What follows belongs to an exercise in optimizing a design on an open flow for small area; a production flow would make more cautious choices. Only simulation tests tie the RTL to the original design; equivalence was not proved. Not every run is shown, and edits may drop behaviour that the tests do not exercise. No activity file was given, so power comes from the tool's default toggle rates.

<file path="design/flow/design.v">
module pe_first(x, w, pi, po);
input [7:0] x, w;
input [15:0] pi;
output [17:0] po;
wire n1, n2, n3, n4, n5, n6, n7, n8, n9, n10, n11, n12, n13, n14, n15, n16, n17, n18, n19, n20, n21, n22, n23, n24, n25, n26, n27, n28, n29, n30, n31, n32, n33, n34, n35, n36, n37, n38, n39, n40, n41, n42, n43, n44, n45, n46, n47, n48, n49, n50, n51, n52, n53, n54, n55, n56, n57, n58, n59, n60, n61, n62, n63, n64, n65, n66, n67, n68, n69, n70, n71, n72, n73, n74, n75, n76, n77, n78, n79, n80, n81, n82, n83, n84, n85, n86, n87, n88, n89, n90, n91, n92, n93, n94, n95, n96, n97, n98, n99, n100, n101, n102, n103, n104, n105, n106, n107, n108, n109, n110, n111, n112, n113, n114, n115, n116, n117, n118, n119, n120, n121, n122, n123, n124, n125, n126, n127, n128, n129, n130, n131, n132, n133, n134, n135, n136, n137, n138, n139, n140, n141, n142, n143, n144, n145, n146, n147, n148, n149, n150, n151, n152, n153, n154, n155, n156, n157, n158, n159, n160, n161, n162, n163, n164, n165, n166, n167, n168, n169, n170, n171, n172, n173, n174, n175, n176, n177, n178, n179, n180, n181, n182, n183, n184, n185, n186, n187, n188, n189, n190, n191, n192, n193, n194, n195, n196, n197, n198, n199, n200, n201, n202;
assign n1 = (x[0] & w[0]);
assign n2 = (x[0] & w[1]);
assign n3 = (x[0] & w[2]);
assign n4 = (x[0] & w[3]);
assign n5 = (x[0] & w[4]);
assign n6 = (x[0] & w[5]);
assign n7 = (x[0] & w[6]);
assign n8 = ~(x[0] & w[7]);
assign n9 = (x[1] & w[0]);
assign n10 = (x[1] & w[1]);
assign n11 = (x[1] & w[2]);
assign n12 = (x[1] & w[3]);
assign n13 = (x[1] & w[4]);
assign n14 = (x[1] & w[5]);
assign n15 = (x[1] & w[6]);
assign n16 = ~(x[1] & w[7]);
assign n17 = (x[2] & w[0]);
assign n18 = (x[2] & w[1]);
assign n19 = (x[2] & w[2]);
assign n20 = (x[2] & w[3]);
assign n21 = (x[2] & w[4]);
assign n22 = (x[2] & w[5]);
assign n23 = (x[2] & w[6]);
assign n24 = ~(x[2] & w[7]);
assign n25 = (x[3] & w[0]);
assign n26 = (x[3] & w[1]);
assign n27 = (x[3] & w[2]);
assign n28 = (x[3] & w[3]);
assign n29 = (x[3] & w[4]);
assign n30 = (x[3] & w[5]);
assign n31 = (x[3] & w[6]);
assign n32 = ~(x[3] & w[7]);
assign n33 = (x[4] & w[0]);
assign n34 = (x[4] & w[1]);
assign n35 = (x[4] & w[2]);
assign n36 = (x[4] & w[3]);
assign n37 = (x[4] & w[4]);
assign n38 = (x[4] & w[5]);
assign n39 = (x[4] & w[6]);
assign n40 = ~(x[4] & w[7]);
assign n41 = (x[5] & w[0]);
assign n42 = (x[5] & w[1]);
assign n43 = (x[5] & w[2]);
assign n44 = (x[5] & w[3]);
assign n45 = (x[5] & w[4]);
assign n46 = (x[5] & w[5]);
assign n47 = (x[5] & w[6]);
assign n48 = ~(x[5] & w[7]);
assign n49 = (x[6] & w[0]);
assign n50 = (x[6] & w[1]);
assign n51 = (x[6] & w[2]);
assign n52 = (x[6] & w[3]);
assign n53 = (x[6] & w[4]);
assign n54 = (x[6] & w[5]);
assign n55 = (x[6] & w[6]);
assign n56 = ~(x[6] & w[7]);
assign n57 = ~(x[7] & w[0]);
assign n58 = ~(x[7] & w[1]);
assign n59 = ~(x[7] & w[2]);
assign n60 = ~(x[7] & w[3]);
assign n61 = ~(x[7] & w[4]);
assign n62 = ~(x[7] & w[5]);
assign n63 = ~(x[7] & w[6]);
assign n64 = (x[7] & w[7]);
assign n65 = pi[0] ^ n1;
assign n66 = pi[0] & n1;
assign n67 = pi[1] ^ n2 ^ n9;
assign n68 = (pi[1] & n2) | (pi[1] & n9) | (n2 & n9);
assign n69 = n66 ^ n67;
assign n70 = n66 & n67;
assign n71 = pi[2] ^ n3 ^ n10;
assign n72 = (pi[2] & n3) | (pi[2] & n10) | (n3 & n10);
assign n73 = n17 ^ n68 ^ n71;
assign n74 = (n17 & n68) | (n17 & n71) | (n68 & n71);
assign n75 = n70 ^ n73;
assign n76 = n70 & n73;
assign n77 = pi[3] ^ n4 ^ n11;
assign n78 = (pi[3] & n4) | (pi[3] & n11) | (n4 & n11);
assign n79 = n18 ^ n25 ^ n72;
assign n80 = (n18 & n25) | (n18 & n72) | (n25 & n72);
assign n81 = n77 ^ n74 ^ n79;
assign n82 = (n77 & n74) | (n77 & n79) | (n74 & n79);
assign n83 = n76 ^ n81;
assign n84 = n76 & n81;
assign n85 = pi[4] ^ n5 ^ n12;
assign n86 = (pi[4] & n5) | (pi[4] & n12) | (n5 & n12);
assign n87 = n19 ^ n26 ^ n33;
assign n88 = (n19 & n26) | (n19 & n33) | (n26 & n33);
assign n89 = n78 ^ n85 ^ n87;
assign n90 = (n78 & n85) | (n78 & n87) | (n85 & n87);
assign n91 = n80 ^ n89 ^ n82;
assign n92 = (n80 & n89) | (n80 & n82) | (n89 & n82);
assign n93 = n84 ^ n91;
assign n94 = n84 & n91;
assign n95 = pi[5] ^ n6 ^ n13;
assign n96 = (pi[5] & n6) | (pi[5] & n13) | (n6 & n13);
assign n97 = n20 ^ n27 ^ n34;
assign n98 = (n20 & n27) | (n20 & n34) | (n27 & n34);
assign n99 = n41 ^ n86 ^ n88;
assign n100 = (n41 & n86) | (n41 & n88) | (n86 & n88);
assign n101 = n95 ^ n97 ^ n90;
assign n102 = (n95 & n97) | (n95 & n90) | (n97 & n90);
assign n103 = n99 ^ n101 ^ n92;
assign n104 = (n99 & n101) | (n99 & n92) | (n101 & n92);
assign n105 = n94 ^ n103;
assign n106 = n94 & n103;
assign n107 = pi[6] ^ n7 ^ n14;
assign n108 = (pi[6] & n7) | (pi[6] & n14) | (n7 & n14);
assign n109 = n21 ^ n28 ^ n35;
assign n110 = (n21 & n28) | (n21 & n35) | (n28 & n35);
assign n111 = n42 ^ n49 ^ n96;
assign n112 = (n42 & n49) | (n42 & n96) | (n49 & n96);
assign n113 = n98 ^ n107 ^ n109;
assign n114 = (n98 & n107) | (n98 & n109) | (n107 & n109);
assign n115 = n100 ^ n111 ^ n113;
assign n116 = (n100 & n111) | (n100 & n113) | (n111 & n113);
assign n117 = n102 ^ n115 ^ n104;
assign n118 = (n102 & n115) | (n102 & n104) | (n115 & n104);
assign n119 = pi[7] ^ n8 ^ n15;
assign n120 = (pi[7] & n8) | (pi[7] & n15) | (n8 & n15);
assign n121 = n22 ^ n29 ^ n36;
assign n122 = (n22 & n29) | (n22 & n36) | (n29 & n36);
assign n123 = n43 ^ n50 ^ n57;
assign n124 = (n43 & n50) | (n43 & n57) | (n50 & n57);
assign n125 = n108 ^ n110 ^ n119;
assign n126 = (n108 & n110) | (n108 & n119) | (n110 & n119);
assign n127 = n121 ^ n123 ^ n112;
assign n128 = (n121 & n123) | (n121 & n112) | (n123 & n112);
assign n129 = n114 ^ n125 ^ n127;
assign n130 = (n114 & n125) | (n114 & n127) | (n125 & n127);
assign n131 = n116 ^ n129 ^ n118;
assign n132 = (n116 & n129) | (n116 & n118) | (n129 & n118);
assign n133 = pi[8] ^ n16 ^ n23;
assign n134 = (pi[8] & n16) | (pi[8] & n23) | (n16 & n23);
assign n135 = n30 ^ n37 ^ n44;
assign n136 = (n30 & n37) | (n30 & n44) | (n37 & n44);
assign n137 = n51 ^ n58 ^ n120;
assign n138 = (n51 & n58) | (n51 & n120) | (n58 & n120);
assign n139 = n122 ^ n124 ^ n133;
assign n140 = (n122 & n124) | (n122 & n133) | (n124 & n133);
assign n141 = n135 ^ n126 ^ n137;
assign n142 = (n135 & n126) | (n135 & n137) | (n126 & n137);
assign n143 = n139 ^ n128 ^ n141;
assign n144 = (n139 & n128) | (n139 & n141) | (n128 & n141);
assign n145 = n130 ^ n143 ^ n132;
assign n146 = (n130 & n143) | (n130 & n132) | (n143 & n132);
assign n147 = pi[9] ^ n24 ^ n31;
assign n148 = (pi[9] & n24) | (pi[9] & n31) | (n24 & n31);
assign n149 = n38 ^ n45 ^ n52;
assign n150 = (n38 & n45) | (n38 & n52) | (n45 & n52);
assign n151 = n59 ^ n134 ^ n136;
assign n152 = (n59 & n134) | (n59 & n136) | (n134 & n136);
assign n153 = n147 ^ n149 ^ n138;
assign n154 = (n147 & n149) | (n147 & n138) | (n149 & n138);
assign n155 = n140 ^ n151 ^ n142;
assign n156 = (n140 & n151) | (n140 & n142) | (n151 & n142);
assign n157 = n153 ^ n144 ^ n155;
assign n158 = (n153 & n144) | (n153 & n155) | (n144 & n155);
assign n159 = n157 ^ n146;
assign n160 = n157 & n146;
assign n161 = pi[10] ^ n32 ^ n39;
assign n162 = (pi[10] & n32) | (pi[10] & n39) | (n32 & n39);
assign n163 = n46 ^ n53 ^ n60;
assign n164 = (n46 & n53) | (n46 & n60) | (n53 & n60);
assign n165 = n148 ^ n150 ^ n161;
assign n166 = (n148 & n150) | (n148 & n161) | (n150 & n161);
assign n167 = n163 ^ n152 ^ n165;
assign n168 = (n163 & n152) | (n163 & n165) | (n152 & n165);
assign n169 = n154 ^ n167 ^ n156;
assign n170 = (n154 & n167) | (n154 & n156) | (n167 & n156);
assign n171 = n158 ^ n169 ^ n160;
assign n172 = (n158 & n169) | (n158 & n160) | (n169 & n160);
assign n173 = pi[11] ^ n40 ^ n47;
assign n174 = (pi[11] & n40) | (pi[11] & n47) | (n40 & n47);
assign n175 = n54 ^ n61 ^ n162;
assign n176 = (n54 & n61) | (n54 & n162) | (n61 & n162);
assign n177 = n164 ^ n173 ^ n166;
assign n178 = (n164 & n173) | (n164 & n166) | (n173 & n166);
assign n179 = n175 ^ n168 ^ n177;
assign n180 = (n175 & n168) | (n175 & n177) | (n168 & n177);
assign n181 = n179 ^ n170;
assign n182 = n179 & n170;
assign n183 = pi[12] ^ n48 ^ n55;
assign n184 = (pi[12] & n48) | (pi[12] & n55) | (n48 & n55);
assign n185 = n62 ^ n174 ^ n183;
assign n186 = (n62 & n174) | (n62 & n183) | (n174 & n183);
assign n187 = n176 ^ n185 ^ n178;
assign n188 = (n176 & n185) | (n176 & n178) | (n185 & n178);
assign n189 = n180 ^ n187 ^ n182;
assign n190 = (n180 & n187) | (n180 & n182) | (n187 & n182);
assign n191 = pi[13] ^ n56 ^ n63;
assign n192 = (pi[13] & n56) | (pi[13] & n63) | (n56 & n63);
assign n193 = n184 ^ n191 ^ n186;
assign n194 = (n184 & n191) | (n184 & n186) | (n191 & n186);
assign n195 = n193 ^ n188 ^ n190;
assign n196 = (n193 & n188) | (n193 & n190) | (n188 & n190);
assign n197 = pi[14] ^ n64 ^ n192;
assign n198 = (pi[14] & n64) | (pi[14] & n192) | (n64 & n192);
assign n199 = n197 ^ n194 ^ n196;
assign n200 = (n197 & n194) | (n197 & n196) | (n194 & n196);
assign n201 = pi[15] ^ n198;
assign n202 = n201 ^ n200;
assign po = {n172, n117, n202, n199, n195, n189, n181, n171, n159, n145, n131, n106, n105, n93, n83, n75, n69, n65};
endmodule
module pe_mid(x, w, pi, po);
input [7:0] x, w;
input [17:0] pi;
output [17:0] po;
wire n1, n2, n3, n4, n5, n6, n7, n8, n9, n10, n11, n12, n13, n14, n15, n16, n17, n18, n19, n20, n21, n22, n23, n24, n25, n26, n27, n28, n29, n30, n31, n32, n33, n34, n35, n36, n37, n38, n39, n40, n41, n42, n43, n44, n45, n46, n47, n48, n49, n50, n51, n52, n53, n54, n55, n56, n57, n58, n59, n60, n61, n62, n63, n64, n65, n66, n67, n68, n69, n70, n71, n72, n73, n74, n75, n76, n77, n78, n79, n80, n81, n82, n83, n84, n85, n86, n87, n88, n89, n90, n91, n92, n93, n94, n95, n96, n97, n98, n99, n100, n101, n102, n103, n104, n105, n106, n107, n108, n109, n110, n111, n112, n113, n114, n115, n116, n117, n118, n119, n120, n121, n122, n123, n124, n125, n126, n127, n128, n129, n130, n131, n132, n133, n134, n135, n136, n137, n138, n139, n140, n141, n142, n143, n144, n145, n146, n147, n148, n149, n150, n151, n152, n153, n154, n155, n156, n157, n158, n159, n160, n161, n162, n163, n164, n165, n166, n167, n168, n169, n170, n171, n172, n173, n174, n175, n176, n177, n178, n179, n180, n181, n182, n183, n184, n185, n186, n187, n188, n189, n190, n191, n192, n193, n194, n195, n196, n197, n198, n199, n200, n201, n202, n203, n204, n205, n206, n207, n208;
assign n1 = (x[0] & w[0]);
assign n2 = (x[0] & w[1]);
assign n3 = (x[0] & w[2]);
assign n4 = (x[0] & w[3]);
assign n5 = (x[0] & w[4]);
assign n6 = (x[0] & w[5]);
assign n7 = (x[0] & w[6]);
assign n8 = ~(x[0] & w[7]);
assign n9 = (x[1] & w[0]);
assign n10 = (x[1] & w[1]);
assign n11 = (x[1] & w[2]);
assign n12 = (x[1] & w[3]);
assign n13 = (x[1] & w[4]);
assign n14 = (x[1] & w[5]);
assign n15 = (x[1] & w[6]);
assign n16 = ~(x[1] & w[7]);
assign n17 = (x[2] & w[0]);
assign n18 = (x[2] & w[1]);
assign n19 = (x[2] & w[2]);
assign n20 = (x[2] & w[3]);
assign n21 = (x[2] & w[4]);
assign n22 = (x[2] & w[5]);
assign n23 = (x[2] & w[6]);
assign n24 = ~(x[2] & w[7]);
assign n25 = (x[3] & w[0]);
assign n26 = (x[3] & w[1]);
assign n27 = (x[3] & w[2]);
assign n28 = (x[3] & w[3]);
assign n29 = (x[3] & w[4]);
assign n30 = (x[3] & w[5]);
assign n31 = (x[3] & w[6]);
assign n32 = ~(x[3] & w[7]);
assign n33 = (x[4] & w[0]);
assign n34 = (x[4] & w[1]);
assign n35 = (x[4] & w[2]);
assign n36 = (x[4] & w[3]);
assign n37 = (x[4] & w[4]);
assign n38 = (x[4] & w[5]);
assign n39 = (x[4] & w[6]);
assign n40 = ~(x[4] & w[7]);
assign n41 = (x[5] & w[0]);
assign n42 = (x[5] & w[1]);
assign n43 = (x[5] & w[2]);
assign n44 = (x[5] & w[3]);
assign n45 = (x[5] & w[4]);
assign n46 = (x[5] & w[5]);
assign n47 = (x[5] & w[6]);
assign n48 = ~(x[5] & w[7]);
assign n49 = (x[6] & w[0]);
assign n50 = (x[6] & w[1]);
assign n51 = (x[6] & w[2]);
assign n52 = (x[6] & w[3]);
assign n53 = (x[6] & w[4]);
assign n54 = (x[6] & w[5]);
assign n55 = (x[6] & w[6]);
assign n56 = ~(x[6] & w[7]);
assign n57 = ~(x[7] & w[0]);
assign n58 = ~(x[7] & w[1]);
assign n59 = ~(x[7] & w[2]);
assign n60 = ~(x[7] & w[3]);
assign n61 = ~(x[7] & w[4]);
assign n62 = ~(x[7] & w[5]);
assign n63 = ~(x[7] & w[6]);
assign n64 = (x[7] & w[7]);
assign n65 = pi[0] ^ n1;
assign n66 = pi[0] & n1;
assign n67 = pi[1] ^ n2 ^ n9;
assign n68 = (pi[1] & n2) | (pi[1] & n9) | (n2 & n9);
assign n69 = n66 ^ n67;
assign n70 = n66 & n67;
assign n71 = pi[2] ^ n3 ^ n10;
assign n72 = (pi[2] & n3) | (pi[2] & n10) | (n3 & n10);
assign n73 = n17 ^ n68 ^ n71;
assign n74 = (n17 & n68) | (n17 & n71) | (n68 & n71);
assign n75 = n70 ^ n73;
assign n76 = n70 & n73;
assign n77 = pi[3] ^ n4 ^ n11;
assign n78 = (pi[3] & n4) | (pi[3] & n11) | (n4 & n11);
assign n79 = n18 ^ n25 ^ n72;
assign n80 = (n18 & n25) | (n18 & n72) | (n25 & n72);
assign n81 = n77 ^ n74 ^ n79;
assign n82 = (n77 & n74) | (n77 & n79) | (n74 & n79);
assign n83 = n76 ^ n81;
assign n84 = n76 & n81;
assign n85 = pi[4] ^ n5 ^ n12;
assign n86 = (pi[4] & n5) | (pi[4] & n12) | (n5 & n12);
assign n87 = n19 ^ n26 ^ n33;
assign n88 = (n19 & n26) | (n19 & n33) | (n26 & n33);
assign n89 = n78 ^ n85 ^ n87;
assign n90 = (n78 & n85) | (n78 & n87) | (n85 & n87);
assign n91 = n80 ^ n89 ^ n82;
assign n92 = (n80 & n89) | (n80 & n82) | (n89 & n82);
assign n93 = n84 ^ n91;
assign n94 = n84 & n91;
assign n95 = pi[5] ^ n6 ^ n13;
assign n96 = (pi[5] & n6) | (pi[5] & n13) | (n6 & n13);
assign n97 = n20 ^ n27 ^ n34;
assign n98 = (n20 & n27) | (n20 & n34) | (n27 & n34);
assign n99 = n41 ^ n86 ^ n88;
assign n100 = (n41 & n86) | (n41 & n88) | (n86 & n88);
assign n101 = n95 ^ n97 ^ n90;
assign n102 = (n95 & n97) | (n95 & n90) | (n97 & n90);
assign n103 = n99 ^ n101 ^ n92;
assign n104 = (n99 & n101) | (n99 & n92) | (n101 & n92);
assign n105 = n94 ^ n103;
assign n106 = n94 & n103;
assign n107 = pi[6] ^ pi[16] ^ n7;
assign n108 = (pi[6] & pi[16]) | (pi[6] & n7) | (pi[16] & n7);
assign n109 = n14 ^ n21 ^ n28;
assign n110 = (n14 & n21) | (n14 & n28) | (n21 & n28);
assign n111 = n35 ^ n42 ^ n49;
assign n112 = (n35 & n42) | (n35 & n49) | (n42 & n49);
assign n113 = n96 ^ n98 ^ n107;
assign n114 = (n96 & n98) | (n96 & n107) | (n98 & n107);
assign n115 = n109 ^ n111 ^ n100;
assign n116 = (n109 & n111) | (n109 & n100) | (n111 & n100);
assign n117 = n113 ^ n102 ^ n115;
assign n118 = (n113 & n102) | (n113 & n115) | (n102 & n115);
assign n119 = n117 ^ n104;
assign n120 = n117 & n104;
assign n121 = pi[7] ^ n8 ^ n15;
assign n122 = (pi[7] & n8) | (pi[7] & n15) | (n8 & n15);
assign n123 = n22 ^ n29 ^ n36;
assign n124 = (n22 & n29) | (n22 & n36) | (n29 & n36);
assign n125 = n43 ^ n50 ^ n57;
assign n126 = (n43 & n50) | (n43 & n57) | (n50 & n57);
assign n127 = n108 ^ n110 ^ n112;
assign n128 = (n108 & n110) | (n108 & n112) | (n110 & n112);
assign n129 = n121 ^ n123 ^ n125;
assign n130 = (n121 & n123) | (n121 & n125) | (n123 & n125);
assign n131 = n114 ^ n127 ^ n129;
assign n132 = (n114 & n127) | (n114 & n129) | (n127 & n129);
assign n133 = n116 ^ n131 ^ n118;
assign n134 = (n116 & n131) | (n116 & n118) | (n131 & n118);
assign n135 = n133 ^ n120;
assign n136 = n133 & n120;
assign n137 = pi[8] ^ n16 ^ n23;
assign n138 = (pi[8] & n16) | (pi[8] & n23) | (n16 & n23);
assign n139 = n30 ^ n37 ^ n44;
assign n140 = (n30 & n37) | (n30 & n44) | (n37 & n44);
assign n141 = n51 ^ n58 ^ n122;
assign n142 = (n51 & n58) | (n51 & n122) | (n58 & n122);
assign n143 = n124 ^ n126 ^ n137;
assign n144 = (n124 & n126) | (n124 & n137) | (n126 & n137);
assign n145 = n139 ^ n128 ^ n130;
assign n146 = (n139 & n128) | (n139 & n130) | (n128 & n130);
assign n147 = n141 ^ n143 ^ n132;
assign n148 = (n141 & n143) | (n141 & n132) | (n143 & n132);
assign n149 = n145 ^ n147 ^ n134;
assign n150 = (n145 & n147) | (n145 & n134) | (n147 & n134);
assign n151 = n136 ^ n149;
assign n152 = n136 & n149;
assign n153 = pi[9] ^ n24 ^ n31;
assign n154 = (pi[9] & n24) | (pi[9] & n31) | (n24 & n31);
assign n155 = n38 ^ n45 ^ n52;
assign n156 = (n38 & n45) | (n38 & n52) | (n45 & n52);
assign n157 = n59 ^ n138 ^ n140;
assign n158 = (n59 & n138) | (n59 & n140) | (n138 & n140);
assign n159 = n153 ^ n155 ^ n142;
assign n160 = (n153 & n155) | (n153 & n142) | (n155 & n142);
assign n161 = n144 ^ n157 ^ n146;
assign n162 = (n144 & n157) | (n144 & n146) | (n157 & n146);
assign n163 = n159 ^ n148 ^ n161;
assign n164 = (n159 & n148) | (n159 & n161) | (n148 & n161);
assign n165 = n163 ^ n150 ^ n152;
assign n166 = (n163 & n150) | (n163 & n152) | (n150 & n152);
assign n167 = pi[10] ^ n32 ^ n39;
assign n168 = (pi[10] & n32) | (pi[10] & n39) | (n32 & n39);
assign n169 = n46 ^ n53 ^ n60;
assign n170 = (n46 & n53) | (n46 & n60) | (n53 & n60);
assign n171 = n154 ^ n156 ^ n167;
assign n172 = (n154 & n156) | (n154 & n167) | (n156 & n167);
assign n173 = n169 ^ n158 ^ n171;
assign n174 = (n169 & n158) | (n169 & n171) | (n158 & n171);
assign n175 = n160 ^ n173 ^ n162;
assign n176 = (n160 & n173) | (n160 & n162) | (n173 & n162);
assign n177 = n164 ^ n175 ^ n166;
assign n178 = (n164 & n175) | (n164 & n166) | (n175 & n166);
assign n179 = pi[11] ^ pi[17] ^ n40;
assign n180 = (pi[11] & pi[17]) | (pi[11] & n40) | (pi[17] & n40);
assign n181 = n47 ^ n54 ^ n61;
assign n182 = (n47 & n54) | (n47 & n61) | (n54 & n61);
assign n183 = n168 ^ n170 ^ n179;
assign n184 = (n168 & n170) | (n168 & n179) | (n170 & n179);
assign n185 = n181 ^ n172 ^ n183;
assign n186 = (n181 & n172) | (n181 & n183) | (n172 & n183);
assign n187 = n174 ^ n185 ^ n176;
assign n188 = (n174 & n185) | (n174 & n176) | (n185 & n176);
assign n189 = pi[12] ^ n48 ^ n55;
assign n190 = (pi[12] & n48) | (pi[12] & n55) | (n48 & n55);
assign n191 = n62 ^ n180 ^ n182;
assign n192 = (n62 & n180) | (n62 & n182) | (n180 & n182);
assign n193 = n189 ^ n184 ^ n191;
assign n194 = (n189 & n184) | (n189 & n191) | (n184 & n191);
assign n195 = n186 ^ n193 ^ n188;
assign n196 = (n186 & n193) | (n186 & n188) | (n193 & n188);
assign n197 = pi[13] ^ n56 ^ n63;
assign n198 = (pi[13] & n56) | (pi[13] & n63) | (n56 & n63);
assign n199 = n190 ^ n197 ^ n192;
assign n200 = (n190 & n197) | (n190 & n192) | (n197 & n192);
assign n201 = n194 ^ n199 ^ n196;
assign n202 = (n194 & n199) | (n194 & n196) | (n199 & n196);
assign n203 = pi[14] ^ n64 ^ n198;
assign n204 = (pi[14] & n64) | (pi[14] & n198) | (n64 & n198);
assign n205 = n203 ^ n200 ^ n202;
assign n206 = (n203 & n200) | (n203 & n202) | (n200 & n202);
assign n207 = pi[15] ^ n204;
assign n208 = n207 ^ n206;
assign po = {n178, n106, n208, n205, n201, n195, n187, n177, n165, n151, n135, n119, n105, n93, n83, n75, n69, n65};
endmodule
module pe_resolve(pi, po);
input [17:0] pi;
output [15:0] po;
wire r1, r2, r3, r4, r5, r6, r7, r8, r9, r10, r11, r12, r13, r14, r15, r16, r17, r18, r19, r20, r21;
assign r1 = pi[6] ^ pi[16];
assign r2 = pi[6] & pi[16];
assign r3 = pi[7] ^ r2;
assign r4 = pi[7] & r2;
assign r5 = pi[8] ^ r4;
assign r6 = pi[8] & r4;
assign r7 = pi[9] ^ r6;
assign r8 = pi[9] & r6;
assign r9 = pi[10] ^ r8;
assign r10 = pi[10] & r8;
assign r11 = 1'b1 ^ pi[11] ^ pi[17];
assign r12 = (1'b1 & pi[11]) | (1'b1 & pi[17]) | (pi[11] & pi[17]);
assign r13 = r11 ^ r10;
assign r14 = r11 & r10;
assign r15 = pi[12] ^ r12 ^ r14;
assign r16 = (pi[12] & r12) | (pi[12] & r14) | (r12 & r14);
assign r17 = pi[13] ^ r16;
assign r18 = pi[13] & r16;
assign r19 = pi[14] ^ r18;
assign r20 = pi[14] & r18;
assign r21 = pi[15] ^ r20;
assign po = {r21, r19, r17, r15, r13, r9, r7, r5, r3, r1, pi[5], pi[4], pi[3], pi[2], pi[1], pi[0]};
endmodule
module systolic_pe_array(clk,rst,load_wght,ifmap0,ifmap1,ifmap2,ifmap3,ifmap4,ifmap5,ifmap6,ifmap7,wght0,wght1,wght2,wght3,wght4,wght5,wght6,wght7,sum_in0,sum_in1,sum_in2,sum_in3,sum_in4,sum_in5,sum_in6,sum_in7,accum0,accum1,accum2,accum3,accum4,accum5,accum6,accum7);
input clk, rst, load_wght;
input [7:0] ifmap0, ifmap1, ifmap2, ifmap3, ifmap4, ifmap5, ifmap6, ifmap7;
input [7:0] wght0, wght1, wght2, wght3, wght4, wght5, wght6, wght7;
input [15:0] sum_in0, sum_in1, sum_in2, sum_in3, sum_in4, sum_in5, sum_in6, sum_in7;
output [15:0] accum0, accum1, accum2, accum3, accum4, accum5, accum6, accum7;
reg [4:0] cnt;
always @(posedge clk or posedge rst)
    if (rst) cnt <= 5'd0;
    else if (!cnt[4]) cnt <= cnt + 5'd1;
wire vld = cnt[4];
wire vld0 = cnt[4] | (&cnt[3:0]);
reg [7:0] w0_0, w0_1, w0_2, w0_3, w0_4, w0_5, w0_6, w0_7;
reg [7:0] w1_0, w1_1, w1_2, w1_3, w1_4, w1_5, w1_6, w1_7;
reg [7:0] w2_0, w2_1, w2_2, w2_3, w2_4, w2_5, w2_6, w2_7;
reg [7:0] w3_0, w3_1, w3_2, w3_3, w3_4, w3_5, w3_6, w3_7;
reg [7:0] w4_0, w4_1, w4_2, w4_3, w4_4, w4_5, w4_6, w4_7;
reg [7:0] w5_0, w5_1, w5_2, w5_3, w5_4, w5_5, w5_6, w5_7;
reg [7:0] w6_0, w6_1, w6_2, w6_3, w6_4, w6_5, w6_6, w6_7;
reg [7:0] w7_0, w7_1, w7_2, w7_3, w7_4, w7_5, w7_6, w7_7;
always @(posedge clk)
    if (rst) begin
        w0_0 <= 8'd0; w0_1 <= 8'd0; w0_2 <= 8'd0; w0_3 <= 8'd0; w0_4 <= 8'd0; w0_5 <= 8'd0; w0_6 <= 8'd0; w0_7 <= 8'd0;
        w1_0 <= 8'd0; w1_1 <= 8'd0; w1_2 <= 8'd0; w1_3 <= 8'd0; w1_4 <= 8'd0; w1_5 <= 8'd0; w1_6 <= 8'd0; w1_7 <= 8'd0;
        w2_0 <= 8'd0; w2_1 <= 8'd0; w2_2 <= 8'd0; w2_3 <= 8'd0; w2_4 <= 8'd0; w2_5 <= 8'd0; w2_6 <= 8'd0; w2_7 <= 8'd0;
        w3_0 <= 8'd0; w3_1 <= 8'd0; w3_2 <= 8'd0; w3_3 <= 8'd0; w3_4 <= 8'd0; w3_5 <= 8'd0; w3_6 <= 8'd0; w3_7 <= 8'd0;
        w4_0 <= 8'd0; w4_1 <= 8'd0; w4_2 <= 8'd0; w4_3 <= 8'd0; w4_4 <= 8'd0; w4_5 <= 8'd0; w4_6 <= 8'd0; w4_7 <= 8'd0;
        w5_0 <= 8'd0; w5_1 <= 8'd0; w5_2 <= 8'd0; w5_3 <= 8'd0; w5_4 <= 8'd0; w5_5 <= 8'd0; w5_6 <= 8'd0; w5_7 <= 8'd0;
        w6_0 <= 8'd0; w6_1 <= 8'd0; w6_2 <= 8'd0; w6_3 <= 8'd0; w6_4 <= 8'd0; w6_5 <= 8'd0; w6_6 <= 8'd0; w6_7 <= 8'd0;
        w7_0 <= 8'd0; w7_1 <= 8'd0; w7_2 <= 8'd0; w7_3 <= 8'd0; w7_4 <= 8'd0; w7_5 <= 8'd0; w7_6 <= 8'd0; w7_7 <= 8'd0;
    end else if (load_wght) begin
        w0_0 <= wght0; w0_1 <= w0_0; w0_2 <= w0_1; w0_3 <= w0_2; w0_4 <= w0_3; w0_5 <= w0_4; w0_6 <= w0_5; w0_7 <= w0_6;
        w1_0 <= wght1; w1_1 <= w1_0; w1_2 <= w1_1; w1_3 <= w1_2; w1_4 <= w1_3; w1_5 <= w1_4; w1_6 <= w1_5; w1_7 <= w1_6;
        w2_0 <= wght2; w2_1 <= w2_0; w2_2 <= w2_1; w2_3 <= w2_2; w2_4 <= w2_3; w2_5 <= w2_4; w2_6 <= w2_5; w2_7 <= w2_6;
        w3_0 <= wght3; w3_1 <= w3_0; w3_2 <= w3_1; w3_3 <= w3_2; w3_4 <= w3_3; w3_5 <= w3_4; w3_6 <= w3_5; w3_7 <= w3_6;
        w4_0 <= wght4; w4_1 <= w4_0; w4_2 <= w4_1; w4_3 <= w4_2; w4_4 <= w4_3; w4_5 <= w4_4; w4_6 <= w4_5; w4_7 <= w4_6;
        w5_0 <= wght5; w5_1 <= w5_0; w5_2 <= w5_1; w5_3 <= w5_2; w5_4 <= w5_3; w5_5 <= w5_4; w5_6 <= w5_5; w5_7 <= w5_6;
        w6_0 <= wght6; w6_1 <= w6_0; w6_2 <= w6_1; w6_3 <= w6_2; w6_4 <= w6_3; w6_5 <= w6_4; w6_6 <= w6_5; w6_7 <= w6_6;
        w7_0 <= wght7; w7_1 <= w7_0; w7_2 <= w7_1; w7_3 <= w7_2; w7_4 <= w7_3; w7_5 <= w7_4; w7_6 <= w7_5; w7_7 <= w7_6;
    end
reg [7:0] x0_1, x0_2, x0_3, x0_4, x0_5, x0_6, x0_7, x0_8;
reg [7:0] x1_1, x1_2, x1_3, x1_4, x1_5, x1_6, x1_7, x1_8, x1_9;
reg [7:0] x2_1, x2_2, x2_3, x2_4, x2_5, x2_6, x2_7, x2_8, x2_9, x2_10;
reg [7:0] x3_1, x3_2, x3_3, x3_4, x3_5, x3_6, x3_7, x3_8, x3_9, x3_10, x3_11;
reg [7:0] x4_1, x4_2, x4_3, x4_4, x4_5, x4_6, x4_7, x4_8, x4_9, x4_10, x4_11, x4_12;
reg [7:0] x5_1, x5_2, x5_3, x5_4, x5_5, x5_6, x5_7, x5_8, x5_9, x5_10, x5_11, x5_12, x5_13;
reg [7:0] x6_1, x6_2, x6_3, x6_4, x6_5, x6_6, x6_7, x6_8, x6_9, x6_10, x6_11, x6_12, x6_13, x6_14;
reg [7:0] x7_1, x7_2, x7_3, x7_4, x7_5, x7_6, x7_7, x7_8, x7_9, x7_10, x7_11, x7_12, x7_13, x7_14, x7_15;
always @(posedge clk) begin
    x0_1 <= ifmap0; x0_2 <= x0_1; x0_3 <= x0_2; x0_4 <= x0_3; x0_5 <= x0_4; x0_6 <= x0_5; x0_7 <= x0_6; x0_8 <= x0_7;
    x1_1 <= ifmap1; x1_2 <= x1_1; x1_3 <= x1_2; x1_4 <= x1_3; x1_5 <= x1_4; x1_6 <= x1_5; x1_7 <= x1_6; x1_8 <= x1_7; x1_9 <= x1_8;
    x2_1 <= ifmap2; x2_2 <= x2_1; x2_3 <= x2_2; x2_4 <= x2_3; x2_5 <= x2_4; x2_6 <= x2_5; x2_7 <= x2_6; x2_8 <= x2_7; x2_9 <= x2_8; x2_10 <= x2_9;
    x3_1 <= ifmap3; x3_2 <= x3_1; x3_3 <= x3_2; x3_4 <= x3_3; x3_5 <= x3_4; x3_6 <= x3_5; x3_7 <= x3_6; x3_8 <= x3_7; x3_9 <= x3_8; x3_10 <= x3_9; x3_11 <= x3_10;
    x4_1 <= ifmap4; x4_2 <= x4_1; x4_3 <= x4_2; x4_4 <= x4_3; x4_5 <= x4_4; x4_6 <= x4_5; x4_7 <= x4_6; x4_8 <= x4_7; x4_9 <= x4_8; x4_10 <= x4_9; x4_11 <= x4_10; x4_12 <= x4_11;
    x5_1 <= ifmap5; x5_2 <= x5_1; x5_3 <= x5_2; x5_4 <= x5_3; x5_5 <= x5_4; x5_6 <= x5_5; x5_7 <= x5_6; x5_8 <= x5_7; x5_9 <= x5_8; x5_10 <= x5_9; x5_11 <= x5_10; x5_12 <= x5_11; x5_13 <= x5_12;
    x6_1 <= ifmap6; x6_2 <= x6_1; x6_3 <= x6_2; x6_4 <= x6_3; x6_5 <= x6_4; x6_6 <= x6_5; x6_7 <= x6_6; x6_8 <= x6_7; x6_9 <= x6_8; x6_10 <= x6_9; x6_11 <= x6_10; x6_12 <= x6_11; x6_13 <= x6_12; x6_14 <= x6_13;
    x7_1 <= ifmap7; x7_2 <= x7_1; x7_3 <= x7_2; x7_4 <= x7_3; x7_5 <= x7_4; x7_6 <= x7_5; x7_7 <= x7_6; x7_8 <= x7_7; x7_9 <= x7_8; x7_10 <= x7_9; x7_11 <= x7_10; x7_12 <= x7_11; x7_13 <= x7_12; x7_14 <= x7_13; x7_15 <= x7_14;
end
reg [15:0] s0_1;
always @(posedge clk) begin
    s0_1 <= sum_in0;
end
wire [17:0] m0_0;
reg [17:0] p0_0;
pe_first u0_0(.x(x0_1), .w(w0_0), .pi(s0_1), .po(m0_0));
always @(posedge clk) p0_0 <= m0_0;
wire [17:0] m0_1;
reg [17:0] p0_1;
pe_mid u0_1(.x(x1_2), .w(w0_1), .pi(p0_0), .po(m0_1));
always @(posedge clk) p0_1 <= m0_1;
wire [17:0] m0_2;
reg [17:0] p0_2;
pe_mid u0_2(.x(x2_3), .w(w0_2), .pi(p0_1), .po(m0_2));
always @(posedge clk) p0_2 <= m0_2;
wire [17:0] m0_3;
reg [17:0] p0_3;
pe_mid u0_3(.x(x3_4), .w(w0_3), .pi(p0_2), .po(m0_3));
always @(posedge clk) p0_3 <= m0_3;
wire [17:0] m0_4;
reg [17:0] p0_4;
pe_mid u0_4(.x(x4_5), .w(w0_4), .pi(p0_3), .po(m0_4));
always @(posedge clk) p0_4 <= m0_4;
wire [17:0] m0_5;
reg [17:0] p0_5;
pe_mid u0_5(.x(x5_6), .w(w0_5), .pi(p0_4), .po(m0_5));
always @(posedge clk) p0_5 <= m0_5;
wire [17:0] m0_6;
reg [17:0] p0_6;
pe_mid u0_6(.x(x6_7), .w(w0_6), .pi(p0_5), .po(m0_6));
always @(posedge clk) p0_6 <= m0_6;
wire [17:0] m0_7;
reg [17:0] p0_7;
pe_mid u0_7(.x(x7_8), .w(w0_7), .pi(p0_6), .po(m0_7));
always @(posedge clk) p0_7 <= m0_7;
wire [15:0] f0;
pe_resolve v0(.pi(p0_7), .po(f0));
reg [15:0] q0_1, q0_2, q0_3, q0_4, q0_5, q0_6, q0_7;
always @(posedge clk) begin
    q0_1 <= f0; q0_2 <= q0_1; q0_3 <= q0_2; q0_4 <= q0_3; q0_5 <= q0_4; q0_6 <= q0_5; q0_7 <= q0_6;
end
assign accum0 = q0_7 & {16{vld0}};
reg [15:0] s1_1, s1_2;
always @(posedge clk) begin
    s1_1 <= sum_in1; s1_2 <= s1_1;
end
wire [17:0] m1_0;
reg [17:0] p1_0;
pe_first u1_0(.x(x0_2), .w(w1_0), .pi(s1_2), .po(m1_0));
always @(posedge clk) p1_0 <= m1_0;
wire [17:0] m1_1;
reg [17:0] p1_1;
pe_mid u1_1(.x(x1_3), .w(w1_1), .pi(p1_0), .po(m1_1));
always @(posedge clk) p1_1 <= m1_1;
wire [17:0] m1_2;
reg [17:0] p1_2;
pe_mid u1_2(.x(x2_4), .w(w1_2), .pi(p1_1), .po(m1_2));
always @(posedge clk) p1_2 <= m1_2;
wire [17:0] m1_3;
reg [17:0] p1_3;
pe_mid u1_3(.x(x3_5), .w(w1_3), .pi(p1_2), .po(m1_3));
always @(posedge clk) p1_3 <= m1_3;
wire [17:0] m1_4;
reg [17:0] p1_4;
pe_mid u1_4(.x(x4_6), .w(w1_4), .pi(p1_3), .po(m1_4));
always @(posedge clk) p1_4 <= m1_4;
wire [17:0] m1_5;
reg [17:0] p1_5;
pe_mid u1_5(.x(x5_7), .w(w1_5), .pi(p1_4), .po(m1_5));
always @(posedge clk) p1_5 <= m1_5;
wire [17:0] m1_6;
reg [17:0] p1_6;
pe_mid u1_6(.x(x6_8), .w(w1_6), .pi(p1_5), .po(m1_6));
always @(posedge clk) p1_6 <= m1_6;
wire [17:0] m1_7;
reg [17:0] p1_7;
pe_mid u1_7(.x(x7_9), .w(w1_7), .pi(p1_6), .po(m1_7));
always @(posedge clk) p1_7 <= m1_7;
wire [15:0] f1;
pe_resolve v1(.pi(p1_7), .po(f1));
reg [15:0] q1_1, q1_2, q1_3, q1_4, q1_5, q1_6;
always @(posedge clk) begin
    q1_1 <= f1; q1_2 <= q1_1; q1_3 <= q1_2; q1_4 <= q1_3; q1_5 <= q1_4; q1_6 <= q1_5;
end
assign accum1 = q1_6 & {16{vld}};
reg [15:0] s2_1, s2_2, s2_3;
always @(posedge clk) begin
    s2_1 <= sum_in2; s2_2 <= s2_1; s2_3 <= s2_2;
end
wire [17:0] m2_0;
reg [17:0] p2_0;
pe_first u2_0(.x(x0_3), .w(w2_0), .pi(s2_3), .po(m2_0));
always @(posedge clk) p2_0 <= m2_0;
wire [17:0] m2_1;
reg [17:0] p2_1;
pe_mid u2_1(.x(x1_4), .w(w2_1), .pi(p2_0), .po(m2_1));
always @(posedge clk) p2_1 <= m2_1;
wire [17:0] m2_2;
reg [17:0] p2_2;
pe_mid u2_2(.x(x2_5), .w(w2_2), .pi(p2_1), .po(m2_2));
always @(posedge clk) p2_2 <= m2_2;
wire [17:0] m2_3;
reg [17:0] p2_3;
pe_mid u2_3(.x(x3_6), .w(w2_3), .pi(p2_2), .po(m2_3));
always @(posedge clk) p2_3 <= m2_3;
wire [17:0] m2_4;
reg [17:0] p2_4;
pe_mid u2_4(.x(x4_7), .w(w2_4), .pi(p2_3), .po(m2_4));
always @(posedge clk) p2_4 <= m2_4;
wire [17:0] m2_5;
reg [17:0] p2_5;
pe_mid u2_5(.x(x5_8), .w(w2_5), .pi(p2_4), .po(m2_5));
always @(posedge clk) p2_5 <= m2_5;
wire [17:0] m2_6;
reg [17:0] p2_6;
pe_mid u2_6(.x(x6_9), .w(w2_6), .pi(p2_5), .po(m2_6));
always @(posedge clk) p2_6 <= m2_6;
wire [17:0] m2_7;
reg [17:0] p2_7;
pe_mid u2_7(.x(x7_10), .w(w2_7), .pi(p2_6), .po(m2_7));
always @(posedge clk) p2_7 <= m2_7;
wire [15:0] f2;
pe_resolve v2(.pi(p2_7), .po(f2));
reg [15:0] q2_1, q2_2, q2_3, q2_4, q2_5;
always @(posedge clk) begin
    q2_1 <= f2; q2_2 <= q2_1; q2_3 <= q2_2; q2_4 <= q2_3; q2_5 <= q2_4;
end
assign accum2 = q2_5 & {16{vld}};
reg [15:0] s3_1, s3_2, s3_3, s3_4;
always @(posedge clk) begin
    s3_1 <= sum_in3; s3_2 <= s3_1; s3_3 <= s3_2; s3_4 <= s3_3;
end
wire [17:0] m3_0;
reg [17:0] p3_0;
pe_first u3_0(.x(x0_4), .w(w3_0), .pi(s3_4), .po(m3_0));
always @(posedge clk) p3_0 <= m3_0;
wire [17:0] m3_1;
reg [17:0] p3_1;
pe_mid u3_1(.x(x1_5), .w(w3_1), .pi(p3_0), .po(m3_1));
always @(posedge clk) p3_1 <= m3_1;
wire [17:0] m3_2;
reg [17:0] p3_2;
pe_mid u3_2(.x(x2_6), .w(w3_2), .pi(p3_1), .po(m3_2));
always @(posedge clk) p3_2 <= m3_2;
wire [17:0] m3_3;
reg [17:0] p3_3;
pe_mid u3_3(.x(x3_7), .w(w3_3), .pi(p3_2), .po(m3_3));
always @(posedge clk) p3_3 <= m3_3;
wire [17:0] m3_4;
reg [17:0] p3_4;
pe_mid u3_4(.x(x4_8), .w(w3_4), .pi(p3_3), .po(m3_4));
always @(posedge clk) p3_4 <= m3_4;
wire [17:0] m3_5;
reg [17:0] p3_5;
pe_mid u3_5(.x(x5_9), .w(w3_5), .pi(p3_4), .po(m3_5));
always @(posedge clk) p3_5 <= m3_5;
wire [17:0] m3_6;
reg [17:0] p3_6;
pe_mid u3_6(.x(x6_10), .w(w3_6), .pi(p3_5), .po(m3_6));
always @(posedge clk) p3_6 <= m3_6;
wire [17:0] m3_7;
reg [17:0] p3_7;
pe_mid u3_7(.x(x7_11), .w(w3_7), .pi(p3_6), .po(m3_7));
always @(posedge clk) p3_7 <= m3_7;
wire [15:0] f3;
pe_resolve v3(.pi(p3_7), .po(f3));
reg [15:0] q3_1, q3_2, q3_3, q3_4;
always @(posedge clk) begin
    q3_1 <= f3; q3_2 <= q3_1; q3_3 <= q3_2; q3_4 <= q3_3;
end
assign accum3 = q3_4 & {16{vld}};
reg [15:0] s4_1, s4_2, s4_3, s4_4, s4_5;
always @(posedge clk) begin
    s4_1 <= sum_in4; s4_2 <= s4_1; s4_3 <= s4_2; s4_4 <= s4_3; s4_5 <= s4_4;
end
wire [17:0] m4_0;
reg [17:0] p4_0;
pe_first u4_0(.x(x0_5), .w(w4_0), .pi(s4_5), .po(m4_0));
always @(posedge clk) p4_0 <= m4_0;
wire [17:0] m4_1;
reg [17:0] p4_1;
pe_mid u4_1(.x(x1_6), .w(w4_1), .pi(p4_0), .po(m4_1));
always @(posedge clk) p4_1 <= m4_1;
wire [17:0] m4_2;
reg [17:0] p4_2;
pe_mid u4_2(.x(x2_7), .w(w4_2), .pi(p4_1), .po(m4_2));
always @(posedge clk) p4_2 <= m4_2;
wire [17:0] m4_3;
reg [17:0] p4_3;
pe_mid u4_3(.x(x3_8), .w(w4_3), .pi(p4_2), .po(m4_3));
always @(posedge clk) p4_3 <= m4_3;
wire [17:0] m4_4;
reg [17:0] p4_4;
pe_mid u4_4(.x(x4_9), .w(w4_4), .pi(p4_3), .po(m4_4));
always @(posedge clk) p4_4 <= m4_4;
wire [17:0] m4_5;
reg [17:0] p4_5;
pe_mid u4_5(.x(x5_10), .w(w4_5), .pi(p4_4), .po(m4_5));
always @(posedge clk) p4_5 <= m4_5;
wire [17:0] m4_6;
reg [17:0] p4_6;
pe_mid u4_6(.x(x6_11), .w(w4_6), .pi(p4_5), .po(m4_6));
always @(posedge clk) p4_6 <= m4_6;
wire [17:0] m4_7;
reg [17:0] p4_7;
pe_mid u4_7(.x(x7_12), .w(w4_7), .pi(p4_6), .po(m4_7));
always @(posedge clk) p4_7 <= m4_7;
wire [15:0] f4;
pe_resolve v4(.pi(p4_7), .po(f4));
reg [15:0] q4_1, q4_2, q4_3;
always @(posedge clk) begin
    q4_1 <= f4; q4_2 <= q4_1; q4_3 <= q4_2;
end
assign accum4 = q4_3 & {16{vld}};
reg [15:0] s5_1, s5_2, s5_3, s5_4, s5_5, s5_6;
always @(posedge clk) begin
    s5_1 <= sum_in5; s5_2 <= s5_1; s5_3 <= s5_2; s5_4 <= s5_3; s5_5 <= s5_4; s5_6 <= s5_5;
end
wire [17:0] m5_0;
reg [17:0] p5_0;
pe_first u5_0(.x(x0_6), .w(w5_0), .pi(s5_6), .po(m5_0));
always @(posedge clk) p5_0 <= m5_0;
wire [17:0] m5_1;
reg [17:0] p5_1;
pe_mid u5_1(.x(x1_7), .w(w5_1), .pi(p5_0), .po(m5_1));
always @(posedge clk) p5_1 <= m5_1;
wire [17:0] m5_2;
reg [17:0] p5_2;
pe_mid u5_2(.x(x2_8), .w(w5_2), .pi(p5_1), .po(m5_2));
always @(posedge clk) p5_2 <= m5_2;
wire [17:0] m5_3;
reg [17:0] p5_3;
pe_mid u5_3(.x(x3_9), .w(w5_3), .pi(p5_2), .po(m5_3));
always @(posedge clk) p5_3 <= m5_3;
wire [17:0] m5_4;
reg [17:0] p5_4;
pe_mid u5_4(.x(x4_10), .w(w5_4), .pi(p5_3), .po(m5_4));
always @(posedge clk) p5_4 <= m5_4;
wire [17:0] m5_5;
reg [17:0] p5_5;
pe_mid u5_5(.x(x5_11), .w(w5_5), .pi(p5_4), .po(m5_5));
always @(posedge clk) p5_5 <= m5_5;
wire [17:0] m5_6;
reg [17:0] p5_6;
pe_mid u5_6(.x(x6_12), .w(w5_6), .pi(p5_5), .po(m5_6));
always @(posedge clk) p5_6 <= m5_6;
wire [17:0] m5_7;
reg [17:0] p5_7;
pe_mid u5_7(.x(x7_13), .w(w5_7), .pi(p5_6), .po(m5_7));
always @(posedge clk) p5_7 <= m5_7;
wire [15:0] f5;
pe_resolve v5(.pi(p5_7), .po(f5));
reg [15:0] q5_1, q5_2;
always @(posedge clk) begin
    q5_1 <= f5; q5_2 <= q5_1;
end
assign accum5 = q5_2 & {16{vld}};
reg [15:0] s6_1, s6_2, s6_3, s6_4, s6_5, s6_6, s6_7;
always @(posedge clk) begin
    s6_1 <= sum_in6; s6_2 <= s6_1; s6_3 <= s6_2; s6_4 <= s6_3; s6_5 <= s6_4; s6_6 <= s6_5; s6_7 <= s6_6;
end
wire [17:0] m6_0;
reg [17:0] p6_0;
pe_first u6_0(.x(x0_7), .w(w6_0), .pi(s6_7), .po(m6_0));
always @(posedge clk) p6_0 <= m6_0;
wire [17:0] m6_1;
reg [17:0] p6_1;
pe_mid u6_1(.x(x1_8), .w(w6_1), .pi(p6_0), .po(m6_1));
always @(posedge clk) p6_1 <= m6_1;
wire [17:0] m6_2;
reg [17:0] p6_2;
pe_mid u6_2(.x(x2_9), .w(w6_2), .pi(p6_1), .po(m6_2));
always @(posedge clk) p6_2 <= m6_2;
wire [17:0] m6_3;
reg [17:0] p6_3;
pe_mid u6_3(.x(x3_10), .w(w6_3), .pi(p6_2), .po(m6_3));
always @(posedge clk) p6_3 <= m6_3;
wire [17:0] m6_4;
reg [17:0] p6_4;
pe_mid u6_4(.x(x4_11), .w(w6_4), .pi(p6_3), .po(m6_4));
always @(posedge clk) p6_4 <= m6_4;
wire [17:0] m6_5;
reg [17:0] p6_5;
pe_mid u6_5(.x(x5_12), .w(w6_5), .pi(p6_4), .po(m6_5));
always @(posedge clk) p6_5 <= m6_5;
wire [17:0] m6_6;
reg [17:0] p6_6;
pe_mid u6_6(.x(x6_13), .w(w6_6), .pi(p6_5), .po(m6_6));
always @(posedge clk) p6_6 <= m6_6;
wire [17:0] m6_7;
reg [17:0] p6_7;
pe_mid u6_7(.x(x7_14), .w(w6_7), .pi(p6_6), .po(m6_7));
always @(posedge clk) p6_7 <= m6_7;
wire [15:0] f6;
pe_resolve v6(.pi(p6_7), .po(f6));
reg [15:0] q6_1;
always @(posedge clk) begin
    q6_1 <= f6;
end
assign accum6 = q6_1 & {16{vld}};
reg [15:0] s7_1, s7_2, s7_3, s7_4, s7_5, s7_6, s7_7, s7_8;
always @(posedge clk) begin
    s7_1 <= sum_in7; s7_2 <= s7_1; s7_3 <= s7_2; s7_4 <= s7_3; s7_5 <= s7_4; s7_6 <= s7_5; s7_7 <= s7_6; s7_8 <= s7_7;
end
wire [17:0] m7_0;
reg [17:0] p7_0;
pe_first u7_0(.x(x0_8), .w(w7_0), .pi(s7_8), .po(m7_0));
always @(posedge clk) p7_0 <= m7_0;
wire [17:0] m7_1;
reg [17:0] p7_1;
pe_mid u7_1(.x(x1_9), .w(w7_1), .pi(p7_0), .po(m7_1));
always @(posedge clk) p7_1 <= m7_1;
wire [17:0] m7_2;
reg [17:0] p7_2;
pe_mid u7_2(.x(x2_10), .w(w7_2), .pi(p7_1), .po(m7_2));
always @(posedge clk) p7_2 <= m7_2;
wire [17:0] m7_3;
reg [17:0] p7_3;
pe_mid u7_3(.x(x3_11), .w(w7_3), .pi(p7_2), .po(m7_3));
always @(posedge clk) p7_3 <= m7_3;
wire [17:0] m7_4;
reg [17:0] p7_4;
pe_mid u7_4(.x(x4_12), .w(w7_4), .pi(p7_3), .po(m7_4));
always @(posedge clk) p7_4 <= m7_4;
wire [17:0] m7_5;
reg [17:0] p7_5;
pe_mid u7_5(.x(x5_13), .w(w7_5), .pi(p7_4), .po(m7_5));
always @(posedge clk) p7_5 <= m7_5;
wire [17:0] m7_6;
reg [17:0] p7_6;
pe_mid u7_6(.x(x6_14), .w(w7_6), .pi(p7_5), .po(m7_6));
always @(posedge clk) p7_6 <= m7_6;
wire [17:0] m7_7;
reg [17:0] p7_7;
pe_mid u7_7(.x(x7_15), .w(w7_7), .pi(p7_6), .po(m7_7));
always @(posedge clk) p7_7 <= m7_7;
wire [15:0] f7;
pe_resolve v7(.pi(p7_7), .po(f7));
assign accum7 = f7 & {16{vld}};
endmodule
</file>
<file path="design/flow/run.sh">
#!/bin/bash
# synth_recipe.tcl (not shown) runs the flow's synth.tcl, then flattens the netlist and writes it again
# the make line also repeats each setting of config.mk as NAME=value (left out here)
make -C /OpenROAD-flow-scripts/flow DESIGN_CONFIG=/design/flow/config.mk WORK_HOME=/design/flow/orfs CLKGATE_MAP_FILE= SYNTH_SCRIPT=/design/flow/synth_recipe.tcl finish
</file>
<file path="design/flow/config.mk">
export PLATFORM = sky130hd
export DESIGN_NAME = systolic_pe_array
export DESIGN_NICKNAME = systolic_pe_array
export VERILOG_FILES = /design/flow/design.v
export SDC_FILE = /design/flow/constraint.sdc
export NUM_CORES = 4
export LEC_CHECK = 0
export CAP_MARGIN = 20
export CORE_MARGIN = 2
export CORE_UTILIZATION = 40
export SLEW_MARGIN = 20
</file>
<file path="design/flow/constraint.sdc">
create_clock -name core_clock -period 5.5 [get_ports {clk}]
set_input_delay 1.1000 -clock core_clock [delete_from_list [all_inputs] [get_ports {clk}]]
set_output_delay 1.1000 -clock core_clock [all_outputs]
set_load 0.01 [all_outputs]
</file>
Figure 1. Ports around the boundary (run 1).
Scale bar: 200 µm. Pins as bars across the die edge, other pins in gray.
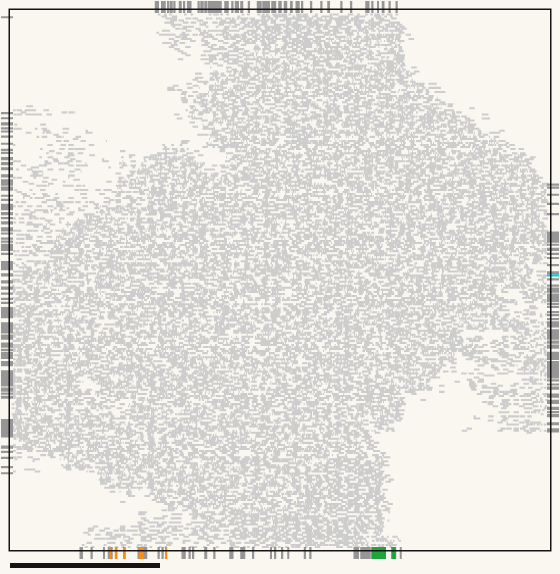
legend:
  orange:
    port: `ifmap4`
    pins: 8
    direction: input
    edge: bottom
  cyan:
    port: `rst`
    pins: 1
    direction: input
    edge: right
  green:
    port: `accum1`
    pins: 16
    direction: output
    edge: bottom
DIE HEIGHT: 720 µm
Die X: 720 µm
I/O Buffers: 386

Figure 2. Cells colored by class (run 1).
Scale bar: 200 µm.
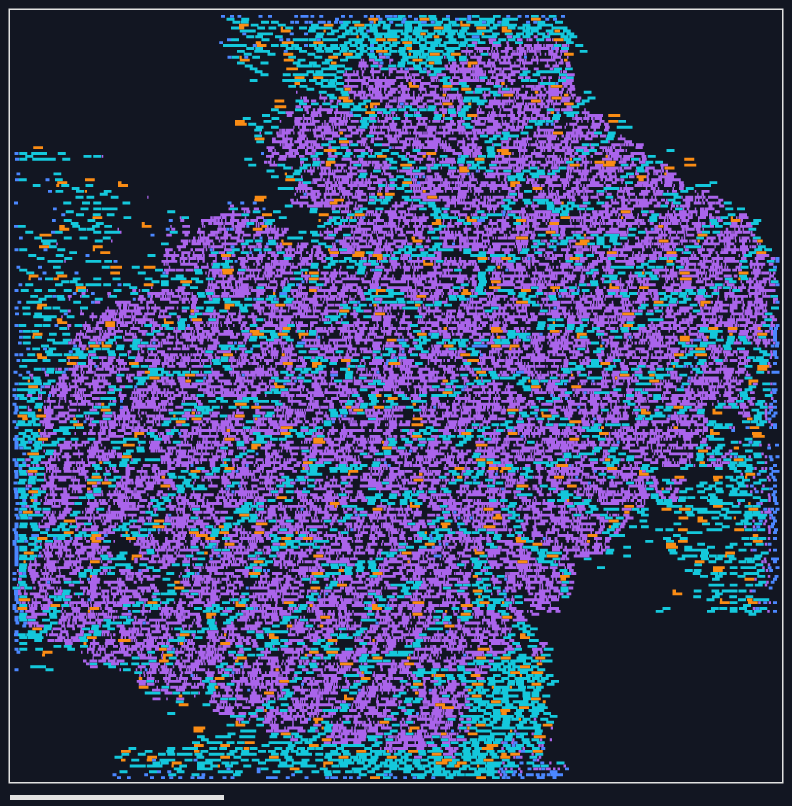
legend:
  orange:
    class: clock drivers and dummy loads
    cells: 705
    share_of_their_area: 6.2%
  blue:
    class: remaining buffers and delay cells
    cells: 581
    share_of_their_area: 2.5%
  cyan:
    class: sequential cells
    cells: 3429
    share_of_their_area: 31%
  purple:
    class: combinational and other logic
    cells: 14196
    share_of_their_area: 60%
Layout Utilization: 45.0%
sequential share of cell area: 29.9%

Figure 3. Clock distribution (run 1).
Scale bar: 200 µm.
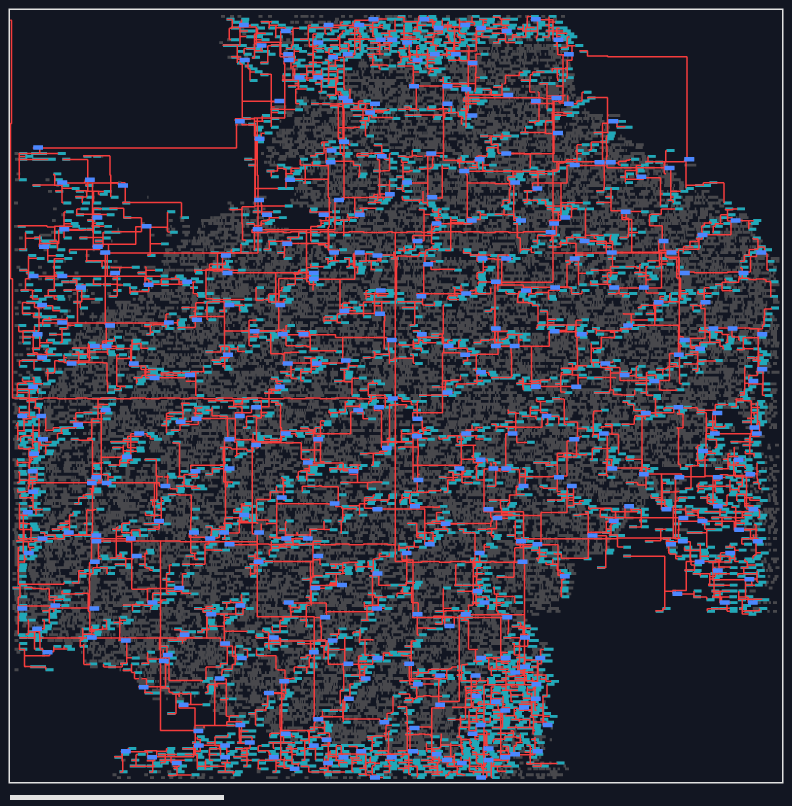
legend:
  cyan:
    item: flip-flops
    count: 3429
  blue:
    item: clock drivers
    count: 382
  red:
    item: clock wires
    length: 46.3 mm
flops lie: all over the die
routed clock nets: 383
Worst-Skew Late Latency: 0.99 ns
Worst Clk Skew: 0.0537 ns
Clk pwr share: 25.4%
P_clk: 27.3 mW

==> results.sh, run 1 <==
export IMPL_crit_path_frequent_cell="fa_1"
export IMPL_crit_path_start_kind="flop"
export IMPL_numCtsBuffers=382
export IMPL_drv_slew=0
export IMPL_final_common_cell="inv_1"
export IMPL_relSlewSlack_pct=44.9
export IMPL_cts_tree="yes"
export IMPL_setup_viol=0
export IMPL_hold_class="reg -> reg"
export IMPL_routedWlPerCell_um=15.6
export IMPL_cts_sinks=3429
export IMPL_ys_top_cells_by_area="fa_1 39%, dfxtp_1 33%, inv_1 7.7%"
export IMPL_ys_ff_latch=3429
export IMPL_timing_max_cap_violations=0
export IMPL_area_growth_pct=12.0
export IMPL_worst_pin_slew_ns=0.826
export IMPL_netlist_area_um2=205000
export IMPL_synth_area_per_cell_um2=11.2
export IMPL_initialDrtViolationCount=4193
export IMPL_wirelength_um=399000
export IMPL_final_cell_mix="4204 x inv_1, 3960 x fa_1, 3424 x dfxtp_1"
export IMPL_cp_slowest_stage_delay_ns=0.66
export IMPL_crit_path_cell_trace="and2_1 -> fa_1 -> fa_1 -> inv_1 -> fa_1 -> fa_1 -> fa_1 -> fa_1 -> fa_1 -> fa_1 -> xor2_1 -> xnor2_1"
export IMPL_critPathRequiredTime_ns=6.36
export IMPL_yosysSeqAreaShare_pct=33.5
export IMPL_rsz0062_at_grt="false"
export IMPL_setup_slack_ns=0.459
export IMPL_fin_crit_sh_pct=91.7
export IMPL_r2r_setup_slack_ns=0.46
export IMPL_grt_overflow=0
export IMPL_yosys_warnings=1
export IMPL_end_kind="flop"
export IMPL_start_util_pct=40.2
export IMPL_core_rowCount=262
export IMPL_synth_distinct_cells=23
export IMPL_reg2reg_to="p6_1[15]$_DFF_P_"
export IMPL_fillers=47145
export IMPL_boundaryPins=387
export IMPL_gp_congestion=0.818
export IMPL_nNetsFinal=23450
export IMPL_grt_pass1_vias=126011
export IMPL_grt_first_pass_wirelength_um=667000
export IMPL_drt_pass1_iter_count=6
export IMPL_dp_hpwl_um=307000
export IMPL_cp_buffers_inverters=1
export IMPL_cts_hold_buffers=0
export IMPL_reg2reg_depth=12
export IMPL_cp_startpoint="x1_8[3]$_DFF_P_"
export IMPL_yosysTopAreaCell="fa_1"
export IMPL_cp_depth=12
export IMPL_ant_nets=0
export IMPL_grt_max_degree=122
export IMPL_power_internal_mw=69.3
export IMPL_vias=113201
export IMPL_route_detailed_drc=0
export IMPL_cts_root_buf="clkbuf_16"
export IMPL_power_frac_seq_pct=32.8
export IMPL_core_um2=510000
export IMPL_fin_tns_setup_ns=0
export IMPL_status="timing/DRC/antenna clean"
export IMPL_powerDensity_nw_per_um2=469
export IMPL_crit_fanout=9
export IMPL_worstSetupEndpoint="p6_1[15]$_DFF_P_"
export IMPL_via_per_inst=4.41
export IMPL_cts_htree_levels=5
export IMPL_synthCells=18265
export IMPL_comb_power_share_pct=41.8
export IMPL_fin_total_pwr_mw=108
export IMPL_worstSetupPathType="reg -> reg"
export IMPL_crit_arrival_ns=5.90
export IMPL_antenna_found_initial=32
export IMPL_r2r_start="x1_8[3]$_DFF_P_"
export IMPL_crit_slowest_cell="dfxtp_1"
export IMPL_leakagePower_nw=107
export IMPL_dp_cells=24938
export IMPL_synth_top_cell_area_share_pct=38.7
export IMPL_cts_resized=0
export IMPL_place_ws_ns=0.382
export IMPL_clk_pin_slew_ns=0.06
export IMPL_stdcell_count=25649
export IMPL_track_usage_pct=15.8
## run 1: metal layers
| layer | track usage, % | up-vias | part of all wire (%) |
|---|---|---|---|
| li1 | - | 52418 | - |
| met1 | 21.6 | 58566 | 45 |
| met2 | 26.3 | 1608 | 48 |
| met3 | 2.53 | 589 | 4.1 |
| met4 | 3.49 | 20 | 2.1 |
| met5 | 0 | - | 0.031 |
## run 1: cells by family after synthesis
logic type	count (synthesis)	share of synthesized area [%]
xor+xnor	139	0.594
buf+inv	4844	9.21
fa+ha+maj	4601	42.6
compound gates	1	0.0104
flops	3429	33.5
simple gates	4738	11.6
mux	513	2.51
## run 1: final cells by class
cell class	instances	area, µm²	share of cell area [%]
Clock inverter	204	2980	1.30
Clock buffer	501	10800	4.68
Timing Repair Buffer	581	5480	2.39
Sequential cell	3429	68700	29.9
Antenna cell	6	15.0	0.00654
Multi-Input combinational cell	9992	117000	51.2
Tap cell	6732	8420	3.67
Inverter	4204	15800	6.87
## run 1: per-stage QoR
| step | cell area (µm²) | util, % |
|---|---|---|
| floorplan | 205000 | - |
| global placement | 216000 | 42.3 |
| detailed placement | 216000 | 42.3 |
| CTS | 230000 | 45.0 |
| global route | 230000 | 45.0 |
| finish | 230000 | 45.0 |
## run 1: power groups by stage
stage | Sequential [mW] | Clock (mW) | Combinational (mW)
after floorplan | 34.3 | 0 | 33.1
after CTS | 35.4 | 28.3 | 46.8
final | 35.2 | 27.3 | 45.0
after global placement | 35.9 | 0 | 45.4
after global routing | 35.9 | 29.3 | 54.0
after detailed placement | 36.0 | 0 | 46.5
## run 1: worst min path at each step
stage | startpoint | endpoint | slack [ns] | cells after the start
floorplan | p0_7[0]$_DFF_P_ | q0_1[0]$_DFF_P_ | 0.31 | 0
global placement | q0_6[14]$_DFF_P_ | q0_7[14]$_DFF_P_ | 0.31 | 0
detailed placement | p0_7[0]$_DFF_P_ | q0_1[0]$_DFF_P_ | 0.31 | 0
CTS | s7_7[0]$_DFF_P_ | s7_8[0]$_DFF_P_ | 0.29 | 0
global route | s7_7[0]$_DFF_P_ | s7_8[0]$_DFF_P_ | 0.30 | 0
finish | s6_1[3]$_DFF_P_ | s6_2[3]$_DFF_P_ | 0.29 | 0
## run 1: cells in the mapped netlist
master / number
nand2b_1: 1
xor2_1: 72
buf_12: 5
mux2_2: 1
nand2_1: 1824
nor2b_1: 17
buf_1: 4
inv_1: 4204
xnor2_1: 67
buf_4: 3
ha_1: 641
mux2i_1: 512
nand4b_1: 1
buf_6: 1
fa_1: 3960
clkbuf_1: 534
dfxtp_1: 3424
dfrtp_1: 5
a31oi_4: 1
buf_8: 48
and2_1: 2383
buf_2: 45
nor2_1: 512
Figure 4. Supply network (run 1).
Scale bar: 200 µm. Pins as bars on the die edge. Tap cells in gray.
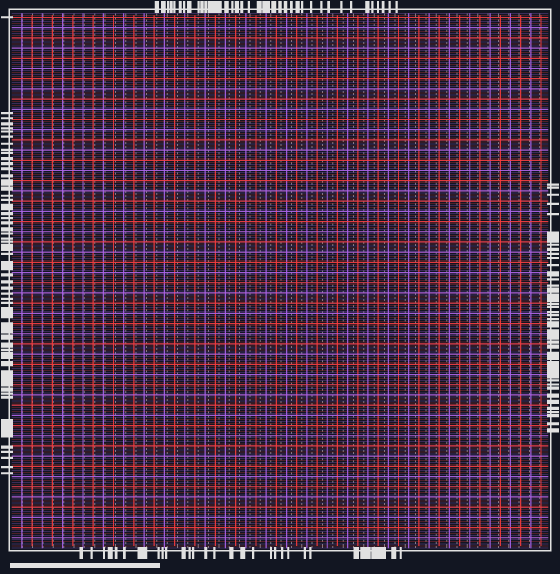

==> run 2: a larger rewrite; changed files in full <==
removed: design/flow/run.sh
==> design/flow/design.v <==
module fa_cell(a, b, c, s, co);
input a, b, c;
output s, co;
assign s = a ^ b ^ c;
assign co = (a & b) | (a & c) | (b & c);
endmodule
module ha_cell(a, b, s, co);
input a, b;
output s, co;
assign s = a ^ b;
assign co = a & b;
endmodule
module bpp_n(one, two, a, b, neg, y);
input one, two, a, b, neg;
output y;
assign y = ~(((one & a) | (two & b)) ^ neg);
endmodule
module bpp_p(one, two, a, b, neg, y);
input one, two, a, b, neg;
output y;
assign y = ((one & a) | (two & b)) ^ neg;
endmodule
module bpp0_n(one, a, neg, y);
input one, a, neg;
output y;
assign y = ~((one & a) ^ neg);
endmodule
module bpp8_p(one, two, a, neg, y);
input one, two, a, neg;
output y;
assign y = ((one | two) & a) ^ neg;
endmodule
module pe_k0(x, w, pi, po);
input [7:0] x, w;
input [15:0] pi;
output [16:0] po;
wire n1, n2, n3, n4, n5, n6, n7, n8, n9, n10, n11, n12, n13, n14, n15, n16, n17, n18, n19, n20, n21, n22, n23, n24, n25, n26, n27, n28, n29, n30, n31, n32, n33, n34, n35, n36, n37, n38, n39, n40, n41, n42, n43, n44, n45, n46, n47, n48, n49, n50, n51, n52, n53, n54, n55, n56, n57, n58, n59, n60, n61, n62, n63, n64, n65, n66, n67, n68, n69, n70, n71, n72, n73, n74, n75, n76, n77, n78, n79, n80, n81, n82, n83, n84, n85, n86, n87, n88, n89, n90, n91, n92, n93, n94, n95, n96, n97, n98, n99, n100, n101, n102, n103, n104, n105, n106, n107, n108, n109, n110, n111, n112, n113, n114, n115, n116, n117, n118, n119, n120, n121, n122, n123, n124;
wire one0 = x[0] ^ 1'b0;
wire two0 = ~one0 & (x[1] ^ x[0]);
wire neg0 = x[1];
bpp0_n bn1(.one(one0), .a(w[0]), .neg(neg0), .y(n1));
bpp_n bn2(.one(one0), .two(two0), .a(w[1]), .b(w[0]), .neg(neg0), .y(n2));
bpp_n bn3(.one(one0), .two(two0), .a(w[2]), .b(w[1]), .neg(neg0), .y(n3));
bpp_n bn4(.one(one0), .two(two0), .a(w[3]), .b(w[2]), .neg(neg0), .y(n4));
bpp_n bn5(.one(one0), .two(two0), .a(w[4]), .b(w[3]), .neg(neg0), .y(n5));
bpp_n bn6(.one(one0), .two(two0), .a(w[5]), .b(w[4]), .neg(neg0), .y(n6));
bpp_n bn7(.one(one0), .two(two0), .a(w[6]), .b(w[5]), .neg(neg0), .y(n7));
bpp_n bn8(.one(one0), .two(two0), .a(w[7]), .b(w[6]), .neg(neg0), .y(n8));
bpp8_p bn9(.one(one0), .two(two0), .a(w[7]), .neg(neg0), .y(n9));
assign n10 = ~neg0;
wire one1 = x[2] ^ x[1];
wire two1 = ~one1 & (x[3] ^ x[2]);
wire neg1 = x[3];
bpp0_n bn11(.one(one1), .a(w[0]), .neg(neg1), .y(n11));
bpp_n bn12(.one(one1), .two(two1), .a(w[1]), .b(w[0]), .neg(neg1), .y(n12));
bpp_n bn13(.one(one1), .two(two1), .a(w[2]), .b(w[1]), .neg(neg1), .y(n13));
bpp_n bn14(.one(one1), .two(two1), .a(w[3]), .b(w[2]), .neg(neg1), .y(n14));
bpp_n bn15(.one(one1), .two(two1), .a(w[4]), .b(w[3]), .neg(neg1), .y(n15));
bpp_n bn16(.one(one1), .two(two1), .a(w[5]), .b(w[4]), .neg(neg1), .y(n16));
bpp_n bn17(.one(one1), .two(two1), .a(w[6]), .b(w[5]), .neg(neg1), .y(n17));
bpp_n bn18(.one(one1), .two(two1), .a(w[7]), .b(w[6]), .neg(neg1), .y(n18));
bpp8_p bn19(.one(one1), .two(two1), .a(w[7]), .neg(neg1), .y(n19));
assign n20 = ~neg1;
wire one2 = x[4] ^ x[3];
wire two2 = ~one2 & (x[5] ^ x[4]);
wire neg2 = x[5];
bpp0_n bn21(.one(one2), .a(w[0]), .neg(neg2), .y(n21));
bpp_n bn22(.one(one2), .two(two2), .a(w[1]), .b(w[0]), .neg(neg2), .y(n22));
bpp_n bn23(.one(one2), .two(two2), .a(w[2]), .b(w[1]), .neg(neg2), .y(n23));
bpp_n bn24(.one(one2), .two(two2), .a(w[3]), .b(w[2]), .neg(neg2), .y(n24));
bpp_n bn25(.one(one2), .two(two2), .a(w[4]), .b(w[3]), .neg(neg2), .y(n25));
bpp_n bn26(.one(one2), .two(two2), .a(w[5]), .b(w[4]), .neg(neg2), .y(n26));
bpp_n bn27(.one(one2), .two(two2), .a(w[6]), .b(w[5]), .neg(neg2), .y(n27));
bpp_n bn28(.one(one2), .two(two2), .a(w[7]), .b(w[6]), .neg(neg2), .y(n28));
bpp8_p bn29(.one(one2), .two(two2), .a(w[7]), .neg(neg2), .y(n29));
assign n30 = ~neg2;
wire one3 = x[6] ^ x[5];
wire two3 = ~one3 & (x[7] ^ x[6]);
wire neg3 = x[7];
bpp0_n bn31(.one(one3), .a(w[0]), .neg(neg3), .y(n31));
bpp_n bn32(.one(one3), .two(two3), .a(w[1]), .b(w[0]), .neg(neg3), .y(n32));
bpp_n bn33(.one(one3), .two(two3), .a(w[2]), .b(w[1]), .neg(neg3), .y(n33));
bpp_n bn34(.one(one3), .two(two3), .a(w[3]), .b(w[2]), .neg(neg3), .y(n34));
bpp_n bn35(.one(one3), .two(two3), .a(w[4]), .b(w[3]), .neg(neg3), .y(n35));
bpp_n bn36(.one(one3), .two(two3), .a(w[5]), .b(w[4]), .neg(neg3), .y(n36));
bpp_n bn37(.one(one3), .two(two3), .a(w[6]), .b(w[5]), .neg(neg3), .y(n37));
bpp_n bn38(.one(one3), .two(two3), .a(w[7]), .b(w[6]), .neg(neg3), .y(n38));
bpp8_p bn39(.one(one3), .two(two3), .a(w[7]), .neg(neg3), .y(n39));
assign n40 = ~neg3;
fa_cell fn41(.a(pi[0]), .b(n10), .c(n1), .s(n41), .co(n42));
fa_cell fn43(.a(pi[1]), .b(n2), .c(n42), .s(n43), .co(n44));
fa_cell fn45(.a(pi[2]), .b(n20), .c(n3), .s(n45), .co(n46));
fa_cell fn47(.a(n11), .b(n45), .c(n44), .s(n47), .co(n48));
fa_cell fn49(.a(pi[3]), .b(n4), .c(n12), .s(n49), .co(n50));
fa_cell fn51(.a(n46), .b(n49), .c(n48), .s(n51), .co(n52));
fa_cell fn53(.a(pi[4]), .b(n30), .c(n5), .s(n53), .co(n54));
fa_cell fn55(.a(n13), .b(n21), .c(n50), .s(n55), .co(n56));
fa_cell fn57(.a(n53), .b(n55), .c(n52), .s(n57), .co(n58));
fa_cell fn59(.a(pi[5]), .b(n6), .c(n14), .s(n59), .co(n60));
fa_cell fn61(.a(n22), .b(n54), .c(n59), .s(n61), .co(n62));
fa_cell fn63(.a(n56), .b(n61), .c(n58), .s(n63), .co(n64));
fa_cell fn65(.a(pi[6]), .b(n40), .c(n7), .s(n65), .co(n66));
fa_cell fn67(.a(n15), .b(n23), .c(n31), .s(n67), .co(n68));
fa_cell fn69(.a(n60), .b(n65), .c(n67), .s(n69), .co(n70));
fa_cell fn71(.a(n62), .b(n69), .c(n64), .s(n71), .co(n72));
fa_cell fn73(.a(pi[7]), .b(n8), .c(n16), .s(n73), .co(n74));
fa_cell fn75(.a(n24), .b(n32), .c(n66), .s(n75), .co(n76));
fa_cell fn77(.a(n68), .b(n73), .c(n70), .s(n77), .co(n78));
fa_cell fn79(.a(n75), .b(n77), .c(n72), .s(n79), .co(n80));
fa_cell fn81(.a(pi[8]), .b(n9), .c(n17), .s(n81), .co(n82));
fa_cell fn83(.a(n25), .b(n33), .c(n74), .s(n83), .co(n84));
fa_cell fn85(.a(n81), .b(n76), .c(n83), .s(n85), .co(n86));
fa_cell fn87(.a(n78), .b(n85), .c(n80), .s(n87), .co(n88));
fa_cell fn89(.a(pi[9]), .b(n18), .c(n26), .s(n89), .co(n90));
fa_cell fn91(.a(n34), .b(n82), .c(n89), .s(n91), .co(n92));
fa_cell fn93(.a(n84), .b(n91), .c(n86), .s(n93), .co(n94));
assign n95 = ~(n93 ^ n88);
assign n96 = n93 | n88;
fa_cell fn97(.a(pi[10]), .b(n19), .c(n27), .s(n97), .co(n98));
fa_cell fn99(.a(n35), .b(n90), .c(n97), .s(n99), .co(n100));
fa_cell fn101(.a(n92), .b(n99), .c(n94), .s(n101), .co(n102));
fa_cell fn103(.a(pi[11]), .b(n28), .c(n36), .s(n103), .co(n104));
fa_cell fn105(.a(n98), .b(n103), .c(n100), .s(n105), .co(n106));
assign n107 = ~(n105 ^ n102);
assign n108 = n105 | n102;
fa_cell fn109(.a(pi[12]), .b(n29), .c(n37), .s(n109), .co(n110));
fa_cell fn111(.a(n104), .b(n109), .c(n106), .s(n111), .co(n112));
assign n113 = ~(n111 ^ n108);
assign n114 = n111 | n108;
fa_cell fn115(.a(pi[13]), .b(n38), .c(n110), .s(n115), .co(n116));
fa_cell fn117(.a(n115), .b(n112), .c(n114), .s(n117), .co(n118));
fa_cell fn119(.a(pi[14]), .b(n39), .c(n116), .s(n119), .co(n120));
assign n121 = ~(n119 ^ n118);
assign n122 = n119 | n118;
assign n123 = pi[15] ^ n120;
assign n124 = n123 ^ n122;
assign po = {n101, n124, n121, n117, n113, n107, n96, n95, n87, n79, n71, n63, n57, n51, n47, n43, n41};
endmodule
module pe_k1(x, w, pi, po);
input [7:0] x, w;
input [16:0] pi;
output [16:0] po;
wire n1, n2, n3, n4, n5, n6, n7, n8, n9, n10, n11, n12, n13, n14, n15, n16, n17, n18, n19, n20, n21, n22, n23, n24, n25, n26, n27, n28, n29, n30, n31, n32, n33, n34, n35, n36, n37, n38, n39, n40, n41, n42, n43, n44, n45, n46, n47, n48, n49, n50, n51, n52, n53, n54, n55, n56, n57, n58, n59, n60, n61, n62, n63, n64, n65, n66, n67, n68, n69, n70, n71, n72, n73, n74, n75, n76, n77, n78, n79, n80, n81, n82, n83, n84, n85, n86, n87, n88, n89, n90, n91, n92, n93, n94, n95, n96, n97, n98, n99, n100, n101, n102, n103, n104, n105, n106, n107, n108, n109, n110, n111, n112, n113, n114, n115, n116, n117, n118, n119, n120, n121, n122, n123, n124, n125, n126;
wire one0 = x[0] ^ 1'b0;
wire two0 = ~one0 & (x[1] ^ x[0]);
wire neg0 = x[1];
bpp0_n bn1(.one(one0), .a(w[0]), .neg(neg0), .y(n1));
bpp_n bn2(.one(one0), .two(two0), .a(w[1]), .b(w[0]), .neg(neg0), .y(n2));
bpp_n bn3(.one(one0), .two(two0), .a(w[2]), .b(w[1]), .neg(neg0), .y(n3));
bpp_n bn4(.one(one0), .two(two0), .a(w[3]), .b(w[2]), .neg(neg0), .y(n4));
bpp_n bn5(.one(one0), .two(two0), .a(w[4]), .b(w[3]), .neg(neg0), .y(n5));
bpp_n bn6(.one(one0), .two(two0), .a(w[5]), .b(w[4]), .neg(neg0), .y(n6));
bpp_n bn7(.one(one0), .two(two0), .a(w[6]), .b(w[5]), .neg(neg0), .y(n7));
bpp_n bn8(.one(one0), .two(two0), .a(w[7]), .b(w[6]), .neg(neg0), .y(n8));
bpp8_p bn9(.one(one0), .two(two0), .a(w[7]), .neg(neg0), .y(n9));
assign n10 = ~neg0;
wire one1 = x[2] ^ x[1];
wire two1 = ~one1 & (x[3] ^ x[2]);
wire neg1 = x[3];
bpp0_n bn11(.one(one1), .a(w[0]), .neg(neg1), .y(n11));
bpp_n bn12(.one(one1), .two(two1), .a(w[1]), .b(w[0]), .neg(neg1), .y(n12));
bpp_n bn13(.one(one1), .two(two1), .a(w[2]), .b(w[1]), .neg(neg1), .y(n13));
bpp_n bn14(.one(one1), .two(two1), .a(w[3]), .b(w[2]), .neg(neg1), .y(n14));
bpp_n bn15(.one(one1), .two(two1), .a(w[4]), .b(w[3]), .neg(neg1), .y(n15));
bpp_n bn16(.one(one1), .two(two1), .a(w[5]), .b(w[4]), .neg(neg1), .y(n16));
bpp_n bn17(.one(one1), .two(two1), .a(w[6]), .b(w[5]), .neg(neg1), .y(n17));
bpp_n bn18(.one(one1), .two(two1), .a(w[7]), .b(w[6]), .neg(neg1), .y(n18));
bpp8_p bn19(.one(one1), .two(two1), .a(w[7]), .neg(neg1), .y(n19));
assign n20 = ~neg1;
wire one2 = x[4] ^ x[3];
wire two2 = ~one2 & (x[5] ^ x[4]);
wire neg2 = x[5];
bpp0_n bn21(.one(one2), .a(w[0]), .neg(neg2), .y(n21));
bpp_n bn22(.one(one2), .two(two2), .a(w[1]), .b(w[0]), .neg(neg2), .y(n22));
bpp_n bn23(.one(one2), .two(two2), .a(w[2]), .b(w[1]), .neg(neg2), .y(n23));
bpp_n bn24(.one(one2), .two(two2), .a(w[3]), .b(w[2]), .neg(neg2), .y(n24));
bpp_n bn25(.one(one2), .two(two2), .a(w[4]), .b(w[3]), .neg(neg2), .y(n25));
bpp_n bn26(.one(one2), .two(two2), .a(w[5]), .b(w[4]), .neg(neg2), .y(n26));
bpp_n bn27(.one(one2), .two(two2), .a(w[6]), .b(w[5]), .neg(neg2), .y(n27));
bpp_n bn28(.one(one2), .two(two2), .a(w[7]), .b(w[6]), .neg(neg2), .y(n28));
bpp8_p bn29(.one(one2), .two(two2), .a(w[7]), .neg(neg2), .y(n29));
assign n30 = ~neg2;
wire one3 = x[6] ^ x[5];
wire two3 = ~one3 & (x[7] ^ x[6]);
wire neg3 = x[7];
bpp0_n bn31(.one(one3), .a(w[0]), .neg(neg3), .y(n31));
bpp_n bn32(.one(one3), .two(two3), .a(w[1]), .b(w[0]), .neg(neg3), .y(n32));
bpp_n bn33(.one(one3), .two(two3), .a(w[2]), .b(w[1]), .neg(neg3), .y(n33));
bpp_n bn34(.one(one3), .two(two3), .a(w[3]), .b(w[2]), .neg(neg3), .y(n34));
bpp_n bn35(.one(one3), .two(two3), .a(w[4]), .b(w[3]), .neg(neg3), .y(n35));
bpp_n bn36(.one(one3), .two(two3), .a(w[5]), .b(w[4]), .neg(neg3), .y(n36));
bpp_n bn37(.one(one3), .two(two3), .a(w[6]), .b(w[5]), .neg(neg3), .y(n37));
bpp_n bn38(.one(one3), .two(two3), .a(w[7]), .b(w[6]), .neg(neg3), .y(n38));
bpp8_p bn39(.one(one3), .two(two3), .a(w[7]), .neg(neg3), .y(n39));
assign n40 = ~neg3;
fa_cell fn41(.a(pi[0]), .b(n10), .c(n1), .s(n41), .co(n42));
fa_cell fn43(.a(pi[1]), .b(n2), .c(n42), .s(n43), .co(n44));
fa_cell fn45(.a(pi[2]), .b(n20), .c(n3), .s(n45), .co(n46));
fa_cell fn47(.a(n11), .b(n45), .c(n44), .s(n47), .co(n48));
fa_cell fn49(.a(pi[3]), .b(n4), .c(n12), .s(n49), .co(n50));
fa_cell fn51(.a(n46), .b(n49), .c(n48), .s(n51), .co(n52));
fa_cell fn53(.a(pi[4]), .b(n30), .c(n5), .s(n53), .co(n54));
fa_cell fn55(.a(n13), .b(n21), .c(n50), .s(n55), .co(n56));
fa_cell fn57(.a(n53), .b(n55), .c(n52), .s(n57), .co(n58));
fa_cell fn59(.a(pi[5]), .b(n6), .c(n14), .s(n59), .co(n60));
fa_cell fn61(.a(n22), .b(n54), .c(n59), .s(n61), .co(n62));
fa_cell fn63(.a(n56), .b(n61), .c(n58), .s(n63), .co(n64));
fa_cell fn65(.a(pi[6]), .b(n40), .c(n7), .s(n65), .co(n66));
fa_cell fn67(.a(n15), .b(n23), .c(n31), .s(n67), .co(n68));
fa_cell fn69(.a(n60), .b(n65), .c(n67), .s(n69), .co(n70));
fa_cell fn71(.a(n62), .b(n69), .c(n64), .s(n71), .co(n72));
fa_cell fn73(.a(pi[7]), .b(n8), .c(n16), .s(n73), .co(n74));
fa_cell fn75(.a(n24), .b(n32), .c(n66), .s(n75), .co(n76));
fa_cell fn77(.a(n68), .b(n73), .c(n70), .s(n77), .co(n78));
fa_cell fn79(.a(n75), .b(n77), .c(n72), .s(n79), .co(n80));
fa_cell fn81(.a(pi[8]), .b(n9), .c(n17), .s(n81), .co(n82));
fa_cell fn83(.a(n25), .b(n33), .c(n74), .s(n83), .co(n84));
fa_cell fn85(.a(n81), .b(n76), .c(n83), .s(n85), .co(n86));
fa_cell fn87(.a(n78), .b(n85), .c(n80), .s(n87), .co(n88));
fa_cell fn89(.a(pi[9]), .b(n18), .c(n26), .s(n89), .co(n90));
fa_cell fn91(.a(n34), .b(n82), .c(n89), .s(n91), .co(n92));
fa_cell fn93(.a(n84), .b(n91), .c(n86), .s(n93), .co(n94));
assign n95 = ~(n93 ^ n88);
assign n96 = n93 | n88;
fa_cell fn97(.a(pi[10]), .b(pi[16]), .c(n19), .s(n97), .co(n98));
fa_cell fn99(.a(n27), .b(n35), .c(n90), .s(n99), .co(n100));
fa_cell fn101(.a(n97), .b(n92), .c(n99), .s(n101), .co(n102));
assign n103 = ~(n101 ^ n94);
assign n104 = n101 | n94;
fa_cell fn105(.a(pi[11]), .b(n28), .c(n36), .s(n105), .co(n106));
fa_cell fn107(.a(n98), .b(n105), .c(n100), .s(n107), .co(n108));
fa_cell fn109(.a(n102), .b(n107), .c(n104), .s(n109), .co(n110));
fa_cell fn111(.a(pi[12]), .b(n29), .c(n37), .s(n111), .co(n112));
fa_cell fn113(.a(n106), .b(n111), .c(n108), .s(n113), .co(n114));
assign n115 = ~(n113 ^ n110);
assign n116 = n113 | n110;
fa_cell fn117(.a(pi[13]), .b(n38), .c(n112), .s(n117), .co(n118));
fa_cell fn119(.a(n117), .b(n114), .c(n116), .s(n119), .co(n120));
fa_cell fn121(.a(pi[14]), .b(n39), .c(n118), .s(n121), .co(n122));
assign n123 = ~(n121 ^ n120);
assign n124 = n121 | n120;
assign n125 = pi[15] ^ n122;
assign n126 = n125 ^ n124;
assign po = {n103, n126, n123, n119, n115, n109, n96, n95, n87, n79, n71, n63, n57, n51, n47, n43, n41};
endmodule
module pe_k2(x, w, pi, po);
input [7:0] x, w;
input [16:0] pi;
output [16:0] po;
wire n1, n2, n3, n4, n5, n6, n7, n8, n9, n10, n11, n12, n13, n14, n15, n16, n17, n18, n19, n20, n21, n22, n23, n24, n25, n26, n27, n28, n29, n30, n31, n32, n33, n34, n35, n36, n37, n38, n39, n40, n41, n42, n43, n44, n45, n46, n47, n48, n49, n50, n51, n52, n53, n54, n55, n56, n57, n58, n59, n60, n61, n62, n63, n64, n65, n66, n67, n68, n69, n70, n71, n72, n73, n74, n75, n76, n77, n78, n79, n80, n81, n82, n83, n84, n85, n86, n87, n88, n89, n90, n91, n92, n93, n94, n95, n96, n97, n98, n99, n100, n101, n102, n103, n104, n105, n106, n107, n108, n109, n110, n111, n112, n113, n114, n115, n116, n117, n118, n119, n120, n121, n122, n123, n124, n125, n126;
wire one0 = x[0] ^ 1'b0;
wire two0 = ~one0 & (x[1] ^ x[0]);
wire neg0 = x[1];
bpp0_n bn1(.one(one0), .a(w[0]), .neg(neg0), .y(n1));
bpp_n bn2(.one(one0), .two(two0), .a(w[1]), .b(w[0]), .neg(neg0), .y(n2));
bpp_n bn3(.one(one0), .two(two0), .a(w[2]), .b(w[1]), .neg(neg0), .y(n3));
bpp_n bn4(.one(one0), .two(two0), .a(w[3]), .b(w[2]), .neg(neg0), .y(n4));
bpp_n bn5(.one(one0), .two(two0), .a(w[4]), .b(w[3]), .neg(neg0), .y(n5));
bpp_n bn6(.one(one0), .two(two0), .a(w[5]), .b(w[4]), .neg(neg0), .y(n6));
bpp_n bn7(.one(one0), .two(two0), .a(w[6]), .b(w[5]), .neg(neg0), .y(n7));
bpp_n bn8(.one(one0), .two(two0), .a(w[7]), .b(w[6]), .neg(neg0), .y(n8));
bpp8_p bn9(.one(one0), .two(two0), .a(w[7]), .neg(neg0), .y(n9));
assign n10 = ~neg0;
wire one1 = x[2] ^ x[1];
wire two1 = ~one1 & (x[3] ^ x[2]);
wire neg1 = x[3];
bpp0_n bn11(.one(one1), .a(w[0]), .neg(neg1), .y(n11));
bpp_n bn12(.one(one1), .two(two1), .a(w[1]), .b(w[0]), .neg(neg1), .y(n12));
bpp_n bn13(.one(one1), .two(two1), .a(w[2]), .b(w[1]), .neg(neg1), .y(n13));
bpp_n bn14(.one(one1), .two(two1), .a(w[3]), .b(w[2]), .neg(neg1), .y(n14));
bpp_n bn15(.one(one1), .two(two1), .a(w[4]), .b(w[3]), .neg(neg1), .y(n15));
bpp_n bn16(.one(one1), .two(two1), .a(w[5]), .b(w[4]), .neg(neg1), .y(n16));
bpp_n bn17(.one(one1), .two(two1), .a(w[6]), .b(w[5]), .neg(neg1), .y(n17));
bpp_n bn18(.one(one1), .two(two1), .a(w[7]), .b(w[6]), .neg(neg1), .y(n18));
bpp8_p bn19(.one(one1), .two(two1), .a(w[7]), .neg(neg1), .y(n19));
assign n20 = ~neg1;
wire one2 = x[4] ^ x[3];
wire two2 = ~one2 & (x[5] ^ x[4]);
wire neg2 = x[5];
bpp0_n bn21(.one(one2), .a(w[0]), .neg(neg2), .y(n21));
bpp_n bn22(.one(one2), .two(two2), .a(w[1]), .b(w[0]), .neg(neg2), .y(n22));
bpp_n bn23(.one(one2), .two(two2), .a(w[2]), .b(w[1]), .neg(neg2), .y(n23));
bpp_n bn24(.one(one2), .two(two2), .a(w[3]), .b(w[2]), .neg(neg2), .y(n24));
bpp_n bn25(.one(one2), .two(two2), .a(w[4]), .b(w[3]), .neg(neg2), .y(n25));
bpp_n bn26(.one(one2), .two(two2), .a(w[5]), .b(w[4]), .neg(neg2), .y(n26));
bpp_n bn27(.one(one2), .two(two2), .a(w[6]), .b(w[5]), .neg(neg2), .y(n27));
bpp_n bn28(.one(one2), .two(two2), .a(w[7]), .b(w[6]), .neg(neg2), .y(n28));
bpp8_p bn29(.one(one2), .two(two2), .a(w[7]), .neg(neg2), .y(n29));
assign n30 = ~neg2;
wire one3 = x[6] ^ x[5];
wire two3 = ~one3 & (x[7] ^ x[6]);
wire neg3 = x[7];
bpp0_n bn31(.one(one3), .a(w[0]), .neg(neg3), .y(n31));
bpp_n bn32(.one(one3), .two(two3), .a(w[1]), .b(w[0]), .neg(neg3), .y(n32));
bpp_n bn33(.one(one3), .two(two3), .a(w[2]), .b(w[1]), .neg(neg3), .y(n33));
bpp_n bn34(.one(one3), .two(two3), .a(w[3]), .b(w[2]), .neg(neg3), .y(n34));
bpp_n bn35(.one(one3), .two(two3), .a(w[4]), .b(w[3]), .neg(neg3), .y(n35));
bpp_n bn36(.one(one3), .two(two3), .a(w[5]), .b(w[4]), .neg(neg3), .y(n36));
bpp_n bn37(.one(one3), .two(two3), .a(w[6]), .b(w[5]), .neg(neg3), .y(n37));
bpp_n bn38(.one(one3), .two(two3), .a(w[7]), .b(w[6]), .neg(neg3), .y(n38));
bpp8_p bn39(.one(one3), .two(two3), .a(w[7]), .neg(neg3), .y(n39));
assign n40 = ~neg3;
fa_cell fn41(.a(pi[0]), .b(n10), .c(n1), .s(n41), .co(n42));
fa_cell fn43(.a(pi[1]), .b(n2), .c(n42), .s(n43), .co(n44));
fa_cell fn45(.a(pi[2]), .b(n20), .c(n3), .s(n45), .co(n46));
fa_cell fn47(.a(n11), .b(n45), .c(n44), .s(n47), .co(n48));
fa_cell fn49(.a(pi[3]), .b(n4), .c(n12), .s(n49), .co(n50));
fa_cell fn51(.a(n46), .b(n49), .c(n48), .s(n51), .co(n52));
fa_cell fn53(.a(pi[4]), .b(n30), .c(n5), .s(n53), .co(n54));
fa_cell fn55(.a(n13), .b(n21), .c(n50), .s(n55), .co(n56));
fa_cell fn57(.a(n53), .b(n55), .c(n52), .s(n57), .co(n58));
fa_cell fn59(.a(pi[5]), .b(n6), .c(n14), .s(n59), .co(n60));
fa_cell fn61(.a(n22), .b(n54), .c(n59), .s(n61), .co(n62));
fa_cell fn63(.a(n56), .b(n61), .c(n58), .s(n63), .co(n64));
fa_cell fn65(.a(pi[6]), .b(n40), .c(n7), .s(n65), .co(n66));
fa_cell fn67(.a(n15), .b(n23), .c(n31), .s(n67), .co(n68));
fa_cell fn69(.a(n60), .b(n65), .c(n67), .s(n69), .co(n70));
fa_cell fn71(.a(n62), .b(n69), .c(n64), .s(n71), .co(n72));
fa_cell fn73(.a(pi[7]), .b(n8), .c(n16), .s(n73), .co(n74));
fa_cell fn75(.a(n24), .b(n32), .c(n66), .s(n75), .co(n76));
fa_cell fn77(.a(n68), .b(n73), .c(n70), .s(n77), .co(n78));
fa_cell fn79(.a(n75), .b(n77), .c(n72), .s(n79), .co(n80));
fa_cell fn81(.a(pi[8]), .b(n9), .c(n17), .s(n81), .co(n82));
fa_cell fn83(.a(n25), .b(n33), .c(n74), .s(n83), .co(n84));
fa_cell fn85(.a(n81), .b(n76), .c(n83), .s(n85), .co(n86));
fa_cell fn87(.a(n78), .b(n85), .c(n80), .s(n87), .co(n88));
fa_cell fn89(.a(pi[9]), .b(n18), .c(n26), .s(n89), .co(n90));
fa_cell fn91(.a(n34), .b(n82), .c(n89), .s(n91), .co(n92));
fa_cell fn93(.a(n84), .b(n91), .c(n86), .s(n93), .co(n94));
assign n95 = ~(n93 ^ n88);
assign n96 = n93 | n88;
fa_cell fn97(.a(pi[10]), .b(pi[16]), .c(n19), .s(n97), .co(n98));
fa_cell fn99(.a(n27), .b(n35), .c(n90), .s(n99), .co(n100));
fa_cell fn101(.a(n97), .b(n92), .c(n99), .s(n101), .co(n102));
assign n103 = ~(n101 ^ n94);
assign n104 = n101 | n94;
fa_cell fn105(.a(pi[11]), .b(n28), .c(n36), .s(n105), .co(n106));
fa_cell fn107(.a(n98), .b(n105), .c(n100), .s(n107), .co(n108));
fa_cell fn109(.a(n102), .b(n107), .c(n104), .s(n109), .co(n110));
fa_cell fn111(.a(pi[12]), .b(n29), .c(n37), .s(n111), .co(n112));
fa_cell fn113(.a(n106), .b(n111), .c(n108), .s(n113), .co(n114));
assign n115 = ~(n113 ^ n110);
assign n116 = n113 | n110;
fa_cell fn117(.a(pi[13]), .b(n38), .c(n112), .s(n117), .co(n118));
fa_cell fn119(.a(n117), .b(n114), .c(n116), .s(n119), .co(n120));
fa_cell fn121(.a(pi[14]), .b(n39), .c(n118), .s(n121), .co(n122));
assign n123 = ~(n121 ^ n120);
assign n124 = n121 | n120;
assign n125 = pi[15] ^ n122;
assign n126 = n125 ^ n124;
assign po = {n103, n126, n123, n119, n115, n109, n96, n95, n87, n79, n71, n63, n57, n51, n47, n43, n41};
endmodule
module pe_k3(x, w, pi, po);
input [7:0] x, w;
input [16:0] pi;
output [16:0] po;
wire n1, n2, n3, n4, n5, n6, n7, n8, n9, n10, n11, n12, n13, n14, n15, n16, n17, n18, n19, n20, n21, n22, n23, n24, n25, n26, n27, n28, n29, n30, n31, n32, n33, n34, n35, n36, n37, n38, n39, n40, n41, n42, n43, n44, n45, n46, n47, n48, n49, n50, n51, n52, n53, n54, n55, n56, n57, n58, n59, n60, n61, n62, n63, n64, n65, n66, n67, n68, n69, n70, n71, n72, n73, n74, n75, n76, n77, n78, n79, n80, n81, n82, n83, n84, n85, n86, n87, n88, n89, n90, n91, n92, n93, n94, n95, n96, n97, n98, n99, n100, n101, n102, n103, n104, n105, n106, n107, n108, n109, n110, n111, n112, n113, n114, n115, n116, n117, n118, n119, n120, n121, n122, n123, n124, n125, n126;
wire one0 = x[0] ^ 1'b0;
wire two0 = ~one0 & (x[1] ^ x[0]);
wire neg0 = x[1];
bpp0_n bn1(.one(one0), .a(w[0]), .neg(neg0), .y(n1));
bpp_n bn2(.one(one0), .two(two0), .a(w[1]), .b(w[0]), .neg(neg0), .y(n2));
bpp_n bn3(.one(one0), .two(two0), .a(w[2]), .b(w[1]), .neg(neg0), .y(n3));
bpp_n bn4(.one(one0), .two(two0), .a(w[3]), .b(w[2]), .neg(neg0), .y(n4));
bpp_n bn5(.one(one0), .two(two0), .a(w[4]), .b(w[3]), .neg(neg0), .y(n5));
bpp_n bn6(.one(one0), .two(two0), .a(w[5]), .b(w[4]), .neg(neg0), .y(n6));
bpp_n bn7(.one(one0), .two(two0), .a(w[6]), .b(w[5]), .neg(neg0), .y(n7));
bpp_n bn8(.one(one0), .two(two0), .a(w[7]), .b(w[6]), .neg(neg0), .y(n8));
bpp8_p bn9(.one(one0), .two(two0), .a(w[7]), .neg(neg0), .y(n9));
assign n10 = ~neg0;
wire one1 = x[2] ^ x[1];
wire two1 = ~one1 & (x[3] ^ x[2]);
wire neg1 = x[3];
bpp0_n bn11(.one(one1), .a(w[0]), .neg(neg1), .y(n11));
bpp_n bn12(.one(one1), .two(two1), .a(w[1]), .b(w[0]), .neg(neg1), .y(n12));
bpp_n bn13(.one(one1), .two(two1), .a(w[2]), .b(w[1]), .neg(neg1), .y(n13));
bpp_n bn14(.one(one1), .two(two1), .a(w[3]), .b(w[2]), .neg(neg1), .y(n14));
bpp_n bn15(.one(one1), .two(two1), .a(w[4]), .b(w[3]), .neg(neg1), .y(n15));
bpp_n bn16(.one(one1), .two(two1), .a(w[5]), .b(w[4]), .neg(neg1), .y(n16));
bpp_n bn17(.one(one1), .two(two1), .a(w[6]), .b(w[5]), .neg(neg1), .y(n17));
bpp_n bn18(.one(one1), .two(two1), .a(w[7]), .b(w[6]), .neg(neg1), .y(n18));
bpp8_p bn19(.one(one1), .two(two1), .a(w[7]), .neg(neg1), .y(n19));
assign n20 = ~neg1;
wire one2 = x[4] ^ x[3];
wire two2 = ~one2 & (x[5] ^ x[4]);
wire neg2 = x[5];
bpp0_n bn21(.one(one2), .a(w[0]), .neg(neg2), .y(n21));
bpp_n bn22(.one(one2), .two(two2), .a(w[1]), .b(w[0]), .neg(neg2), .y(n22));
bpp_n bn23(.one(one2), .two(two2), .a(w[2]), .b(w[1]), .neg(neg2), .y(n23));
bpp_n bn24(.one(one2), .two(two2), .a(w[3]), .b(w[2]), .neg(neg2), .y(n24));
bpp_n bn25(.one(one2), .two(two2), .a(w[4]), .b(w[3]), .neg(neg2), .y(n25));
bpp_n bn26(.one(one2), .two(two2), .a(w[5]), .b(w[4]), .neg(neg2), .y(n26));
bpp_n bn27(.one(one2), .two(two2), .a(w[6]), .b(w[5]), .neg(neg2), .y(n27));
bpp_n bn28(.one(one2), .two(two2), .a(w[7]), .b(w[6]), .neg(neg2), .y(n28));
bpp8_p bn29(.one(one2), .two(two2), .a(w[7]), .neg(neg2), .y(n29));
assign n30 = ~neg2;
wire one3 = x[6] ^ x[5];
wire two3 = ~one3 & (x[7] ^ x[6]);
wire neg3 = x[7];
bpp0_n bn31(.one(one3), .a(w[0]), .neg(neg3), .y(n31));
bpp_n bn32(.one(one3), .two(two3), .a(w[1]), .b(w[0]), .neg(neg3), .y(n32));
bpp_n bn33(.one(one3), .two(two3), .a(w[2]), .b(w[1]), .neg(neg3), .y(n33));
bpp_n bn34(.one(one3), .two(two3), .a(w[3]), .b(w[2]), .neg(neg3), .y(n34));
bpp_n bn35(.one(one3), .two(two3), .a(w[4]), .b(w[3]), .neg(neg3), .y(n35));
bpp_n bn36(.one(one3), .two(two3), .a(w[5]), .b(w[4]), .neg(neg3), .y(n36));
bpp_n bn37(.one(one3), .two(two3), .a(w[6]), .b(w[5]), .neg(neg3), .y(n37));
bpp_n bn38(.one(one3), .two(two3), .a(w[7]), .b(w[6]), .neg(neg3), .y(n38));
bpp8_p bn39(.one(one3), .two(two3), .a(w[7]), .neg(neg3), .y(n39));
assign n40 = ~neg3;
fa_cell fn41(.a(pi[0]), .b(n10), .c(n1), .s(n41), .co(n42));
fa_cell fn43(.a(pi[1]), .b(n2), .c(n42), .s(n43), .co(n44));
fa_cell fn45(.a(pi[2]), .b(n20), .c(n3), .s(n45), .co(n46));
fa_cell fn47(.a(n11), .b(n45), .c(n44), .s(n47), .co(n48));
fa_cell fn49(.a(pi[3]), .b(n4), .c(n12), .s(n49), .co(n50));
fa_cell fn51(.a(n46), .b(n49), .c(n48), .s(n51), .co(n52));
fa_cell fn53(.a(pi[4]), .b(n30), .c(n5), .s(n53), .co(n54));
fa_cell fn55(.a(n13), .b(n21), .c(n50), .s(n55), .co(n56));
fa_cell fn57(.a(n53), .b(n55), .c(n52), .s(n57), .co(n58));
fa_cell fn59(.a(pi[5]), .b(n6), .c(n14), .s(n59), .co(n60));
fa_cell fn61(.a(n22), .b(n54), .c(n59), .s(n61), .co(n62));
fa_cell fn63(.a(n56), .b(n61), .c(n58), .s(n63), .co(n64));
fa_cell fn65(.a(pi[6]), .b(n40), .c(n7), .s(n65), .co(n66));
fa_cell fn67(.a(n15), .b(n23), .c(n31), .s(n67), .co(n68));
fa_cell fn69(.a(n60), .b(n65), .c(n67), .s(n69), .co(n70));
fa_cell fn71(.a(n62), .b(n69), .c(n64), .s(n71), .co(n72));
fa_cell fn73(.a(pi[7]), .b(n8), .c(n16), .s(n73), .co(n74));
fa_cell fn75(.a(n24), .b(n32), .c(n66), .s(n75), .co(n76));
fa_cell fn77(.a(n68), .b(n73), .c(n70), .s(n77), .co(n78));
fa_cell fn79(.a(n75), .b(n77), .c(n72), .s(n79), .co(n80));
fa_cell fn81(.a(pi[8]), .b(n9), .c(n17), .s(n81), .co(n82));
fa_cell fn83(.a(n25), .b(n33), .c(n74), .s(n83), .co(n84));
fa_cell fn85(.a(n81), .b(n76), .c(n83), .s(n85), .co(n86));
fa_cell fn87(.a(n78), .b(n85), .c(n80), .s(n87), .co(n88));
fa_cell fn89(.a(pi[9]), .b(n18), .c(n26), .s(n89), .co(n90));
fa_cell fn91(.a(n34), .b(n82), .c(n89), .s(n91), .co(n92));
fa_cell fn93(.a(n84), .b(n91), .c(n86), .s(n93), .co(n94));
assign n95 = ~(n93 ^ n88);
assign n96 = n93 | n88;
fa_cell fn97(.a(pi[10]), .b(pi[16]), .c(n19), .s(n97), .co(n98));
fa_cell fn99(.a(n27), .b(n35), .c(n90), .s(n99), .co(n100));
fa_cell fn101(.a(n97), .b(n92), .c(n99), .s(n101), .co(n102));
assign n103 = ~(n101 ^ n94);
assign n104 = n101 | n94;
fa_cell fn105(.a(pi[11]), .b(n28), .c(n36), .s(n105), .co(n106));
fa_cell fn107(.a(n98), .b(n105), .c(n100), .s(n107), .co(n108));
fa_cell fn109(.a(n102), .b(n107), .c(n104), .s(n109), .co(n110));
fa_cell fn111(.a(pi[12]), .b(n29), .c(n37), .s(n111), .co(n112));
fa_cell fn113(.a(n106), .b(n111), .c(n108), .s(n113), .co(n114));
assign n115 = ~(n113 ^ n110);
assign n116 = n113 | n110;
fa_cell fn117(.a(pi[13]), .b(n38), .c(n112), .s(n117), .co(n118));
fa_cell fn119(.a(n117), .b(n114), .c(n116), .s(n119), .co(n120));
fa_cell fn121(.a(pi[14]), .b(n39), .c(n118), .s(n121), .co(n122));
assign n123 = ~(n121 ^ n120);
assign n124 = n121 | n120;
assign n125 = pi[15] ^ n122;
assign n126 = n125 ^ n124;
assign po = {n103, n126, n123, n119, n115, n109, n96, n95, n87, n79, n71, n63, n57, n51, n47, n43, n41};
endmodule
module pe_k4(x, w, pi, po);
input [7:0] x, w;
input [16:0] pi;
output [16:0] po;
wire n1, n2, n3, n4, n5, n6, n7, n8, n9, n10, n11, n12, n13, n14, n15, n16, n17, n18, n19, n20, n21, n22, n23, n24, n25, n26, n27, n28, n29, n30, n31, n32, n33, n34, n35, n36, n37, n38, n39, n40, n41, n42, n43, n44, n45, n46, n47, n48, n49, n50, n51, n52, n53, n54, n55, n56, n57, n58, n59, n60, n61, n62, n63, n64, n65, n66, n67, n68, n69, n70, n71, n72, n73, n74, n75, n76, n77, n78, n79, n80, n81, n82, n83, n84, n85, n86, n87, n88, n89, n90, n91, n92, n93, n94, n95, n96, n97, n98, n99, n100, n101, n102, n103, n104, n105, n106, n107, n108, n109, n110, n111, n112, n113, n114, n115, n116, n117, n118, n119, n120, n121, n122, n123, n124, n125, n126;
wire one0 = x[0] ^ 1'b0;
wire two0 = ~one0 & (x[1] ^ x[0]);
wire neg0 = x[1];
bpp0_n bn1(.one(one0), .a(w[0]), .neg(neg0), .y(n1));
bpp_n bn2(.one(one0), .two(two0), .a(w[1]), .b(w[0]), .neg(neg0), .y(n2));
bpp_n bn3(.one(one0), .two(two0), .a(w[2]), .b(w[1]), .neg(neg0), .y(n3));
bpp_n bn4(.one(one0), .two(two0), .a(w[3]), .b(w[2]), .neg(neg0), .y(n4));
bpp_n bn5(.one(one0), .two(two0), .a(w[4]), .b(w[3]), .neg(neg0), .y(n5));
bpp_n bn6(.one(one0), .two(two0), .a(w[5]), .b(w[4]), .neg(neg0), .y(n6));
bpp_n bn7(.one(one0), .two(two0), .a(w[6]), .b(w[5]), .neg(neg0), .y(n7));
bpp_n bn8(.one(one0), .two(two0), .a(w[7]), .b(w[6]), .neg(neg0), .y(n8));
bpp8_p bn9(.one(one0), .two(two0), .a(w[7]), .neg(neg0), .y(n9));
assign n10 = ~neg0;
wire one1 = x[2] ^ x[1];
wire two1 = ~one1 & (x[3] ^ x[2]);
wire neg1 = x[3];
bpp0_n bn11(.one(one1), .a(w[0]), .neg(neg1), .y(n11));
bpp_n bn12(.one(one1), .two(two1), .a(w[1]), .b(w[0]), .neg(neg1), .y(n12));
bpp_n bn13(.one(one1), .two(two1), .a(w[2]), .b(w[1]), .neg(neg1), .y(n13));
bpp_n bn14(.one(one1), .two(two1), .a(w[3]), .b(w[2]), .neg(neg1), .y(n14));
bpp_n bn15(.one(one1), .two(two1), .a(w[4]), .b(w[3]), .neg(neg1), .y(n15));
bpp_n bn16(.one(one1), .two(two1), .a(w[5]), .b(w[4]), .neg(neg1), .y(n16));
bpp_n bn17(.one(one1), .two(two1), .a(w[6]), .b(w[5]), .neg(neg1), .y(n17));
bpp_n bn18(.one(one1), .two(two1), .a(w[7]), .b(w[6]), .neg(neg1), .y(n18));
bpp8_p bn19(.one(one1), .two(two1), .a(w[7]), .neg(neg1), .y(n19));
assign n20 = ~neg1;
wire one2 = x[4] ^ x[3];
wire two2 = ~one2 & (x[5] ^ x[4]);
wire neg2 = x[5];
bpp0_n bn21(.one(one2), .a(w[0]), .neg(neg2), .y(n21));
bpp_n bn22(.one(one2), .two(two2), .a(w[1]), .b(w[0]), .neg(neg2), .y(n22));
bpp_n bn23(.one(one2), .two(two2), .a(w[2]), .b(w[1]), .neg(neg2), .y(n23));
bpp_n bn24(.one(one2), .two(two2), .a(w[3]), .b(w[2]), .neg(neg2), .y(n24));
bpp_n bn25(.one(one2), .two(two2), .a(w[4]), .b(w[3]), .neg(neg2), .y(n25));
bpp_n bn26(.one(one2), .two(two2), .a(w[5]), .b(w[4]), .neg(neg2), .y(n26));
bpp_n bn27(.one(one2), .two(two2), .a(w[6]), .b(w[5]), .neg(neg2), .y(n27));
bpp_n bn28(.one(one2), .two(two2), .a(w[7]), .b(w[6]), .neg(neg2), .y(n28));
bpp8_p bn29(.one(one2), .two(two2), .a(w[7]), .neg(neg2), .y(n29));
assign n30 = ~neg2;
wire one3 = x[6] ^ x[5];
wire two3 = ~one3 & (x[7] ^ x[6]);
wire neg3 = x[7];
bpp0_n bn31(.one(one3), .a(w[0]), .neg(neg3), .y(n31));
bpp_n bn32(.one(one3), .two(two3), .a(w[1]), .b(w[0]), .neg(neg3), .y(n32));
bpp_n bn33(.one(one3), .two(two3), .a(w[2]), .b(w[1]), .neg(neg3), .y(n33));
bpp_n bn34(.one(one3), .two(two3), .a(w[3]), .b(w[2]), .neg(neg3), .y(n34));
bpp_n bn35(.one(one3), .two(two3), .a(w[4]), .b(w[3]), .neg(neg3), .y(n35));
bpp_n bn36(.one(one3), .two(two3), .a(w[5]), .b(w[4]), .neg(neg3), .y(n36));
bpp_n bn37(.one(one3), .two(two3), .a(w[6]), .b(w[5]), .neg(neg3), .y(n37));
bpp_n bn38(.one(one3), .two(two3), .a(w[7]), .b(w[6]), .neg(neg3), .y(n38));
bpp8_p bn39(.one(one3), .two(two3), .a(w[7]), .neg(neg3), .y(n39));
assign n40 = ~neg3;
fa_cell fn41(.a(pi[0]), .b(n10), .c(n1), .s(n41), .co(n42));
fa_cell fn43(.a(pi[1]), .b(n2), .c(n42), .s(n43), .co(n44));
fa_cell fn45(.a(pi[2]), .b(n20), .c(n3), .s(n45), .co(n46));
fa_cell fn47(.a(n11), .b(n45), .c(n44), .s(n47), .co(n48));
fa_cell fn49(.a(pi[3]), .b(n4), .c(n12), .s(n49), .co(n50));
fa_cell fn51(.a(n46), .b(n49), .c(n48), .s(n51), .co(n52));
fa_cell fn53(.a(pi[4]), .b(n30), .c(n5), .s(n53), .co(n54));
fa_cell fn55(.a(n13), .b(n21), .c(n50), .s(n55), .co(n56));
fa_cell fn57(.a(n53), .b(n55), .c(n52), .s(n57), .co(n58));
fa_cell fn59(.a(pi[5]), .b(n6), .c(n14), .s(n59), .co(n60));
fa_cell fn61(.a(n22), .b(n54), .c(n59), .s(n61), .co(n62));
fa_cell fn63(.a(n56), .b(n61), .c(n58), .s(n63), .co(n64));
fa_cell fn65(.a(pi[6]), .b(n40), .c(n7), .s(n65), .co(n66));
fa_cell fn67(.a(n15), .b(n23), .c(n31), .s(n67), .co(n68));
fa_cell fn69(.a(n60), .b(n65), .c(n67), .s(n69), .co(n70));
fa_cell fn71(.a(n62), .b(n69), .c(n64), .s(n71), .co(n72));
fa_cell fn73(.a(pi[7]), .b(n8), .c(n16), .s(n73), .co(n74));
fa_cell fn75(.a(n24), .b(n32), .c(n66), .s(n75), .co(n76));
fa_cell fn77(.a(n68), .b(n73), .c(n70), .s(n77), .co(n78));
fa_cell fn79(.a(n75), .b(n77), .c(n72), .s(n79), .co(n80));
fa_cell fn81(.a(pi[8]), .b(n9), .c(n17), .s(n81), .co(n82));
fa_cell fn83(.a(n25), .b(n33), .c(n74), .s(n83), .co(n84));
fa_cell fn85(.a(n81), .b(n76), .c(n83), .s(n85), .co(n86));
fa_cell fn87(.a(n78), .b(n85), .c(n80), .s(n87), .co(n88));
fa_cell fn89(.a(pi[9]), .b(n18), .c(n26), .s(n89), .co(n90));
fa_cell fn91(.a(n34), .b(n82), .c(n89), .s(n91), .co(n92));
fa_cell fn93(.a(n84), .b(n91), .c(n86), .s(n93), .co(n94));
assign n95 = ~(n93 ^ n88);
assign n96 = n93 | n88;
fa_cell fn97(.a(pi[10]), .b(pi[16]), .c(n19), .s(n97), .co(n98));
fa_cell fn99(.a(n27), .b(n35), .c(n90), .s(n99), .co(n100));
fa_cell fn101(.a(n97), .b(n92), .c(n99), .s(n101), .co(n102));
assign n103 = ~(n101 ^ n94);
assign n104 = n101 | n94;
fa_cell fn105(.a(pi[11]), .b(n28), .c(n36), .s(n105), .co(n106));
fa_cell fn107(.a(n98), .b(n105), .c(n100), .s(n107), .co(n108));
fa_cell fn109(.a(n102), .b(n107), .c(n104), .s(n109), .co(n110));
fa_cell fn111(.a(pi[12]), .b(n29), .c(n37), .s(n111), .co(n112));
fa_cell fn113(.a(n106), .b(n111), .c(n108), .s(n113), .co(n114));
assign n115 = ~(n113 ^ n110);
assign n116 = n113 | n110;
fa_cell fn117(.a(pi[13]), .b(n38), .c(n112), .s(n117), .co(n118));
fa_cell fn119(.a(n117), .b(n114), .c(n116), .s(n119), .co(n120));
fa_cell fn121(.a(pi[14]), .b(n39), .c(n118), .s(n121), .co(n122));
assign n123 = ~(n121 ^ n120);
assign n124 = n121 | n120;
assign n125 = pi[15] ^ n122;
assign n126 = n125 ^ n124;
assign po = {n103, n126, n123, n119, n115, n109, n96, n95, n87, n79, n71, n63, n57, n51, n47, n43, n41};
endmodule
module pe_k5(x, w, pi, po);
input [7:0] x, w;
input [16:0] pi;
output [16:0] po;
wire n1, n2, n3, n4, n5, n6, n7, n8, n9, n10, n11, n12, n13, n14, n15, n16, n17, n18, n19, n20, n21, n22, n23, n24, n25, n26, n27, n28, n29, n30, n31, n32, n33, n34, n35, n36, n37, n38, n39, n40, n41, n42, n43, n44, n45, n46, n47, n48, n49, n50, n51, n52, n53, n54, n55, n56, n57, n58, n59, n60, n61, n62, n63, n64, n65, n66, n67, n68, n69, n70, n71, n72, n73, n74, n75, n76, n77, n78, n79, n80, n81, n82, n83, n84, n85, n86, n87, n88, n89, n90, n91, n92, n93, n94, n95, n96, n97, n98, n99, n100, n101, n102, n103, n104, n105, n106, n107, n108, n109, n110, n111, n112, n113, n114, n115, n116, n117, n118, n119, n120, n121, n122, n123, n124, n125, n126;
wire one0 = x[0] ^ 1'b0;
wire two0 = ~one0 & (x[1] ^ x[0]);
wire neg0 = x[1];
bpp0_n bn1(.one(one0), .a(w[0]), .neg(neg0), .y(n1));
bpp_n bn2(.one(one0), .two(two0), .a(w[1]), .b(w[0]), .neg(neg0), .y(n2));
bpp_n bn3(.one(one0), .two(two0), .a(w[2]), .b(w[1]), .neg(neg0), .y(n3));
bpp_n bn4(.one(one0), .two(two0), .a(w[3]), .b(w[2]), .neg(neg0), .y(n4));
bpp_n bn5(.one(one0), .two(two0), .a(w[4]), .b(w[3]), .neg(neg0), .y(n5));
bpp_n bn6(.one(one0), .two(two0), .a(w[5]), .b(w[4]), .neg(neg0), .y(n6));
bpp_n bn7(.one(one0), .two(two0), .a(w[6]), .b(w[5]), .neg(neg0), .y(n7));
bpp_n bn8(.one(one0), .two(two0), .a(w[7]), .b(w[6]), .neg(neg0), .y(n8));
bpp8_p bn9(.one(one0), .two(two0), .a(w[7]), .neg(neg0), .y(n9));
assign n10 = ~neg0;
wire one1 = x[2] ^ x[1];
wire two1 = ~one1 & (x[3] ^ x[2]);
wire neg1 = x[3];
bpp0_n bn11(.one(one1), .a(w[0]), .neg(neg1), .y(n11));
bpp_n bn12(.one(one1), .two(two1), .a(w[1]), .b(w[0]), .neg(neg1), .y(n12));
bpp_n bn13(.one(one1), .two(two1), .a(w[2]), .b(w[1]), .neg(neg1), .y(n13));
bpp_n bn14(.one(one1), .two(two1), .a(w[3]), .b(w[2]), .neg(neg1), .y(n14));
bpp_n bn15(.one(one1), .two(two1), .a(w[4]), .b(w[3]), .neg(neg1), .y(n15));
bpp_n bn16(.one(one1), .two(two1), .a(w[5]), .b(w[4]), .neg(neg1), .y(n16));
bpp_n bn17(.one(one1), .two(two1), .a(w[6]), .b(w[5]), .neg(neg1), .y(n17));
bpp_n bn18(.one(one1), .two(two1), .a(w[7]), .b(w[6]), .neg(neg1), .y(n18));
bpp8_p bn19(.one(one1), .two(two1), .a(w[7]), .neg(neg1), .y(n19));
assign n20 = ~neg1;
wire one2 = x[4] ^ x[3];
wire two2 = ~one2 & (x[5] ^ x[4]);
wire neg2 = x[5];
bpp0_n bn21(.one(one2), .a(w[0]), .neg(neg2), .y(n21));
bpp_n bn22(.one(one2), .two(two2), .a(w[1]), .b(w[0]), .neg(neg2), .y(n22));
bpp_n bn23(.one(one2), .two(two2), .a(w[2]), .b(w[1]), .neg(neg2), .y(n23));
bpp_n bn24(.one(one2), .two(two2), .a(w[3]), .b(w[2]), .neg(neg2), .y(n24));
bpp_n bn25(.one(one2), .two(two2), .a(w[4]), .b(w[3]), .neg(neg2), .y(n25));
bpp_n bn26(.one(one2), .two(two2), .a(w[5]), .b(w[4]), .neg(neg2), .y(n26));
bpp_n bn27(.one(one2), .two(two2), .a(w[6]), .b(w[5]), .neg(neg2), .y(n27));
bpp_n bn28(.one(one2), .two(two2), .a(w[7]), .b(w[6]), .neg(neg2), .y(n28));
bpp8_p bn29(.one(one2), .two(two2), .a(w[7]), .neg(neg2), .y(n29));
assign n30 = ~neg2;
wire one3 = x[6] ^ x[5];
wire two3 = ~one3 & (x[7] ^ x[6]);
wire neg3 = x[7];
bpp0_n bn31(.one(one3), .a(w[0]), .neg(neg3), .y(n31));
bpp_n bn32(.one(one3), .two(two3), .a(w[1]), .b(w[0]), .neg(neg3), .y(n32));
bpp_n bn33(.one(one3), .two(two3), .a(w[2]), .b(w[1]), .neg(neg3), .y(n33));
bpp_n bn34(.one(one3), .two(two3), .a(w[3]), .b(w[2]), .neg(neg3), .y(n34));
bpp_n bn35(.one(one3), .two(two3), .a(w[4]), .b(w[3]), .neg(neg3), .y(n35));
bpp_n bn36(.one(one3), .two(two3), .a(w[5]), .b(w[4]), .neg(neg3), .y(n36));
bpp_n bn37(.one(one3), .two(two3), .a(w[6]), .b(w[5]), .neg(neg3), .y(n37));
bpp_n bn38(.one(one3), .two(two3), .a(w[7]), .b(w[6]), .neg(neg3), .y(n38));
bpp8_p bn39(.one(one3), .two(two3), .a(w[7]), .neg(neg3), .y(n39));
assign n40 = ~neg3;
fa_cell fn41(.a(pi[0]), .b(n10), .c(n1), .s(n41), .co(n42));
fa_cell fn43(.a(pi[1]), .b(n2), .c(n42), .s(n43), .co(n44));
fa_cell fn45(.a(pi[2]), .b(n20), .c(n3), .s(n45), .co(n46));
fa_cell fn47(.a(n11), .b(n45), .c(n44), .s(n47), .co(n48));
fa_cell fn49(.a(pi[3]), .b(n4), .c(n12), .s(n49), .co(n50));
fa_cell fn51(.a(n46), .b(n49), .c(n48), .s(n51), .co(n52));
fa_cell fn53(.a(pi[4]), .b(n30), .c(n5), .s(n53), .co(n54));
fa_cell fn55(.a(n13), .b(n21), .c(n50), .s(n55), .co(n56));
fa_cell fn57(.a(n53), .b(n55), .c(n52), .s(n57), .co(n58));
fa_cell fn59(.a(pi[5]), .b(n6), .c(n14), .s(n59), .co(n60));
fa_cell fn61(.a(n22), .b(n54), .c(n59), .s(n61), .co(n62));
fa_cell fn63(.a(n56), .b(n61), .c(n58), .s(n63), .co(n64));
fa_cell fn65(.a(pi[6]), .b(n40), .c(n7), .s(n65), .co(n66));
fa_cell fn67(.a(n15), .b(n23), .c(n31), .s(n67), .co(n68));
fa_cell fn69(.a(n60), .b(n65), .c(n67), .s(n69), .co(n70));
fa_cell fn71(.a(n62), .b(n69), .c(n64), .s(n71), .co(n72));
fa_cell fn73(.a(pi[7]), .b(n8), .c(n16), .s(n73), .co(n74));
fa_cell fn75(.a(n24), .b(n32), .c(n66), .s(n75), .co(n76));
fa_cell fn77(.a(n68), .b(n73), .c(n70), .s(n77), .co(n78));
fa_cell fn79(.a(n75), .b(n77), .c(n72), .s(n79), .co(n80));
fa_cell fn81(.a(pi[8]), .b(n9), .c(n17), .s(n81), .co(n82));
fa_cell fn83(.a(n25), .b(n33), .c(n74), .s(n83), .co(n84));
fa_cell fn85(.a(n81), .b(n76), .c(n83), .s(n85), .co(n86));
fa_cell fn87(.a(n78), .b(n85), .c(n80), .s(n87), .co(n88));
fa_cell fn89(.a(pi[9]), .b(n18), .c(n26), .s(n89), .co(n90));
fa_cell fn91(.a(n34), .b(n82), .c(n89), .s(n91), .co(n92));
fa_cell fn93(.a(n84), .b(n91), .c(n86), .s(n93), .co(n94));
assign n95 = ~(n93 ^ n88);
assign n96 = n93 | n88;
fa_cell fn97(.a(pi[10]), .b(pi[16]), .c(n19), .s(n97), .co(n98));
fa_cell fn99(.a(n27), .b(n35), .c(n90), .s(n99), .co(n100));
fa_cell fn101(.a(n97), .b(n92), .c(n99), .s(n101), .co(n102));
assign n103 = ~(n101 ^ n94);
assign n104 = n101 | n94;
fa_cell fn105(.a(pi[11]), .b(n28), .c(n36), .s(n105), .co(n106));
fa_cell fn107(.a(n98), .b(n105), .c(n100), .s(n107), .co(n108));
fa_cell fn109(.a(n102), .b(n107), .c(n104), .s(n109), .co(n110));
fa_cell fn111(.a(pi[12]), .b(n29), .c(n37), .s(n111), .co(n112));
fa_cell fn113(.a(n106), .b(n111), .c(n108), .s(n113), .co(n114));
assign n115 = ~(n113 ^ n110);
assign n116 = n113 | n110;
fa_cell fn117(.a(pi[13]), .b(n38), .c(n112), .s(n117), .co(n118));
fa_cell fn119(.a(n117), .b(n114), .c(n116), .s(n119), .co(n120));
fa_cell fn121(.a(pi[14]), .b(n39), .c(n118), .s(n121), .co(n122));
assign n123 = ~(n121 ^ n120);
assign n124 = n121 | n120;
assign n125 = pi[15] ^ n122;
assign n126 = n125 ^ n124;
assign po = {n103, n126, n123, n119, n115, n109, n96, n95, n87, n79, n71, n63, n57, n51, n47, n43, n41};
endmodule
module pe_k6(x, w, pi, po);
input [7:0] x, w;
input [16:0] pi;
output [16:0] po;
wire n1, n2, n3, n4, n5, n6, n7, n8, n9, n10, n11, n12, n13, n14, n15, n16, n17, n18, n19, n20, n21, n22, n23, n24, n25, n26, n27, n28, n29, n30, n31, n32, n33, n34, n35, n36, n37, n38, n39, n40, n41, n42, n43, n44, n45, n46, n47, n48, n49, n50, n51, n52, n53, n54, n55, n56, n57, n58, n59, n60, n61, n62, n63, n64, n65, n66, n67, n68, n69, n70, n71, n72, n73, n74, n75, n76, n77, n78, n79, n80, n81, n82, n83, n84, n85, n86, n87, n88, n89, n90, n91, n92, n93, n94, n95, n96, n97, n98, n99, n100, n101, n102, n103, n104, n105, n106, n107, n108, n109, n110, n111, n112, n113, n114, n115, n116, n117, n118, n119, n120, n121, n122, n123, n124, n125, n126;
wire one0 = x[0] ^ 1'b0;
wire two0 = ~one0 & (x[1] ^ x[0]);
wire neg0 = x[1];
bpp0_n bn1(.one(one0), .a(w[0]), .neg(neg0), .y(n1));
bpp_n bn2(.one(one0), .two(two0), .a(w[1]), .b(w[0]), .neg(neg0), .y(n2));
bpp_n bn3(.one(one0), .two(two0), .a(w[2]), .b(w[1]), .neg(neg0), .y(n3));
bpp_n bn4(.one(one0), .two(two0), .a(w[3]), .b(w[2]), .neg(neg0), .y(n4));
bpp_n bn5(.one(one0), .two(two0), .a(w[4]), .b(w[3]), .neg(neg0), .y(n5));
bpp_n bn6(.one(one0), .two(two0), .a(w[5]), .b(w[4]), .neg(neg0), .y(n6));
bpp_n bn7(.one(one0), .two(two0), .a(w[6]), .b(w[5]), .neg(neg0), .y(n7));
bpp_n bn8(.one(one0), .two(two0), .a(w[7]), .b(w[6]), .neg(neg0), .y(n8));
bpp8_p bn9(.one(one0), .two(two0), .a(w[7]), .neg(neg0), .y(n9));
assign n10 = ~neg0;
wire one1 = x[2] ^ x[1];
wire two1 = ~one1 & (x[3] ^ x[2]);
wire neg1 = x[3];
bpp0_n bn11(.one(one1), .a(w[0]), .neg(neg1), .y(n11));
bpp_n bn12(.one(one1), .two(two1), .a(w[1]), .b(w[0]), .neg(neg1), .y(n12));
bpp_n bn13(.one(one1), .two(two1), .a(w[2]), .b(w[1]), .neg(neg1), .y(n13));
bpp_n bn14(.one(one1), .two(two1), .a(w[3]), .b(w[2]), .neg(neg1), .y(n14));
bpp_n bn15(.one(one1), .two(two1), .a(w[4]), .b(w[3]), .neg(neg1), .y(n15));
bpp_n bn16(.one(one1), .two(two1), .a(w[5]), .b(w[4]), .neg(neg1), .y(n16));
bpp_n bn17(.one(one1), .two(two1), .a(w[6]), .b(w[5]), .neg(neg1), .y(n17));
bpp_n bn18(.one(one1), .two(two1), .a(w[7]), .b(w[6]), .neg(neg1), .y(n18));
bpp8_p bn19(.one(one1), .two(two1), .a(w[7]), .neg(neg1), .y(n19));
assign n20 = ~neg1;
wire one2 = x[4] ^ x[3];
wire two2 = ~one2 & (x[5] ^ x[4]);
wire neg2 = x[5];
bpp0_n bn21(.one(one2), .a(w[0]), .neg(neg2), .y(n21));
bpp_n bn22(.one(one2), .two(two2), .a(w[1]), .b(w[0]), .neg(neg2), .y(n22));
bpp_n bn23(.one(one2), .two(two2), .a(w[2]), .b(w[1]), .neg(neg2), .y(n23));
bpp_n bn24(.one(one2), .two(two2), .a(w[3]), .b(w[2]), .neg(neg2), .y(n24));
bpp_n bn25(.one(one2), .two(two2), .a(w[4]), .b(w[3]), .neg(neg2), .y(n25));
bpp_n bn26(.one(one2), .two(two2), .a(w[5]), .b(w[4]), .neg(neg2), .y(n26));
bpp_n bn27(.one(one2), .two(two2), .a(w[6]), .b(w[5]), .neg(neg2), .y(n27));
bpp_n bn28(.one(one2), .two(two2), .a(w[7]), .b(w[6]), .neg(neg2), .y(n28));
bpp8_p bn29(.one(one2), .two(two2), .a(w[7]), .neg(neg2), .y(n29));
assign n30 = ~neg2;
wire one3 = x[6] ^ x[5];
wire two3 = ~one3 & (x[7] ^ x[6]);
wire neg3 = x[7];
bpp0_n bn31(.one(one3), .a(w[0]), .neg(neg3), .y(n31));
bpp_n bn32(.one(one3), .two(two3), .a(w[1]), .b(w[0]), .neg(neg3), .y(n32));
bpp_n bn33(.one(one3), .two(two3), .a(w[2]), .b(w[1]), .neg(neg3), .y(n33));
bpp_n bn34(.one(one3), .two(two3), .a(w[3]), .b(w[2]), .neg(neg3), .y(n34));
bpp_n bn35(.one(one3), .two(two3), .a(w[4]), .b(w[3]), .neg(neg3), .y(n35));
bpp_n bn36(.one(one3), .two(two3), .a(w[5]), .b(w[4]), .neg(neg3), .y(n36));
bpp_n bn37(.one(one3), .two(two3), .a(w[6]), .b(w[5]), .neg(neg3), .y(n37));
bpp_n bn38(.one(one3), .two(two3), .a(w[7]), .b(w[6]), .neg(neg3), .y(n38));
bpp8_p bn39(.one(one3), .two(two3), .a(w[7]), .neg(neg3), .y(n39));
assign n40 = ~neg3;
fa_cell fn41(.a(pi[0]), .b(n10), .c(n1), .s(n41), .co(n42));
fa_cell fn43(.a(pi[1]), .b(n2), .c(n42), .s(n43), .co(n44));
fa_cell fn45(.a(pi[2]), .b(n20), .c(n3), .s(n45), .co(n46));
fa_cell fn47(.a(n11), .b(n45), .c(n44), .s(n47), .co(n48));
fa_cell fn49(.a(pi[3]), .b(n4), .c(n12), .s(n49), .co(n50));
fa_cell fn51(.a(n46), .b(n49), .c(n48), .s(n51), .co(n52));
fa_cell fn53(.a(pi[4]), .b(n30), .c(n5), .s(n53), .co(n54));
fa_cell fn55(.a(n13), .b(n21), .c(n50), .s(n55), .co(n56));
fa_cell fn57(.a(n53), .b(n55), .c(n52), .s(n57), .co(n58));
fa_cell fn59(.a(pi[5]), .b(n6), .c(n14), .s(n59), .co(n60));
fa_cell fn61(.a(n22), .b(n54), .c(n59), .s(n61), .co(n62));
fa_cell fn63(.a(n56), .b(n61), .c(n58), .s(n63), .co(n64));
fa_cell fn65(.a(pi[6]), .b(n40), .c(n7), .s(n65), .co(n66));
fa_cell fn67(.a(n15), .b(n23), .c(n31), .s(n67), .co(n68));
fa_cell fn69(.a(n60), .b(n65), .c(n67), .s(n69), .co(n70));
fa_cell fn71(.a(n62), .b(n69), .c(n64), .s(n71), .co(n72));
fa_cell fn73(.a(pi[7]), .b(n8), .c(n16), .s(n73), .co(n74));
fa_cell fn75(.a(n24), .b(n32), .c(n66), .s(n75), .co(n76));
fa_cell fn77(.a(n68), .b(n73), .c(n70), .s(n77), .co(n78));
fa_cell fn79(.a(n75), .b(n77), .c(n72), .s(n79), .co(n80));
fa_cell fn81(.a(pi[8]), .b(n9), .c(n17), .s(n81), .co(n82));
fa_cell fn83(.a(n25), .b(n33), .c(n74), .s(n83), .co(n84));
fa_cell fn85(.a(n81), .b(n76), .c(n83), .s(n85), .co(n86));
fa_cell fn87(.a(n78), .b(n85), .c(n80), .s(n87), .co(n88));
fa_cell fn89(.a(pi[9]), .b(n18), .c(n26), .s(n89), .co(n90));
fa_cell fn91(.a(n34), .b(n82), .c(n89), .s(n91), .co(n92));
fa_cell fn93(.a(n84), .b(n91), .c(n86), .s(n93), .co(n94));
assign n95 = ~(n93 ^ n88);
assign n96 = n93 | n88;
fa_cell fn97(.a(pi[10]), .b(pi[16]), .c(n19), .s(n97), .co(n98));
fa_cell fn99(.a(n27), .b(n35), .c(n90), .s(n99), .co(n100));
fa_cell fn101(.a(n97), .b(n92), .c(n99), .s(n101), .co(n102));
assign n103 = ~(n101 ^ n94);
assign n104 = n101 | n94;
fa_cell fn105(.a(pi[11]), .b(n28), .c(n36), .s(n105), .co(n106));
fa_cell fn107(.a(n98), .b(n105), .c(n100), .s(n107), .co(n108));
fa_cell fn109(.a(n102), .b(n107), .c(n104), .s(n109), .co(n110));
fa_cell fn111(.a(pi[12]), .b(n29), .c(n37), .s(n111), .co(n112));
fa_cell fn113(.a(n106), .b(n111), .c(n108), .s(n113), .co(n114));
assign n115 = ~(n113 ^ n110);
assign n116 = n113 | n110;
fa_cell fn117(.a(pi[13]), .b(n38), .c(n112), .s(n117), .co(n118));
fa_cell fn119(.a(n117), .b(n114), .c(n116), .s(n119), .co(n120));
fa_cell fn121(.a(pi[14]), .b(n39), .c(n118), .s(n121), .co(n122));
assign n123 = ~(n121 ^ n120);
assign n124 = n121 | n120;
assign n125 = pi[15] ^ n122;
assign n126 = n125 ^ n124;
assign po = {n103, n126, n123, n119, n115, n109, n96, n95, n87, n79, n71, n63, n57, n51, n47, n43, n41};
endmodule
module pe_k7(x, w, pi, po);
input [7:0] x, w;
input [16:0] pi;
output [16:0] po;
wire n1, n2, n3, n4, n5, n6, n7, n8, n9, n10, n11, n12, n13, n14, n15, n16, n17, n18, n19, n20, n21, n22, n23, n24, n25, n26, n27, n28, n29, n30, n31, n32, n33, n34, n35, n36, n37, n38, n39, n40, n41, n42, n43, n44, n45, n46, n47, n48, n49, n50, n51, n52, n53, n54, n55, n56, n57, n58, n59, n60, n61, n62, n63, n64, n65, n66, n67, n68, n69, n70, n71, n72, n73, n74, n75, n76, n77, n78, n79, n80, n81, n82, n83, n84, n85, n86, n87, n88, n89, n90, n91, n92, n93, n94, n95, n96, n97, n98, n99, n100, n101, n102, n103, n104, n105, n106, n107, n108, n109, n110, n111, n112, n113, n114, n115, n116, n117, n118, n119, n120, n121, n122, n123, n124, n125, n126;
wire one0 = x[0] ^ 1'b0;
wire two0 = ~one0 & (x[1] ^ x[0]);
wire neg0 = x[1];
bpp0_n bn1(.one(one0), .a(w[0]), .neg(neg0), .y(n1));
bpp_n bn2(.one(one0), .two(two0), .a(w[1]), .b(w[0]), .neg(neg0), .y(n2));
bpp_n bn3(.one(one0), .two(two0), .a(w[2]), .b(w[1]), .neg(neg0), .y(n3));
bpp_n bn4(.one(one0), .two(two0), .a(w[3]), .b(w[2]), .neg(neg0), .y(n4));
bpp_n bn5(.one(one0), .two(two0), .a(w[4]), .b(w[3]), .neg(neg0), .y(n5));
bpp_n bn6(.one(one0), .two(two0), .a(w[5]), .b(w[4]), .neg(neg0), .y(n6));
bpp_n bn7(.one(one0), .two(two0), .a(w[6]), .b(w[5]), .neg(neg0), .y(n7));
bpp_n bn8(.one(one0), .two(two0), .a(w[7]), .b(w[6]), .neg(neg0), .y(n8));
bpp8_p bn9(.one(one0), .two(two0), .a(w[7]), .neg(neg0), .y(n9));
assign n10 = ~neg0;
wire one1 = x[2] ^ x[1];
wire two1 = ~one1 & (x[3] ^ x[2]);
wire neg1 = x[3];
bpp0_n bn11(.one(one1), .a(w[0]), .neg(neg1), .y(n11));
bpp_n bn12(.one(one1), .two(two1), .a(w[1]), .b(w[0]), .neg(neg1), .y(n12));
bpp_n bn13(.one(one1), .two(two1), .a(w[2]), .b(w[1]), .neg(neg1), .y(n13));
bpp_n bn14(.one(one1), .two(two1), .a(w[3]), .b(w[2]), .neg(neg1), .y(n14));
bpp_n bn15(.one(one1), .two(two1), .a(w[4]), .b(w[3]), .neg(neg1), .y(n15));
bpp_n bn16(.one(one1), .two(two1), .a(w[5]), .b(w[4]), .neg(neg1), .y(n16));
bpp_n bn17(.one(one1), .two(two1), .a(w[6]), .b(w[5]), .neg(neg1), .y(n17));
bpp_n bn18(.one(one1), .two(two1), .a(w[7]), .b(w[6]), .neg(neg1), .y(n18));
bpp8_p bn19(.one(one1), .two(two1), .a(w[7]), .neg(neg1), .y(n19));
assign n20 = ~neg1;
wire one2 = x[4] ^ x[3];
wire two2 = ~one2 & (x[5] ^ x[4]);
wire neg2 = x[5];
bpp0_n bn21(.one(one2), .a(w[0]), .neg(neg2), .y(n21));
bpp_n bn22(.one(one2), .two(two2), .a(w[1]), .b(w[0]), .neg(neg2), .y(n22));
bpp_n bn23(.one(one2), .two(two2), .a(w[2]), .b(w[1]), .neg(neg2), .y(n23));
bpp_n bn24(.one(one2), .two(two2), .a(w[3]), .b(w[2]), .neg(neg2), .y(n24));
bpp_n bn25(.one(one2), .two(two2), .a(w[4]), .b(w[3]), .neg(neg2), .y(n25));
bpp_n bn26(.one(one2), .two(two2), .a(w[5]), .b(w[4]), .neg(neg2), .y(n26));
bpp_n bn27(.one(one2), .two(two2), .a(w[6]), .b(w[5]), .neg(neg2), .y(n27));
bpp_n bn28(.one(one2), .two(two2), .a(w[7]), .b(w[6]), .neg(neg2), .y(n28));
bpp8_p bn29(.one(one2), .two(two2), .a(w[7]), .neg(neg2), .y(n29));
assign n30 = ~neg2;
wire one3 = x[6] ^ x[5];
wire two3 = ~one3 & (x[7] ^ x[6]);
wire neg3 = x[7];
bpp0_n bn31(.one(one3), .a(w[0]), .neg(neg3), .y(n31));
bpp_n bn32(.one(one3), .two(two3), .a(w[1]), .b(w[0]), .neg(neg3), .y(n32));
bpp_n bn33(.one(one3), .two(two3), .a(w[2]), .b(w[1]), .neg(neg3), .y(n33));
bpp_n bn34(.one(one3), .two(two3), .a(w[3]), .b(w[2]), .neg(neg3), .y(n34));
bpp_n bn35(.one(one3), .two(two3), .a(w[4]), .b(w[3]), .neg(neg3), .y(n35));
bpp_n bn36(.one(one3), .two(two3), .a(w[5]), .b(w[4]), .neg(neg3), .y(n36));
bpp_n bn37(.one(one3), .two(two3), .a(w[6]), .b(w[5]), .neg(neg3), .y(n37));
bpp_n bn38(.one(one3), .two(two3), .a(w[7]), .b(w[6]), .neg(neg3), .y(n38));
bpp8_p bn39(.one(one3), .two(two3), .a(w[7]), .neg(neg3), .y(n39));
assign n40 = ~neg3;
fa_cell fn41(.a(pi[0]), .b(n10), .c(n1), .s(n41), .co(n42));
fa_cell fn43(.a(pi[1]), .b(n2), .c(n42), .s(n43), .co(n44));
fa_cell fn45(.a(pi[2]), .b(n20), .c(n3), .s(n45), .co(n46));
fa_cell fn47(.a(n11), .b(n45), .c(n44), .s(n47), .co(n48));
fa_cell fn49(.a(pi[3]), .b(n4), .c(n12), .s(n49), .co(n50));
fa_cell fn51(.a(n46), .b(n49), .c(n48), .s(n51), .co(n52));
fa_cell fn53(.a(pi[4]), .b(n30), .c(n5), .s(n53), .co(n54));
fa_cell fn55(.a(n13), .b(n21), .c(n50), .s(n55), .co(n56));
fa_cell fn57(.a(n53), .b(n55), .c(n52), .s(n57), .co(n58));
fa_cell fn59(.a(pi[5]), .b(n6), .c(n14), .s(n59), .co(n60));
fa_cell fn61(.a(n22), .b(n54), .c(n59), .s(n61), .co(n62));
fa_cell fn63(.a(n56), .b(n61), .c(n58), .s(n63), .co(n64));
fa_cell fn65(.a(pi[6]), .b(n40), .c(n7), .s(n65), .co(n66));
fa_cell fn67(.a(n15), .b(n23), .c(n31), .s(n67), .co(n68));
fa_cell fn69(.a(n60), .b(n65), .c(n67), .s(n69), .co(n70));
fa_cell fn71(.a(n62), .b(n69), .c(n64), .s(n71), .co(n72));
fa_cell fn73(.a(pi[7]), .b(n8), .c(n16), .s(n73), .co(n74));
fa_cell fn75(.a(n24), .b(n32), .c(n66), .s(n75), .co(n76));
fa_cell fn77(.a(n68), .b(n73), .c(n70), .s(n77), .co(n78));
fa_cell fn79(.a(n75), .b(n77), .c(n72), .s(n79), .co(n80));
fa_cell fn81(.a(pi[8]), .b(n9), .c(n17), .s(n81), .co(n82));
fa_cell fn83(.a(n25), .b(n33), .c(n74), .s(n83), .co(n84));
fa_cell fn85(.a(n81), .b(n76), .c(n83), .s(n85), .co(n86));
fa_cell fn87(.a(n78), .b(n85), .c(n80), .s(n87), .co(n88));
fa_cell fn89(.a(pi[9]), .b(n18), .c(n26), .s(n89), .co(n90));
fa_cell fn91(.a(n34), .b(n82), .c(n89), .s(n91), .co(n92));
fa_cell fn93(.a(n84), .b(n91), .c(n86), .s(n93), .co(n94));
assign n95 = ~(n93 ^ n88);
assign n96 = n93 | n88;
fa_cell fn97(.a(pi[10]), .b(pi[16]), .c(n19), .s(n97), .co(n98));
fa_cell fn99(.a(n27), .b(n35), .c(n90), .s(n99), .co(n100));
fa_cell fn101(.a(n97), .b(n92), .c(n99), .s(n101), .co(n102));
assign n103 = ~(n101 ^ n94);
assign n104 = n101 | n94;
fa_cell fn105(.a(pi[11]), .b(n28), .c(n36), .s(n105), .co(n106));
fa_cell fn107(.a(n98), .b(n105), .c(n100), .s(n107), .co(n108));
fa_cell fn109(.a(n102), .b(n107), .c(n104), .s(n109), .co(n110));
fa_cell fn111(.a(pi[12]), .b(n29), .c(n37), .s(n111), .co(n112));
fa_cell fn113(.a(n106), .b(n111), .c(n108), .s(n113), .co(n114));
assign n115 = ~(n113 ^ n110);
assign n116 = n113 | n110;
fa_cell fn117(.a(pi[13]), .b(n38), .c(n112), .s(n117), .co(n118));
fa_cell fn119(.a(n117), .b(n114), .c(n116), .s(n119), .co(n120));
fa_cell fn121(.a(pi[14]), .b(n39), .c(n118), .s(n121), .co(n122));
assign n123 = ~(n121 ^ n120);
assign n124 = n121 | n120;
assign n125 = pi[15] ^ n122;
assign n126 = n125 ^ n124;
assign po = {n103, n126, n123, n119, n115, n109, n96, n95, n87, n79, n71, n63, n57, n51, n47, n43, n41};
endmodule
module pe_resolve(pi, po);
input [16:0] pi;
output [15:0] po;
wire n1, n2, n3, n4, n5, n6, n7, n8, n9, n10, n11, n12, n13, n14;
assign n1 = ~(pi[10] ^ pi[16]);
assign n2 = pi[10] | pi[16];
assign n3 = ~1'b1;
fa_cell fn4(.a(n3), .b(pi[11]), .c(n2), .s(n4), .co(n5));
assign n6 = ~1'b1;
fa_cell fn7(.a(n6), .b(pi[12]), .c(n5), .s(n7), .co(n8));
assign n9 = ~(pi[13] ^ n8);
assign n10 = pi[13] | n8;
assign n11 = ~1'b1;
fa_cell fn12(.a(n11), .b(pi[14]), .c(n10), .s(n12), .co(n13));
assign n14 = pi[15] ^ n13;
assign po = {n14, n12, n9, n7, n4, n1, pi[9], pi[8], pi[7], pi[6], pi[5], pi[4], pi[3], pi[2], pi[1], pi[0]};
endmodule
module systolic_pe_array(clk,rst,load_wght,ifmap0,ifmap1,ifmap2,ifmap3,ifmap4,ifmap5,ifmap6,ifmap7,wght0,wght1,wght2,wght3,wght4,wght5,wght6,wght7,sum_in0,sum_in1,sum_in2,sum_in3,sum_in4,sum_in5,sum_in6,sum_in7,accum0,accum1,accum2,accum3,accum4,accum5,accum6,accum7);
input clk, rst, load_wght;
input [7:0] ifmap0, ifmap1, ifmap2, ifmap3, ifmap4, ifmap5, ifmap6, ifmap7;
input [7:0] wght0, wght1, wght2, wght3, wght4, wght5, wght6, wght7;
input [15:0] sum_in0, sum_in1, sum_in2, sum_in3, sum_in4, sum_in5, sum_in6, sum_in7;
output [15:0] accum0, accum1, accum2, accum3, accum4, accum5, accum6, accum7;
reg [4:0] cnt;
always @(posedge clk or posedge rst)
    if (rst) cnt <= 5'd0;
    else if (!cnt[4]) cnt <= cnt + 5'd1;
wire vld = cnt[4];
wire vld0 = cnt[4] | (&cnt[3:0]);
reg [7:0] w0_0, w0_1, w0_2, w0_3, w0_4, w0_5, w0_6, w0_7;
reg [7:0] w1_0, w1_1, w1_2, w1_3, w1_4, w1_5, w1_6, w1_7;
reg [7:0] w2_0, w2_1, w2_2, w2_3, w2_4, w2_5, w2_6, w2_7;
reg [7:0] w3_0, w3_1, w3_2, w3_3, w3_4, w3_5, w3_6, w3_7;
reg [7:0] w4_0, w4_1, w4_2, w4_3, w4_4, w4_5, w4_6, w4_7;
reg [7:0] w5_0, w5_1, w5_2, w5_3, w5_4, w5_5, w5_6, w5_7;
reg [7:0] w6_0, w6_1, w6_2, w6_3, w6_4, w6_5, w6_6, w6_7;
reg [7:0] w7_0, w7_1, w7_2, w7_3, w7_4, w7_5, w7_6, w7_7;
always @(posedge clk)
    if (rst) begin
        w0_0 <= 8'd0; w0_1 <= 8'd0; w0_2 <= 8'd0; w0_3 <= 8'd0; w0_4 <= 8'd0; w0_5 <= 8'd0; w0_6 <= 8'd0; w0_7 <= 8'd0;
        w1_0 <= 8'd0; w1_1 <= 8'd0; w1_2 <= 8'd0; w1_3 <= 8'd0; w1_4 <= 8'd0; w1_5 <= 8'd0; w1_6 <= 8'd0; w1_7 <= 8'd0;
        w2_0 <= 8'd0; w2_1 <= 8'd0; w2_2 <= 8'd0; w2_3 <= 8'd0; w2_4 <= 8'd0; w2_5 <= 8'd0; w2_6 <= 8'd0; w2_7 <= 8'd0;
        w3_0 <= 8'd0; w3_1 <= 8'd0; w3_2 <= 8'd0; w3_3 <= 8'd0; w3_4 <= 8'd0; w3_5 <= 8'd0; w3_6 <= 8'd0; w3_7 <= 8'd0;
        w4_0 <= 8'd0; w4_1 <= 8'd0; w4_2 <= 8'd0; w4_3 <= 8'd0; w4_4 <= 8'd0; w4_5 <= 8'd0; w4_6 <= 8'd0; w4_7 <= 8'd0;
        w5_0 <= 8'd0; w5_1 <= 8'd0; w5_2 <= 8'd0; w5_3 <= 8'd0; w5_4 <= 8'd0; w5_5 <= 8'd0; w5_6 <= 8'd0; w5_7 <= 8'd0;
        w6_0 <= 8'd0; w6_1 <= 8'd0; w6_2 <= 8'd0; w6_3 <= 8'd0; w6_4 <= 8'd0; w6_5 <= 8'd0; w6_6 <= 8'd0; w6_7 <= 8'd0;
        w7_0 <= 8'd0; w7_1 <= 8'd0; w7_2 <= 8'd0; w7_3 <= 8'd0; w7_4 <= 8'd0; w7_5 <= 8'd0; w7_6 <= 8'd0; w7_7 <= 8'd0;
    end else if (load_wght) begin
        w0_0 <= wght0; w0_1 <= w0_0; w0_2 <= w0_1; w0_3 <= w0_2; w0_4 <= w0_3; w0_5 <= w0_4; w0_6 <= w0_5; w0_7 <= w0_6;
        w1_0 <= wght1; w1_1 <= w1_0; w1_2 <= w1_1; w1_3 <= w1_2; w1_4 <= w1_3; w1_5 <= w1_4; w1_6 <= w1_5; w1_7 <= w1_6;
        w2_0 <= wght2; w2_1 <= w2_0; w2_2 <= w2_1; w2_3 <= w2_2; w2_4 <= w2_3; w2_5 <= w2_4; w2_6 <= w2_5; w2_7 <= w2_6;
        w3_0 <= wght3; w3_1 <= w3_0; w3_2 <= w3_1; w3_3 <= w3_2; w3_4 <= w3_3; w3_5 <= w3_4; w3_6 <= w3_5; w3_7 <= w3_6;
        w4_0 <= wght4; w4_1 <= w4_0; w4_2 <= w4_1; w4_3 <= w4_2; w4_4 <= w4_3; w4_5 <= w4_4; w4_6 <= w4_5; w4_7 <= w4_6;
        w5_0 <= wght5; w5_1 <= w5_0; w5_2 <= w5_1; w5_3 <= w5_2; w5_4 <= w5_3; w5_5 <= w5_4; w5_6 <= w5_5; w5_7 <= w5_6;
        w6_0 <= wght6; w6_1 <= w6_0; w6_2 <= w6_1; w6_3 <= w6_2; w6_4 <= w6_3; w6_5 <= w6_4; w6_6 <= w6_5; w6_7 <= w6_6;
        w7_0 <= wght7; w7_1 <= w7_0; w7_2 <= w7_1; w7_3 <= w7_2; w7_4 <= w7_3; w7_5 <= w7_4; w7_6 <= w7_5; w7_7 <= w7_6;
    end
reg [7:0] x0_1, x0_2, x0_3, x0_4, x0_5, x0_6, x0_7, x0_8;
reg [7:0] x1_1, x1_2, x1_3, x1_4, x1_5, x1_6, x1_7, x1_8, x1_9;
reg [7:0] x2_1, x2_2, x2_3, x2_4, x2_5, x2_6, x2_7, x2_8, x2_9, x2_10;
reg [7:0] x3_1, x3_2, x3_3, x3_4, x3_5, x3_6, x3_7, x3_8, x3_9, x3_10, x3_11;
reg [7:0] x4_1, x4_2, x4_3, x4_4, x4_5, x4_6, x4_7, x4_8, x4_9, x4_10, x4_11, x4_12;
reg [7:0] x5_1, x5_2, x5_3, x5_4, x5_5, x5_6, x5_7, x5_8, x5_9, x5_10, x5_11, x5_12, x5_13;
reg [7:0] x6_1, x6_2, x6_3, x6_4, x6_5, x6_6, x6_7, x6_8, x6_9, x6_10, x6_11, x6_12, x6_13, x6_14;
reg [7:0] x7_1, x7_2, x7_3, x7_4, x7_5, x7_6, x7_7, x7_8, x7_9, x7_10, x7_11, x7_12, x7_13, x7_14, x7_15;
always @(posedge clk) begin
    x0_1 <= ifmap0; x0_2 <= x0_1; x0_3 <= x0_2; x0_4 <= x0_3; x0_5 <= x0_4; x0_6 <= x0_5; x0_7 <= x0_6; x0_8 <= x0_7;
    x1_1 <= ifmap1; x1_2 <= x1_1; x1_3 <= x1_2; x1_4 <= x1_3; x1_5 <= x1_4; x1_6 <= x1_5; x1_7 <= x1_6; x1_8 <= x1_7; x1_9 <= x1_8;
    x2_1 <= ifmap2; x2_2 <= x2_1; x2_3 <= x2_2; x2_4 <= x2_3; x2_5 <= x2_4; x2_6 <= x2_5; x2_7 <= x2_6; x2_8 <= x2_7; x2_9 <= x2_8; x2_10 <= x2_9;
    x3_1 <= ifmap3; x3_2 <= x3_1; x3_3 <= x3_2; x3_4 <= x3_3; x3_5 <= x3_4; x3_6 <= x3_5; x3_7 <= x3_6; x3_8 <= x3_7; x3_9 <= x3_8; x3_10 <= x3_9; x3_11 <= x3_10;
    x4_1 <= ifmap4; x4_2 <= x4_1; x4_3 <= x4_2; x4_4 <= x4_3; x4_5 <= x4_4; x4_6 <= x4_5; x4_7 <= x4_6; x4_8 <= x4_7; x4_9 <= x4_8; x4_10 <= x4_9; x4_11 <= x4_10; x4_12 <= x4_11;
    x5_1 <= ifmap5; x5_2 <= x5_1; x5_3 <= x5_2; x5_4 <= x5_3; x5_5 <= x5_4; x5_6 <= x5_5; x5_7 <= x5_6; x5_8 <= x5_7; x5_9 <= x5_8; x5_10 <= x5_9; x5_11 <= x5_10; x5_12 <= x5_11; x5_13 <= x5_12;
    x6_1 <= ifmap6; x6_2 <= x6_1; x6_3 <= x6_2; x6_4 <= x6_3; x6_5 <= x6_4; x6_6 <= x6_5; x6_7 <= x6_6; x6_8 <= x6_7; x6_9 <= x6_8; x6_10 <= x6_9; x6_11 <= x6_10; x6_12 <= x6_11; x6_13 <= x6_12; x6_14 <= x6_13;
    x7_1 <= ifmap7; x7_2 <= x7_1; x7_3 <= x7_2; x7_4 <= x7_3; x7_5 <= x7_4; x7_6 <= x7_5; x7_7 <= x7_6; x7_8 <= x7_7; x7_9 <= x7_8; x7_10 <= x7_9; x7_11 <= x7_10; x7_12 <= x7_11; x7_13 <= x7_12; x7_14 <= x7_13; x7_15 <= x7_14;
end
localparam [15:0] TRUEPOL = 16'b1000000000000000;
reg [15:0] s0_1;
always @(posedge clk) begin
    s0_1 <= ~sum_in0;
end
wire [16:0] m0_0;
reg [16:0] p0_0;
pe_k0 u0_0(.x(x0_1), .w(w0_0), .pi(s0_1), .po(m0_0));
always @(posedge clk) p0_0 <= m0_0;
wire [16:0] m0_1;
reg [16:0] p0_1;
pe_k1 u0_1(.x(x1_2), .w(w0_1), .pi(p0_0), .po(m0_1));
always @(posedge clk) p0_1 <= m0_1;
wire [16:0] m0_2;
reg [16:0] p0_2;
pe_k2 u0_2(.x(x2_3), .w(w0_2), .pi(p0_1), .po(m0_2));
always @(posedge clk) p0_2 <= m0_2;
wire [16:0] m0_3;
reg [16:0] p0_3;
pe_k3 u0_3(.x(x3_4), .w(w0_3), .pi(p0_2), .po(m0_3));
always @(posedge clk) p0_3 <= m0_3;
wire [16:0] m0_4;
reg [16:0] p0_4;
pe_k4 u0_4(.x(x4_5), .w(w0_4), .pi(p0_3), .po(m0_4));
always @(posedge clk) p0_4 <= m0_4;
wire [16:0] m0_5;
reg [16:0] p0_5;
pe_k5 u0_5(.x(x5_6), .w(w0_5), .pi(p0_4), .po(m0_5));
always @(posedge clk) p0_5 <= m0_5;
wire [16:0] m0_6;
reg [16:0] p0_6;
pe_k6 u0_6(.x(x6_7), .w(w0_6), .pi(p0_5), .po(m0_6));
always @(posedge clk) p0_6 <= m0_6;
wire [16:0] m0_7;
reg [16:0] p0_7;
pe_k7 u0_7(.x(x7_8), .w(w0_7), .pi(p0_6), .po(m0_7));
always @(posedge clk) p0_7 <= m0_7;
wire [15:0] f0;
pe_resolve v0(.pi(p0_7), .po(f0));
reg [15:0] q0_1, q0_2, q0_3, q0_4, q0_5, q0_6, q0_7;
always @(posedge clk) begin
    q0_1 <= f0; q0_2 <= q0_1; q0_3 <= q0_2; q0_4 <= q0_3; q0_5 <= q0_4; q0_6 <= q0_5; q0_7 <= q0_6;
end
assign accum0 = ~(q0_7 ^ TRUEPOL) & {16{vld0}};
reg [15:0] s1_1, s1_2;
always @(posedge clk) begin
    s1_1 <= ~sum_in1; s1_2 <= s1_1;
end
wire [16:0] m1_0;
reg [16:0] p1_0;
pe_k0 u1_0(.x(x0_2), .w(w1_0), .pi(s1_2), .po(m1_0));
always @(posedge clk) p1_0 <= m1_0;
wire [16:0] m1_1;
reg [16:0] p1_1;
pe_k1 u1_1(.x(x1_3), .w(w1_1), .pi(p1_0), .po(m1_1));
always @(posedge clk) p1_1 <= m1_1;
wire [16:0] m1_2;
reg [16:0] p1_2;
pe_k2 u1_2(.x(x2_4), .w(w1_2), .pi(p1_1), .po(m1_2));
always @(posedge clk) p1_2 <= m1_2;
wire [16:0] m1_3;
reg [16:0] p1_3;
pe_k3 u1_3(.x(x3_5), .w(w1_3), .pi(p1_2), .po(m1_3));
always @(posedge clk) p1_3 <= m1_3;
wire [16:0] m1_4;
reg [16:0] p1_4;
pe_k4 u1_4(.x(x4_6), .w(w1_4), .pi(p1_3), .po(m1_4));
always @(posedge clk) p1_4 <= m1_4;
wire [16:0] m1_5;
reg [16:0] p1_5;
pe_k5 u1_5(.x(x5_7), .w(w1_5), .pi(p1_4), .po(m1_5));
always @(posedge clk) p1_5 <= m1_5;
wire [16:0] m1_6;
reg [16:0] p1_6;
pe_k6 u1_6(.x(x6_8), .w(w1_6), .pi(p1_5), .po(m1_6));
always @(posedge clk) p1_6 <= m1_6;
wire [16:0] m1_7;
reg [16:0] p1_7;
pe_k7 u1_7(.x(x7_9), .w(w1_7), .pi(p1_6), .po(m1_7));
always @(posedge clk) p1_7 <= m1_7;
wire [15:0] f1;
pe_resolve v1(.pi(p1_7), .po(f1));
reg [15:0] q1_1, q1_2, q1_3, q1_4, q1_5, q1_6;
always @(posedge clk) begin
    q1_1 <= f1; q1_2 <= q1_1; q1_3 <= q1_2; q1_4 <= q1_3; q1_5 <= q1_4; q1_6 <= q1_5;
end
assign accum1 = ~(q1_6 ^ TRUEPOL) & {16{vld}};
reg [15:0] s2_1, s2_2, s2_3;
always @(posedge clk) begin
    s2_1 <= ~sum_in2; s2_2 <= s2_1; s2_3 <= s2_2;
end
wire [16:0] m2_0;
reg [16:0] p2_0;
pe_k0 u2_0(.x(x0_3), .w(w2_0), .pi(s2_3), .po(m2_0));
always @(posedge clk) p2_0 <= m2_0;
wire [16:0] m2_1;
reg [16:0] p2_1;
pe_k1 u2_1(.x(x1_4), .w(w2_1), .pi(p2_0), .po(m2_1));
always @(posedge clk) p2_1 <= m2_1;
wire [16:0] m2_2;
reg [16:0] p2_2;
pe_k2 u2_2(.x(x2_5), .w(w2_2), .pi(p2_1), .po(m2_2));
always @(posedge clk) p2_2 <= m2_2;
wire [16:0] m2_3;
reg [16:0] p2_3;
pe_k3 u2_3(.x(x3_6), .w(w2_3), .pi(p2_2), .po(m2_3));
always @(posedge clk) p2_3 <= m2_3;
wire [16:0] m2_4;
reg [16:0] p2_4;
pe_k4 u2_4(.x(x4_7), .w(w2_4), .pi(p2_3), .po(m2_4));
always @(posedge clk) p2_4 <= m2_4;
wire [16:0] m2_5;
reg [16:0] p2_5;
pe_k5 u2_5(.x(x5_8), .w(w2_5), .pi(p2_4), .po(m2_5));
always @(posedge clk) p2_5 <= m2_5;
wire [16:0] m2_6;
reg [16:0] p2_6;
pe_k6 u2_6(.x(x6_9), .w(w2_6), .pi(p2_5), .po(m2_6));
always @(posedge clk) p2_6 <= m2_6;
wire [16:0] m2_7;
reg [16:0] p2_7;
pe_k7 u2_7(.x(x7_10), .w(w2_7), .pi(p2_6), .po(m2_7));
always @(posedge clk) p2_7 <= m2_7;
wire [15:0] f2;
pe_resolve v2(.pi(p2_7), .po(f2));
reg [15:0] q2_1, q2_2, q2_3, q2_4, q2_5;
always @(posedge clk) begin
    q2_1 <= f2; q2_2 <= q2_1; q2_3 <= q2_2; q2_4 <= q2_3; q2_5 <= q2_4;
end
assign accum2 = ~(q2_5 ^ TRUEPOL) & {16{vld}};
reg [15:0] s3_1, s3_2, s3_3, s3_4;
always @(posedge clk) begin
    s3_1 <= ~sum_in3; s3_2 <= s3_1; s3_3 <= s3_2; s3_4 <= s3_3;
end
wire [16:0] m3_0;
reg [16:0] p3_0;
pe_k0 u3_0(.x(x0_4), .w(w3_0), .pi(s3_4), .po(m3_0));
always @(posedge clk) p3_0 <= m3_0;
wire [16:0] m3_1;
reg [16:0] p3_1;
pe_k1 u3_1(.x(x1_5), .w(w3_1), .pi(p3_0), .po(m3_1));
always @(posedge clk) p3_1 <= m3_1;
wire [16:0] m3_2;
reg [16:0] p3_2;
pe_k2 u3_2(.x(x2_6), .w(w3_2), .pi(p3_1), .po(m3_2));
always @(posedge clk) p3_2 <= m3_2;
wire [16:0] m3_3;
reg [16:0] p3_3;
pe_k3 u3_3(.x(x3_7), .w(w3_3), .pi(p3_2), .po(m3_3));
always @(posedge clk) p3_3 <= m3_3;
wire [16:0] m3_4;
reg [16:0] p3_4;
pe_k4 u3_4(.x(x4_8), .w(w3_4), .pi(p3_3), .po(m3_4));
always @(posedge clk) p3_4 <= m3_4;
wire [16:0] m3_5;
reg [16:0] p3_5;
pe_k5 u3_5(.x(x5_9), .w(w3_5), .pi(p3_4), .po(m3_5));
always @(posedge clk) p3_5 <= m3_5;
wire [16:0] m3_6;
reg [16:0] p3_6;
pe_k6 u3_6(.x(x6_10), .w(w3_6), .pi(p3_5), .po(m3_6));
always @(posedge clk) p3_6 <= m3_6;
wire [16:0] m3_7;
reg [16:0] p3_7;
pe_k7 u3_7(.x(x7_11), .w(w3_7), .pi(p3_6), .po(m3_7));
always @(posedge clk) p3_7 <= m3_7;
wire [15:0] f3;
pe_resolve v3(.pi(p3_7), .po(f3));
reg [15:0] q3_1, q3_2, q3_3, q3_4;
always @(posedge clk) begin
    q3_1 <= f3; q3_2 <= q3_1; q3_3 <= q3_2; q3_4 <= q3_3;
end
assign accum3 = ~(q3_4 ^ TRUEPOL) & {16{vld}};
reg [15:0] s4_1, s4_2, s4_3, s4_4, s4_5;
always @(posedge clk) begin
    s4_1 <= ~sum_in4; s4_2 <= s4_1; s4_3 <= s4_2; s4_4 <= s4_3; s4_5 <= s4_4;
end
wire [16:0] m4_0;
reg [16:0] p4_0;
pe_k0 u4_0(.x(x0_5), .w(w4_0), .pi(s4_5), .po(m4_0));
always @(posedge clk) p4_0 <= m4_0;
wire [16:0] m4_1;
reg [16:0] p4_1;
pe_k1 u4_1(.x(x1_6), .w(w4_1), .pi(p4_0), .po(m4_1));
always @(posedge clk) p4_1 <= m4_1;
wire [16:0] m4_2;
reg [16:0] p4_2;
pe_k2 u4_2(.x(x2_7), .w(w4_2), .pi(p4_1), .po(m4_2));
always @(posedge clk) p4_2 <= m4_2;
wire [16:0] m4_3;
reg [16:0] p4_3;
pe_k3 u4_3(.x(x3_8), .w(w4_3), .pi(p4_2), .po(m4_3));
always @(posedge clk) p4_3 <= m4_3;
wire [16:0] m4_4;
reg [16:0] p4_4;
pe_k4 u4_4(.x(x4_9), .w(w4_4), .pi(p4_3), .po(m4_4));
always @(posedge clk) p4_4 <= m4_4;
wire [16:0] m4_5;
reg [16:0] p4_5;
pe_k5 u4_5(.x(x5_10), .w(w4_5), .pi(p4_4), .po(m4_5));
always @(posedge clk) p4_5 <= m4_5;
wire [16:0] m4_6;
reg [16:0] p4_6;
pe_k6 u4_6(.x(x6_11), .w(w4_6), .pi(p4_5), .po(m4_6));
always @(posedge clk) p4_6 <= m4_6;
wire [16:0] m4_7;
reg [16:0] p4_7;
pe_k7 u4_7(.x(x7_12), .w(w4_7), .pi(p4_6), .po(m4_7));
always @(posedge clk) p4_7 <= m4_7;
wire [15:0] f4;
pe_resolve v4(.pi(p4_7), .po(f4));
reg [15:0] q4_1, q4_2, q4_3;
always @(posedge clk) begin
    q4_1 <= f4; q4_2 <= q4_1; q4_3 <= q4_2;
end
assign accum4 = ~(q4_3 ^ TRUEPOL) & {16{vld}};
reg [15:0] s5_1, s5_2, s5_3, s5_4, s5_5, s5_6;
always @(posedge clk) begin
    s5_1 <= ~sum_in5; s5_2 <= s5_1; s5_3 <= s5_2; s5_4 <= s5_3; s5_5 <= s5_4; s5_6 <= s5_5;
end
wire [16:0] m5_0;
reg [16:0] p5_0;
pe_k0 u5_0(.x(x0_6), .w(w5_0), .pi(s5_6), .po(m5_0));
always @(posedge clk) p5_0 <= m5_0;
wire [16:0] m5_1;
reg [16:0] p5_1;
pe_k1 u5_1(.x(x1_7), .w(w5_1), .pi(p5_0), .po(m5_1));
always @(posedge clk) p5_1 <= m5_1;
wire [16:0] m5_2;
reg [16:0] p5_2;
pe_k2 u5_2(.x(x2_8), .w(w5_2), .pi(p5_1), .po(m5_2));
always @(posedge clk) p5_2 <= m5_2;
wire [16:0] m5_3;
reg [16:0] p5_3;
pe_k3 u5_3(.x(x3_9), .w(w5_3), .pi(p5_2), .po(m5_3));
always @(posedge clk) p5_3 <= m5_3;
wire [16:0] m5_4;
reg [16:0] p5_4;
pe_k4 u5_4(.x(x4_10), .w(w5_4), .pi(p5_3), .po(m5_4));
always @(posedge clk) p5_4 <= m5_4;
wire [16:0] m5_5;
reg [16:0] p5_5;
pe_k5 u5_5(.x(x5_11), .w(w5_5), .pi(p5_4), .po(m5_5));
always @(posedge clk) p5_5 <= m5_5;
wire [16:0] m5_6;
reg [16:0] p5_6;
pe_k6 u5_6(.x(x6_12), .w(w5_6), .pi(p5_5), .po(m5_6));
always @(posedge clk) p5_6 <= m5_6;
wire [16:0] m5_7;
reg [16:0] p5_7;
pe_k7 u5_7(.x(x7_13), .w(w5_7), .pi(p5_6), .po(m5_7));
always @(posedge clk) p5_7 <= m5_7;
wire [15:0] f5;
pe_resolve v5(.pi(p5_7), .po(f5));
reg [15:0] q5_1, q5_2;
always @(posedge clk) begin
    q5_1 <= f5; q5_2 <= q5_1;
end
assign accum5 = ~(q5_2 ^ TRUEPOL) & {16{vld}};
reg [15:0] s6_1, s6_2, s6_3, s6_4, s6_5, s6_6, s6_7;
always @(posedge clk) begin
    s6_1 <= ~sum_in6; s6_2 <= s6_1; s6_3 <= s6_2; s6_4 <= s6_3; s6_5 <= s6_4; s6_6 <= s6_5; s6_7 <= s6_6;
end
wire [16:0] m6_0;
reg [16:0] p6_0;
pe_k0 u6_0(.x(x0_7), .w(w6_0), .pi(s6_7), .po(m6_0));
always @(posedge clk) p6_0 <= m6_0;
wire [16:0] m6_1;
reg [16:0] p6_1;
pe_k1 u6_1(.x(x1_8), .w(w6_1), .pi(p6_0), .po(m6_1));
always @(posedge clk) p6_1 <= m6_1;
wire [16:0] m6_2;
reg [16:0] p6_2;
pe_k2 u6_2(.x(x2_9), .w(w6_2), .pi(p6_1), .po(m6_2));
always @(posedge clk) p6_2 <= m6_2;
wire [16:0] m6_3;
reg [16:0] p6_3;
pe_k3 u6_3(.x(x3_10), .w(w6_3), .pi(p6_2), .po(m6_3));
always @(posedge clk) p6_3 <= m6_3;
wire [16:0] m6_4;
reg [16:0] p6_4;
pe_k4 u6_4(.x(x4_11), .w(w6_4), .pi(p6_3), .po(m6_4));
always @(posedge clk) p6_4 <= m6_4;
wire [16:0] m6_5;
reg [16:0] p6_5;
pe_k5 u6_5(.x(x5_12), .w(w6_5), .pi(p6_4), .po(m6_5));
always @(posedge clk) p6_5 <= m6_5;
wire [16:0] m6_6;
reg [16:0] p6_6;
pe_k6 u6_6(.x(x6_13), .w(w6_6), .pi(p6_5), .po(m6_6));
always @(posedge clk) p6_6 <= m6_6;
wire [16:0] m6_7;
reg [16:0] p6_7;
pe_k7 u6_7(.x(x7_14), .w(w6_7), .pi(p6_6), .po(m6_7));
always @(posedge clk) p6_7 <= m6_7;
wire [15:0] f6;
pe_resolve v6(.pi(p6_7), .po(f6));
reg [15:0] q6_1;
always @(posedge clk) begin
    q6_1 <= f6;
end
assign accum6 = ~(q6_1 ^ TRUEPOL) & {16{vld}};
reg [15:0] s7_1, s7_2, s7_3, s7_4, s7_5, s7_6, s7_7, s7_8;
always @(posedge clk) begin
    s7_1 <= ~sum_in7; s7_2 <= s7_1; s7_3 <= s7_2; s7_4 <= s7_3; s7_5 <= s7_4; s7_6 <= s7_5; s7_7 <= s7_6; s7_8 <= s7_7;
end
wire [16:0] m7_0;
reg [16:0] p7_0;
pe_k0 u7_0(.x(x0_8), .w(w7_0), .pi(s7_8), .po(m7_0));
always @(posedge clk) p7_0 <= m7_0;
wire [16:0] m7_1;
reg [16:0] p7_1;
pe_k1 u7_1(.x(x1_9), .w(w7_1), .pi(p7_0), .po(m7_1));
always @(posedge clk) p7_1 <= m7_1;
wire [16:0] m7_2;
reg [16:0] p7_2;
pe_k2 u7_2(.x(x2_10), .w(w7_2), .pi(p7_1), .po(m7_2));
always @(posedge clk) p7_2 <= m7_2;
wire [16:0] m7_3;
reg [16:0] p7_3;
pe_k3 u7_3(.x(x3_11), .w(w7_3), .pi(p7_2), .po(m7_3));
always @(posedge clk) p7_3 <= m7_3;
wire [16:0] m7_4;
reg [16:0] p7_4;
pe_k4 u7_4(.x(x4_12), .w(w7_4), .pi(p7_3), .po(m7_4));
always @(posedge clk) p7_4 <= m7_4;
wire [16:0] m7_5;
reg [16:0] p7_5;
pe_k5 u7_5(.x(x5_13), .w(w7_5), .pi(p7_4), .po(m7_5));
always @(posedge clk) p7_5 <= m7_5;
wire [16:0] m7_6;
reg [16:0] p7_6;
pe_k6 u7_6(.x(x6_14), .w(w7_6), .pi(p7_5), .po(m7_6));
always @(posedge clk) p7_6 <= m7_6;
wire [16:0] m7_7;
reg [16:0] p7_7;
pe_k7 u7_7(.x(x7_15), .w(w7_7), .pi(p7_6), .po(m7_7));
always @(posedge clk) p7_7 <= m7_7;
wire [15:0] f7;
pe_resolve v7(.pi(p7_7), .po(f7));
assign accum7 = ~(f7 ^ TRUEPOL) & {16{vld}};
endmodule
==> design/flow/flow/run.sh <==
#!/bin/bash
set -euo pipefail
W=$PWD
export MY_FLOW_DIR=$W/flow
grep -q 'SYNTH_SCRIPT=' standard.sh
sed -e "s#SYNTH_SCRIPT=[^ ]*#SYNTH_SCRIPT=$W/flow/synth.tcl ADDER_MAP_FILE= 'BUFFER_PORTS_ARGS=-buffer_cell sky130_fd_sc_hd__buf_1'#" standard.sh > my_standard.sh
bash my_standard.sh "$@" > flow_make.log 2>&1
==> design/flow/flow/cells_map.v <==
// Maps the design's adder cells onto the library's adder cells.
module fa_cell(a, b, c, s, co);
input a, b, c;
output s, co;
sky130_fd_sc_hd__fa_1 _TECHMAP_REPLACE_ (.A(a), .B(b), .CIN(c), .SUM(s), .COUT(co));
endmodule

module ha_cell(a, b, s, co);
input a, b;
output s, co;
sky130_fd_sc_hd__ha_1 _TECHMAP_REPLACE_ (.A(a), .B(b), .SUM(s), .COUT(co));
endmodule

module bpp_n(one, two, a, b, neg, y);
input one, two, a, b, neg;
output y;
wire mn;
sky130_fd_sc_hd__a22oi_1 g0 (.A1(one), .A2(a), .B1(two), .B2(b), .Y(mn));
sky130_fd_sc_hd__xor2_1 g1 (.A(mn), .B(neg), .X(y));
endmodule

module bpp_p(one, two, a, b, neg, y);
input one, two, a, b, neg;
output y;
wire mn;
sky130_fd_sc_hd__a22oi_1 g0 (.A1(one), .A2(a), .B1(two), .B2(b), .Y(mn));
sky130_fd_sc_hd__xnor2_1 g1 (.A(mn), .B(neg), .Y(y));
endmodule

module bpp0_n(one, a, neg, y);
input one, a, neg;
output y;
wire mn;
sky130_fd_sc_hd__nand2_1 g0 (.A(one), .B(a), .Y(mn));
sky130_fd_sc_hd__xor2_1 g1 (.A(mn), .B(neg), .X(y));
endmodule

module bpp8_p(one, two, a, neg, y);
input one, two, a, neg;
output y;
wire mn;
sky130_fd_sc_hd__o21ai_1 g0 (.A1(one), .A2(two), .B1(a), .Y(mn));
sky130_fd_sc_hd__xnor2_1 g1 (.A(mn), .B(neg), .Y(y));
endmodule
==> design/flow/flow/synth.tcl <==
# The standard synthesis (synth_recipe.tcl), except:
#  - before the first synth call, the design's fa_cell/ha_cell instances become the library's
#    full/half adder cells (cells_map.v), so the adder trees keep the structure the RTL gives;
#  - synth's fine step skips its generic "abc -fast".
# Registers are untouched, so they keep the standard synthesis's names and cell types.
set ::my_mapped 0
proc synth {args} {
  if {!$::my_mapped} {
    set ::my_mapped 1
    yosys techmap -map $::env(MY_FLOW_DIR)/cells_map.v
    yosys hierarchy -top $::env(DESIGN_NAME)
  }
  if {[lsearch -exact $args "fine:"] >= 0} {
    yosys synth -nofsm -noshare -noabc {*}$args
  } else {
    yosys synth -nofsm -noshare {*}$args
  }
}
source $::env(SCRIPTS_DIR)/synth.tcl
# left out here: clear keep_hierarchy, flatten, clean up, hide names made inside functions, write 1_2_yosys.v
==> design/flow/standard.sh <==
#!/bin/bash
# synth_recipe.tcl (not shown) runs the flow's synth.tcl, then flattens the netlist and writes it again
# the make line also repeats each setting of config.mk as NAME=value (left out here)
make -C /OpenROAD-flow-scripts/flow DESIGN_CONFIG=/design/flow/config.mk WORK_HOME=/design/flow/orfs CLKGATE_MAP_FILE= SYNTH_SCRIPT=/design/flow/synth_recipe.tcl "${@:-finish}"
==> design/flow/config.mk <==
export PLATFORM = sky130hd
export DESIGN_NAME = systolic_pe_array
export DESIGN_NICKNAME = systolic_pe_array
export VERILOG_FILES = /design/flow/design.v
export SDC_FILE = /design/flow/constraint.sdc
export NUM_CORES = 4
export LEC_CHECK = 0
export CAP_MARGIN = 20
export CORE_MARGIN = 2
export CORE_UTILIZATION = 55
export CTS_BUF_LIST = sky130_fd_sc_hd__clkbuf_8
export CTS_CLUSTER_DIAMETER = 50
export CTS_CLUSTER_SIZE = 18
export SLEW_MARGIN = 20
Figure 5. Supply network (run 2).
Scale bar: 200 µm. Pins as bars on the die edge. Tap cells in gray.
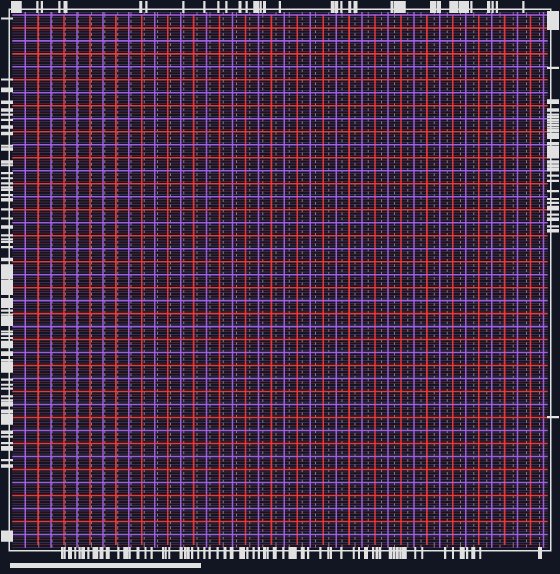
legend:
  purple:
    net: VSS
  red:
    net: VDD
met1 rails: 207
rows: 206
core area: 314000 µm²
Die X: 565 µm

==> results.sh, run 2 <==
export IMPL_status="timing/DRC/antenna clean"
export IMPL_synth_async_sr_flop_share_pct=0.149
export IMPL_rsz0062_at_grt="false"
export IMPL_nNetsFinal=17770
export IMPL_wirelength_um=387000
export IMPL_comb_power_share_pct=44.7
export IMPL_final_common_cell="dfxtp_1"
export IMPL_synth_top_cells_by_count="3360 x dfxtp_1, 2448 x fa_1, 2314 x xor2_1"
export IMPL_ys_top_cells_by_area="dfxtp_1 39%, fa_1 28%, xor2_1 12%"
export IMPL_fillers=25265
export IMPL_synth_edff_count=0
export IMPL_ant_nets=0
export IMPL_final_cell_mix="3360 x dfxtp_1, 2448 x fa_1, 2314 x xor2_1"
export IMPL_crit_path_cell_trace="nand2b_1 -> o21ai_0 -> a22oi_1 -> xor2_1 -> fa_1 -> fa_1 -> fa_1 -> fa_1 -> or2_2 -> fa_1 -> or2_2 -> fa_1 -> nor2_1 -> xnor2_1"
export IMPL_route_detailed_drc=0
export IMPL_cp_depth=14
export IMPL_crit_arrival_ns=6.22
export IMPL_power_frac_seq_pct=36.7
export IMPL_io_buffers=386
export IMPL_clk_latency_ns=1.11
export IMPL_boundaryPins=387
export IMPL_crit_slowest_cell="o21ai_0"
export IMPL_leakagePower_nw=70.4
export IMPL_synth_area_per_cell_um2=12.7
export IMPL_yosysSeqAreaShare_pct=38.9
export IMPL_start_util_pct=55.2
export IMPL_worst_pin_slew_ns=1.16
export IMPL_hold_class="in -> reg"
export IMPL_grt_overflow=0
export IMPL_yosysMostFrequentCell="dfxtp_1"
export IMPL_reg2reg_depth=14
export IMPL_clock_power_share_pct=18.6
export IMPL_vias=105301
export IMPL_core_rowCount=206
export IMPL_irDropWorstVdd_mv=0.405
export IMPL_grt_pass1_vias=113448
export IMPL_numCtsBuffers=366
export IMPL_critical_path_top_delay_family="adder cells"
export IMPL_clk_pin_slew_ns=0.09
export IMPL_drt_pass1_iter_count=6
export IMPL_whs_ns=0.118
export IMPL_setup_slack_ns=0.278
export IMPL_fin_crit_sh_pct=94.9
export IMPL_crit_path_frequent_cell="fa_1"
export IMPL_dieArea_um2=320000
export IMPL_final_core_util_pct=61.7
export IMPL_yosys_warnings=1
export IMPL_fin_skew_ns=0.0593
export IMPL_antenna_found_initial=8
export IMPL_cts_sinks=3365
export IMPL_cts_root_buf="clkbuf_8"
export IMPL_min_path_cells=1
export IMPL_fmax_ghz=0.192
export IMPL_setup_viol=0
export IMPL_cts_resized=0
export IMPL_multi_input_comb_area_um2=103000
export IMPL_critPathRequiredTime_ns=6.50
export IMPL_crit_path_start_kind="flop"
export IMPL_final_seq_area_um2=67400
export IMPL_synth_top_cell_area_share_pct=38.8
export IMPL_crit_fanout=8
export IMPL_synth_distinct_cells=28
export IMPL_p_sw_mw=37.4
export IMPL_cts_tree="yes"
export IMPL_finalCriticalPeriod_ns=5.22
export IMPL_grt_max_degree=154
export IMPL_fin_tns_setup_ns=0
export IMPL_synthFlopType="dfxtp_1"
export IMPL_cts_htree_levels=5
export IMPL_grt_first_pass_wirelength_um=628000
export IMPL_dp_hpwl_um=296000
export IMPL_cp_buffers_inverters=0
export IMPL_drv_slew=0
export IMPL_synthCells=13608
export IMPL_via_per_inst=5.40
export IMPL_end_kind="flop"
export IMPL_hold_violations=0
export IMPL_area_growth_pct=11.9
export IMPL_powerDensity_nw_per_um2=518
export IMPL_swShare_pct=37.2
export IMPL_drive_gt1_share_pct=10.2
export IMPL_netlist_area_um2=173000
export IMPL_fin_total_pwr_mw=100
export IMPL_relSlewSlack_pct=21.8
export IMPL_power_internal_mw=63.0
export IMPL_ys_ff_latch=3365
export IMPL_cp_slowest_stage_delay_ns=0.82
export IMPL_gp_congestion=0.869
export IMPL_timing_max_cap_violations=0
export IMPL_yosysTopAreaCell="dfxtp_1"
export IMPL_clockBufferDepth=4
export IMPL_initialDrtViolationCount=7264
export IMPL_worstSetupPathType="reg -> reg"
export IMPL_place_ws_ns=0.350
Figure 6. Track usage over the die (run 2).
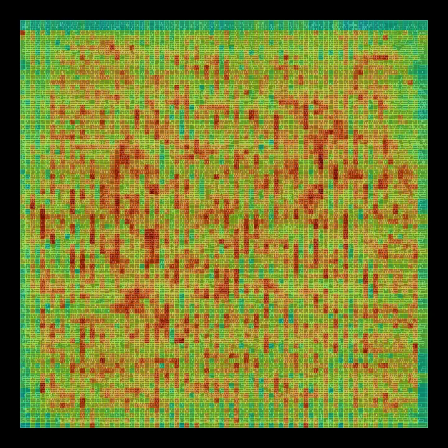
WL/cell: 19.8 µm
All-Layer GR Usage: 24.6%

-- run 2: final timing paths --
path	start	to	slack (ns)
max	x3_6[2]$_DFF_P_	p2_3[15]$_DFF_P_	0.28
min	ifmap0[6]	x0_1[6]$_DFF_P_	0.12
max reg2reg	x3_6[2]$_DFF_P_	p2_3[15]$_DFF_P_	0.28
min reg2reg	s2_2[7]$_DFF_P_	s2_3[7]$_DFF_P_	0.30
max in group asynchronous	rst	cnt[4]$_DFF_PP0_	4.28
min in group asynchronous	rst	cnt[4]$_DFF_PP0_	0.99
-- run 2: timing repair --
action / CTS / global route
buffers inserted: 0 / 0
hold endpoints to repair: 66 / 0
hold buffers: 66 / 0
-- run 2: worst register-to-register path: stages, from the launching register on --
cell,delay [ns]
dfxtp_1,0.39
nand2b_1,0.17
o21ai_0,0.82
a22oi_1,0.18
xor2_1,0.24
fa_1,0.40
fa_1,0.48
fa_1,0.41
fa_1,0.41
or2_2,0.30
fa_1,0.40
or2_2,0.30
fa_1,0.40
nor2_1,0.13
xnor2_1,0.12
-- run 2: layout make-up --
| type | count | share of cell area (%) |
|---|---|---|
| sequential | 3365 | 34.7 |
| clock buffer | 388 | 2.75 |
| timing repair buffer | 1192 | 4.01 |
| tap | 4160 | 2.68 |
| clock inverter | 265 | 1.71 |
| antenna | 7 | 0.00903 |
| inverter | 386 | 0.747 |
| multi-input combinational | 9752 | 53.3 |
-- run 2: kinds of logic (layout without fill, tap and decap cells) --
family | Yosys count | count (layout) | share of synthesized area (%)
and+or+nand+nor | 1619 | 1619 | 4.66
xor gates and xnor gates | 2900 | 2900 | 14.6
buffers and inverters | 514 | 2231 | 1.52
muxes | 512 | 512 | 2.96
other | 1 | 31 | 0.00216
AOI/OAI and AO/OA | 2249 | 2249 | 9.08
DFF | 3365 | 3365 | 38.9
adders and majority gates | 2448 | 2448 | 28.3
-- run 2: per-stage QoR --
step,instance area [µm²],std cells
floorplan,173000,13631
global placement,185000,18789
detailed placement,185000,18789
CTS,194000,19508
global route,194000,19510
finish,194000,19515
-- run 2: routing by layer --
| metal | routed length [µm] | part of all wire, % | global-route usage [%] | vias up |
|---|---|---|---|---|
| met4 | 10600 | 2.8 | 6.82 | 6 |
| met3 | 15200 | 3.9 | 2.37 | 605 |
| met5 | 43 | 0.011 | 0 | - |
| met2 | 193000 | 50 | 42.7 | 2663 |
| li1 | - | - | - | 48614 |
| met1 | 168000 | 43 | 32.8 | 53413 |
-- run 2: power groups by stage --
stage / registers, mW / logic, mW / clock network, mW
final: 36.9 / 44.9 / 18.7
after detailed placement: 37.8 / 46.2 / 0
after CTS: 37.2 / 46.5 / 19.3
after global placement: 37.7 / 45.4 / 0
after global routing: 37.6 / 51.8 / 20.2
after floorplan: 35.9 / 32.5 / 0
Figure 7. Cells colored by class (run 2).
Scale bar: 200 µm.
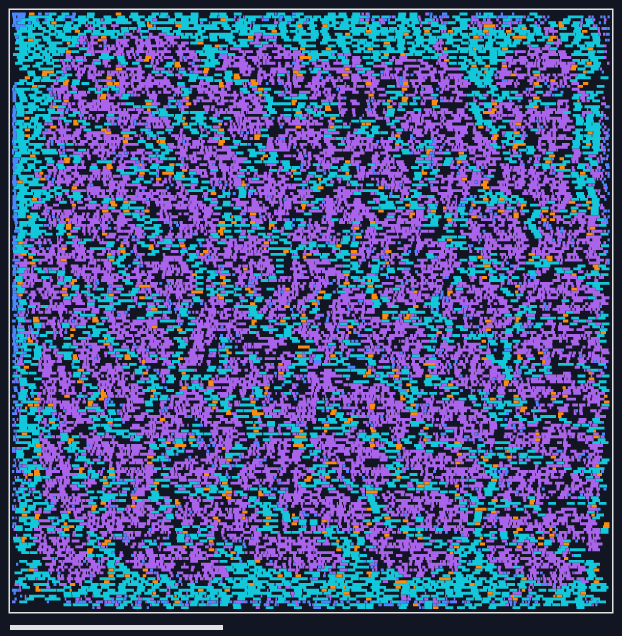

==> run 3, diff against run 2 <==
--- a/design/flow/config.mk
+++ b/design/flow/config.mk
@@ -8,7 +8,7 @@
 export CAP_MARGIN = 20
 export CORE_MARGIN = 2
 export CORE_UTILIZATION = 55
-export CTS_BUF_LIST = sky130_fd_sc_hd__clkbuf_8
-export CTS_CLUSTER_DIAMETER = 50
-export CTS_CLUSTER_SIZE = 18
+export CTS_BUF_LIST = sky130_fd_sc_hd__clkbuf_16
+export CTS_CLUSTER_DIAMETER = 80
+export CTS_CLUSTER_SIZE = 30
 export SLEW_MARGIN = 20
Figure 8. Cells colored by class (run 3).
Scale bar: 200 µm.
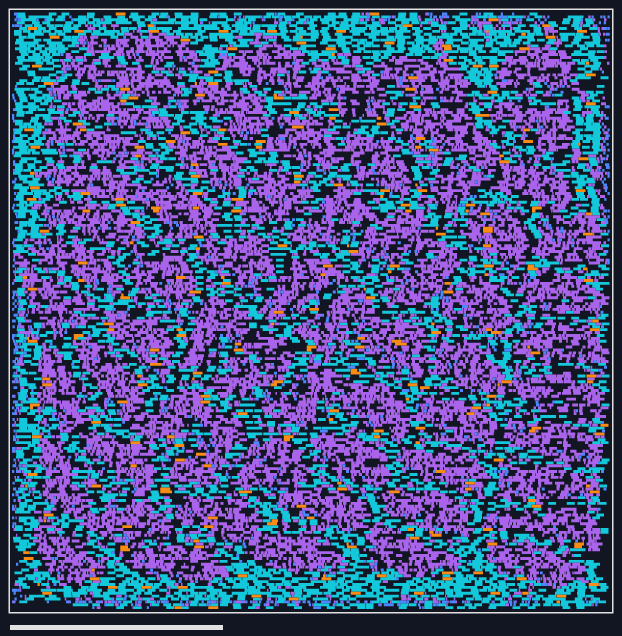
legend:
  cyan:
    class: sequential cells
    cells: 3365
    share_of_their_area: 36%
  purple:
    class: combinational and other logic
    cells: 10138
    share_of_their_area: 57%
  blue:
    class: remaining buffers and delay cells
    cells: 1126
    share_of_their_area: 3.8%
  orange:
    class: clock drivers and dummy loads
    cells: 292
    share_of_their_area: 3.3%
Layout Utilization: 60.7%
sequential share of cell area: 35.3%
num rows: 206

==> results.sh, run 3 <==
export IMPL_status="timing/DRC/antenna clean"
export IMPL_grt_busiest_layer="met2"
export IMPL_grt_overflow=0
export IMPL_dieArea_um2=320000
export IMPL_ys_ff_latch=3365
export IMPL_synth_async_sr_flop_share_pct=0.149
export IMPL_io_buffers=386
export IMPL_antenna_found_initial=8
export IMPL_setup_viol=0
export IMPL_cts_resized=0
export IMPL_synth_top_cell_area_share_pct=38.8
export IMPL_end_kind="flop"
export IMPL_final_common_cell="dfxtp_1"
export IMPL_gr_usage_met2_pct=42.7
export IMPL_cts_sinks=3365
export IMPL_relSlewSlack_pct=22.9
export IMPL_grt_first_pass_wirelength_um=623000
export IMPL_reg2reg_depth=14
export IMPL_yosysTopAreaCell="dfxtp_1"
export IMPL_boundaryPins=387
export IMPL_finalCriticalPeriod_ns=5.19
export IMPL_post_cts_buffers=0
export IMPL_synthCells=13608
export IMPL_vias=103839
export IMPL_drt_pass1_iter_count=6
export IMPL_route_detailed_drc=0
export IMPL_synth_edff_count=0
export IMPL_worst_pin_slew_ns=1.15
export IMPL_clockBufferDepth=4
export IMPL_setup_slack_ns=0.313
export IMPL_track_usage_pct=24.4
export IMPL_fin_area_um2=191000
export IMPL_nNetsFinal=17513
export IMPL_irDropWorstVdd_mv=0.349
export IMPL_powerDensity_nw_per_um2=510
export IMPL_cts_htree_levels=4
export IMPL_synth_top_cells_by_count="3360 x dfxtp_1, 2448 x fa_1, 2314 x xor2_1"
export IMPL_leakagePower_nw=68.7
export IMPL_synth_area_per_cell_um2=12.7
export IMPL_core_um2=314000
export IMPL_cts_hold_buffers=0
export IMPL_rsz0062_at_grt="false"
export IMPL_hold_violations=0
export IMPL_cts_root_buf="clkbuf_16"
export IMPL_fin_skew_ns=0.0381
export IMPL_initialDrtViolationCount=7275
export IMPL_final_cell_mix="3360 x dfxtp_1, 2448 x fa_1, 2314 x xor2_1"
export IMPL_die_width_um=565
export IMPL_stdcell_count=19085
export IMPL_synth_distinct_cells=28
export IMPL_ant_nets=0
export IMPL_dp_hpwl_um=296000
export IMPL_grtUsageMet1_pct=32.9
export IMPL_drv_slew=0
export IMPL_netlist_area_um2=173000
export IMPL_wirelength_um=384000
export IMPL_fin_crit_sh_pct=94.3
export IMPL_die_h_um=565
export IMPL_yosysMostFrequentCell="dfxtp_1"
export IMPL_fmax_ghz=0.193
export IMPL_area_growth_pct=9.98
export IMPL_crit_arrival_ns=6.00
export IMPL_fin_tns_setup_ns=0
export IMPL_yosys_warnings=1
export IMPL_via_per_inst=5.44
export IMPL_critPathRequiredTime_ns=6.31
export IMPL_yosysSeqAreaShare_pct=38.9
export IMPL_crit_fanout=8
export IMPL_crit_path_start_kind="flop"
export IMPL_routedWlPerCell_um=20.1
export IMPL_gp_congestion=0.869
export IMPL_grt_pass1_vias=111345
export IMPL_synthFlopType="dfxtp_1"
export IMPL_min_path_cells=1
export IMPL_clk_pin_slew_ns=0.10
export IMPL_timing_max_cap_violations=0
export IMPL_cts_tree="yes"
export IMPL_numCtsBuffers=175
export IMPL_ys_top_cells_by_area="dfxtp_1 39%, fa_1 28%, xor2_1 12%"
export IMPL_dp_cells=18789
export IMPL_worstSetupPathType="reg -> reg"
export IMPL_placed_cell_area_um2=185000
export IMPL_drive_gt1_share_pct=8.14
export IMPL_hold_class="in -> reg"
export IMPL_place_ws_ns=0.350
export IMPL_grt_util_met3_pct=2.36
export IMPL_grt_max_degree=154
export IMPL_start_util_pct=55.2
Figure 9. Clock distribution (run 3).
Scale bar: 200 µm.
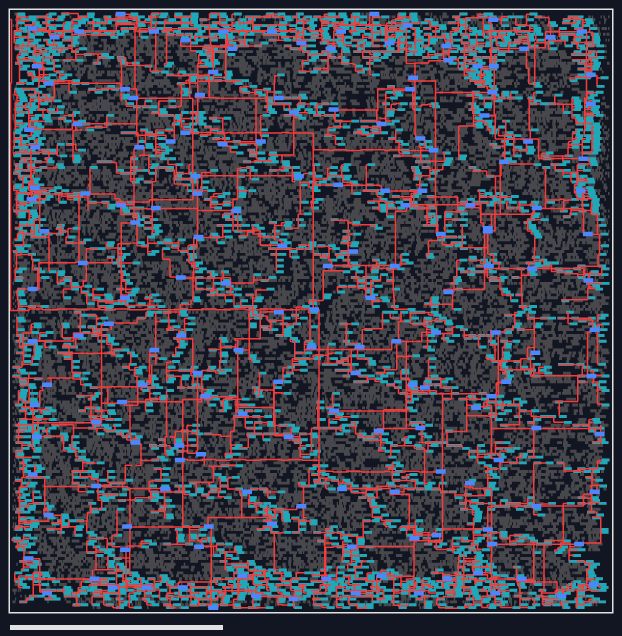
legend:
  cyan:
    item: flip-flops
    count: 3365
  red:
    item: clock wires
    length: 35.5 mm
  blue:
    item: clock drivers
    count: 175
flops lie: all over the die
routed clock nets: 176
Worst-Skew Late Latency: 0.91 ns
P_clk: 15.5 mW
Clk pwr share: 15.9%

==> run 3: cell counts after synthesis <==
No cell type changed its count.
==> run 3: metrics by stage <==
stage	util [%]	hold WS [ns]	total power, mW
after floorplan	-	0.310	68.4
after global placement	58.8	0.310	83.1
after detailed placement	58.8	0.312	84.0
after CTS	60.7	0.180	99.7
after global routing	60.7	0.205	106
final	60.7	0.267	97.3
==> run 3: final timing paths <==
check | startpoint | to | slack, ns
min in group asynchronous | rst | cnt[2]$_DFFE_PP0N_ | 1.16
max in group asynchronous | rst | cnt[4]$_DFF_PP0_ | 4.11
worst min-delay path | ifmap2[2] | x2_1[2]$_DFF_P_ | 0.27
worst max-delay path | x3_6[2]$_DFF_P_ | p2_3[15]$_DFF_P_ | 0.31
worst max register to register | x3_6[2]$_DFF_P_ | p2_3[15]$_DFF_P_ | 0.31
worst min register to register | p3_7[7]$_DFF_P_ | q3_1[7]$_DFF_P_ | 0.31
==> run 3: power by group <==
group	switching, mW	total (mW)	internal (mW)
logic	22.7	44.9	22.3
clock network	8.84	15.5	6.64
registers	4.40	36.9	32.5
==> run 3: routing by layer <==
layer	share of wire, %	vias up
li1	-	47920
met1	44	53001
met2	50	2463
met3	4.0	451
met4	2.1	4
met5	0.0065	-
==> run 3: cell families after synthesis <==
logic type | synth area share (%)
fa+ha+maj | 28.3
xor+xnor | 14.6
simple gates | 4.66
compound gates | 9.08
buf+inv | 1.52
flops | 38.9
other cells | 0.00216
mux | 2.96
==> run 3: area by class of cell <==
type	instances	area, µm²
antenna	4	10.0
clock buffer	180	4500
clock inverter	112	1550
fill	25418	124000
inverter	386	1450
multi-input combinational	9752	103000
sequential	3365	67400
tap	4160	5200
timing repair buffer	1126	7110
==> run 3: critical path, cell delays in order (launching register included) <==
cell      delay [ns]
dfxtp_1         0.40
nand2b_1        0.17
o21ai_0         0.81
a22oi_1         0.18
xor2_1          0.24
fa_1            0.39
fa_1            0.47
fa_1            0.41
fa_1            0.41
or2_2           0.30
fa_1            0.39
or2_2           0.30
fa_1            0.40
nor2_1          0.13
xnor2_1         0.12
Figure 10. Track usage over the die (run 3).
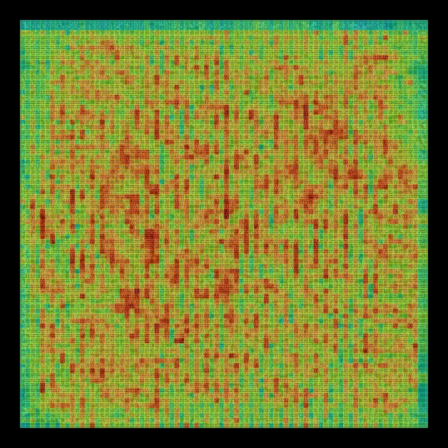

==> run 4, diff against run 3 <==
==> design/flow/flow/run.sh (replaced) <==
#!/bin/bash
set -euo pipefail
W=$PWD
export MY_FLOW_DIR=$W/flow
grep -q 'SYNTH_SCRIPT=' standard.sh
sed -e "s#SYNTH_SCRIPT=[^ ]*#SYNTH_SCRIPT=$W/flow/synth.tcl ADDER_MAP_FILE= 'BUFFER_PORTS_ARGS=-buffer_cell sky130_fd_sc_hd__buf_1' 'CTS_ARGS=-sink_clustering_enable -repair_clock_nets -dont_use_dummy_load -sink_clustering_size 30 -sink_clustering_max_diameter 80 -buf_list sky130_fd_sc_hd__clkbuf_16'#" standard.sh > my_standard.sh
bash my_standard.sh "$@" > flow_make.log 2>&1
--- a/design/flow/config.mk
+++ b/design/flow/config.mk
@@ -11,4 +11,5 @@
 export CTS_BUF_LIST = sky130_fd_sc_hd__clkbuf_16
 export CTS_CLUSTER_DIAMETER = 80
 export CTS_CLUSTER_SIZE = 30
+export GPL_TIMING_DRIVEN = 0
 export SLEW_MARGIN = 20
Figure 11. Track usage over the die (run 4).
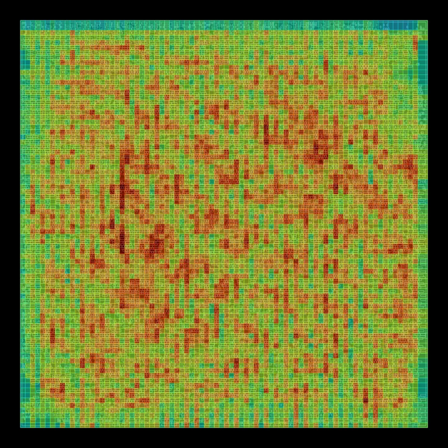
Global Route met2 Usage: 42.6%
GRT met1 Usage: 32.3%
grt met3 use: 2.22%
Layout Utilization: 58.8%
All-Layer GR Usage: 24.5%

Figure 12. Ports around the boundary (run 4).
Scale bar: 200 µm. Pins as bars across the die edge, other pins in gray.
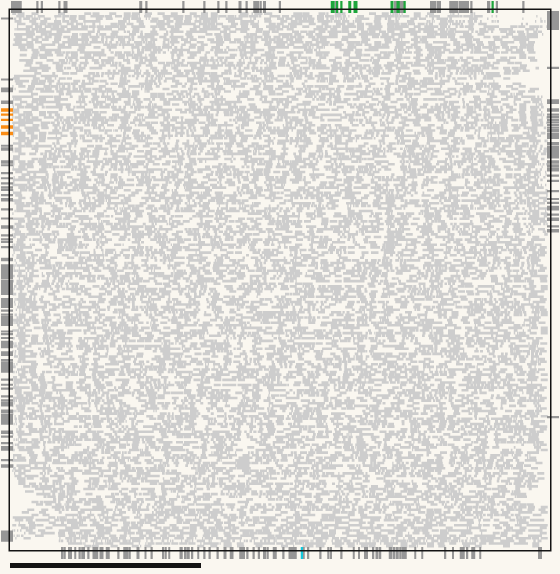
legend:
  orange:
    port: `ifmap4`
    pins: 8
    direction: input
    edge: left
  green:
    port: `accum1`
    pins: 16
    direction: output
    edge: top
  cyan:
    port: `rst`
    pins: 1
    direction: input
    edge: bottom
all pins by edge: 133 left, 106 bottom, 84 top, 64 right
DIE HEIGHT: 565 µm
I/O Buffers: 384

==> results.sh, run 4 <==
export IMPL_grt_pass1_vias=109155
export IMPL_dp_hpwl_um=299000
export IMPL_synth_async_sr_flop_share_pct=0.149
export IMPL_yosysMostFrequentCell="dfxtp_1"
export IMPL_route_detailed_drc=0
export IMPL_synth_top_cells_by_count="3360 x dfxtp_1, 2448 x fa_1, 2314 x xor2_1"
export IMPL_status="timing/DRC/antenna clean"
export IMPL_finalCriticalPeriod_ns=5.31
export IMPL_timing_max_cap_violations=0
export IMPL_powerDensity_nw_per_um2=516
export IMPL_gp_congestion=0.871
export IMPL_grt_first_pass_wirelength_um=620000
export IMPL_start_util_pct=55.2
export IMPL_leakagePower_nw=64.9
export IMPL_core_um2=314000
export IMPL_end_kind="flop"
export IMPL_grt_max_degree=31
export IMPL_ys_top_cells_by_area="dfxtp_1 39%, fa_1 28%, xor2_1 12%"
export IMPL_fin_skew_ns=0.0819
export IMPL_cts_htree_levels=4
export IMPL_via_per_inst=5.55
export IMPL_final_cell_mix="3241 x dfxtp_1, 2448 x fa_1, 2308 x xor2_1"
export IMPL_netlist_area_um2=173000
export IMPL_cp_startpoint="x1_4[1]$_DFF_P_"
export IMPL_reg2reg_depth=13
export IMPL_worstSetupEndpoint="p2_1[10]$_DFF_P_"
export IMPL_final_common_cell="dfxtp_1"
export IMPL_drv_slew=0
export IMPL_synth_distinct_cells=28
export IMPL_clk_latency_ns=0.91
export IMPL_yosys_warnings=1
export IMPL_placed_cell_area_um2=180000
export IMPL_reg2reg_to="p2_1[10]$_DFF_P_"
export IMPL_worst_pin_slew_ns=1.02
export IMPL_crit_fanout=14
export IMPL_synth_area_per_cell_um2=12.7
export IMPL_cts_sinks=3365
export IMPL_wirelength_um=385000
export IMPL_crit_arrival_ns=6.05
export IMPL_ys_ff_latch=3365
export IMPL_numCtsBuffers=178
export IMPL_synth_top_cell_area_share_pct=38.8
export IMPL_worstSetupPathType="reg -> reg"
export IMPL_drt_pass1_iter_count=7
export IMPL_ant_nets=0
export IMPL_r2r_setup_slack_ns=0.19
export IMPL_clockBufferDepth=4
export IMPL_drive_gt1_share_pct=4.43
export IMPL_hold_violations=0
export IMPL_synth_edff_count=0
export IMPL_boundaryPins=387
export IMPL_routedWlPerCell_um=21.0
export IMPL_die_width_um=565
export IMPL_critPathRequiredTime_ns=6.24
export IMPL_relSlewSlack_pct=31.4
export IMPL_r2r_start="x1_4[1]$_DFF_P_"
export IMPL_synthCells=13608
export IMPL_hold_class="reg -> reg"
export IMPL_nNetsFinal=16903
export IMPL_irDropWorstVdd_mv=0.363
export IMPL_cts_root_buf="clkbuf_16"
export IMPL_yosysTopAreaCell="dfxtp_1"
export IMPL_synthFlopType="dfxtp_1"
export IMPL_clk_pin_slew_ns=0.10
export IMPL_cts_tree="yes"
export IMPL_grt_overflow=0
export IMPL_crit_path_start_kind="flop"
export IMPL_fin_crit_sh_pct=96.5
export IMPL_vias=101871
export IMPL_core_rowCount=206
export IMPL_antenna_found_initial=12
export IMPL_area_growth_pct=6.62
export IMPL_dieArea_um2=320000
export IMPL_cts_hold_buffers=0
export IMPL_yosysSeqAreaShare_pct=38.9
export IMPL_fin_area_um2=185000
export IMPL_initialDrtViolationCount=7536
export IMPL_fmax_ghz=0.188
export IMPL_fin_total_pwr_mw=95.3
export IMPL_setup_viol=0
## run 4: how the worst min path moves through the flow
stage / from / to / slack [ns] / cells after the start
after floorplan: p0_7[0]$_DFF_P_ / q0_1[0]$_DFF_P_ / 0.31 / 0
after global placement: x5_1[3]$_DFF_P_ / x5_2[3]$_DFF_P_ / 0.31 / 0
after detailed placement: q0_2[7]$_DFF_P_ / q0_3[7]$_DFF_P_ / 0.31 / 0
after CTS: ifmap5[6] / x5_1[6]$_DFF_P_ / 0.18 / 1
after global routing: ifmap4[5] / x4_1[5]$_DFF_P_ / 0.22 / 1
final: x3_1[7]$_DFF_P_ / x3_2[7]$_DFF_P_ / 0.25 / 0
## run 4: worst max-delay path: stages, from the launching register on
cell	delay [ns]
dfxtp_2	0.58
inv_1	0.14
nor2_1	0.46
a22oi_1	0.16
xor2_1	0.23
fa_1	0.47
fa_1	0.44
fa_1	0.41
fa_1	0.39
fa_1	0.39
fa_1	0.41
fa_1	0.39
fa_1	0.42
or2_2	0.29
## run 4: where the power goes
group	internal [mW]	leakage [nW]	switching (mW)	total [mW]
clock network	5.76	2.19	7.44	13.2
logic	22.1	34.4	22.7	44.9
registers	32.5	28.2	4.76	37.2
total	60.4	64.9	34.9	95.3
## run 4: stage by stage
step                worst slack, ns  std cells  hold WS, ns  util [%]  setup TNS (ns)
global route                -0.0282      18355        0.225      58.8         -0.0397
detailed placement           -0.286      18176        0.312      57.3           -5.30
floorplan                     0.540      13631        0.310         -               0
global placement             -0.179      18175        0.310      57.3           -1.58
finish                        0.194      18358        0.253      58.8               0
CTS                        0.000432      18354        0.182      58.8               0
## run 4: cell type report
class,count,area [µm²]
Antenna cell,4,10.0
Clock buffer,178,4450
Multi-Input combinational cell,9752,104000
Buffer,128,1190
Fill cell,25721,129000
Timing Repair Buffer,385,1470
Inverter,386,1450
Sequential cell,3365,67500
Tap cell,4160,5200
## run 4: cells by family (layout without fill, tap and decap cells)
| kind of cell | after synthesis | in the layout | share of synthesized area, % |
|---|---|---|---|
| DFF | 3365 | 3365 | 38.9 |
| xor gates and xnor gates | 2900 | 2900 | 14.6 |
| adders and majority gates | 2448 | 2448 | 28.3 |
| AOI/OAI and AO/OA | 2249 | 2249 | 9.08 |
| and+or+nand+nor | 1619 | 1619 | 4.66 |
| buffers and inverters | 514 | 1077 | 1.52 |
| muxes | 512 | 512 | 2.96 |
| other | 1 | 28 | 0.00216 |
## run 4: repair_timing
item,4_1_cts,5_1_grt
gates resized for setup,71,193
setup endpoints to repair,90,257
buffers inserted,0,0
cloned,0,0
## run 4: layer usage
metal,up-vias,GRT usage [%],wire length (µm)
li1,46542,-,-
met3,560,2.22,15600
met2,2712,42.6,193000
met4,0,7.79,13200
met5,-,0,0
met1,52057,32.3,163000
Figure 13. Cells colored by class (run 4).
Scale bar: 200 µm.
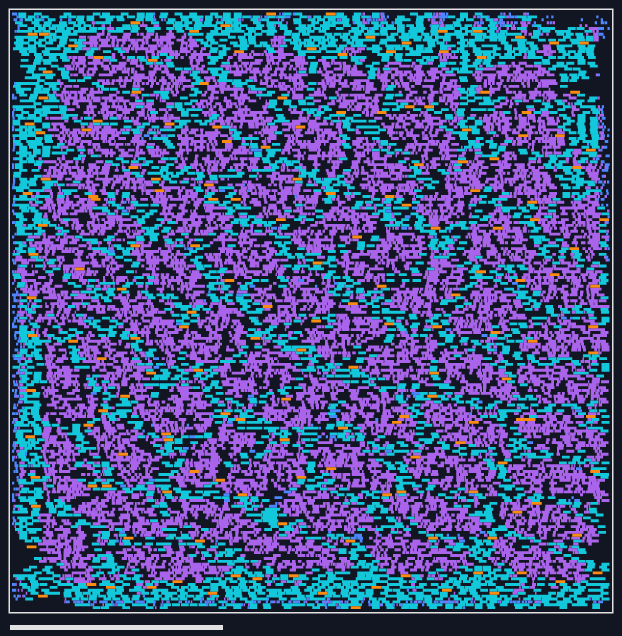

==> run 5, diff against run 4 <==
--- a/design/flow/config.mk
+++ b/design/flow/config.mk
@@ -7,7 +7,7 @@
 export LEC_CHECK = 0
 export CAP_MARGIN = 20
 export CORE_MARGIN = 2
-export CORE_UTILIZATION = 55
+export CORE_UTILIZATION = 65
 export CTS_BUF_LIST = sky130_fd_sc_hd__clkbuf_16
 export CTS_CLUSTER_DIAMETER = 80
 export CTS_CLUSTER_SIZE = 30
Figure 14. Cells colored by class (run 5).
Scale bar: 200 µm.
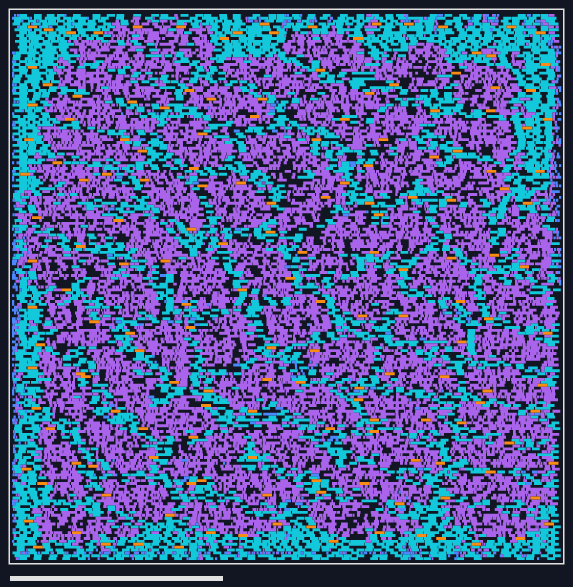
legend:
  orange:
    class: clock drivers
    cells: 170
    share_of_their_area: 2.4%
  purple:
    class: combinational and other logic
    cells: 10138
    share_of_their_area: 59%
  blue:
    class: remaining buffers and delay cells
    cells: 514
    share_of_their_area: 1.5%
  cyan:
    class: sequential cells
    cells: 3365
    share_of_their_area: 38%
num rows: 189
core area: 265000 µm²
sequential share of cell area: 36.7%
Layout Utilization: 69.3%
Finished Cell Area: 184000 µm²

==> results.sh, run 5 <==
export IMPL_via_per_inst=5.82
export IMPL_crit_arrival_ns=6.11
export IMPL_clock_power_share_pct=13.4
export IMPL_vias=103220
export IMPL_post_cts_buffers=0
export IMPL_ys_top_cells_by_area="dfxtp_1 39%, fa_1 28%, xor2_1 12%"
export IMPL_swShare_pct=36.8
export IMPL_final_seq_area_um2=67500
export IMPL_synth_edff_count=0
export IMPL_netlist_area_um2=173000
export IMPL_setup_viol=0
export IMPL_die_h_um=520
export IMPL_timing_max_cap_violations=0
export IMPL_status="timing/DRC/antenna clean"
export IMPL_grt_max_degree=31
export IMPL_multi_input_comb_area_um2=104000
export IMPL_min_path_cells=1
export IMPL_placed_cell_area_um2=179000
export IMPL_nNetsFinal=16896
export IMPL_yosysMostFrequentCell="dfxtp_1"
export IMPL_start_util_pct=65.3
export IMPL_fillers=19482
export IMPL_drv_slew=0
export IMPL_drt_pass1_iter_count=6
export IMPL_ys_ff_latch=3365
export IMPL_fin_crit_sh_pct=97.0
export IMPL_cts_hold_buffers=0
export IMPL_reg2reg_depth=13
export IMPL_final_common_cell="dfxtp_1"
export IMPL_area_growth_pct=6.04
export IMPL_worstSetupPathType="reg -> reg"
export IMPL_gp_congestion=0.893
export IMPL_comb_power_share_pct=47.5
export IMPL_crit_path_start_kind="flop"
export IMPL_fmax_ghz=0.187
export IMPL_yosysTopAreaCell="dfxtp_1"
export IMPL_clockBufferDepth=4
export IMPL_cts_htree_levels=4
export IMPL_initialDrtViolationCount=8060
export IMPL_grt_overflow=0
export IMPL_cts_sinks=3365
export IMPL_synthCells=13608
export IMPL_boundaryPins=387
export IMPL_finalCriticalPeriod_ns=5.33
export IMPL_synth_distinct_cells=28
export IMPL_clk_latency_ns=0.92
export IMPL_reg2reg_to="p5_5[15]$_DFF_P_"
export IMPL_power_internal_mw=60.2
export IMPL_cts_tree="yes"
export IMPL_relSlewSlack_pct=28.3
export IMPL_synthFlopType="dfxtp_1"
export IMPL_io_buffers=384
export IMPL_ant_nets=0
export IMPL_drive_gt1_share_pct=4.41
export IMPL_antenna_found_initial=14
export IMPL_final_cell_mix="3235 x dfxtp_1, 2448 x fa_1, 2311 x xor2_1"
export IMPL_crit_fanout=16
export IMPL_synth_async_sr_flop_share_pct=0.149
export IMPL_dieArea_um2=271000
export IMPL_synth_top_cell_area_share_pct=38.8
export IMPL_critPathRequiredTime_ns=6.28
export IMPL_die_width_um=520
export IMPL_yosys_warnings=1
export IMPL_hold_violations=0
export IMPL_synth_area_per_cell_um2=12.7
export IMPL_r2r_start="x5_11[5]$_DFF_P_"
export IMPL_leakagePower_nw=64.8
export IMPL_wirelength_um=378000
export IMPL_cts_root_buf="clkbuf_16"
export IMPL_fin_skew_ns=0.110
export IMPL_synth_top_cells_by_count="3360 x dfxtp_1, 2448 x fa_1, 2314 x xor2_1"
export IMPL_r2r_setup_slack_ns=0.17
export IMPL_p_sw_mw=35.1
export IMPL_yosysSeqAreaShare_pct=38.9
export IMPL_grt_pass1_vias=110189
export IMPL_numCtsBuffers=170
Figure 15. Track usage over the die (run 5).
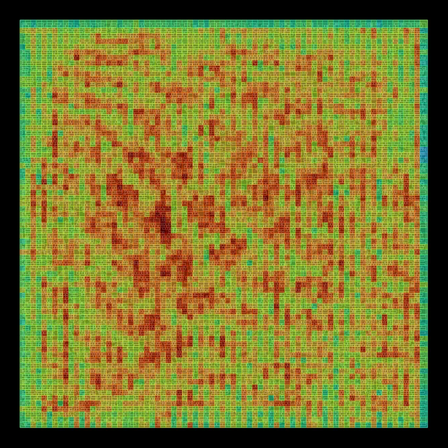
All-Layer GR Usage: 28.5%
GRT met1 Usage: 39.2%
WL/cell: 21.3 µm
grt met3 use: 3.50%
GRT busiest layer: met2

run 5: cell counts after synthesis:
No cell type changed its count.
run 5: metrics by stage:
| step | setup slack, ns | power (mW) | std cells | hold WS (ns) | util, % |
|---|---|---|---|---|---|
| 6_report | 0.166 | 95.4 | 17725 | 0.295 | 69.3 |
| 5_1_grt | -0.0342 | 104 | 17721 | 0.253 | 69.3 |
| 4_1_cts | 0.000909 | 97.0 | 17718 | 0.215 | 69.2 |
| 3_5_place_dp | -0.308 | 84.1 | 17548 | 0.312 | 67.6 |
| 3_3_place_gp | -0.150 | 82.9 | 17548 | 0.309 | 67.6 |
| 2_1_floorplan | 0.540 | 68.4 | 13631 | 0.310 | - |
run 5: final cells by class:
class | instances | area share (%)
timing repair buffer | 386 | 0.789
sequential | 3365 | 36.7
antenna | 5 | 0.00681
inverter | 386 | 0.788
buffer | 128 | 0.647
clock buffer | 170 | 2.31
tap | 3533 | 2.40
multi-input combinational | 9752 | 56.3
run 5: routing by layer:
layer | up-vias | part of all wire, % | global-route usage, %
li1 | 46496 | - | -
met1 | 52793 | 42 | 39.2
met2 | 3291 | 48 | 47.3
met3 | 638 | 5.5 | 3.50
met4 | 2 | 3.5 | 9.10
met5 | - | 0.0034 | 0
run 5: worst max-delay path by stage:
stage                      from  cells after the start                to  slack (ns)
5_1_grt         x0_1[3]$_DFF_P_                     12  p0_0[10]$_DFF_P_       -0.03
2_1_floorplan   x0_1[1]$_DFF_P_                     13  p0_0[10]$_DFF_P_        0.54
6_report       x5_11[5]$_DFF_P_                     13  p5_5[15]$_DFF_P_        0.17
3_3_place_gp   x7_10[3]$_DFF_P_                     13  p2_7[14]$_DFF_P_       -0.15
3_5_place_dp    x7_8[3]$_DFF_P_                     14  p0_7[15]$_DFF_P_       -0.31
4_1_cts        x6_10[5]$_DFF_P_                     12  p3_6[14]$_DFF_P_      0.0009
run 5: timing repair:
| action | 4_1_cts | 5_1_grt |
|---|---|---|
| resized for setup | 73 | 196 |
| endpoints found under the setup margin | 90 | 259 |
| gates cloned | 0 | 0 |
run 5: cell families (layout without fill, tap and decap cells):
logic type | Yosys count | in the layout | share of synthesized area, %
xor+xnor | 2900 | 2900 | 14.6
fa+ha+maj | 2448 | 2448 | 28.3
buf+inv | 514 | 1070 | 1.52
flops | 3365 | 3365 | 38.9
simple gates | 1619 | 1619 | 4.66
mux | 512 | 512 | 2.96
compound gates | 2249 | 2249 | 9.08
other cells | 1 | 29 | 0.00216
run 5: worst max-delay path, cell delays in order (launching register included):
cell and delay [ns]:
dfxtp_1 0.83, nand2b_1 0.10, o21ai_0 0.83, a22oi_1 0.18, xor2_1 0.23, fa_1 0.54, fa_1 0.45, fa_1 0.43
or2_2 0.29, fa_1 0.40, or2_2 0.30, fa_1 0.40, nor2_1 0.13, xnor2_1 0.13
run 5: power groups by stage:
stage                     clock, mW  combinational, mW  sequential, mW
after global routing           14.0               51.9            38.0
after detailed placement          0               46.1            38.0
final                          12.8               45.3            37.2
after floorplan                   0               32.5            35.9
after global placement            0               45.1            37.9
after CTS                      13.2               46.3            37.4
Figure 16. Clock distribution (run 5).
Scale bar: 200 µm.
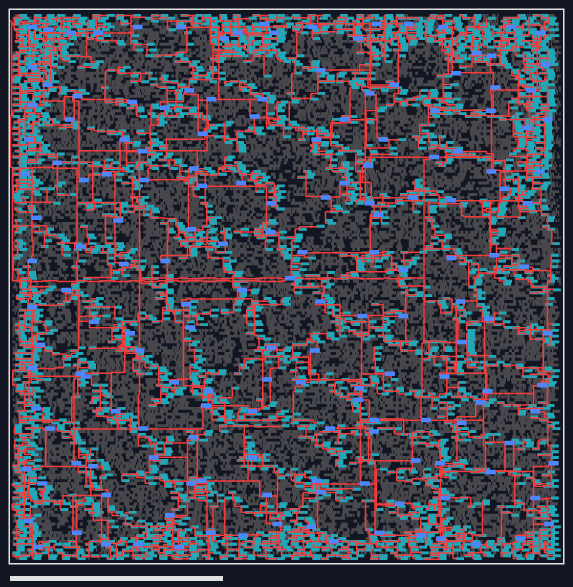

## Run 6: large edit since run 5, in outline
design/flow/design.v: 1304 -> 1235 lines; modules unchanged: 4
  bpp0_p: new, 5 lines
  bpp8_n: new, 5 lines
  pe_k0: edited, 106 -> 98 lines
  pe_k1: edited, 107 -> 99 lines
  pe_k2: edited, 107 -> 99 lines
  pe_k3: edited, 107 -> 99 lines
  pe_k4: edited, 107 -> 99 lines
  pe_k5: edited, 107 -> 99 lines
  pe_k6: edited, 107 -> 99 lines
  pe_k7: edited, 107 -> 99 lines
  pe_resolve: edited, 17 -> 12 lines
  systolic_pe_array: edited, 400 -> 400 lines
  removed: bpp0_n, bpp8_p
==> module bpp8_n as of run 6 <==
module bpp8_n(one, two, a, neg, y);
input one, two, a, neg;
output y;
assign y = ~(((one | two) & a) ^ neg);
endmodule
==> module pe_k3 as of run 6 <==
module pe_k3(x, w, pi, po);
input [7:0] x, w;
input [16:0] pi;
output [16:0] po;
wire n1, n2, n3, n4, n5, n6, n7, n8, n9, n10, n11, n12, n13, n14, n15, n16, n17, n18, n19, n20, n21, n22, n23, n24, n25, n26, n27, n28, n29, n30, n31, n32, n33, n34, n35, n36, n37, n38, n39, n40, n41, n42, n43, n44, n45, n46, n47, n48, n49, n50, n51, n52, n53, n54, n55, n56, n57, n58, n59, n60, n61, n62, n63, n64, n65, n66, n67, n68, n69, n70, n71, n72, n73, n74, n75, n76, n77, n78, n79, n80, n81, n82, n83, n84, n85, n86, n87, n88, n89, n90, n91, n92, n93, n94, n95, n96, n97, n98, n99, n100, n101, n102, n103, n104, n105, n106, n107, n108, n109, n110, n111, n112, n113, n114, n115, n116, n117, n118, n119, n120, n121, n122;
wire one0 = x[0] ^ 1'b0;
wire two0 = ~one0 & (x[1] ^ x[0]);
wire neg0 = x[1];
bpp0_p bn1(.one(one0), .a(w[0]), .neg(neg0), .y(n1));
bpp_p bn2(.one(one0), .two(two0), .a(w[1]), .b(w[0]), .neg(neg0), .y(n2));
bpp_p bn3(.one(one0), .two(two0), .a(w[2]), .b(w[1]), .neg(neg0), .y(n3));
bpp_p bn4(.one(one0), .two(two0), .a(w[3]), .b(w[2]), .neg(neg0), .y(n4));
bpp_p bn5(.one(one0), .two(two0), .a(w[4]), .b(w[3]), .neg(neg0), .y(n5));
bpp_p bn6(.one(one0), .two(two0), .a(w[5]), .b(w[4]), .neg(neg0), .y(n6));
bpp_p bn7(.one(one0), .two(two0), .a(w[6]), .b(w[5]), .neg(neg0), .y(n7));
bpp_p bn8(.one(one0), .two(two0), .a(w[7]), .b(w[6]), .neg(neg0), .y(n8));
bpp8_n bn9(.one(one0), .two(two0), .a(w[7]), .neg(neg0), .y(n9));
wire one1 = x[2] ^ x[1];
wire two1 = ~one1 & (x[3] ^ x[2]);
wire neg1 = x[3];
bpp0_p bn10(.one(one1), .a(w[0]), .neg(neg1), .y(n10));
bpp_p bn11(.one(one1), .two(two1), .a(w[1]), .b(w[0]), .neg(neg1), .y(n11));
bpp_p bn12(.one(one1), .two(two1), .a(w[2]), .b(w[1]), .neg(neg1), .y(n12));
bpp_p bn13(.one(one1), .two(two1), .a(w[3]), .b(w[2]), .neg(neg1), .y(n13));
bpp_p bn14(.one(one1), .two(two1), .a(w[4]), .b(w[3]), .neg(neg1), .y(n14));
bpp_p bn15(.one(one1), .two(two1), .a(w[5]), .b(w[4]), .neg(neg1), .y(n15));
bpp_p bn16(.one(one1), .two(two1), .a(w[6]), .b(w[5]), .neg(neg1), .y(n16));
bpp_p bn17(.one(one1), .two(two1), .a(w[7]), .b(w[6]), .neg(neg1), .y(n17));
bpp8_n bn18(.one(one1), .two(two1), .a(w[7]), .neg(neg1), .y(n18));
wire one2 = x[4] ^ x[3];
wire two2 = ~one2 & (x[5] ^ x[4]);
wire neg2 = x[5];
bpp0_p bn19(.one(one2), .a(w[0]), .neg(neg2), .y(n19));
bpp_p bn20(.one(one2), .two(two2), .a(w[1]), .b(w[0]), .neg(neg2), .y(n20));
bpp_p bn21(.one(one2), .two(two2), .a(w[2]), .b(w[1]), .neg(neg2), .y(n21));
bpp_p bn22(.one(one2), .two(two2), .a(w[3]), .b(w[2]), .neg(neg2), .y(n22));
bpp_p bn23(.one(one2), .two(two2), .a(w[4]), .b(w[3]), .neg(neg2), .y(n23));
bpp_p bn24(.one(one2), .two(two2), .a(w[5]), .b(w[4]), .neg(neg2), .y(n24));
bpp_p bn25(.one(one2), .two(two2), .a(w[6]), .b(w[5]), .neg(neg2), .y(n25));
bpp_p bn26(.one(one2), .two(two2), .a(w[7]), .b(w[6]), .neg(neg2), .y(n26));
bpp8_n bn27(.one(one2), .two(two2), .a(w[7]), .neg(neg2), .y(n27));
wire one3 = x[6] ^ x[5];
wire two3 = ~one3 & (x[7] ^ x[6]);
wire neg3 = x[7];
bpp0_p bn28(.one(one3), .a(w[0]), .neg(neg3), .y(n28));
bpp_p bn29(.one(one3), .two(two3), .a(w[1]), .b(w[0]), .neg(neg3), .y(n29));
bpp_p bn30(.one(one3), .two(two3), .a(w[2]), .b(w[1]), .neg(neg3), .y(n30));
bpp_p bn31(.one(one3), .two(two3), .a(w[3]), .b(w[2]), .neg(neg3), .y(n31));
bpp_p bn32(.one(one3), .two(two3), .a(w[4]), .b(w[3]), .neg(neg3), .y(n32));
bpp_p bn33(.one(one3), .two(two3), .a(w[5]), .b(w[4]), .neg(neg3), .y(n33));
bpp_p bn34(.one(one3), .two(two3), .a(w[6]), .b(w[5]), .neg(neg3), .y(n34));
bpp_p bn35(.one(one3), .two(two3), .a(w[7]), .b(w[6]), .neg(neg3), .y(n35));
bpp8_n bn36(.one(one3), .two(two3), .a(w[7]), .neg(neg3), .y(n36));
fa_cell fn37(.a(pi[0]), .b(neg0), .c(n1), .s(n37), .co(n38));
fa_cell fn39(.a(pi[1]), .b(n2), .c(n38), .s(n39), .co(n40));
fa_cell fn41(.a(pi[2]), .b(neg1), .c(n3), .s(n41), .co(n42));
fa_cell fn43(.a(n10), .b(n41), .c(n40), .s(n43), .co(n44));
fa_cell fn45(.a(pi[3]), .b(n4), .c(n11), .s(n45), .co(n46));
fa_cell fn47(.a(n42), .b(n45), .c(n44), .s(n47), .co(n48));
fa_cell fn49(.a(pi[4]), .b(neg2), .c(n5), .s(n49), .co(n50));
fa_cell fn51(.a(n12), .b(n19), .c(n46), .s(n51), .co(n52));
fa_cell fn53(.a(n49), .b(n51), .c(n48), .s(n53), .co(n54));
fa_cell fn55(.a(pi[5]), .b(n6), .c(n13), .s(n55), .co(n56));
fa_cell fn57(.a(n20), .b(n50), .c(n55), .s(n57), .co(n58));
fa_cell fn59(.a(n52), .b(n57), .c(n54), .s(n59), .co(n60));
fa_cell fn61(.a(pi[6]), .b(neg3), .c(n7), .s(n61), .co(n62));
fa_cell fn63(.a(n14), .b(n21), .c(n28), .s(n63), .co(n64));
fa_cell fn65(.a(n56), .b(n61), .c(n63), .s(n65), .co(n66));
fa_cell fn67(.a(n58), .b(n65), .c(n60), .s(n67), .co(n68));
fa_cell fn69(.a(pi[7]), .b(n8), .c(n15), .s(n69), .co(n70));
fa_cell fn71(.a(n22), .b(n29), .c(n62), .s(n71), .co(n72));
fa_cell fn73(.a(n64), .b(n69), .c(n66), .s(n73), .co(n74));
fa_cell fn75(.a(n71), .b(n73), .c(n68), .s(n75), .co(n76));
fa_cell fn77(.a(pi[8]), .b(n9), .c(n16), .s(n77), .co(n78));
fa_cell fn79(.a(n23), .b(n30), .c(n70), .s(n79), .co(n80));
fa_cell fn81(.a(n77), .b(n72), .c(n79), .s(n81), .co(n82));
fa_cell fn83(.a(n74), .b(n81), .c(n76), .s(n83), .co(n84));
fa_cell fn85(.a(pi[9]), .b(n17), .c(n24), .s(n85), .co(n86));
fa_cell fn87(.a(n31), .b(n78), .c(n85), .s(n87), .co(n88));
fa_cell fn89(.a(n80), .b(n87), .c(n82), .s(n89), .co(n90));
ha_cell hn91(.a(n89), .b(n84), .s(n91), .co(n92));
fa_cell fn93(.a(pi[10]), .b(pi[16]), .c(n18), .s(n93), .co(n94));
fa_cell fn95(.a(n25), .b(n32), .c(n86), .s(n95), .co(n96));
fa_cell fn97(.a(n93), .b(n88), .c(n95), .s(n97), .co(n98));
ha_cell hn99(.a(n97), .b(n90), .s(n99), .co(n100));
fa_cell fn101(.a(pi[11]), .b(n26), .c(n33), .s(n101), .co(n102));
fa_cell fn103(.a(n94), .b(n101), .c(n96), .s(n103), .co(n104));
fa_cell fn105(.a(n98), .b(n103), .c(n100), .s(n105), .co(n106));
fa_cell fn107(.a(pi[12]), .b(n27), .c(n34), .s(n107), .co(n108));
fa_cell fn109(.a(n102), .b(n107), .c(n104), .s(n109), .co(n110));
ha_cell hn111(.a(n109), .b(n106), .s(n111), .co(n112));
fa_cell fn113(.a(pi[13]), .b(n35), .c(n108), .s(n113), .co(n114));
fa_cell fn115(.a(n113), .b(n110), .c(n112), .s(n115), .co(n116));
fa_cell fn117(.a(pi[14]), .b(n36), .c(n114), .s(n117), .co(n118));
ha_cell hn119(.a(n117), .b(n116), .s(n119), .co(n120));
assign n121 = pi[15] ^ n118;
assign n122 = n121 ^ n120;
assign po = {n99, n122, n119, n115, n111, n105, n92, n91, n83, n75, n67, n59, n53, n47, n43, n39, n37};
endmodule
==> module pe_resolve as of run 6 <==
module pe_resolve(pi, po);
input [16:0] pi;
output [15:0] po;
wire n1, n2, n3, n4, n5, n6, n7, n8, n9, n10, n11;
ha_cell hn1(.a(pi[10]), .b(pi[16]), .s(n1), .co(n2));
fa_cell fn3(.a(1'b1), .b(pi[11]), .c(n2), .s(n3), .co(n4));
fa_cell fn5(.a(1'b1), .b(pi[12]), .c(n4), .s(n5), .co(n6));
ha_cell hn7(.a(pi[13]), .b(n6), .s(n7), .co(n8));
fa_cell fn9(.a(1'b1), .b(pi[14]), .c(n8), .s(n9), .co(n10));
assign n11 = pi[15] ^ n10;
assign po = {n11, n9, n7, n5, n3, n1, pi[9], pi[8], pi[7], pi[6], pi[5], pi[4], pi[3], pi[2], pi[1], pi[0]};
endmodule
==> module bpp0_p as of run 6 <==
module bpp0_p(one, a, neg, y);
input one, a, neg;
output y;
assign y = (one & a) ^ neg;
endmodule
--- a/design/flow/flow/cells_map.v
+++ b/design/flow/flow/cells_map.v
@@ -43,2 +43,18 @@
 sky130_fd_sc_hd__xnor2_1 g1 (.A(mn), .B(neg), .Y(y));
 endmodule
+
+module bpp0_p(one, a, neg, y);
+input one, a, neg;
+output y;
+wire mn;
+sky130_fd_sc_hd__nand2_1 g0 (.A(one), .B(a), .Y(mn));
+sky130_fd_sc_hd__xnor2_1 g1 (.A(mn), .B(neg), .Y(y));
+endmodule
+
+module bpp8_n(one, two, a, neg, y);
+input one, two, a, neg;
+output y;
+wire mn;
+sky130_fd_sc_hd__o21ai_1 g0 (.A1(one), .A2(two), .B1(a), .Y(mn));
+sky130_fd_sc_hd__xor2_1 g1 (.A(mn), .B(neg), .X(y));
+endmodule
Figure 17. Clock distribution (run 6).
Scale bar: 200 µm.
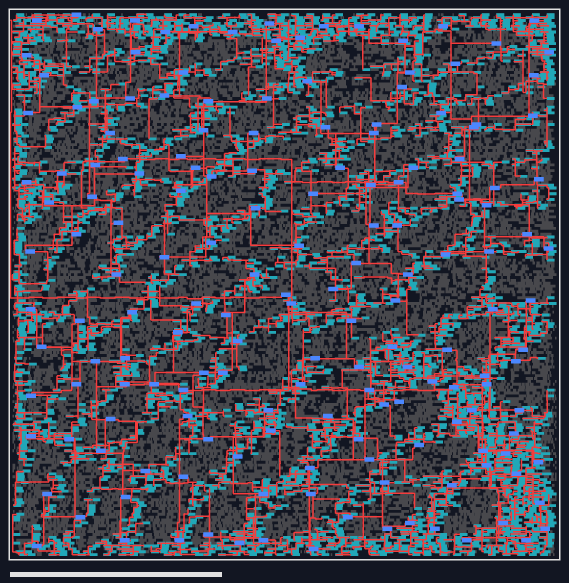
legend:
  cyan:
    item: flip-flops
    count: 3365
  blue:
    item: clock drivers
    count: 170
  red:
    item: clock wires
    length: 32.5 mm
flops lie: all over the die
routed clock nets: 171
Worst-Skew Late Latency: 0.92 ns
Worst Clk Skew: 0.0983 ns
P_clk: 12.8 mW
Clk pwr share: 14.2%

Figure 18. Supply network (run 6).
Scale bar: 200 µm. Pins as bars on the die edge. Tap cells in gray.
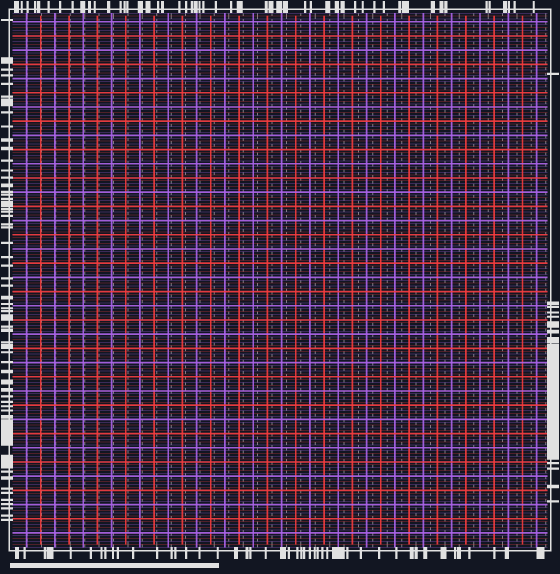
legend:
  red:
    net: VDD
  purple:
    net: VSS
rows: 188
met4 straps: 37
Die X: 517 µm
DIE HEIGHT: 517 µm

==> results.sh, run 6 <==
export IMPL_fin_area_um2=182000
export IMPL_final_cell_mix="3218 x dfxtp_1, 2448 x fa_1, 2180 x xnor2_1"
export IMPL_post_cts_buffers=0
export IMPL_fmax_ghz=0.189
export IMPL_antenna_found_initial=13
export IMPL_stdcell_count=17049
export IMPL_area_growth_pct=6.12
export IMPL_finalCriticalPeriod_ns=5.30
export IMPL_via_per_inst=5.89
export IMPL_synth_distinct_cells=28
export IMPL_final_core_util_pct=69.3
export IMPL_crit_arrival_ns=6.05
export IMPL_clk_pin_slew_ns=0.10
export IMPL_yosys_warnings=1
export IMPL_drt_pass1_iter_count=7
export IMPL_reg2reg_to="p1_6[9]$_DFF_P_"
export IMPL_cts_htree_levels=4
export IMPL_io_buffers=384
export IMPL_worstSetupPathType="reg -> reg"
export IMPL_r2r_setup_slack_ns=0.20
export IMPL_worst_pin_slew_ns=1.15
export IMPL_ant_nets=0
export IMPL_final_common_cell="dfxtp_1"
export IMPL_drive_gt1_share_pct=3.26
export IMPL_critPathRequiredTime_ns=6.25
export IMPL_relSlewSlack_pct=23.4
export IMPL_ys_ff_latch=3365
export IMPL_gp_congestion=0.898
export IMPL_yosysTopAreaCell="dfxtp_1"
export IMPL_status="timing/DRC/antenna clean"
export IMPL_dieArea_um2=267000
export IMPL_crit_path_cell_trace="nor2b_1 -> a22oi_1 -> xnor2_1 -> fa_1 -> fa_1 -> fa_1 -> fa_1 -> fa_1 -> fa_1 -> fa_1 -> fa_1 -> ha_1"
export IMPL_synth_area_per_cell_um2=13.2
export IMPL_synth_edff_count=0
export IMPL_vias=100406
export IMPL_yosysMostFrequentCell="dfxtp_1"
export IMPL_crit_fanout=15
export IMPL_cts_sinks=3365
export IMPL_cp_startpoint="x6_8[1]$_DFF_P_"
export IMPL_hold_violations=0
export IMPL_numCtsBuffers=170
export IMPL_dp_cells=16875
export IMPL_clockBufferDepth=4
export IMPL_fillers=19117
export IMPL_grt_overflow=0
export IMPL_track_usage_pct=28.0
export IMPL_synth_async_sr_flop_share_pct=0.149
export IMPL_netlist_area_um2=171000
export IMPL_setup_viol=0
export IMPL_crit_path_start_kind="flop"
export IMPL_synth_top_cells_by_count="3360 x dfxtp_1, 2448 x fa_1, 2180 x xnor2_1"
export IMPL_core_rowCount=188
export IMPL_hold_start="ifmap7[3]"
export IMPL_wirelength_um=374000
export IMPL_cts_hold_buffers=0
export IMPL_dp_hpwl_um=288000
export IMPL_cts_root_buf="clkbuf_16"
export IMPL_cts_tree="yes"
export IMPL_yosysSeqAreaShare_pct=39.4
export IMPL_boundaryPins=387
export IMPL_start_util_pct=65.3
export IMPL_hold_end="x7_1[3]$_DFF_P_"
export IMPL_grt_first_pass_wirelength_um=589000
export IMPL_hold_class="in -> reg"
export IMPL_core_um2=262000
export IMPL_end_kind="flop"
export IMPL_reg2reg_depth=12
export IMPL_synthFlopType="dfxtp_1"
export IMPL_crit_slowest_cell="nor2b_1"
export IMPL_leakagePower_nw=64.8
export IMPL_ys_top_cells_by_area="dfxtp_1 39%, fa_1 29%, xnor2_1 11%"
export IMPL_routedWlPerCell_um=21.9
export IMPL_initialDrtViolationCount=8669
export IMPL_nNetsFinal=16511
export IMPL_whs_ns=0.263
export IMPL_grt_max_degree=31
export IMPL_timing_max_cap_violations=0
export IMPL_synth_top_cell_area_share_pct=39.3
export IMPL_rsz0062_at_grt="false"
export IMPL_drv_slew=0
export IMPL_irDropWorstVdd_mv=0.386
export IMPL_min_path_cells=1
export IMPL_r2r_start="x6_8[1]$_DFF_P_"
export IMPL_powerDensity_nw_per_um2=497
export IMPL_grt_pass1_vias=103703
export IMPL_crit_path_frequent_cell="fa_1"
export IMPL_fin_crit_sh_pct=96.3
export IMPL_placed_cell_area_um2=177000
export IMPL_synthCells=12952
export IMPL_cp_slowest_stage_delay_ns=0.62
==> run 6: changes by cell type in the layout (fill, tap and decap cells not counted), moves of 32 or more <==
cell / change
nand2_1: +184
nor2_1: -121
o22ai_1: +187
xnor2_1: +1594
or2_2: -192
and2_1: +103
o21ai_1: -119
inv_1: -384
nor2b_1: -32
o21ai_0: -80
nand3b_1: -192
xor2_1: -1859
ha_1: +272
==> run 6: how the worst max path moves through the flow <==
stage	slack, ns	endpoint	cells past startpoint
floorplan	0.58	p0_0[9]$_DFF_P_	12
global placement	-0.05	p7_6[15]$_DFF_P_	15
detailed placement	-0.07	p7_6[15]$_DFF_P_	15
CTS	0.001	p5_0[9]$_DFF_P_	12
global route	0.002	p5_4[15]$_DFF_P_	14
finish	0.20	p1_6[9]$_DFF_P_	12
==> run 6: power breakdown <==
group	leakage, nW	total [mW]	switching, mW	internal, mW
Clock	2.09	12.8	7.32	5.52
Combinational	34.5	40.2	20.8	19.4
Sequential	28.2	37.2	4.71	32.5
Total	64.8	90.3	32.8	57.4
==> run 6: timing repair <==
| action | CTS | global route |
|---|---|---|
| resized for setup | 20 | 138 |
| setup endpoints to repair | 19 | 189 |
| cloned | 0 | 0 |
| hold endpoints to repair | 0 | 0 |
==> run 6: critical path: cells and delay by family (launching register included) <==
kind	cells	cell delay, ns
fa+ha+maj	9	3.52
flops	1	0.61
xor+xnor	1	0.24
simple gates	1	0.62
compound gates	1	0.17
==> run 6: area by class of cell <==
type	instances	area [µm²]	share of cell area (%)
antenna	4	10.0	0.00551
buffer	128	1190	0.654
clock buffer	170	4250	2.34
inverter	2	7.51	0.00413
multi-input combinational	9480	103000	56.6
sequential	3365	67600	37.2
tap	3515	4400	2.42
timing repair buffer	385	1460	0.804
==> run 6: layer usage <==
metal	track usage, %	up-vias	share of wire [%]
met5	0	-	0.0021
met4	8.29	2	3.2
met3	3.81	532	5.9
met2	43.9	3306	47
met1	40.9	51406	44
li1	-	45160	-
==> run 6: through the flow <==
step | setup TNS [ns] | power [mW] | setup WS, ns
final | 0 | 90.3 | 0.205
after global routing | 0 | 98.5 | 0.00209
after CTS | 0 | 92.0 | 0.000989
after detailed placement | -0.251 | 78.8 | -0.0709
after global placement | -0.0458 | 77.5 | -0.0458
after floorplan | 0 | 63.3 | 0.579
==> run 6: cells by family after synthesis <==
kind of cell | count (synthesis) | share of synthesized area, %
AO/OA/AOI/OAI | 2241 | 9.32
XOR/XNOR | 2636 | 13.5
multiplexers | 512 | 2.99
adder cells (fa/ha/maj) | 2720 | 30.6
buffers and inverters | 130 | 0.694
AND/OR/NAND/NOR | 1347 | 3.52
flip-flops | 3365 | 39.4
other | 1 | 0.00219
Figure 19. Cells colored by class (run 6).
Scale bar: 200 µm.
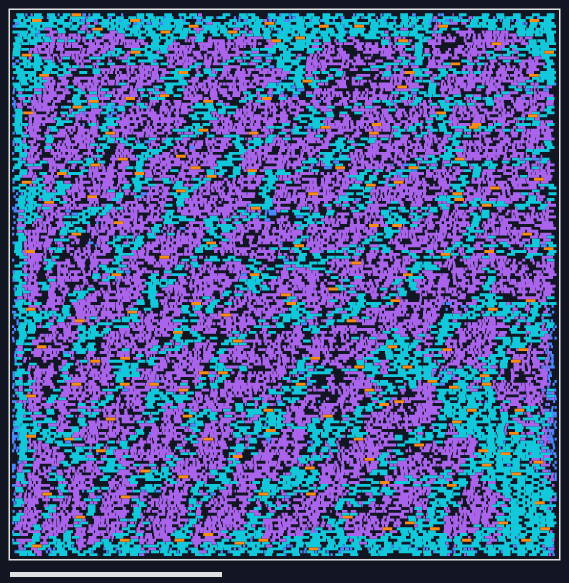

==> run 7, diff against run 6 <==
--- a/design/flow/config.mk
+++ b/design/flow/config.mk
@@ -7,7 +7,7 @@
 export LEC_CHECK = 0
 export CAP_MARGIN = 20
 export CORE_MARGIN = 2
-export CORE_UTILIZATION = 65
+export CORE_UTILIZATION = 75
 export CTS_BUF_LIST = sky130_fd_sc_hd__clkbuf_16
 export CTS_CLUSTER_DIAMETER = 80
 export CTS_CLUSTER_SIZE = 30
Figure 20. Cells colored by class (run 7).
Scale bar: 100 µm.
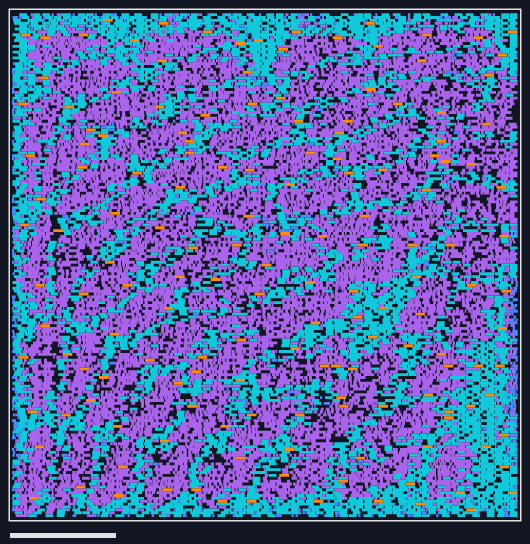
legend:
  cyan:
    class: sequential cells
    cells: 3365
    share_of_their_area: 38%
  blue:
    class: remaining buffers and delay cells
    cells: 513
    share_of_their_area: 1.5%
  purple:
    class: combinational and other logic
    cells: 9482
    share_of_their_area: 58%
  orange:
    class: clock drivers
    cells: 158
    share_of_their_area: 2.2%
Layout Utilization: 79.6%
num rows: 175

Figure 21. Track usage over the die (run 7).
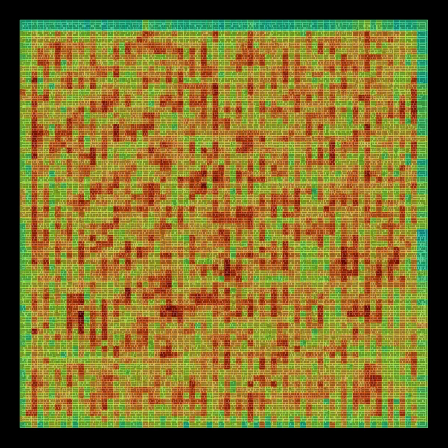
WL/cell: 23.1 µm
Global Route met2 Usage: 53.2%
grt met3 use: 4.72%

==> results.sh, run 7 <==
export IMPL_cts_sinks=3365
export IMPL_synth_top_cell_area_share_pct=39.3
export IMPL_status="finished with violations"
export IMPL_worstSetupPathType="reg -> reg"
export IMPL_via_per_inst=6.22
export IMPL_ys_ff_latch=3365
export IMPL_clk_pin_slew_ns=0.10
export IMPL_setup_slack_ns=0.124
export IMPL_antenna_found_initial=8
export IMPL_yosysSeqAreaShare_pct=39.4
export IMPL_hold_violations=0
export IMPL_relSlewSlack_pct=19.7
export IMPL_timing_max_cap_violations=0
export IMPL_clk_latency_ns=0.88
export IMPL_die_h_um=482
export IMPL_dp_hpwl_um=287000
export IMPL_yosysMostFrequentCell="dfxtp_1"
export IMPL_synthFlopType="dfxtp_1"
export IMPL_clockBufferDepth=3
export IMPL_drive_gt1_share_pct=3.37
export IMPL_cts_tree="yes"
export IMPL_synth_top_cells_by_count="3360 x dfxtp_1, 2448 x fa_1, 2180 x xnor2_1"
export IMPL_drv_slew=0
export IMPL_synth_area_per_cell_um2=13.2
export IMPL_check_faults="antenna violations"
export IMPL_track_usage_pct=33.1
export IMPL_fmax_ghz=0.186
export IMPL_yosys_warnings=1
export IMPL_grt_first_pass_wirelength_um=604000
export IMPL_gp_congestion=0.912
export IMPL_crit_path_start_kind="flop"
export IMPL_grt_max_degree=31
export IMPL_area_growth_pct=5.64
export IMPL_grt_pass1_vias=108205
export IMPL_die_width_um=482
export IMPL_synth_async_sr_flop_share_pct=0.149
export IMPL_netlist_area_um2=171000
export IMPL_hold_class="reg -> reg"
export IMPL_fin_crit_sh_pct=97.7
export IMPL_crit_slowest_cell="dfxtp_2"
export IMPL_final_cell_mix="3206 x dfxtp_1, 2448 x fa_1, 2180 x xnor2_1"
export IMPL_ant_nets=1
export IMPL_post_cts_buffers=0
export IMPL_fin_total_pwr_mw=90.1
export IMPL_vias=102846
export IMPL_synth_edff_count=0
export IMPL_worst_pin_slew_ns=1.20
export IMPL_dieArea_um2=232000
export IMPL_nNetsFinal=16499
export IMPL_numCtsBuffers=158
export IMPL_core_um2=227000
export IMPL_fin_skew_ns=0.106
export IMPL_cts_htree_levels=4
export IMPL_yosysTopAreaCell="dfxtp_1"
export IMPL_io_buffers=384
export IMPL_start_util_pct=75.4
export IMPL_synth_distinct_cells=28
export IMPL_powerDensity_nw_per_um2=498
export IMPL_end_kind="flop"
export IMPL_dp_cells=16369
export IMPL_multi_input_comb_area_um2=103000
export IMPL_fillers=13569
export IMPL_finalCriticalPeriod_ns=5.38
export IMPL_boundaryPins=387
export IMPL_critPathRequiredTime_ns=6.22
export IMPL_final_common_cell="dfxtp_1"
export IMPL_initialDrtViolationCount=10197
export IMPL_synthCells=12952
export IMPL_grt_overflow=0
export IMPL_whs_ns=0.283
export IMPL_stdcell_count=16540
export IMPL_crit_arrival_ns=6.09
export IMPL_setup_viol=0
export IMPL_final_seq_area_um2=67600
export IMPL_place_ws_ns=-0.276
export IMPL_irDropWorstVdd_mv=0.415
export IMPL_cts_root_buf="clkbuf_16"
export IMPL_leakagePower_nw=64.7
export IMPL_cp_buffers_inverters=0
export IMPL_crit_path_frequent_cell="fa_1"
export IMPL_cp_slowest_stage_delay_ns=0.65
export IMPL_crit_fanout=15
export IMPL_drt_pass1_iter_count=6
export IMPL_wirelength_um=382000
export IMPL_critical_path_top_delay_family="adder cells"
export IMPL_crit_path_cell_trace="nand2_1 -> o22ai_2 -> a22oi_1 -> xnor2_1 -> fa_1 -> fa_1 -> fa_1 -> fa_1 -> ha_1 -> fa_1 -> ha_1 -> fa_1 -> ha_1 -> xnor2_1 -> xnor2_1"
export IMPL_ys_top_cells_by_area="dfxtp_1 39%, fa_1 29%, xnor2_1 11%"
run 7: cell counts after synthesis:
No cell type changed its count.
run 7: stage by stage:
stage	TNS [ns]	instance area (µm²)
after global routing	-0.000760	181000
after global placement	-0.466	176000
after detailed placement	-2.07	177000
after CTS	0	181000
after floorplan	0	171000
final	0	181000
run 7: report_power, final:
part | total [mW] | internal (mW) | switching, mW | leakage (nW)
Sequential | 37.4 | 32.5 | 4.90 | 28.2
Clock | 12.4 | 5.14 | 7.23 | 1.95
Combinational | 40.3 | 19.5 | 20.9 | 34.5
Total | 90.1 | 57.1 | 33.0 | 64.7
run 7: path summary, 6_finish.rpt:
path / start / to / slack [ns] / depth (start not counted)
min in group asynchronous: rst / cnt[2]$_DFFE_PP0N_ / 1.25 / 4
max in group asynchronous: rst / cnt[1]$_DFFE_PP0N_ / 4.05 / 4
worst min-delay path: x6_6[5]$_DFF_P_ / x6_7[5]$_DFF_P_ / 0.28 / 0
worst min register to register: x6_6[5]$_DFF_P_ / x6_7[5]$_DFF_P_ / 0.28 / 0
worst max-delay path: x6_7[1]$_DFF_P_ / p0_6[15]$_DFF_P_ / 0.12 / 15
worst max register to register: x6_7[1]$_DFF_P_ / p0_6[15]$_DFF_P_ / 0.12 / 15
run 7: cell families (layout without fill, tap and decap cells):
kind of cell               after synthesis  after routing  synth area share [%]
xor gates and xnor gates              2636           2636                  13.5
other                                    1             37               0.00219
buffers and inverters                  130            673                 0.694
adders and majority gates             2720           2720                  30.6
AOI/OAI and AO/OA                     2241           2241                  9.32
DFF                                   3365           3365                  39.4
and+or+nand+nor                       1347           1347                  3.52
muxes                                  512            512                  2.99
run 7: repair_timing:
action / 4_1_cts / 5_1_grt
hold buffers: 0 / 0
gates resized for setup: 39 / 149
setup endpoints to repair: 46 / 175
pin swaps: 0 / 0
run 7: worst reg2reg max path, stage by stage, from the launching register on:
cell and delay, ns:
dfxtp_2 0.65, nand2_1 0.19, o22ai_2 0.41, a22oi_1 0.15
xnor2_1 0.17, fa_1 0.41, fa_1 0.47, fa_1 0.40
fa_1 0.39, ha_1 0.21, fa_1 0.37, ha_1 0.20
fa_1 0.36, ha_1 0.21, xnor2_1 0.13, xnor2_1 0.48
run 7: cell type report:
type	instances	share of cell area (%)
Tap cell	3009	2.08
Clock buffer	158	2.19
Inverter	2	0.00415
Timing Repair Buffer	385	0.812
Sequential cell	3365	37.4
Antenna cell	13	0.0180
Buffer	128	0.657
Multi-Input combinational cell	9480	56.9
run 7: layer usage:
metal | part of all wire [%] | wire (µm) | track usage (%) | vias up
li1 | - | - | - | 45108
met1 | 41 | 158000 | 47.1 | 52842
met2 | 48 | 184000 | 53.2 | 4235
met3 | 7.0 | 26600 | 4.72 | 661
met4 | 3.3 | 12700 | 9.90 | 0
met5 | 0 | 0 | 0 | -
Figure 22. Ports around the boundary (run 7).
Scale bar: 100 µm. Pins as bars across the die edge, other pins in gray.
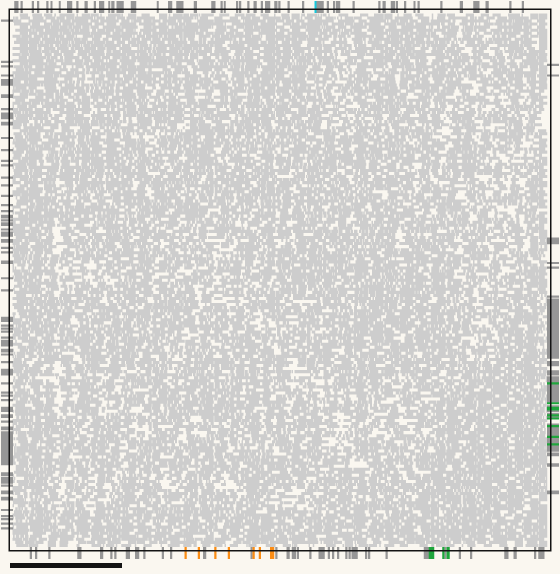

==> run 8: too many edits to list; what changed since run 7 <==
design/flow/design.v: 1235 -> 2053 lines; modules unchanged: 15
  pe7_k0: new, 96 lines
  pe7_k1: new, 99 lines
  pe7_k2: new, 99 lines
  pe7_k3: new, 99 lines
  pe7_k4: new, 99 lines
  pe7_k5: new, 99 lines
  pe7_k6: new, 99 lines
  pe7_k7: new, 99 lines
  pe7_resolve: new, 18 lines
  systolic_pe_array: edited, 400 -> 411 lines
==> module pe7_resolve as of run 8 <==
module pe7_resolve(pi, po);
input [18:0] pi;
output [15:0] po;
wire n1, n2, n3, n4, n5, n6, n7, n8, n9, n10, n11, n12, n13, n14, n15, n16, n17, n18, n19, n20, n21, n22, n23;
ha_cell hn1(.a(pi[5]), .b(pi[16]), .s(n1), .co(n2));
ha_cell hn3(.a(pi[6]), .b(n2), .s(n3), .co(n4));
ha_cell hn5(.a(pi[7]), .b(n4), .s(n5), .co(n6));
ha_cell hn7(.a(pi[8]), .b(n6), .s(n7), .co(n8));
fa_cell fn9(.a(pi[9]), .b(pi[17]), .c(n8), .s(n9), .co(n10));
ha_cell hn11(.a(pi[10]), .b(n10), .s(n11), .co(n12));
fa_cell fn13(.a(1'b1), .b(pi[11]), .c(n12), .s(n13), .co(n14));
fa_cell fn15(.a(1'b1), .b(pi[12]), .c(pi[18]), .s(n15), .co(n16));
ha_cell hn17(.a(n15), .b(n14), .s(n17), .co(n18));
fa_cell fn19(.a(pi[13]), .b(n16), .c(n18), .s(n19), .co(n20));
fa_cell fn21(.a(1'b1), .b(pi[14]), .c(n20), .s(n21), .co(n22));
assign n23 = pi[15] ^ n22;
assign po = {n23, n21, n19, n17, n13, n11, n9, n7, n5, n3, n1, pi[4], pi[3], pi[2], pi[1], pi[0]};
endmodule
--- a/design/flow/config.mk
+++ b/design/flow/config.mk
@@ -8,5 +8,5 @@
 export CAP_MARGIN = 20
 export CORE_MARGIN = 2
-export CORE_UTILIZATION = 75
+export CORE_UTILIZATION = 65
 export CTS_BUF_LIST = sky130_fd_sc_hd__clkbuf_16
 export CTS_CLUSTER_DIAMETER = 80
Figure 23. Ports around the boundary (run 8).
Scale bar: 200 µm. Pins as bars across the die edge, other pins in gray.
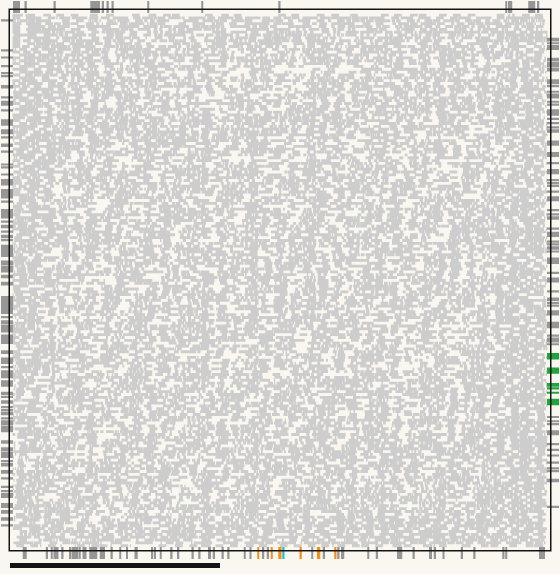
legend:
  green:
    port: `accum1`
    pins: 16
    direction: output
    edge: right
  cyan:
    port: `rst`
    pins: 1
    direction: input
    edge: bottom
  orange:
    port: `ifmap4`
    pins: 8
    direction: input
    edge: bottom
all pins by edge: 156 left, 118 right, 82 bottom, 31 top
Die X: 515 µm
DIE HEIGHT: 515 µm

==> results.sh, run 8 <==
export IMPL_rsz0062_at_grt="false"
export IMPL_leakagePower_nw=64.2
export IMPL_synth_distinct_cells=28
export IMPL_status="timing/DRC/antenna clean"
export IMPL_clock_power_share_pct=13.8
export IMPL_hold_class="reg -> reg"
export IMPL_swShare_pct=36.5
export IMPL_gp_congestion=0.880
export IMPL_clk_latency_ns=0.86
export IMPL_synth_area_per_cell_um2=13.2
export IMPL_crit_fanout=25
export IMPL_io_buffers=384
export IMPL_fin_skew_ns=0.0795
export IMPL_synth_top_cell_area_share_pct=39.1
export IMPL_setup_viol=0
export IMPL_crit_arrival_ns=6.08
export IMPL_ys_ff_latch=3317
export IMPL_clockBufferDepth=3
export IMPL_crit_path_frequent_cell="fa_1"
export IMPL_start_util_pct=65.4
export IMPL_clk_pin_slew_ns=0.10
export IMPL_comb_power_share_pct=45.0
export IMPL_synth_edff_count=0
export IMPL_cts_sinks=3317
export IMPL_final_seq_area_um2=66700
export IMPL_critical_path_top_delay_family="adder cells"
export IMPL_area_growth_pct=6.37
export IMPL_post_cts_buffers=0
export IMPL_synth_async_sr_flop_share_pct=0.151
export IMPL_via_per_inst=5.83
export IMPL_dieArea_um2=265000
export IMPL_finalCriticalPeriod_ns=5.33
export IMPL_final_common_cell="dfxtp_1"
export IMPL_antenna_found_initial=4
export IMPL_p_sw_mw=32.7
export IMPL_track_usage_pct=26.8
export IMPL_drive_gt1_share_pct=3.59
export IMPL_synthFlopType="dfxtp_1"
export IMPL_yosysTopAreaCell="dfxtp_1"
export IMPL_power_frac_seq_pct=41.1
export IMPL_powerDensity_nw_per_um2=497
export IMPL_cts_tree="yes"
export IMPL_timing_max_cap_violations=0
export IMPL_fin_area_um2=180000
export IMPL_crit_slowest_cell="dfxtp_4"
export IMPL_vias=97806
export IMPL_grt_first_pass_wirelength_um=570000
export IMPL_synth_top_cells_by_count="3312 x dfxtp_1, 2448 x fa_1, 2180 x xnor2_1"
export IMPL_yosysSeqAreaShare_pct=39.2
export IMPL_hold_violations=0
export IMPL_initialDrtViolationCount=7944
export IMPL_core_um2=259000
export IMPL_wirelength_um=351000
export IMPL_final_cell_mix="3173 x dfxtp_1, 2448 x fa_1, 2180 x xnor2_1"
export IMPL_dp_hpwl_um=271000
export IMPL_netlist_area_um2=170000
export IMPL_drt_pass1_iter_count=7
export IMPL_numCtsBuffers=164
export IMPL_crit_path_cell_trace="nand2b_1 -> o22ai_2 -> a22oi_1 -> xnor2_1 -> fa_1 -> fa_1 -> fa_1 -> fa_1 -> fa_1 -> ha_1 -> ha_1 -> fa_1 -> ha_1 -> xnor2_1 -> xnor2_1"
export IMPL_grt_pass1_vias=102690
export IMPL_grt_overflow=0
export IMPL_boundaryPins=387
export IMPL_fin_crit_sh_pct=96.9
export IMPL_worstSetupPathType="reg -> reg"
export IMPL_fin_total_pwr_mw=89.7
export IMPL_worst_pin_slew_ns=1.22
export IMPL_placed_cell_area_um2=176000
export IMPL_ant_nets=0
export IMPL_core_rowCount=187
export IMPL_cp_buffers_inverters=0
export IMPL_crit_path_start_kind="flop"
export IMPL_multi_input_comb_area_um2=103000
export IMPL_routedWlPerCell_um=20.9
export IMPL_grt_max_degree=31
export IMPL_relSlewSlack_pct=18.4
export IMPL_fmax_ghz=0.188
export IMPL_end_kind="flop"
export IMPL_ys_top_cells_by_area="dfxtp_1 39%, fa_1 29%, xnor2_1 11%"
export IMPL_cts_htree_levels=4
export IMPL_power_internal_mw=57.0
export IMPL_irDropWorstVdd_mv=0.418
export IMPL_cp_slowest_stage_delay_ns=0.64
export IMPL_route_detailed_drc=0
export IMPL_nNetsFinal=16365
export IMPL_drv_slew=0
export IMPL_critPathRequiredTime_ns=6.25
export IMPL_cts_root_buf="clkbuf_16"
export IMPL_yosysMostFrequentCell="dfxtp_1"
export IMPL_synthCells=12804
export IMPL_fillers=18549
export IMPL_yosys_warnings=1
Figure 24. Track usage over the die (run 8).
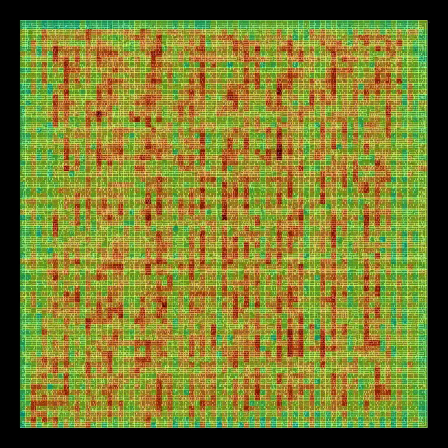
Layout Utilization: 69.5%
GRT met1 Usage: 41.5%
grt met3 use: 3.29%

run 8: layout make-up:
| type | count | share of cell area, % |
|---|---|---|
| well taps | 3402 | 2.36 |
| inverters | 2 | 0.00416 |
| diodes | 3 | 0.00416 |
| repair buffers | 389 | 0.840 |
| clock buffers | 164 | 2.27 |
| plain buffers | 128 | 0.657 |
| multi-input cells | 9380 | 56.9 |
| flip-flops and latches | 3317 | 36.9 |
run 8: power by group through the flow:
stage               Clock (mW)  Sequential [mW]  Combinational, mW
floorplan                    0             35.6               27.3
global placement             0             37.3               38.4
detailed placement           0             37.6               40.3
CTS                       12.8             37.0               40.9
global route              13.6             37.6               46.9
finish                    12.4             36.9               40.4
run 8: timing repair:
item | 4_1_cts | 5_1_grt
resized for setup | 29 | 136
setup endpoints to repair | 31 | 165
endpoints found under the hold margin | 0 | 0
hold buffers | 0 | 0
run 8: routing by layer:
metal | routed length (µm) | part of all wire [%] | up-vias | GRT usage, %
met5 | 13 | 0.0037 | - | 0
met4 | 7730 | 2.2 | 2 | 5.75
met3 | 20100 | 5.7 | 387 | 3.29
met2 | 156000 | 44 | 3009 | 40.6
met1 | 168000 | 48 | 49807 | 41.5
li1 | - | - | 44601 | -
run 8: worst paths after layout:
path	cells past startpoint	start	slack, ns	endpoint
setup / recovery	15	x0_7[3]$_DFF_P_	0.17	p6_0[15]$_DFF_P_
hold / removal	0	x4_4[4]$_DFF_P_	0.30	x4_5[4]$_DFF_P_
setup reg to reg	15	x0_7[3]$_DFF_P_	0.17	p6_0[15]$_DFF_P_
hold reg to reg	0	x4_4[4]$_DFF_P_	0.30	x4_5[4]$_DFF_P_
max in group asynchronous	4	rst	3.58	cnt[0]$_DFFE_PP0N_
min in group asynchronous	4	rst	1.38	cnt[2]$_DFFE_PP0N_
run 8: cells by family (layout without fill, tap and decap cells):
family / Yosys count / in the layout / synth area share [%]
other: 1 / 27 / 0.00221
AND/OR/NAND/NOR: 1291 / 1291 / 3.38
adder cells (fa/ha/maj): 2724 / 2724 / 30.9
buffers and inverters: 130 / 683 / 0.701
flip-flops: 3317 / 3317 / 39.2
multiplexers: 512 / 512 / 3.02
AO/OA/AOI/OAI: 2217 / 2217 / 9.32
XOR/XNOR: 2612 / 2612 / 13.5
run 8: through the flow:
step                      worst slack [ns]  cells  TNS (ns)  hold WS, ns
after global placement               -1.75  16613    -55.41        0.310
after global routing               0.00196  16783         0        0.250
after floorplan                      0.125  12827         0        0.310
after detailed placement            -0.535  16618    -19.31        0.312
after CTS                          0.00222  16782         0        0.216
final                                0.172  16785         0        0.295
run 8: worst reg2reg max path, stage by stage, from the launching register on:
cell and delay (ns):
dfxtp_4 0.64, nand2b_1 0.17, o22ai_2 0.63, a22oi_1 0.18, xnor2_1 0.20, fa_1 0.40
fa_1 0.46, fa_1 0.39, fa_1 0.39, fa_1 0.37, ha_1 0.19, ha_1 0.18
fa_1 0.36, ha_1 0.20, xnor2_1 0.13, xnor2_1 0.30
Figure 25. Clock distribution (run 8).
Scale bar: 200 µm.
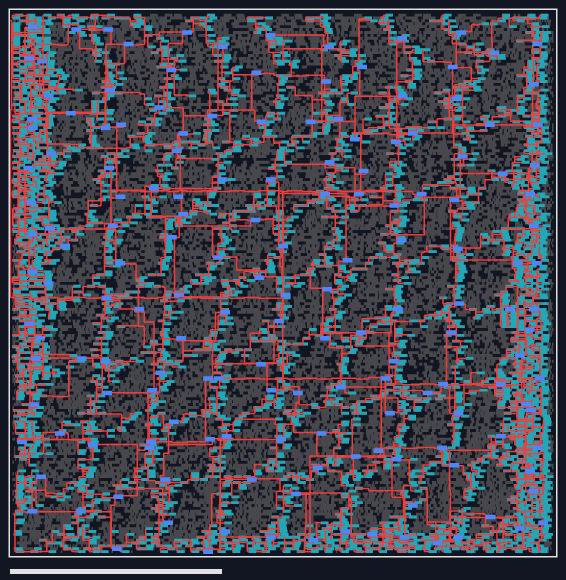

==> run 9, diff against run 8 <==
--- a/design/flow/config.mk
+++ b/design/flow/config.mk
@@ -5,11 +5,11 @@
 export SDC_FILE = /design/flow/constraint.sdc
 export NUM_CORES = 4
 export LEC_CHECK = 0
-export CAP_MARGIN = 20
+export CAP_MARGIN = 10
 export CORE_MARGIN = 2
 export CORE_UTILIZATION = 65
 export CTS_BUF_LIST = sky130_fd_sc_hd__clkbuf_16
 export CTS_CLUSTER_DIAMETER = 80
 export CTS_CLUSTER_SIZE = 30
 export GPL_TIMING_DRIVEN = 0
-export SLEW_MARGIN = 20
+export SLEW_MARGIN = 10
Figure 26. Clock distribution (run 9).
Scale bar: 200 µm.
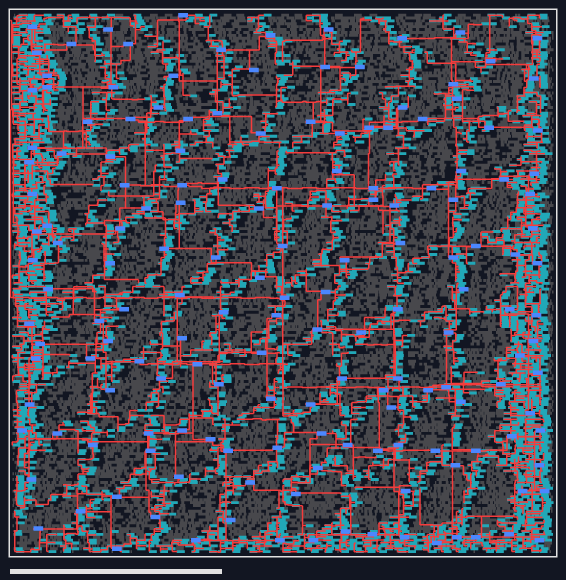
legend:
  cyan:
    item: flip-flops
    count: 3317
  blue:
    item: clock drivers
    count: 165
  red:
    item: clock wires
    length: 31.0 mm
flops lie: all over the die
Worst-Skew Late Latency: 0.86 ns
Worst Clk Skew: 0.0840 ns
P_clk: 12.4 mW

Figure 27. Cells colored by class (run 9).
Scale bar: 200 µm.
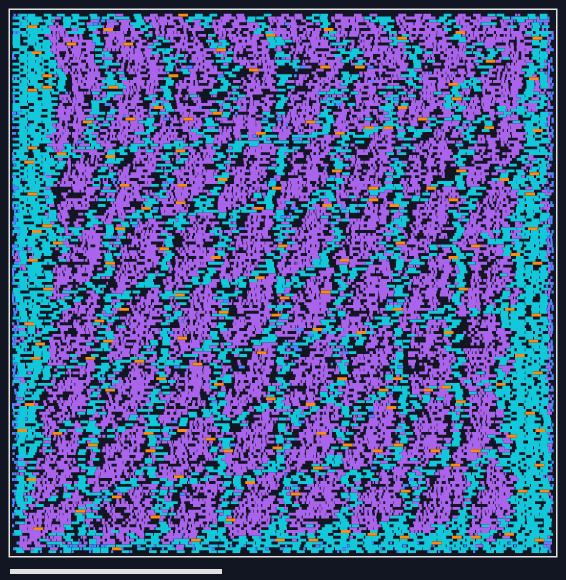
legend:
  cyan:
    class: sequential cells
    cells: 3317
    share_of_their_area: 38%
  blue:
    class: remaining buffers and delay cells
    cells: 519
    share_of_their_area: 1.5%
  purple:
    class: combinational and other logic
    cells: 9382
    share_of_their_area: 58%
  orange:
    class: clock drivers
    cells: 165
    share_of_their_area: 2.3%
Finished Cell Area: 180000 µm²
Layout Utilization: 69.5%

==> results.sh, run 9 <==
export IMPL_yosys_warnings=1
export IMPL_yosysTopAreaCell="dfxtp_1"
export IMPL_ys_top_cells_by_area="dfxtp_1 39%, fa_1 29%, xnor2_1 11%"
export IMPL_netlist_area_um2=170000
export IMPL_boundaryPins=387
export IMPL_cp_buffers_inverters=0
export IMPL_ant_nets=0
export IMPL_clk_pin_slew_ns=0.10
export IMPL_relSlewSlack_pct=16.3
export IMPL_cts_tree="yes"
export IMPL_rsz0062_at_grt="false"
export IMPL_numCtsBuffers=165
export IMPL_crit_arrival_ns=6.04
export IMPL_area_growth_pct=6.36
export IMPL_grt_max_degree=31
export IMPL_synth_top_cells_by_count="3312 x dfxtp_1, 2448 x fa_1, 2180 x xnor2_1"
export IMPL_placed_cell_area_um2=176000
export IMPL_setup_viol=0
export IMPL_worst_pin_slew_ns=1.26
export IMPL_timing_max_cap_violations=0
export IMPL_yosysSeqAreaShare_pct=39.2
export IMPL_hold_class="reg -> reg"
export IMPL_die_width_um=515
export IMPL_drv_slew=0
export IMPL_fmax_ghz=0.187
export IMPL_status="timing/DRC/antenna clean"
export IMPL_core_um2=259000
export IMPL_io_buffers=384
export IMPL_cp_slowest_stage_delay_ns=0.87
export IMPL_drive_gt1_share_pct=3.58
export IMPL_cts_htree_levels=4
export IMPL_grt_overflow=0
export IMPL_nNetsFinal=16368
export IMPL_fillers=18666
export IMPL_fin_crit_sh_pct=97.0
export IMPL_clockBufferDepth=3
export IMPL_start_util_pct=65.4
export IMPL_dp_hpwl_um=271000
export IMPL_synth_top_cell_area_share_pct=39.1
export IMPL_synth_edff_count=0
export IMPL_route_detailed_drc=0
export IMPL_antenna_found_initial=3
export IMPL_crit_slowest_cell="dfxtp_2"
export IMPL_setup_slack_ns=0.163
export IMPL_worstSetupPathType="reg -> reg"
export IMPL_synthCells=12804
export IMPL_cts_root_buf="clkbuf_16"
export IMPL_core_rowCount=187
export IMPL_crit_path_start_kind="flop"
export IMPL_track_usage_pct=26.8
export IMPL_final_common_cell="dfxtp_1"
export IMPL_hold_violations=0
export IMPL_synth_distinct_cells=28
export IMPL_grt_first_pass_wirelength_um=570000
export IMPL_r2r_setup_slack_ns=0.16
export IMPL_synthFlopType="dfxtp_1"
export IMPL_routedWlPerCell_um=20.9
export IMPL_powerDensity_nw_per_um2=498
export IMPL_synth_area_per_cell_um2=13.2
export IMPL_final_cell_mix="3174 x dfxtp_1, 2448 x fa_1, 2180 x xnor2_1"
export IMPL_vias=98157
export IMPL_critPathRequiredTime_ns=6.20
export IMPL_die_h_um=515
export IMPL_critical_path_top_delay_family="adder cells"
export IMPL_crit_path_frequent_cell="fa_1"
export IMPL_place_ws_ns=-0.866
export IMPL_crit_path_cell_trace="nand2b_1 -> o22ai_2 -> a22oi_1 -> xnor2_1 -> fa_1 -> fa_1 -> fa_1 -> ha_1 -> fa_1 -> ha_1 -> fa_1 -> ha_1 -> xnor2_1 -> xnor2_1"
export IMPL_yosysMostFrequentCell="dfxtp_1"
export IMPL_synth_async_sr_flop_share_pct=0.151
export IMPL_cts_hold_buffers=0
export IMPL_finalCriticalPeriod_ns=5.34
export IMPL_gp_congestion=0.880
export IMPL_via_per_inst=5.85
export IMPL_irDropWorstVdd_mv=0.408
export IMPL_crit_fanout=25
export IMPL_cts_sinks=3317
export IMPL_initialDrtViolationCount=7751
export IMPL_wirelength_um=351000
export IMPL_end_kind="flop"
export IMPL_dieArea_um2=265000
export IMPL_leakagePower_nw=64.2
export IMPL_grt_pass1_vias=102733
export IMPL_ys_ff_latch=3317
export IMPL_drt_pass1_iter_count=8
-- run 9: changes by cell type in the layout (fill, tap and decap cells not counted), sizes merged --
cell | before | now
buf | 495 | 496
diode | 3 | 4
clkbuf | 186 | 188
-- run 9: logic make-up (layout without fill, tap and decap cells) --
family          after synthesis  count (layout)  synth area share [%]
compound gates             2217            2217                  9.32
xor+xnor                   2612            2612                  13.5
fa+ha+maj                  2724            2724                  30.9
buf+inv                     130             686                 0.701
flops                      3317            3317                  39.2
mux                         512             512                  3.02
other cells                   1              28               0.00221
simple gates               1291            1291                  3.38
-- run 9: metal layers --
metal  vias to the layer above  GRT usage [%]  part of all wire (%)
li1                      44630              -                     -
met5                         -              0                0.0037
met4                         2           5.40                   2.0
met2                      3144           40.6                    44
met3                       350           3.30                   5.5
met1                     50031           41.6                    48
-- run 9: final cells by class --
cell class	instances	area (µm²)	area share (%)
plain buffers	128	1190	0.657
multi-input cells	9380	103000	56.9
repair buffers	391	1500	0.832
inverters	2	7.51	0.00416
flip-flops and latches	3317	66700	36.9
well taps	3402	4260	2.36
diodes	4	10.0	0.00555
clock buffers	165	4130	2.29
-- run 9: what timing repair did --
item,in CTS,in global routing
gates cloned,0,0
pin swaps,0,0
resized for setup,40,138
setup endpoints to repair,40,172
buffers inserted,0,0
-- run 9: worst paths after layout --
kind                                        from                  to  cells after the start
max in group asynchronous                    rst    cnt[4]$_DFF_PP0_                      4
worst min-delay path             x6_5[7]$_DFF_P_     x6_6[7]$_DFF_P_                      0
worst max register to register  x4_11[5]$_DFF_P_    p6_4[15]$_DFF_P_                     14
worst max-delay path            x4_11[5]$_DFF_P_    p6_4[15]$_DFF_P_                     14
min in group asynchronous                    rst  cnt[2]$_DFFE_PP0N_                      4
worst min register to register   x6_5[7]$_DFF_P_     x6_6[7]$_DFF_P_                      0
-- run 9: power by group --
group | internal, mW | total [mW] | leakage, nW | switching [mW]
clock | 5.34 | 12.4 | 2.03 | 7.08
combinational | 19.5 | 40.4 | 34.4 | 20.9
sequential | 32.2 | 36.9 | 27.8 | 4.71
-- run 9: worst reg2reg max path, delay by kind of cell, from the launching register on --
| family | cells | cell delay (ns) |
|---|---|---|
| adders and majority gates | 8 | 2.71 |
| DFF | 1 | 0.87 |
| AOI/OAI and AO/OA | 2 | 0.86 |
| xor gates and xnor gates | 3 | 0.65 |
| and+or+nand+nor | 1 | 0.16 |
-- run 9: through the flow --
step           TNS (ns)  hold slack (ns)  instances  total power [mW]
3_3_place_gp     -55.41            0.310      16613              75.8
2_1_floorplan         0            0.310      12827              63.0
5_1_grt               0            0.239      16787              98.1
6_report              0            0.292      16789              89.8
4_1_cts               0            0.216      16785              90.8
3_5_place_dp     -28.39            0.312      16620              77.9
Figure 28. Ports around the boundary (run 9).
Scale bar: 200 µm. Pins as bars across the die edge, other pins in gray.
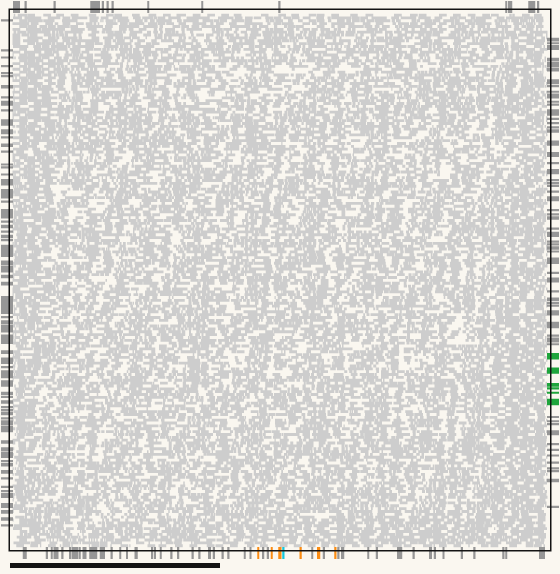

==> run 10, diff against run 9 <==
==> design/flow/flow/run.sh (replaced) <==
#!/bin/bash
set -euo pipefail
W=$PWD
export MY_FLOW_DIR=$W/flow
grep -q 'SYNTH_SCRIPT=' standard.sh
sed -e "s#SYNTH_SCRIPT=[^ ]*#SYNTH_SCRIPT=$W/flow/synth.tcl ADDER_MAP_FILE= 'BUFFER_PORTS_ARGS=-buffer_cell sky130_fd_sc_hd__buf_1' 'CTS_ARGS=-sink_clustering_enable -repair_clock_nets -dont_use_dummy_load -sink_clustering_size 34 -sink_clustering_max_diameter 80 -buf_list sky130_fd_sc_hd__clkbuf_16'#" standard.sh > my_standard.sh
bash my_standard.sh "$@" > flow_make.log 2>&1
==> design/flow/config.mk (replaced) <==
export PLATFORM = sky130hd
export DESIGN_NAME = systolic_pe_array
export DESIGN_NICKNAME = systolic_pe_array
export VERILOG_FILES = /design/flow/design.v
export SDC_FILE = /design/flow/constraint.sdc
export NUM_CORES = 4
export LEC_CHECK = 0
export CAP_MARGIN = 20
export CORE_MARGIN = 2
export CORE_UTILIZATION = 65
export CTS_BUF_LIST = sky130_fd_sc_hd__clkbuf_16
export CTS_CLUSTER_DIAMETER = 80
export CTS_CLUSTER_SIZE = 34
export GPL_TIMING_DRIVEN = 0
export SLEW_MARGIN = 20
Figure 29. Ports around the boundary (run 10).
Scale bar: 200 µm. Pins as bars across the die edge, other pins in gray.
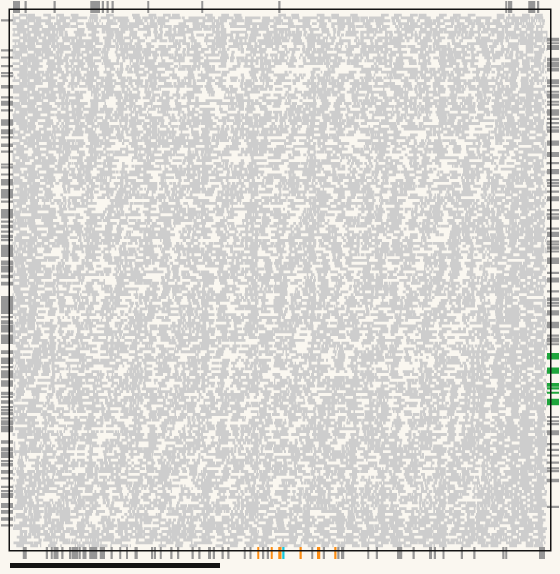
legend:
  orange:
    port: `ifmap4`
    pins: 8
    direction: input
    edge: bottom
  green:
    port: `accum1`
    pins: 16
    direction: output
    edge: right
  cyan:
    port: `rst`
    pins: 1
    direction: input
    edge: bottom
all pins by edge: 156 left, 118 right, 82 bottom, 31 top

Figure 30. Supply network (run 10).
Scale bar: 200 µm. Pins as bars on the die edge. Tap cells in gray.
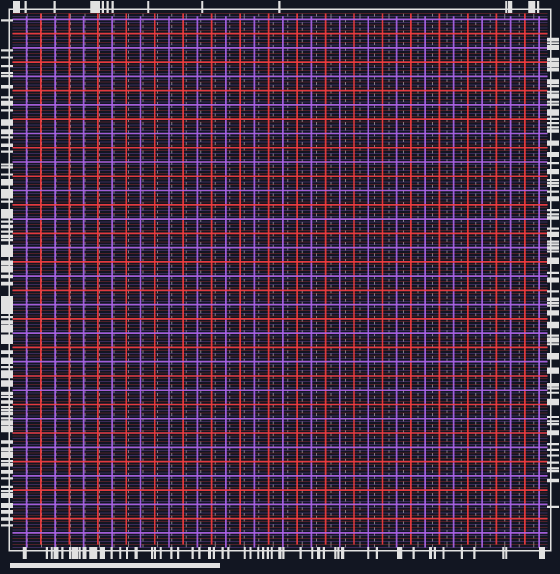
legend:
  red:
    net: VDD
  purple:
    net: VSS
met5 straps: 37
tap cells: 3402
signal pins: 387
met4 straps: 37
VDD IR max: 0.389 mV
core area: 259000 µm²

==> results.sh, run 10 <==
export IMPL_fillers=18542
export IMPL_cts_sinks=3317
export IMPL_r2r_start="x0_7[1]$_DFF_P_"
export IMPL_numCtsBuffers=158
export IMPL_antenna_found_initial=3
export IMPL_initialDrtViolationCount=7834
export IMPL_start_util_pct=65.4
export IMPL_netlist_area_um2=170000
export IMPL_setup_slack_ns=0.186
export IMPL_boundaryPins=387
export IMPL_die_width_um=515
export IMPL_dieArea_um2=265000
export IMPL_relSlewSlack_pct=18.9
export IMPL_fin_tns_setup_ns=0
export IMPL_yosysMostFrequentCell="dfxtp_1"
export IMPL_die_h_um=515
export IMPL_area_growth_pct=6.28
export IMPL_vias=97732
export IMPL_fin_skew_ns=0.0994
export IMPL_critPathRequiredTime_ns=6.24
export IMPL_drv_slew=0
export IMPL_end_kind="flop"
export IMPL_ant_nets=0
export IMPL_core_rowCount=187
export IMPL_crit_path_start_kind="flop"
export IMPL_yosysTopAreaCell="dfxtp_1"
export IMPL_gp_congestion=0.880
export IMPL_critical_path_top_delay_family="adder cells"
export IMPL_status="timing/DRC/antenna clean"
export IMPL_hold_start="s7_5[13]$_DFF_P_"
export IMPL_worst_pin_slew_ns=1.22
export IMPL_fmax_ghz=0.188
export IMPL_cp_buffers_inverters=0
export IMPL_yosys_warnings=1
export IMPL_synth_distinct_cells=28
export IMPL_min_path_cells=0
export IMPL_leakagePower_nw=64.2
export IMPL_track_usage_pct=26.7
export IMPL_hold_violations=0
export IMPL_synth_top_cell_area_share_pct=39.1
export IMPL_fin_crit_sh_pct=96.6
export IMPL_synth_edff_count=0
export IMPL_place_ws_ns=-0.535
export IMPL_synth_area_per_cell_um2=13.2
export IMPL_drt_pass1_iter_count=6
export IMPL_nNetsFinal=16359
export IMPL_grt_first_pass_wirelength_um=568000
export IMPL_route_detailed_drc=0
export IMPL_synth_top_cells_by_count="3312 x dfxtp_1, 2448 x fa_1, 2180 x xnor2_1"
export IMPL_r2r_setup_slack_ns=0.19
export IMPL_ys_ff_latch=3317
export IMPL_cp_slowest_stage_delay_ns=0.66
export IMPL_clk_pin_slew_ns=0.11
export IMPL_crit_path_frequent_cell="fa_1"
[run 10: cell counts after synthesis]
No cell type changed its count.
[run 10: logic make-up (layout without fill, tap and decap cells)]
| logic type | Yosys count | count (layout) | share of synthesized area, % |
|---|---|---|---|
| flops | 3317 | 3317 | 39.2 |
| fa+ha+maj | 2724 | 2724 | 30.9 |
| xor+xnor | 2612 | 2612 | 13.5 |
| compound gates | 2217 | 2217 | 9.32 |
| simple gates | 1291 | 1291 | 3.38 |
| mux | 512 | 512 | 3.02 |
| buf+inv | 130 | 677 | 0.701 |
| other cells | 1 | 28 | 0.00221 |
[run 10: worst max-delay path by stage]
stage | start | end | cells after the start
6_report | x0_7[1]$_DFF_P_ | p6_0[15]$_DFF_P_ | 15
2_1_floorplan | x0_7[3]$_DFF_P_ | p6_0[15]$_DFF_P_ | 15
4_1_cts | x2_9[1]$_DFF_P_ | p6_2[15]$_DFF_P_ | 15
5_1_grt | x7_14[5]$_DFF_P_ | p6_7[15]$_DFF_P_ | 13
3_5_place_dp | rst | p7_5[8]$_DFF_P_ | 12
3_3_place_gp | rst | p7_7[8]$_DFF_P_ | 12
[run 10: metrics by stage]
step	std cells	cell area, µm²	power (mW)	util (%)	hold WS, ns
floorplan	12827	170000	63.0	-	0.310
global placement	16613	175000	75.8	67.6	0.310
detailed placement	16618	176000	77.8	67.8	0.312
CTS	16776	180000	90.5	69.4	0.233
global route	16777	180000	97.8	69.5	0.253
finish	16780	180000	89.5	69.5	0.289
[run 10: power breakdown]
| part | switching [mW] | internal, mW |
|---|---|---|
| logic | 20.9 | 19.5 |
| registers | 4.70 | 32.2 |
| clock network | 7.02 | 5.13 |
| total | 32.6 | 56.8 |
[run 10: routing by layer]
layer / GRT usage, % / vias up / routed length, µm / part of all wire [%]
li1: - / 44601 / - / -
met1: 41.6 / 49796 / 169000 / 48
met2: 40.4 / 2964 / 155000 / 44
met3: 3.12 / 371 / 19000 / 5.4
met4: 5.46 / 0 / 7500 / 2.1
met5: 0 / - / 0 / 0
[run 10: cell type report]
cell class              instances  area, µm²  share of cell area, %
clock buffers                 158       3950                   2.19
plain buffers                 128       1190                  0.658
inverters                       2       7.51                0.00416
diodes                          4       10.0                0.00555
multi-input cells            9380     103000                   57.0
well taps                    3402       4260                   2.36
repair buffers                389       1520                  0.840
flip-flops and latches       3317      66700                   37.0
[run 10: timing repair]
item / in CTS / in global routing
hold buffers: 0 / 0
gates resized for setup: 31 / 133
cloned: 0 / 0
endpoints found under the hold margin: 0 / 0
setup endpoints to repair: 34 / 164

[static timing again, ports no longer ideal]
In the flow no input, the clock included, has a driving cell. The finished layouts below were timed again as built, in two steps. Step 1 assumes that a clkbuf_16 drives the clock port and a buf_2 every other input. Step 2 times the ports against the registers' clock, not the clock port: input delays grow and output delays shrink by t, the midpoint of the rising clock arrivals with the driver on. a / b / c = ideal ports / drivers / drivers and shift; a / b = the first two.
run	t, ns	setup slack, ns
run 1	1.098	0.459 / 0.459 / 0.459
run 2	1.185	0.278 / 0.278 / 0.278
run 3	0.990	0.313 / 0.313 / 0.313
run 4	0.972	0.194 / 0.194 / 0.194
run 5	0.964	0.166 / 0.166 / 0.166
run 6	0.962	0.205 / 0.205 / 0.205
run 7	0.922	0.124 / 0.124 / 0.124
run 8	0.932	0.172 / 0.172 / -0.552
run 9	0.931	0.163 / 0.163 / -0.627
run 10	0.909	0.186 / 0.186 / -0.528
Met with ideal ports but missed after step 2: setup timing in run 8, run 9 and run 10.
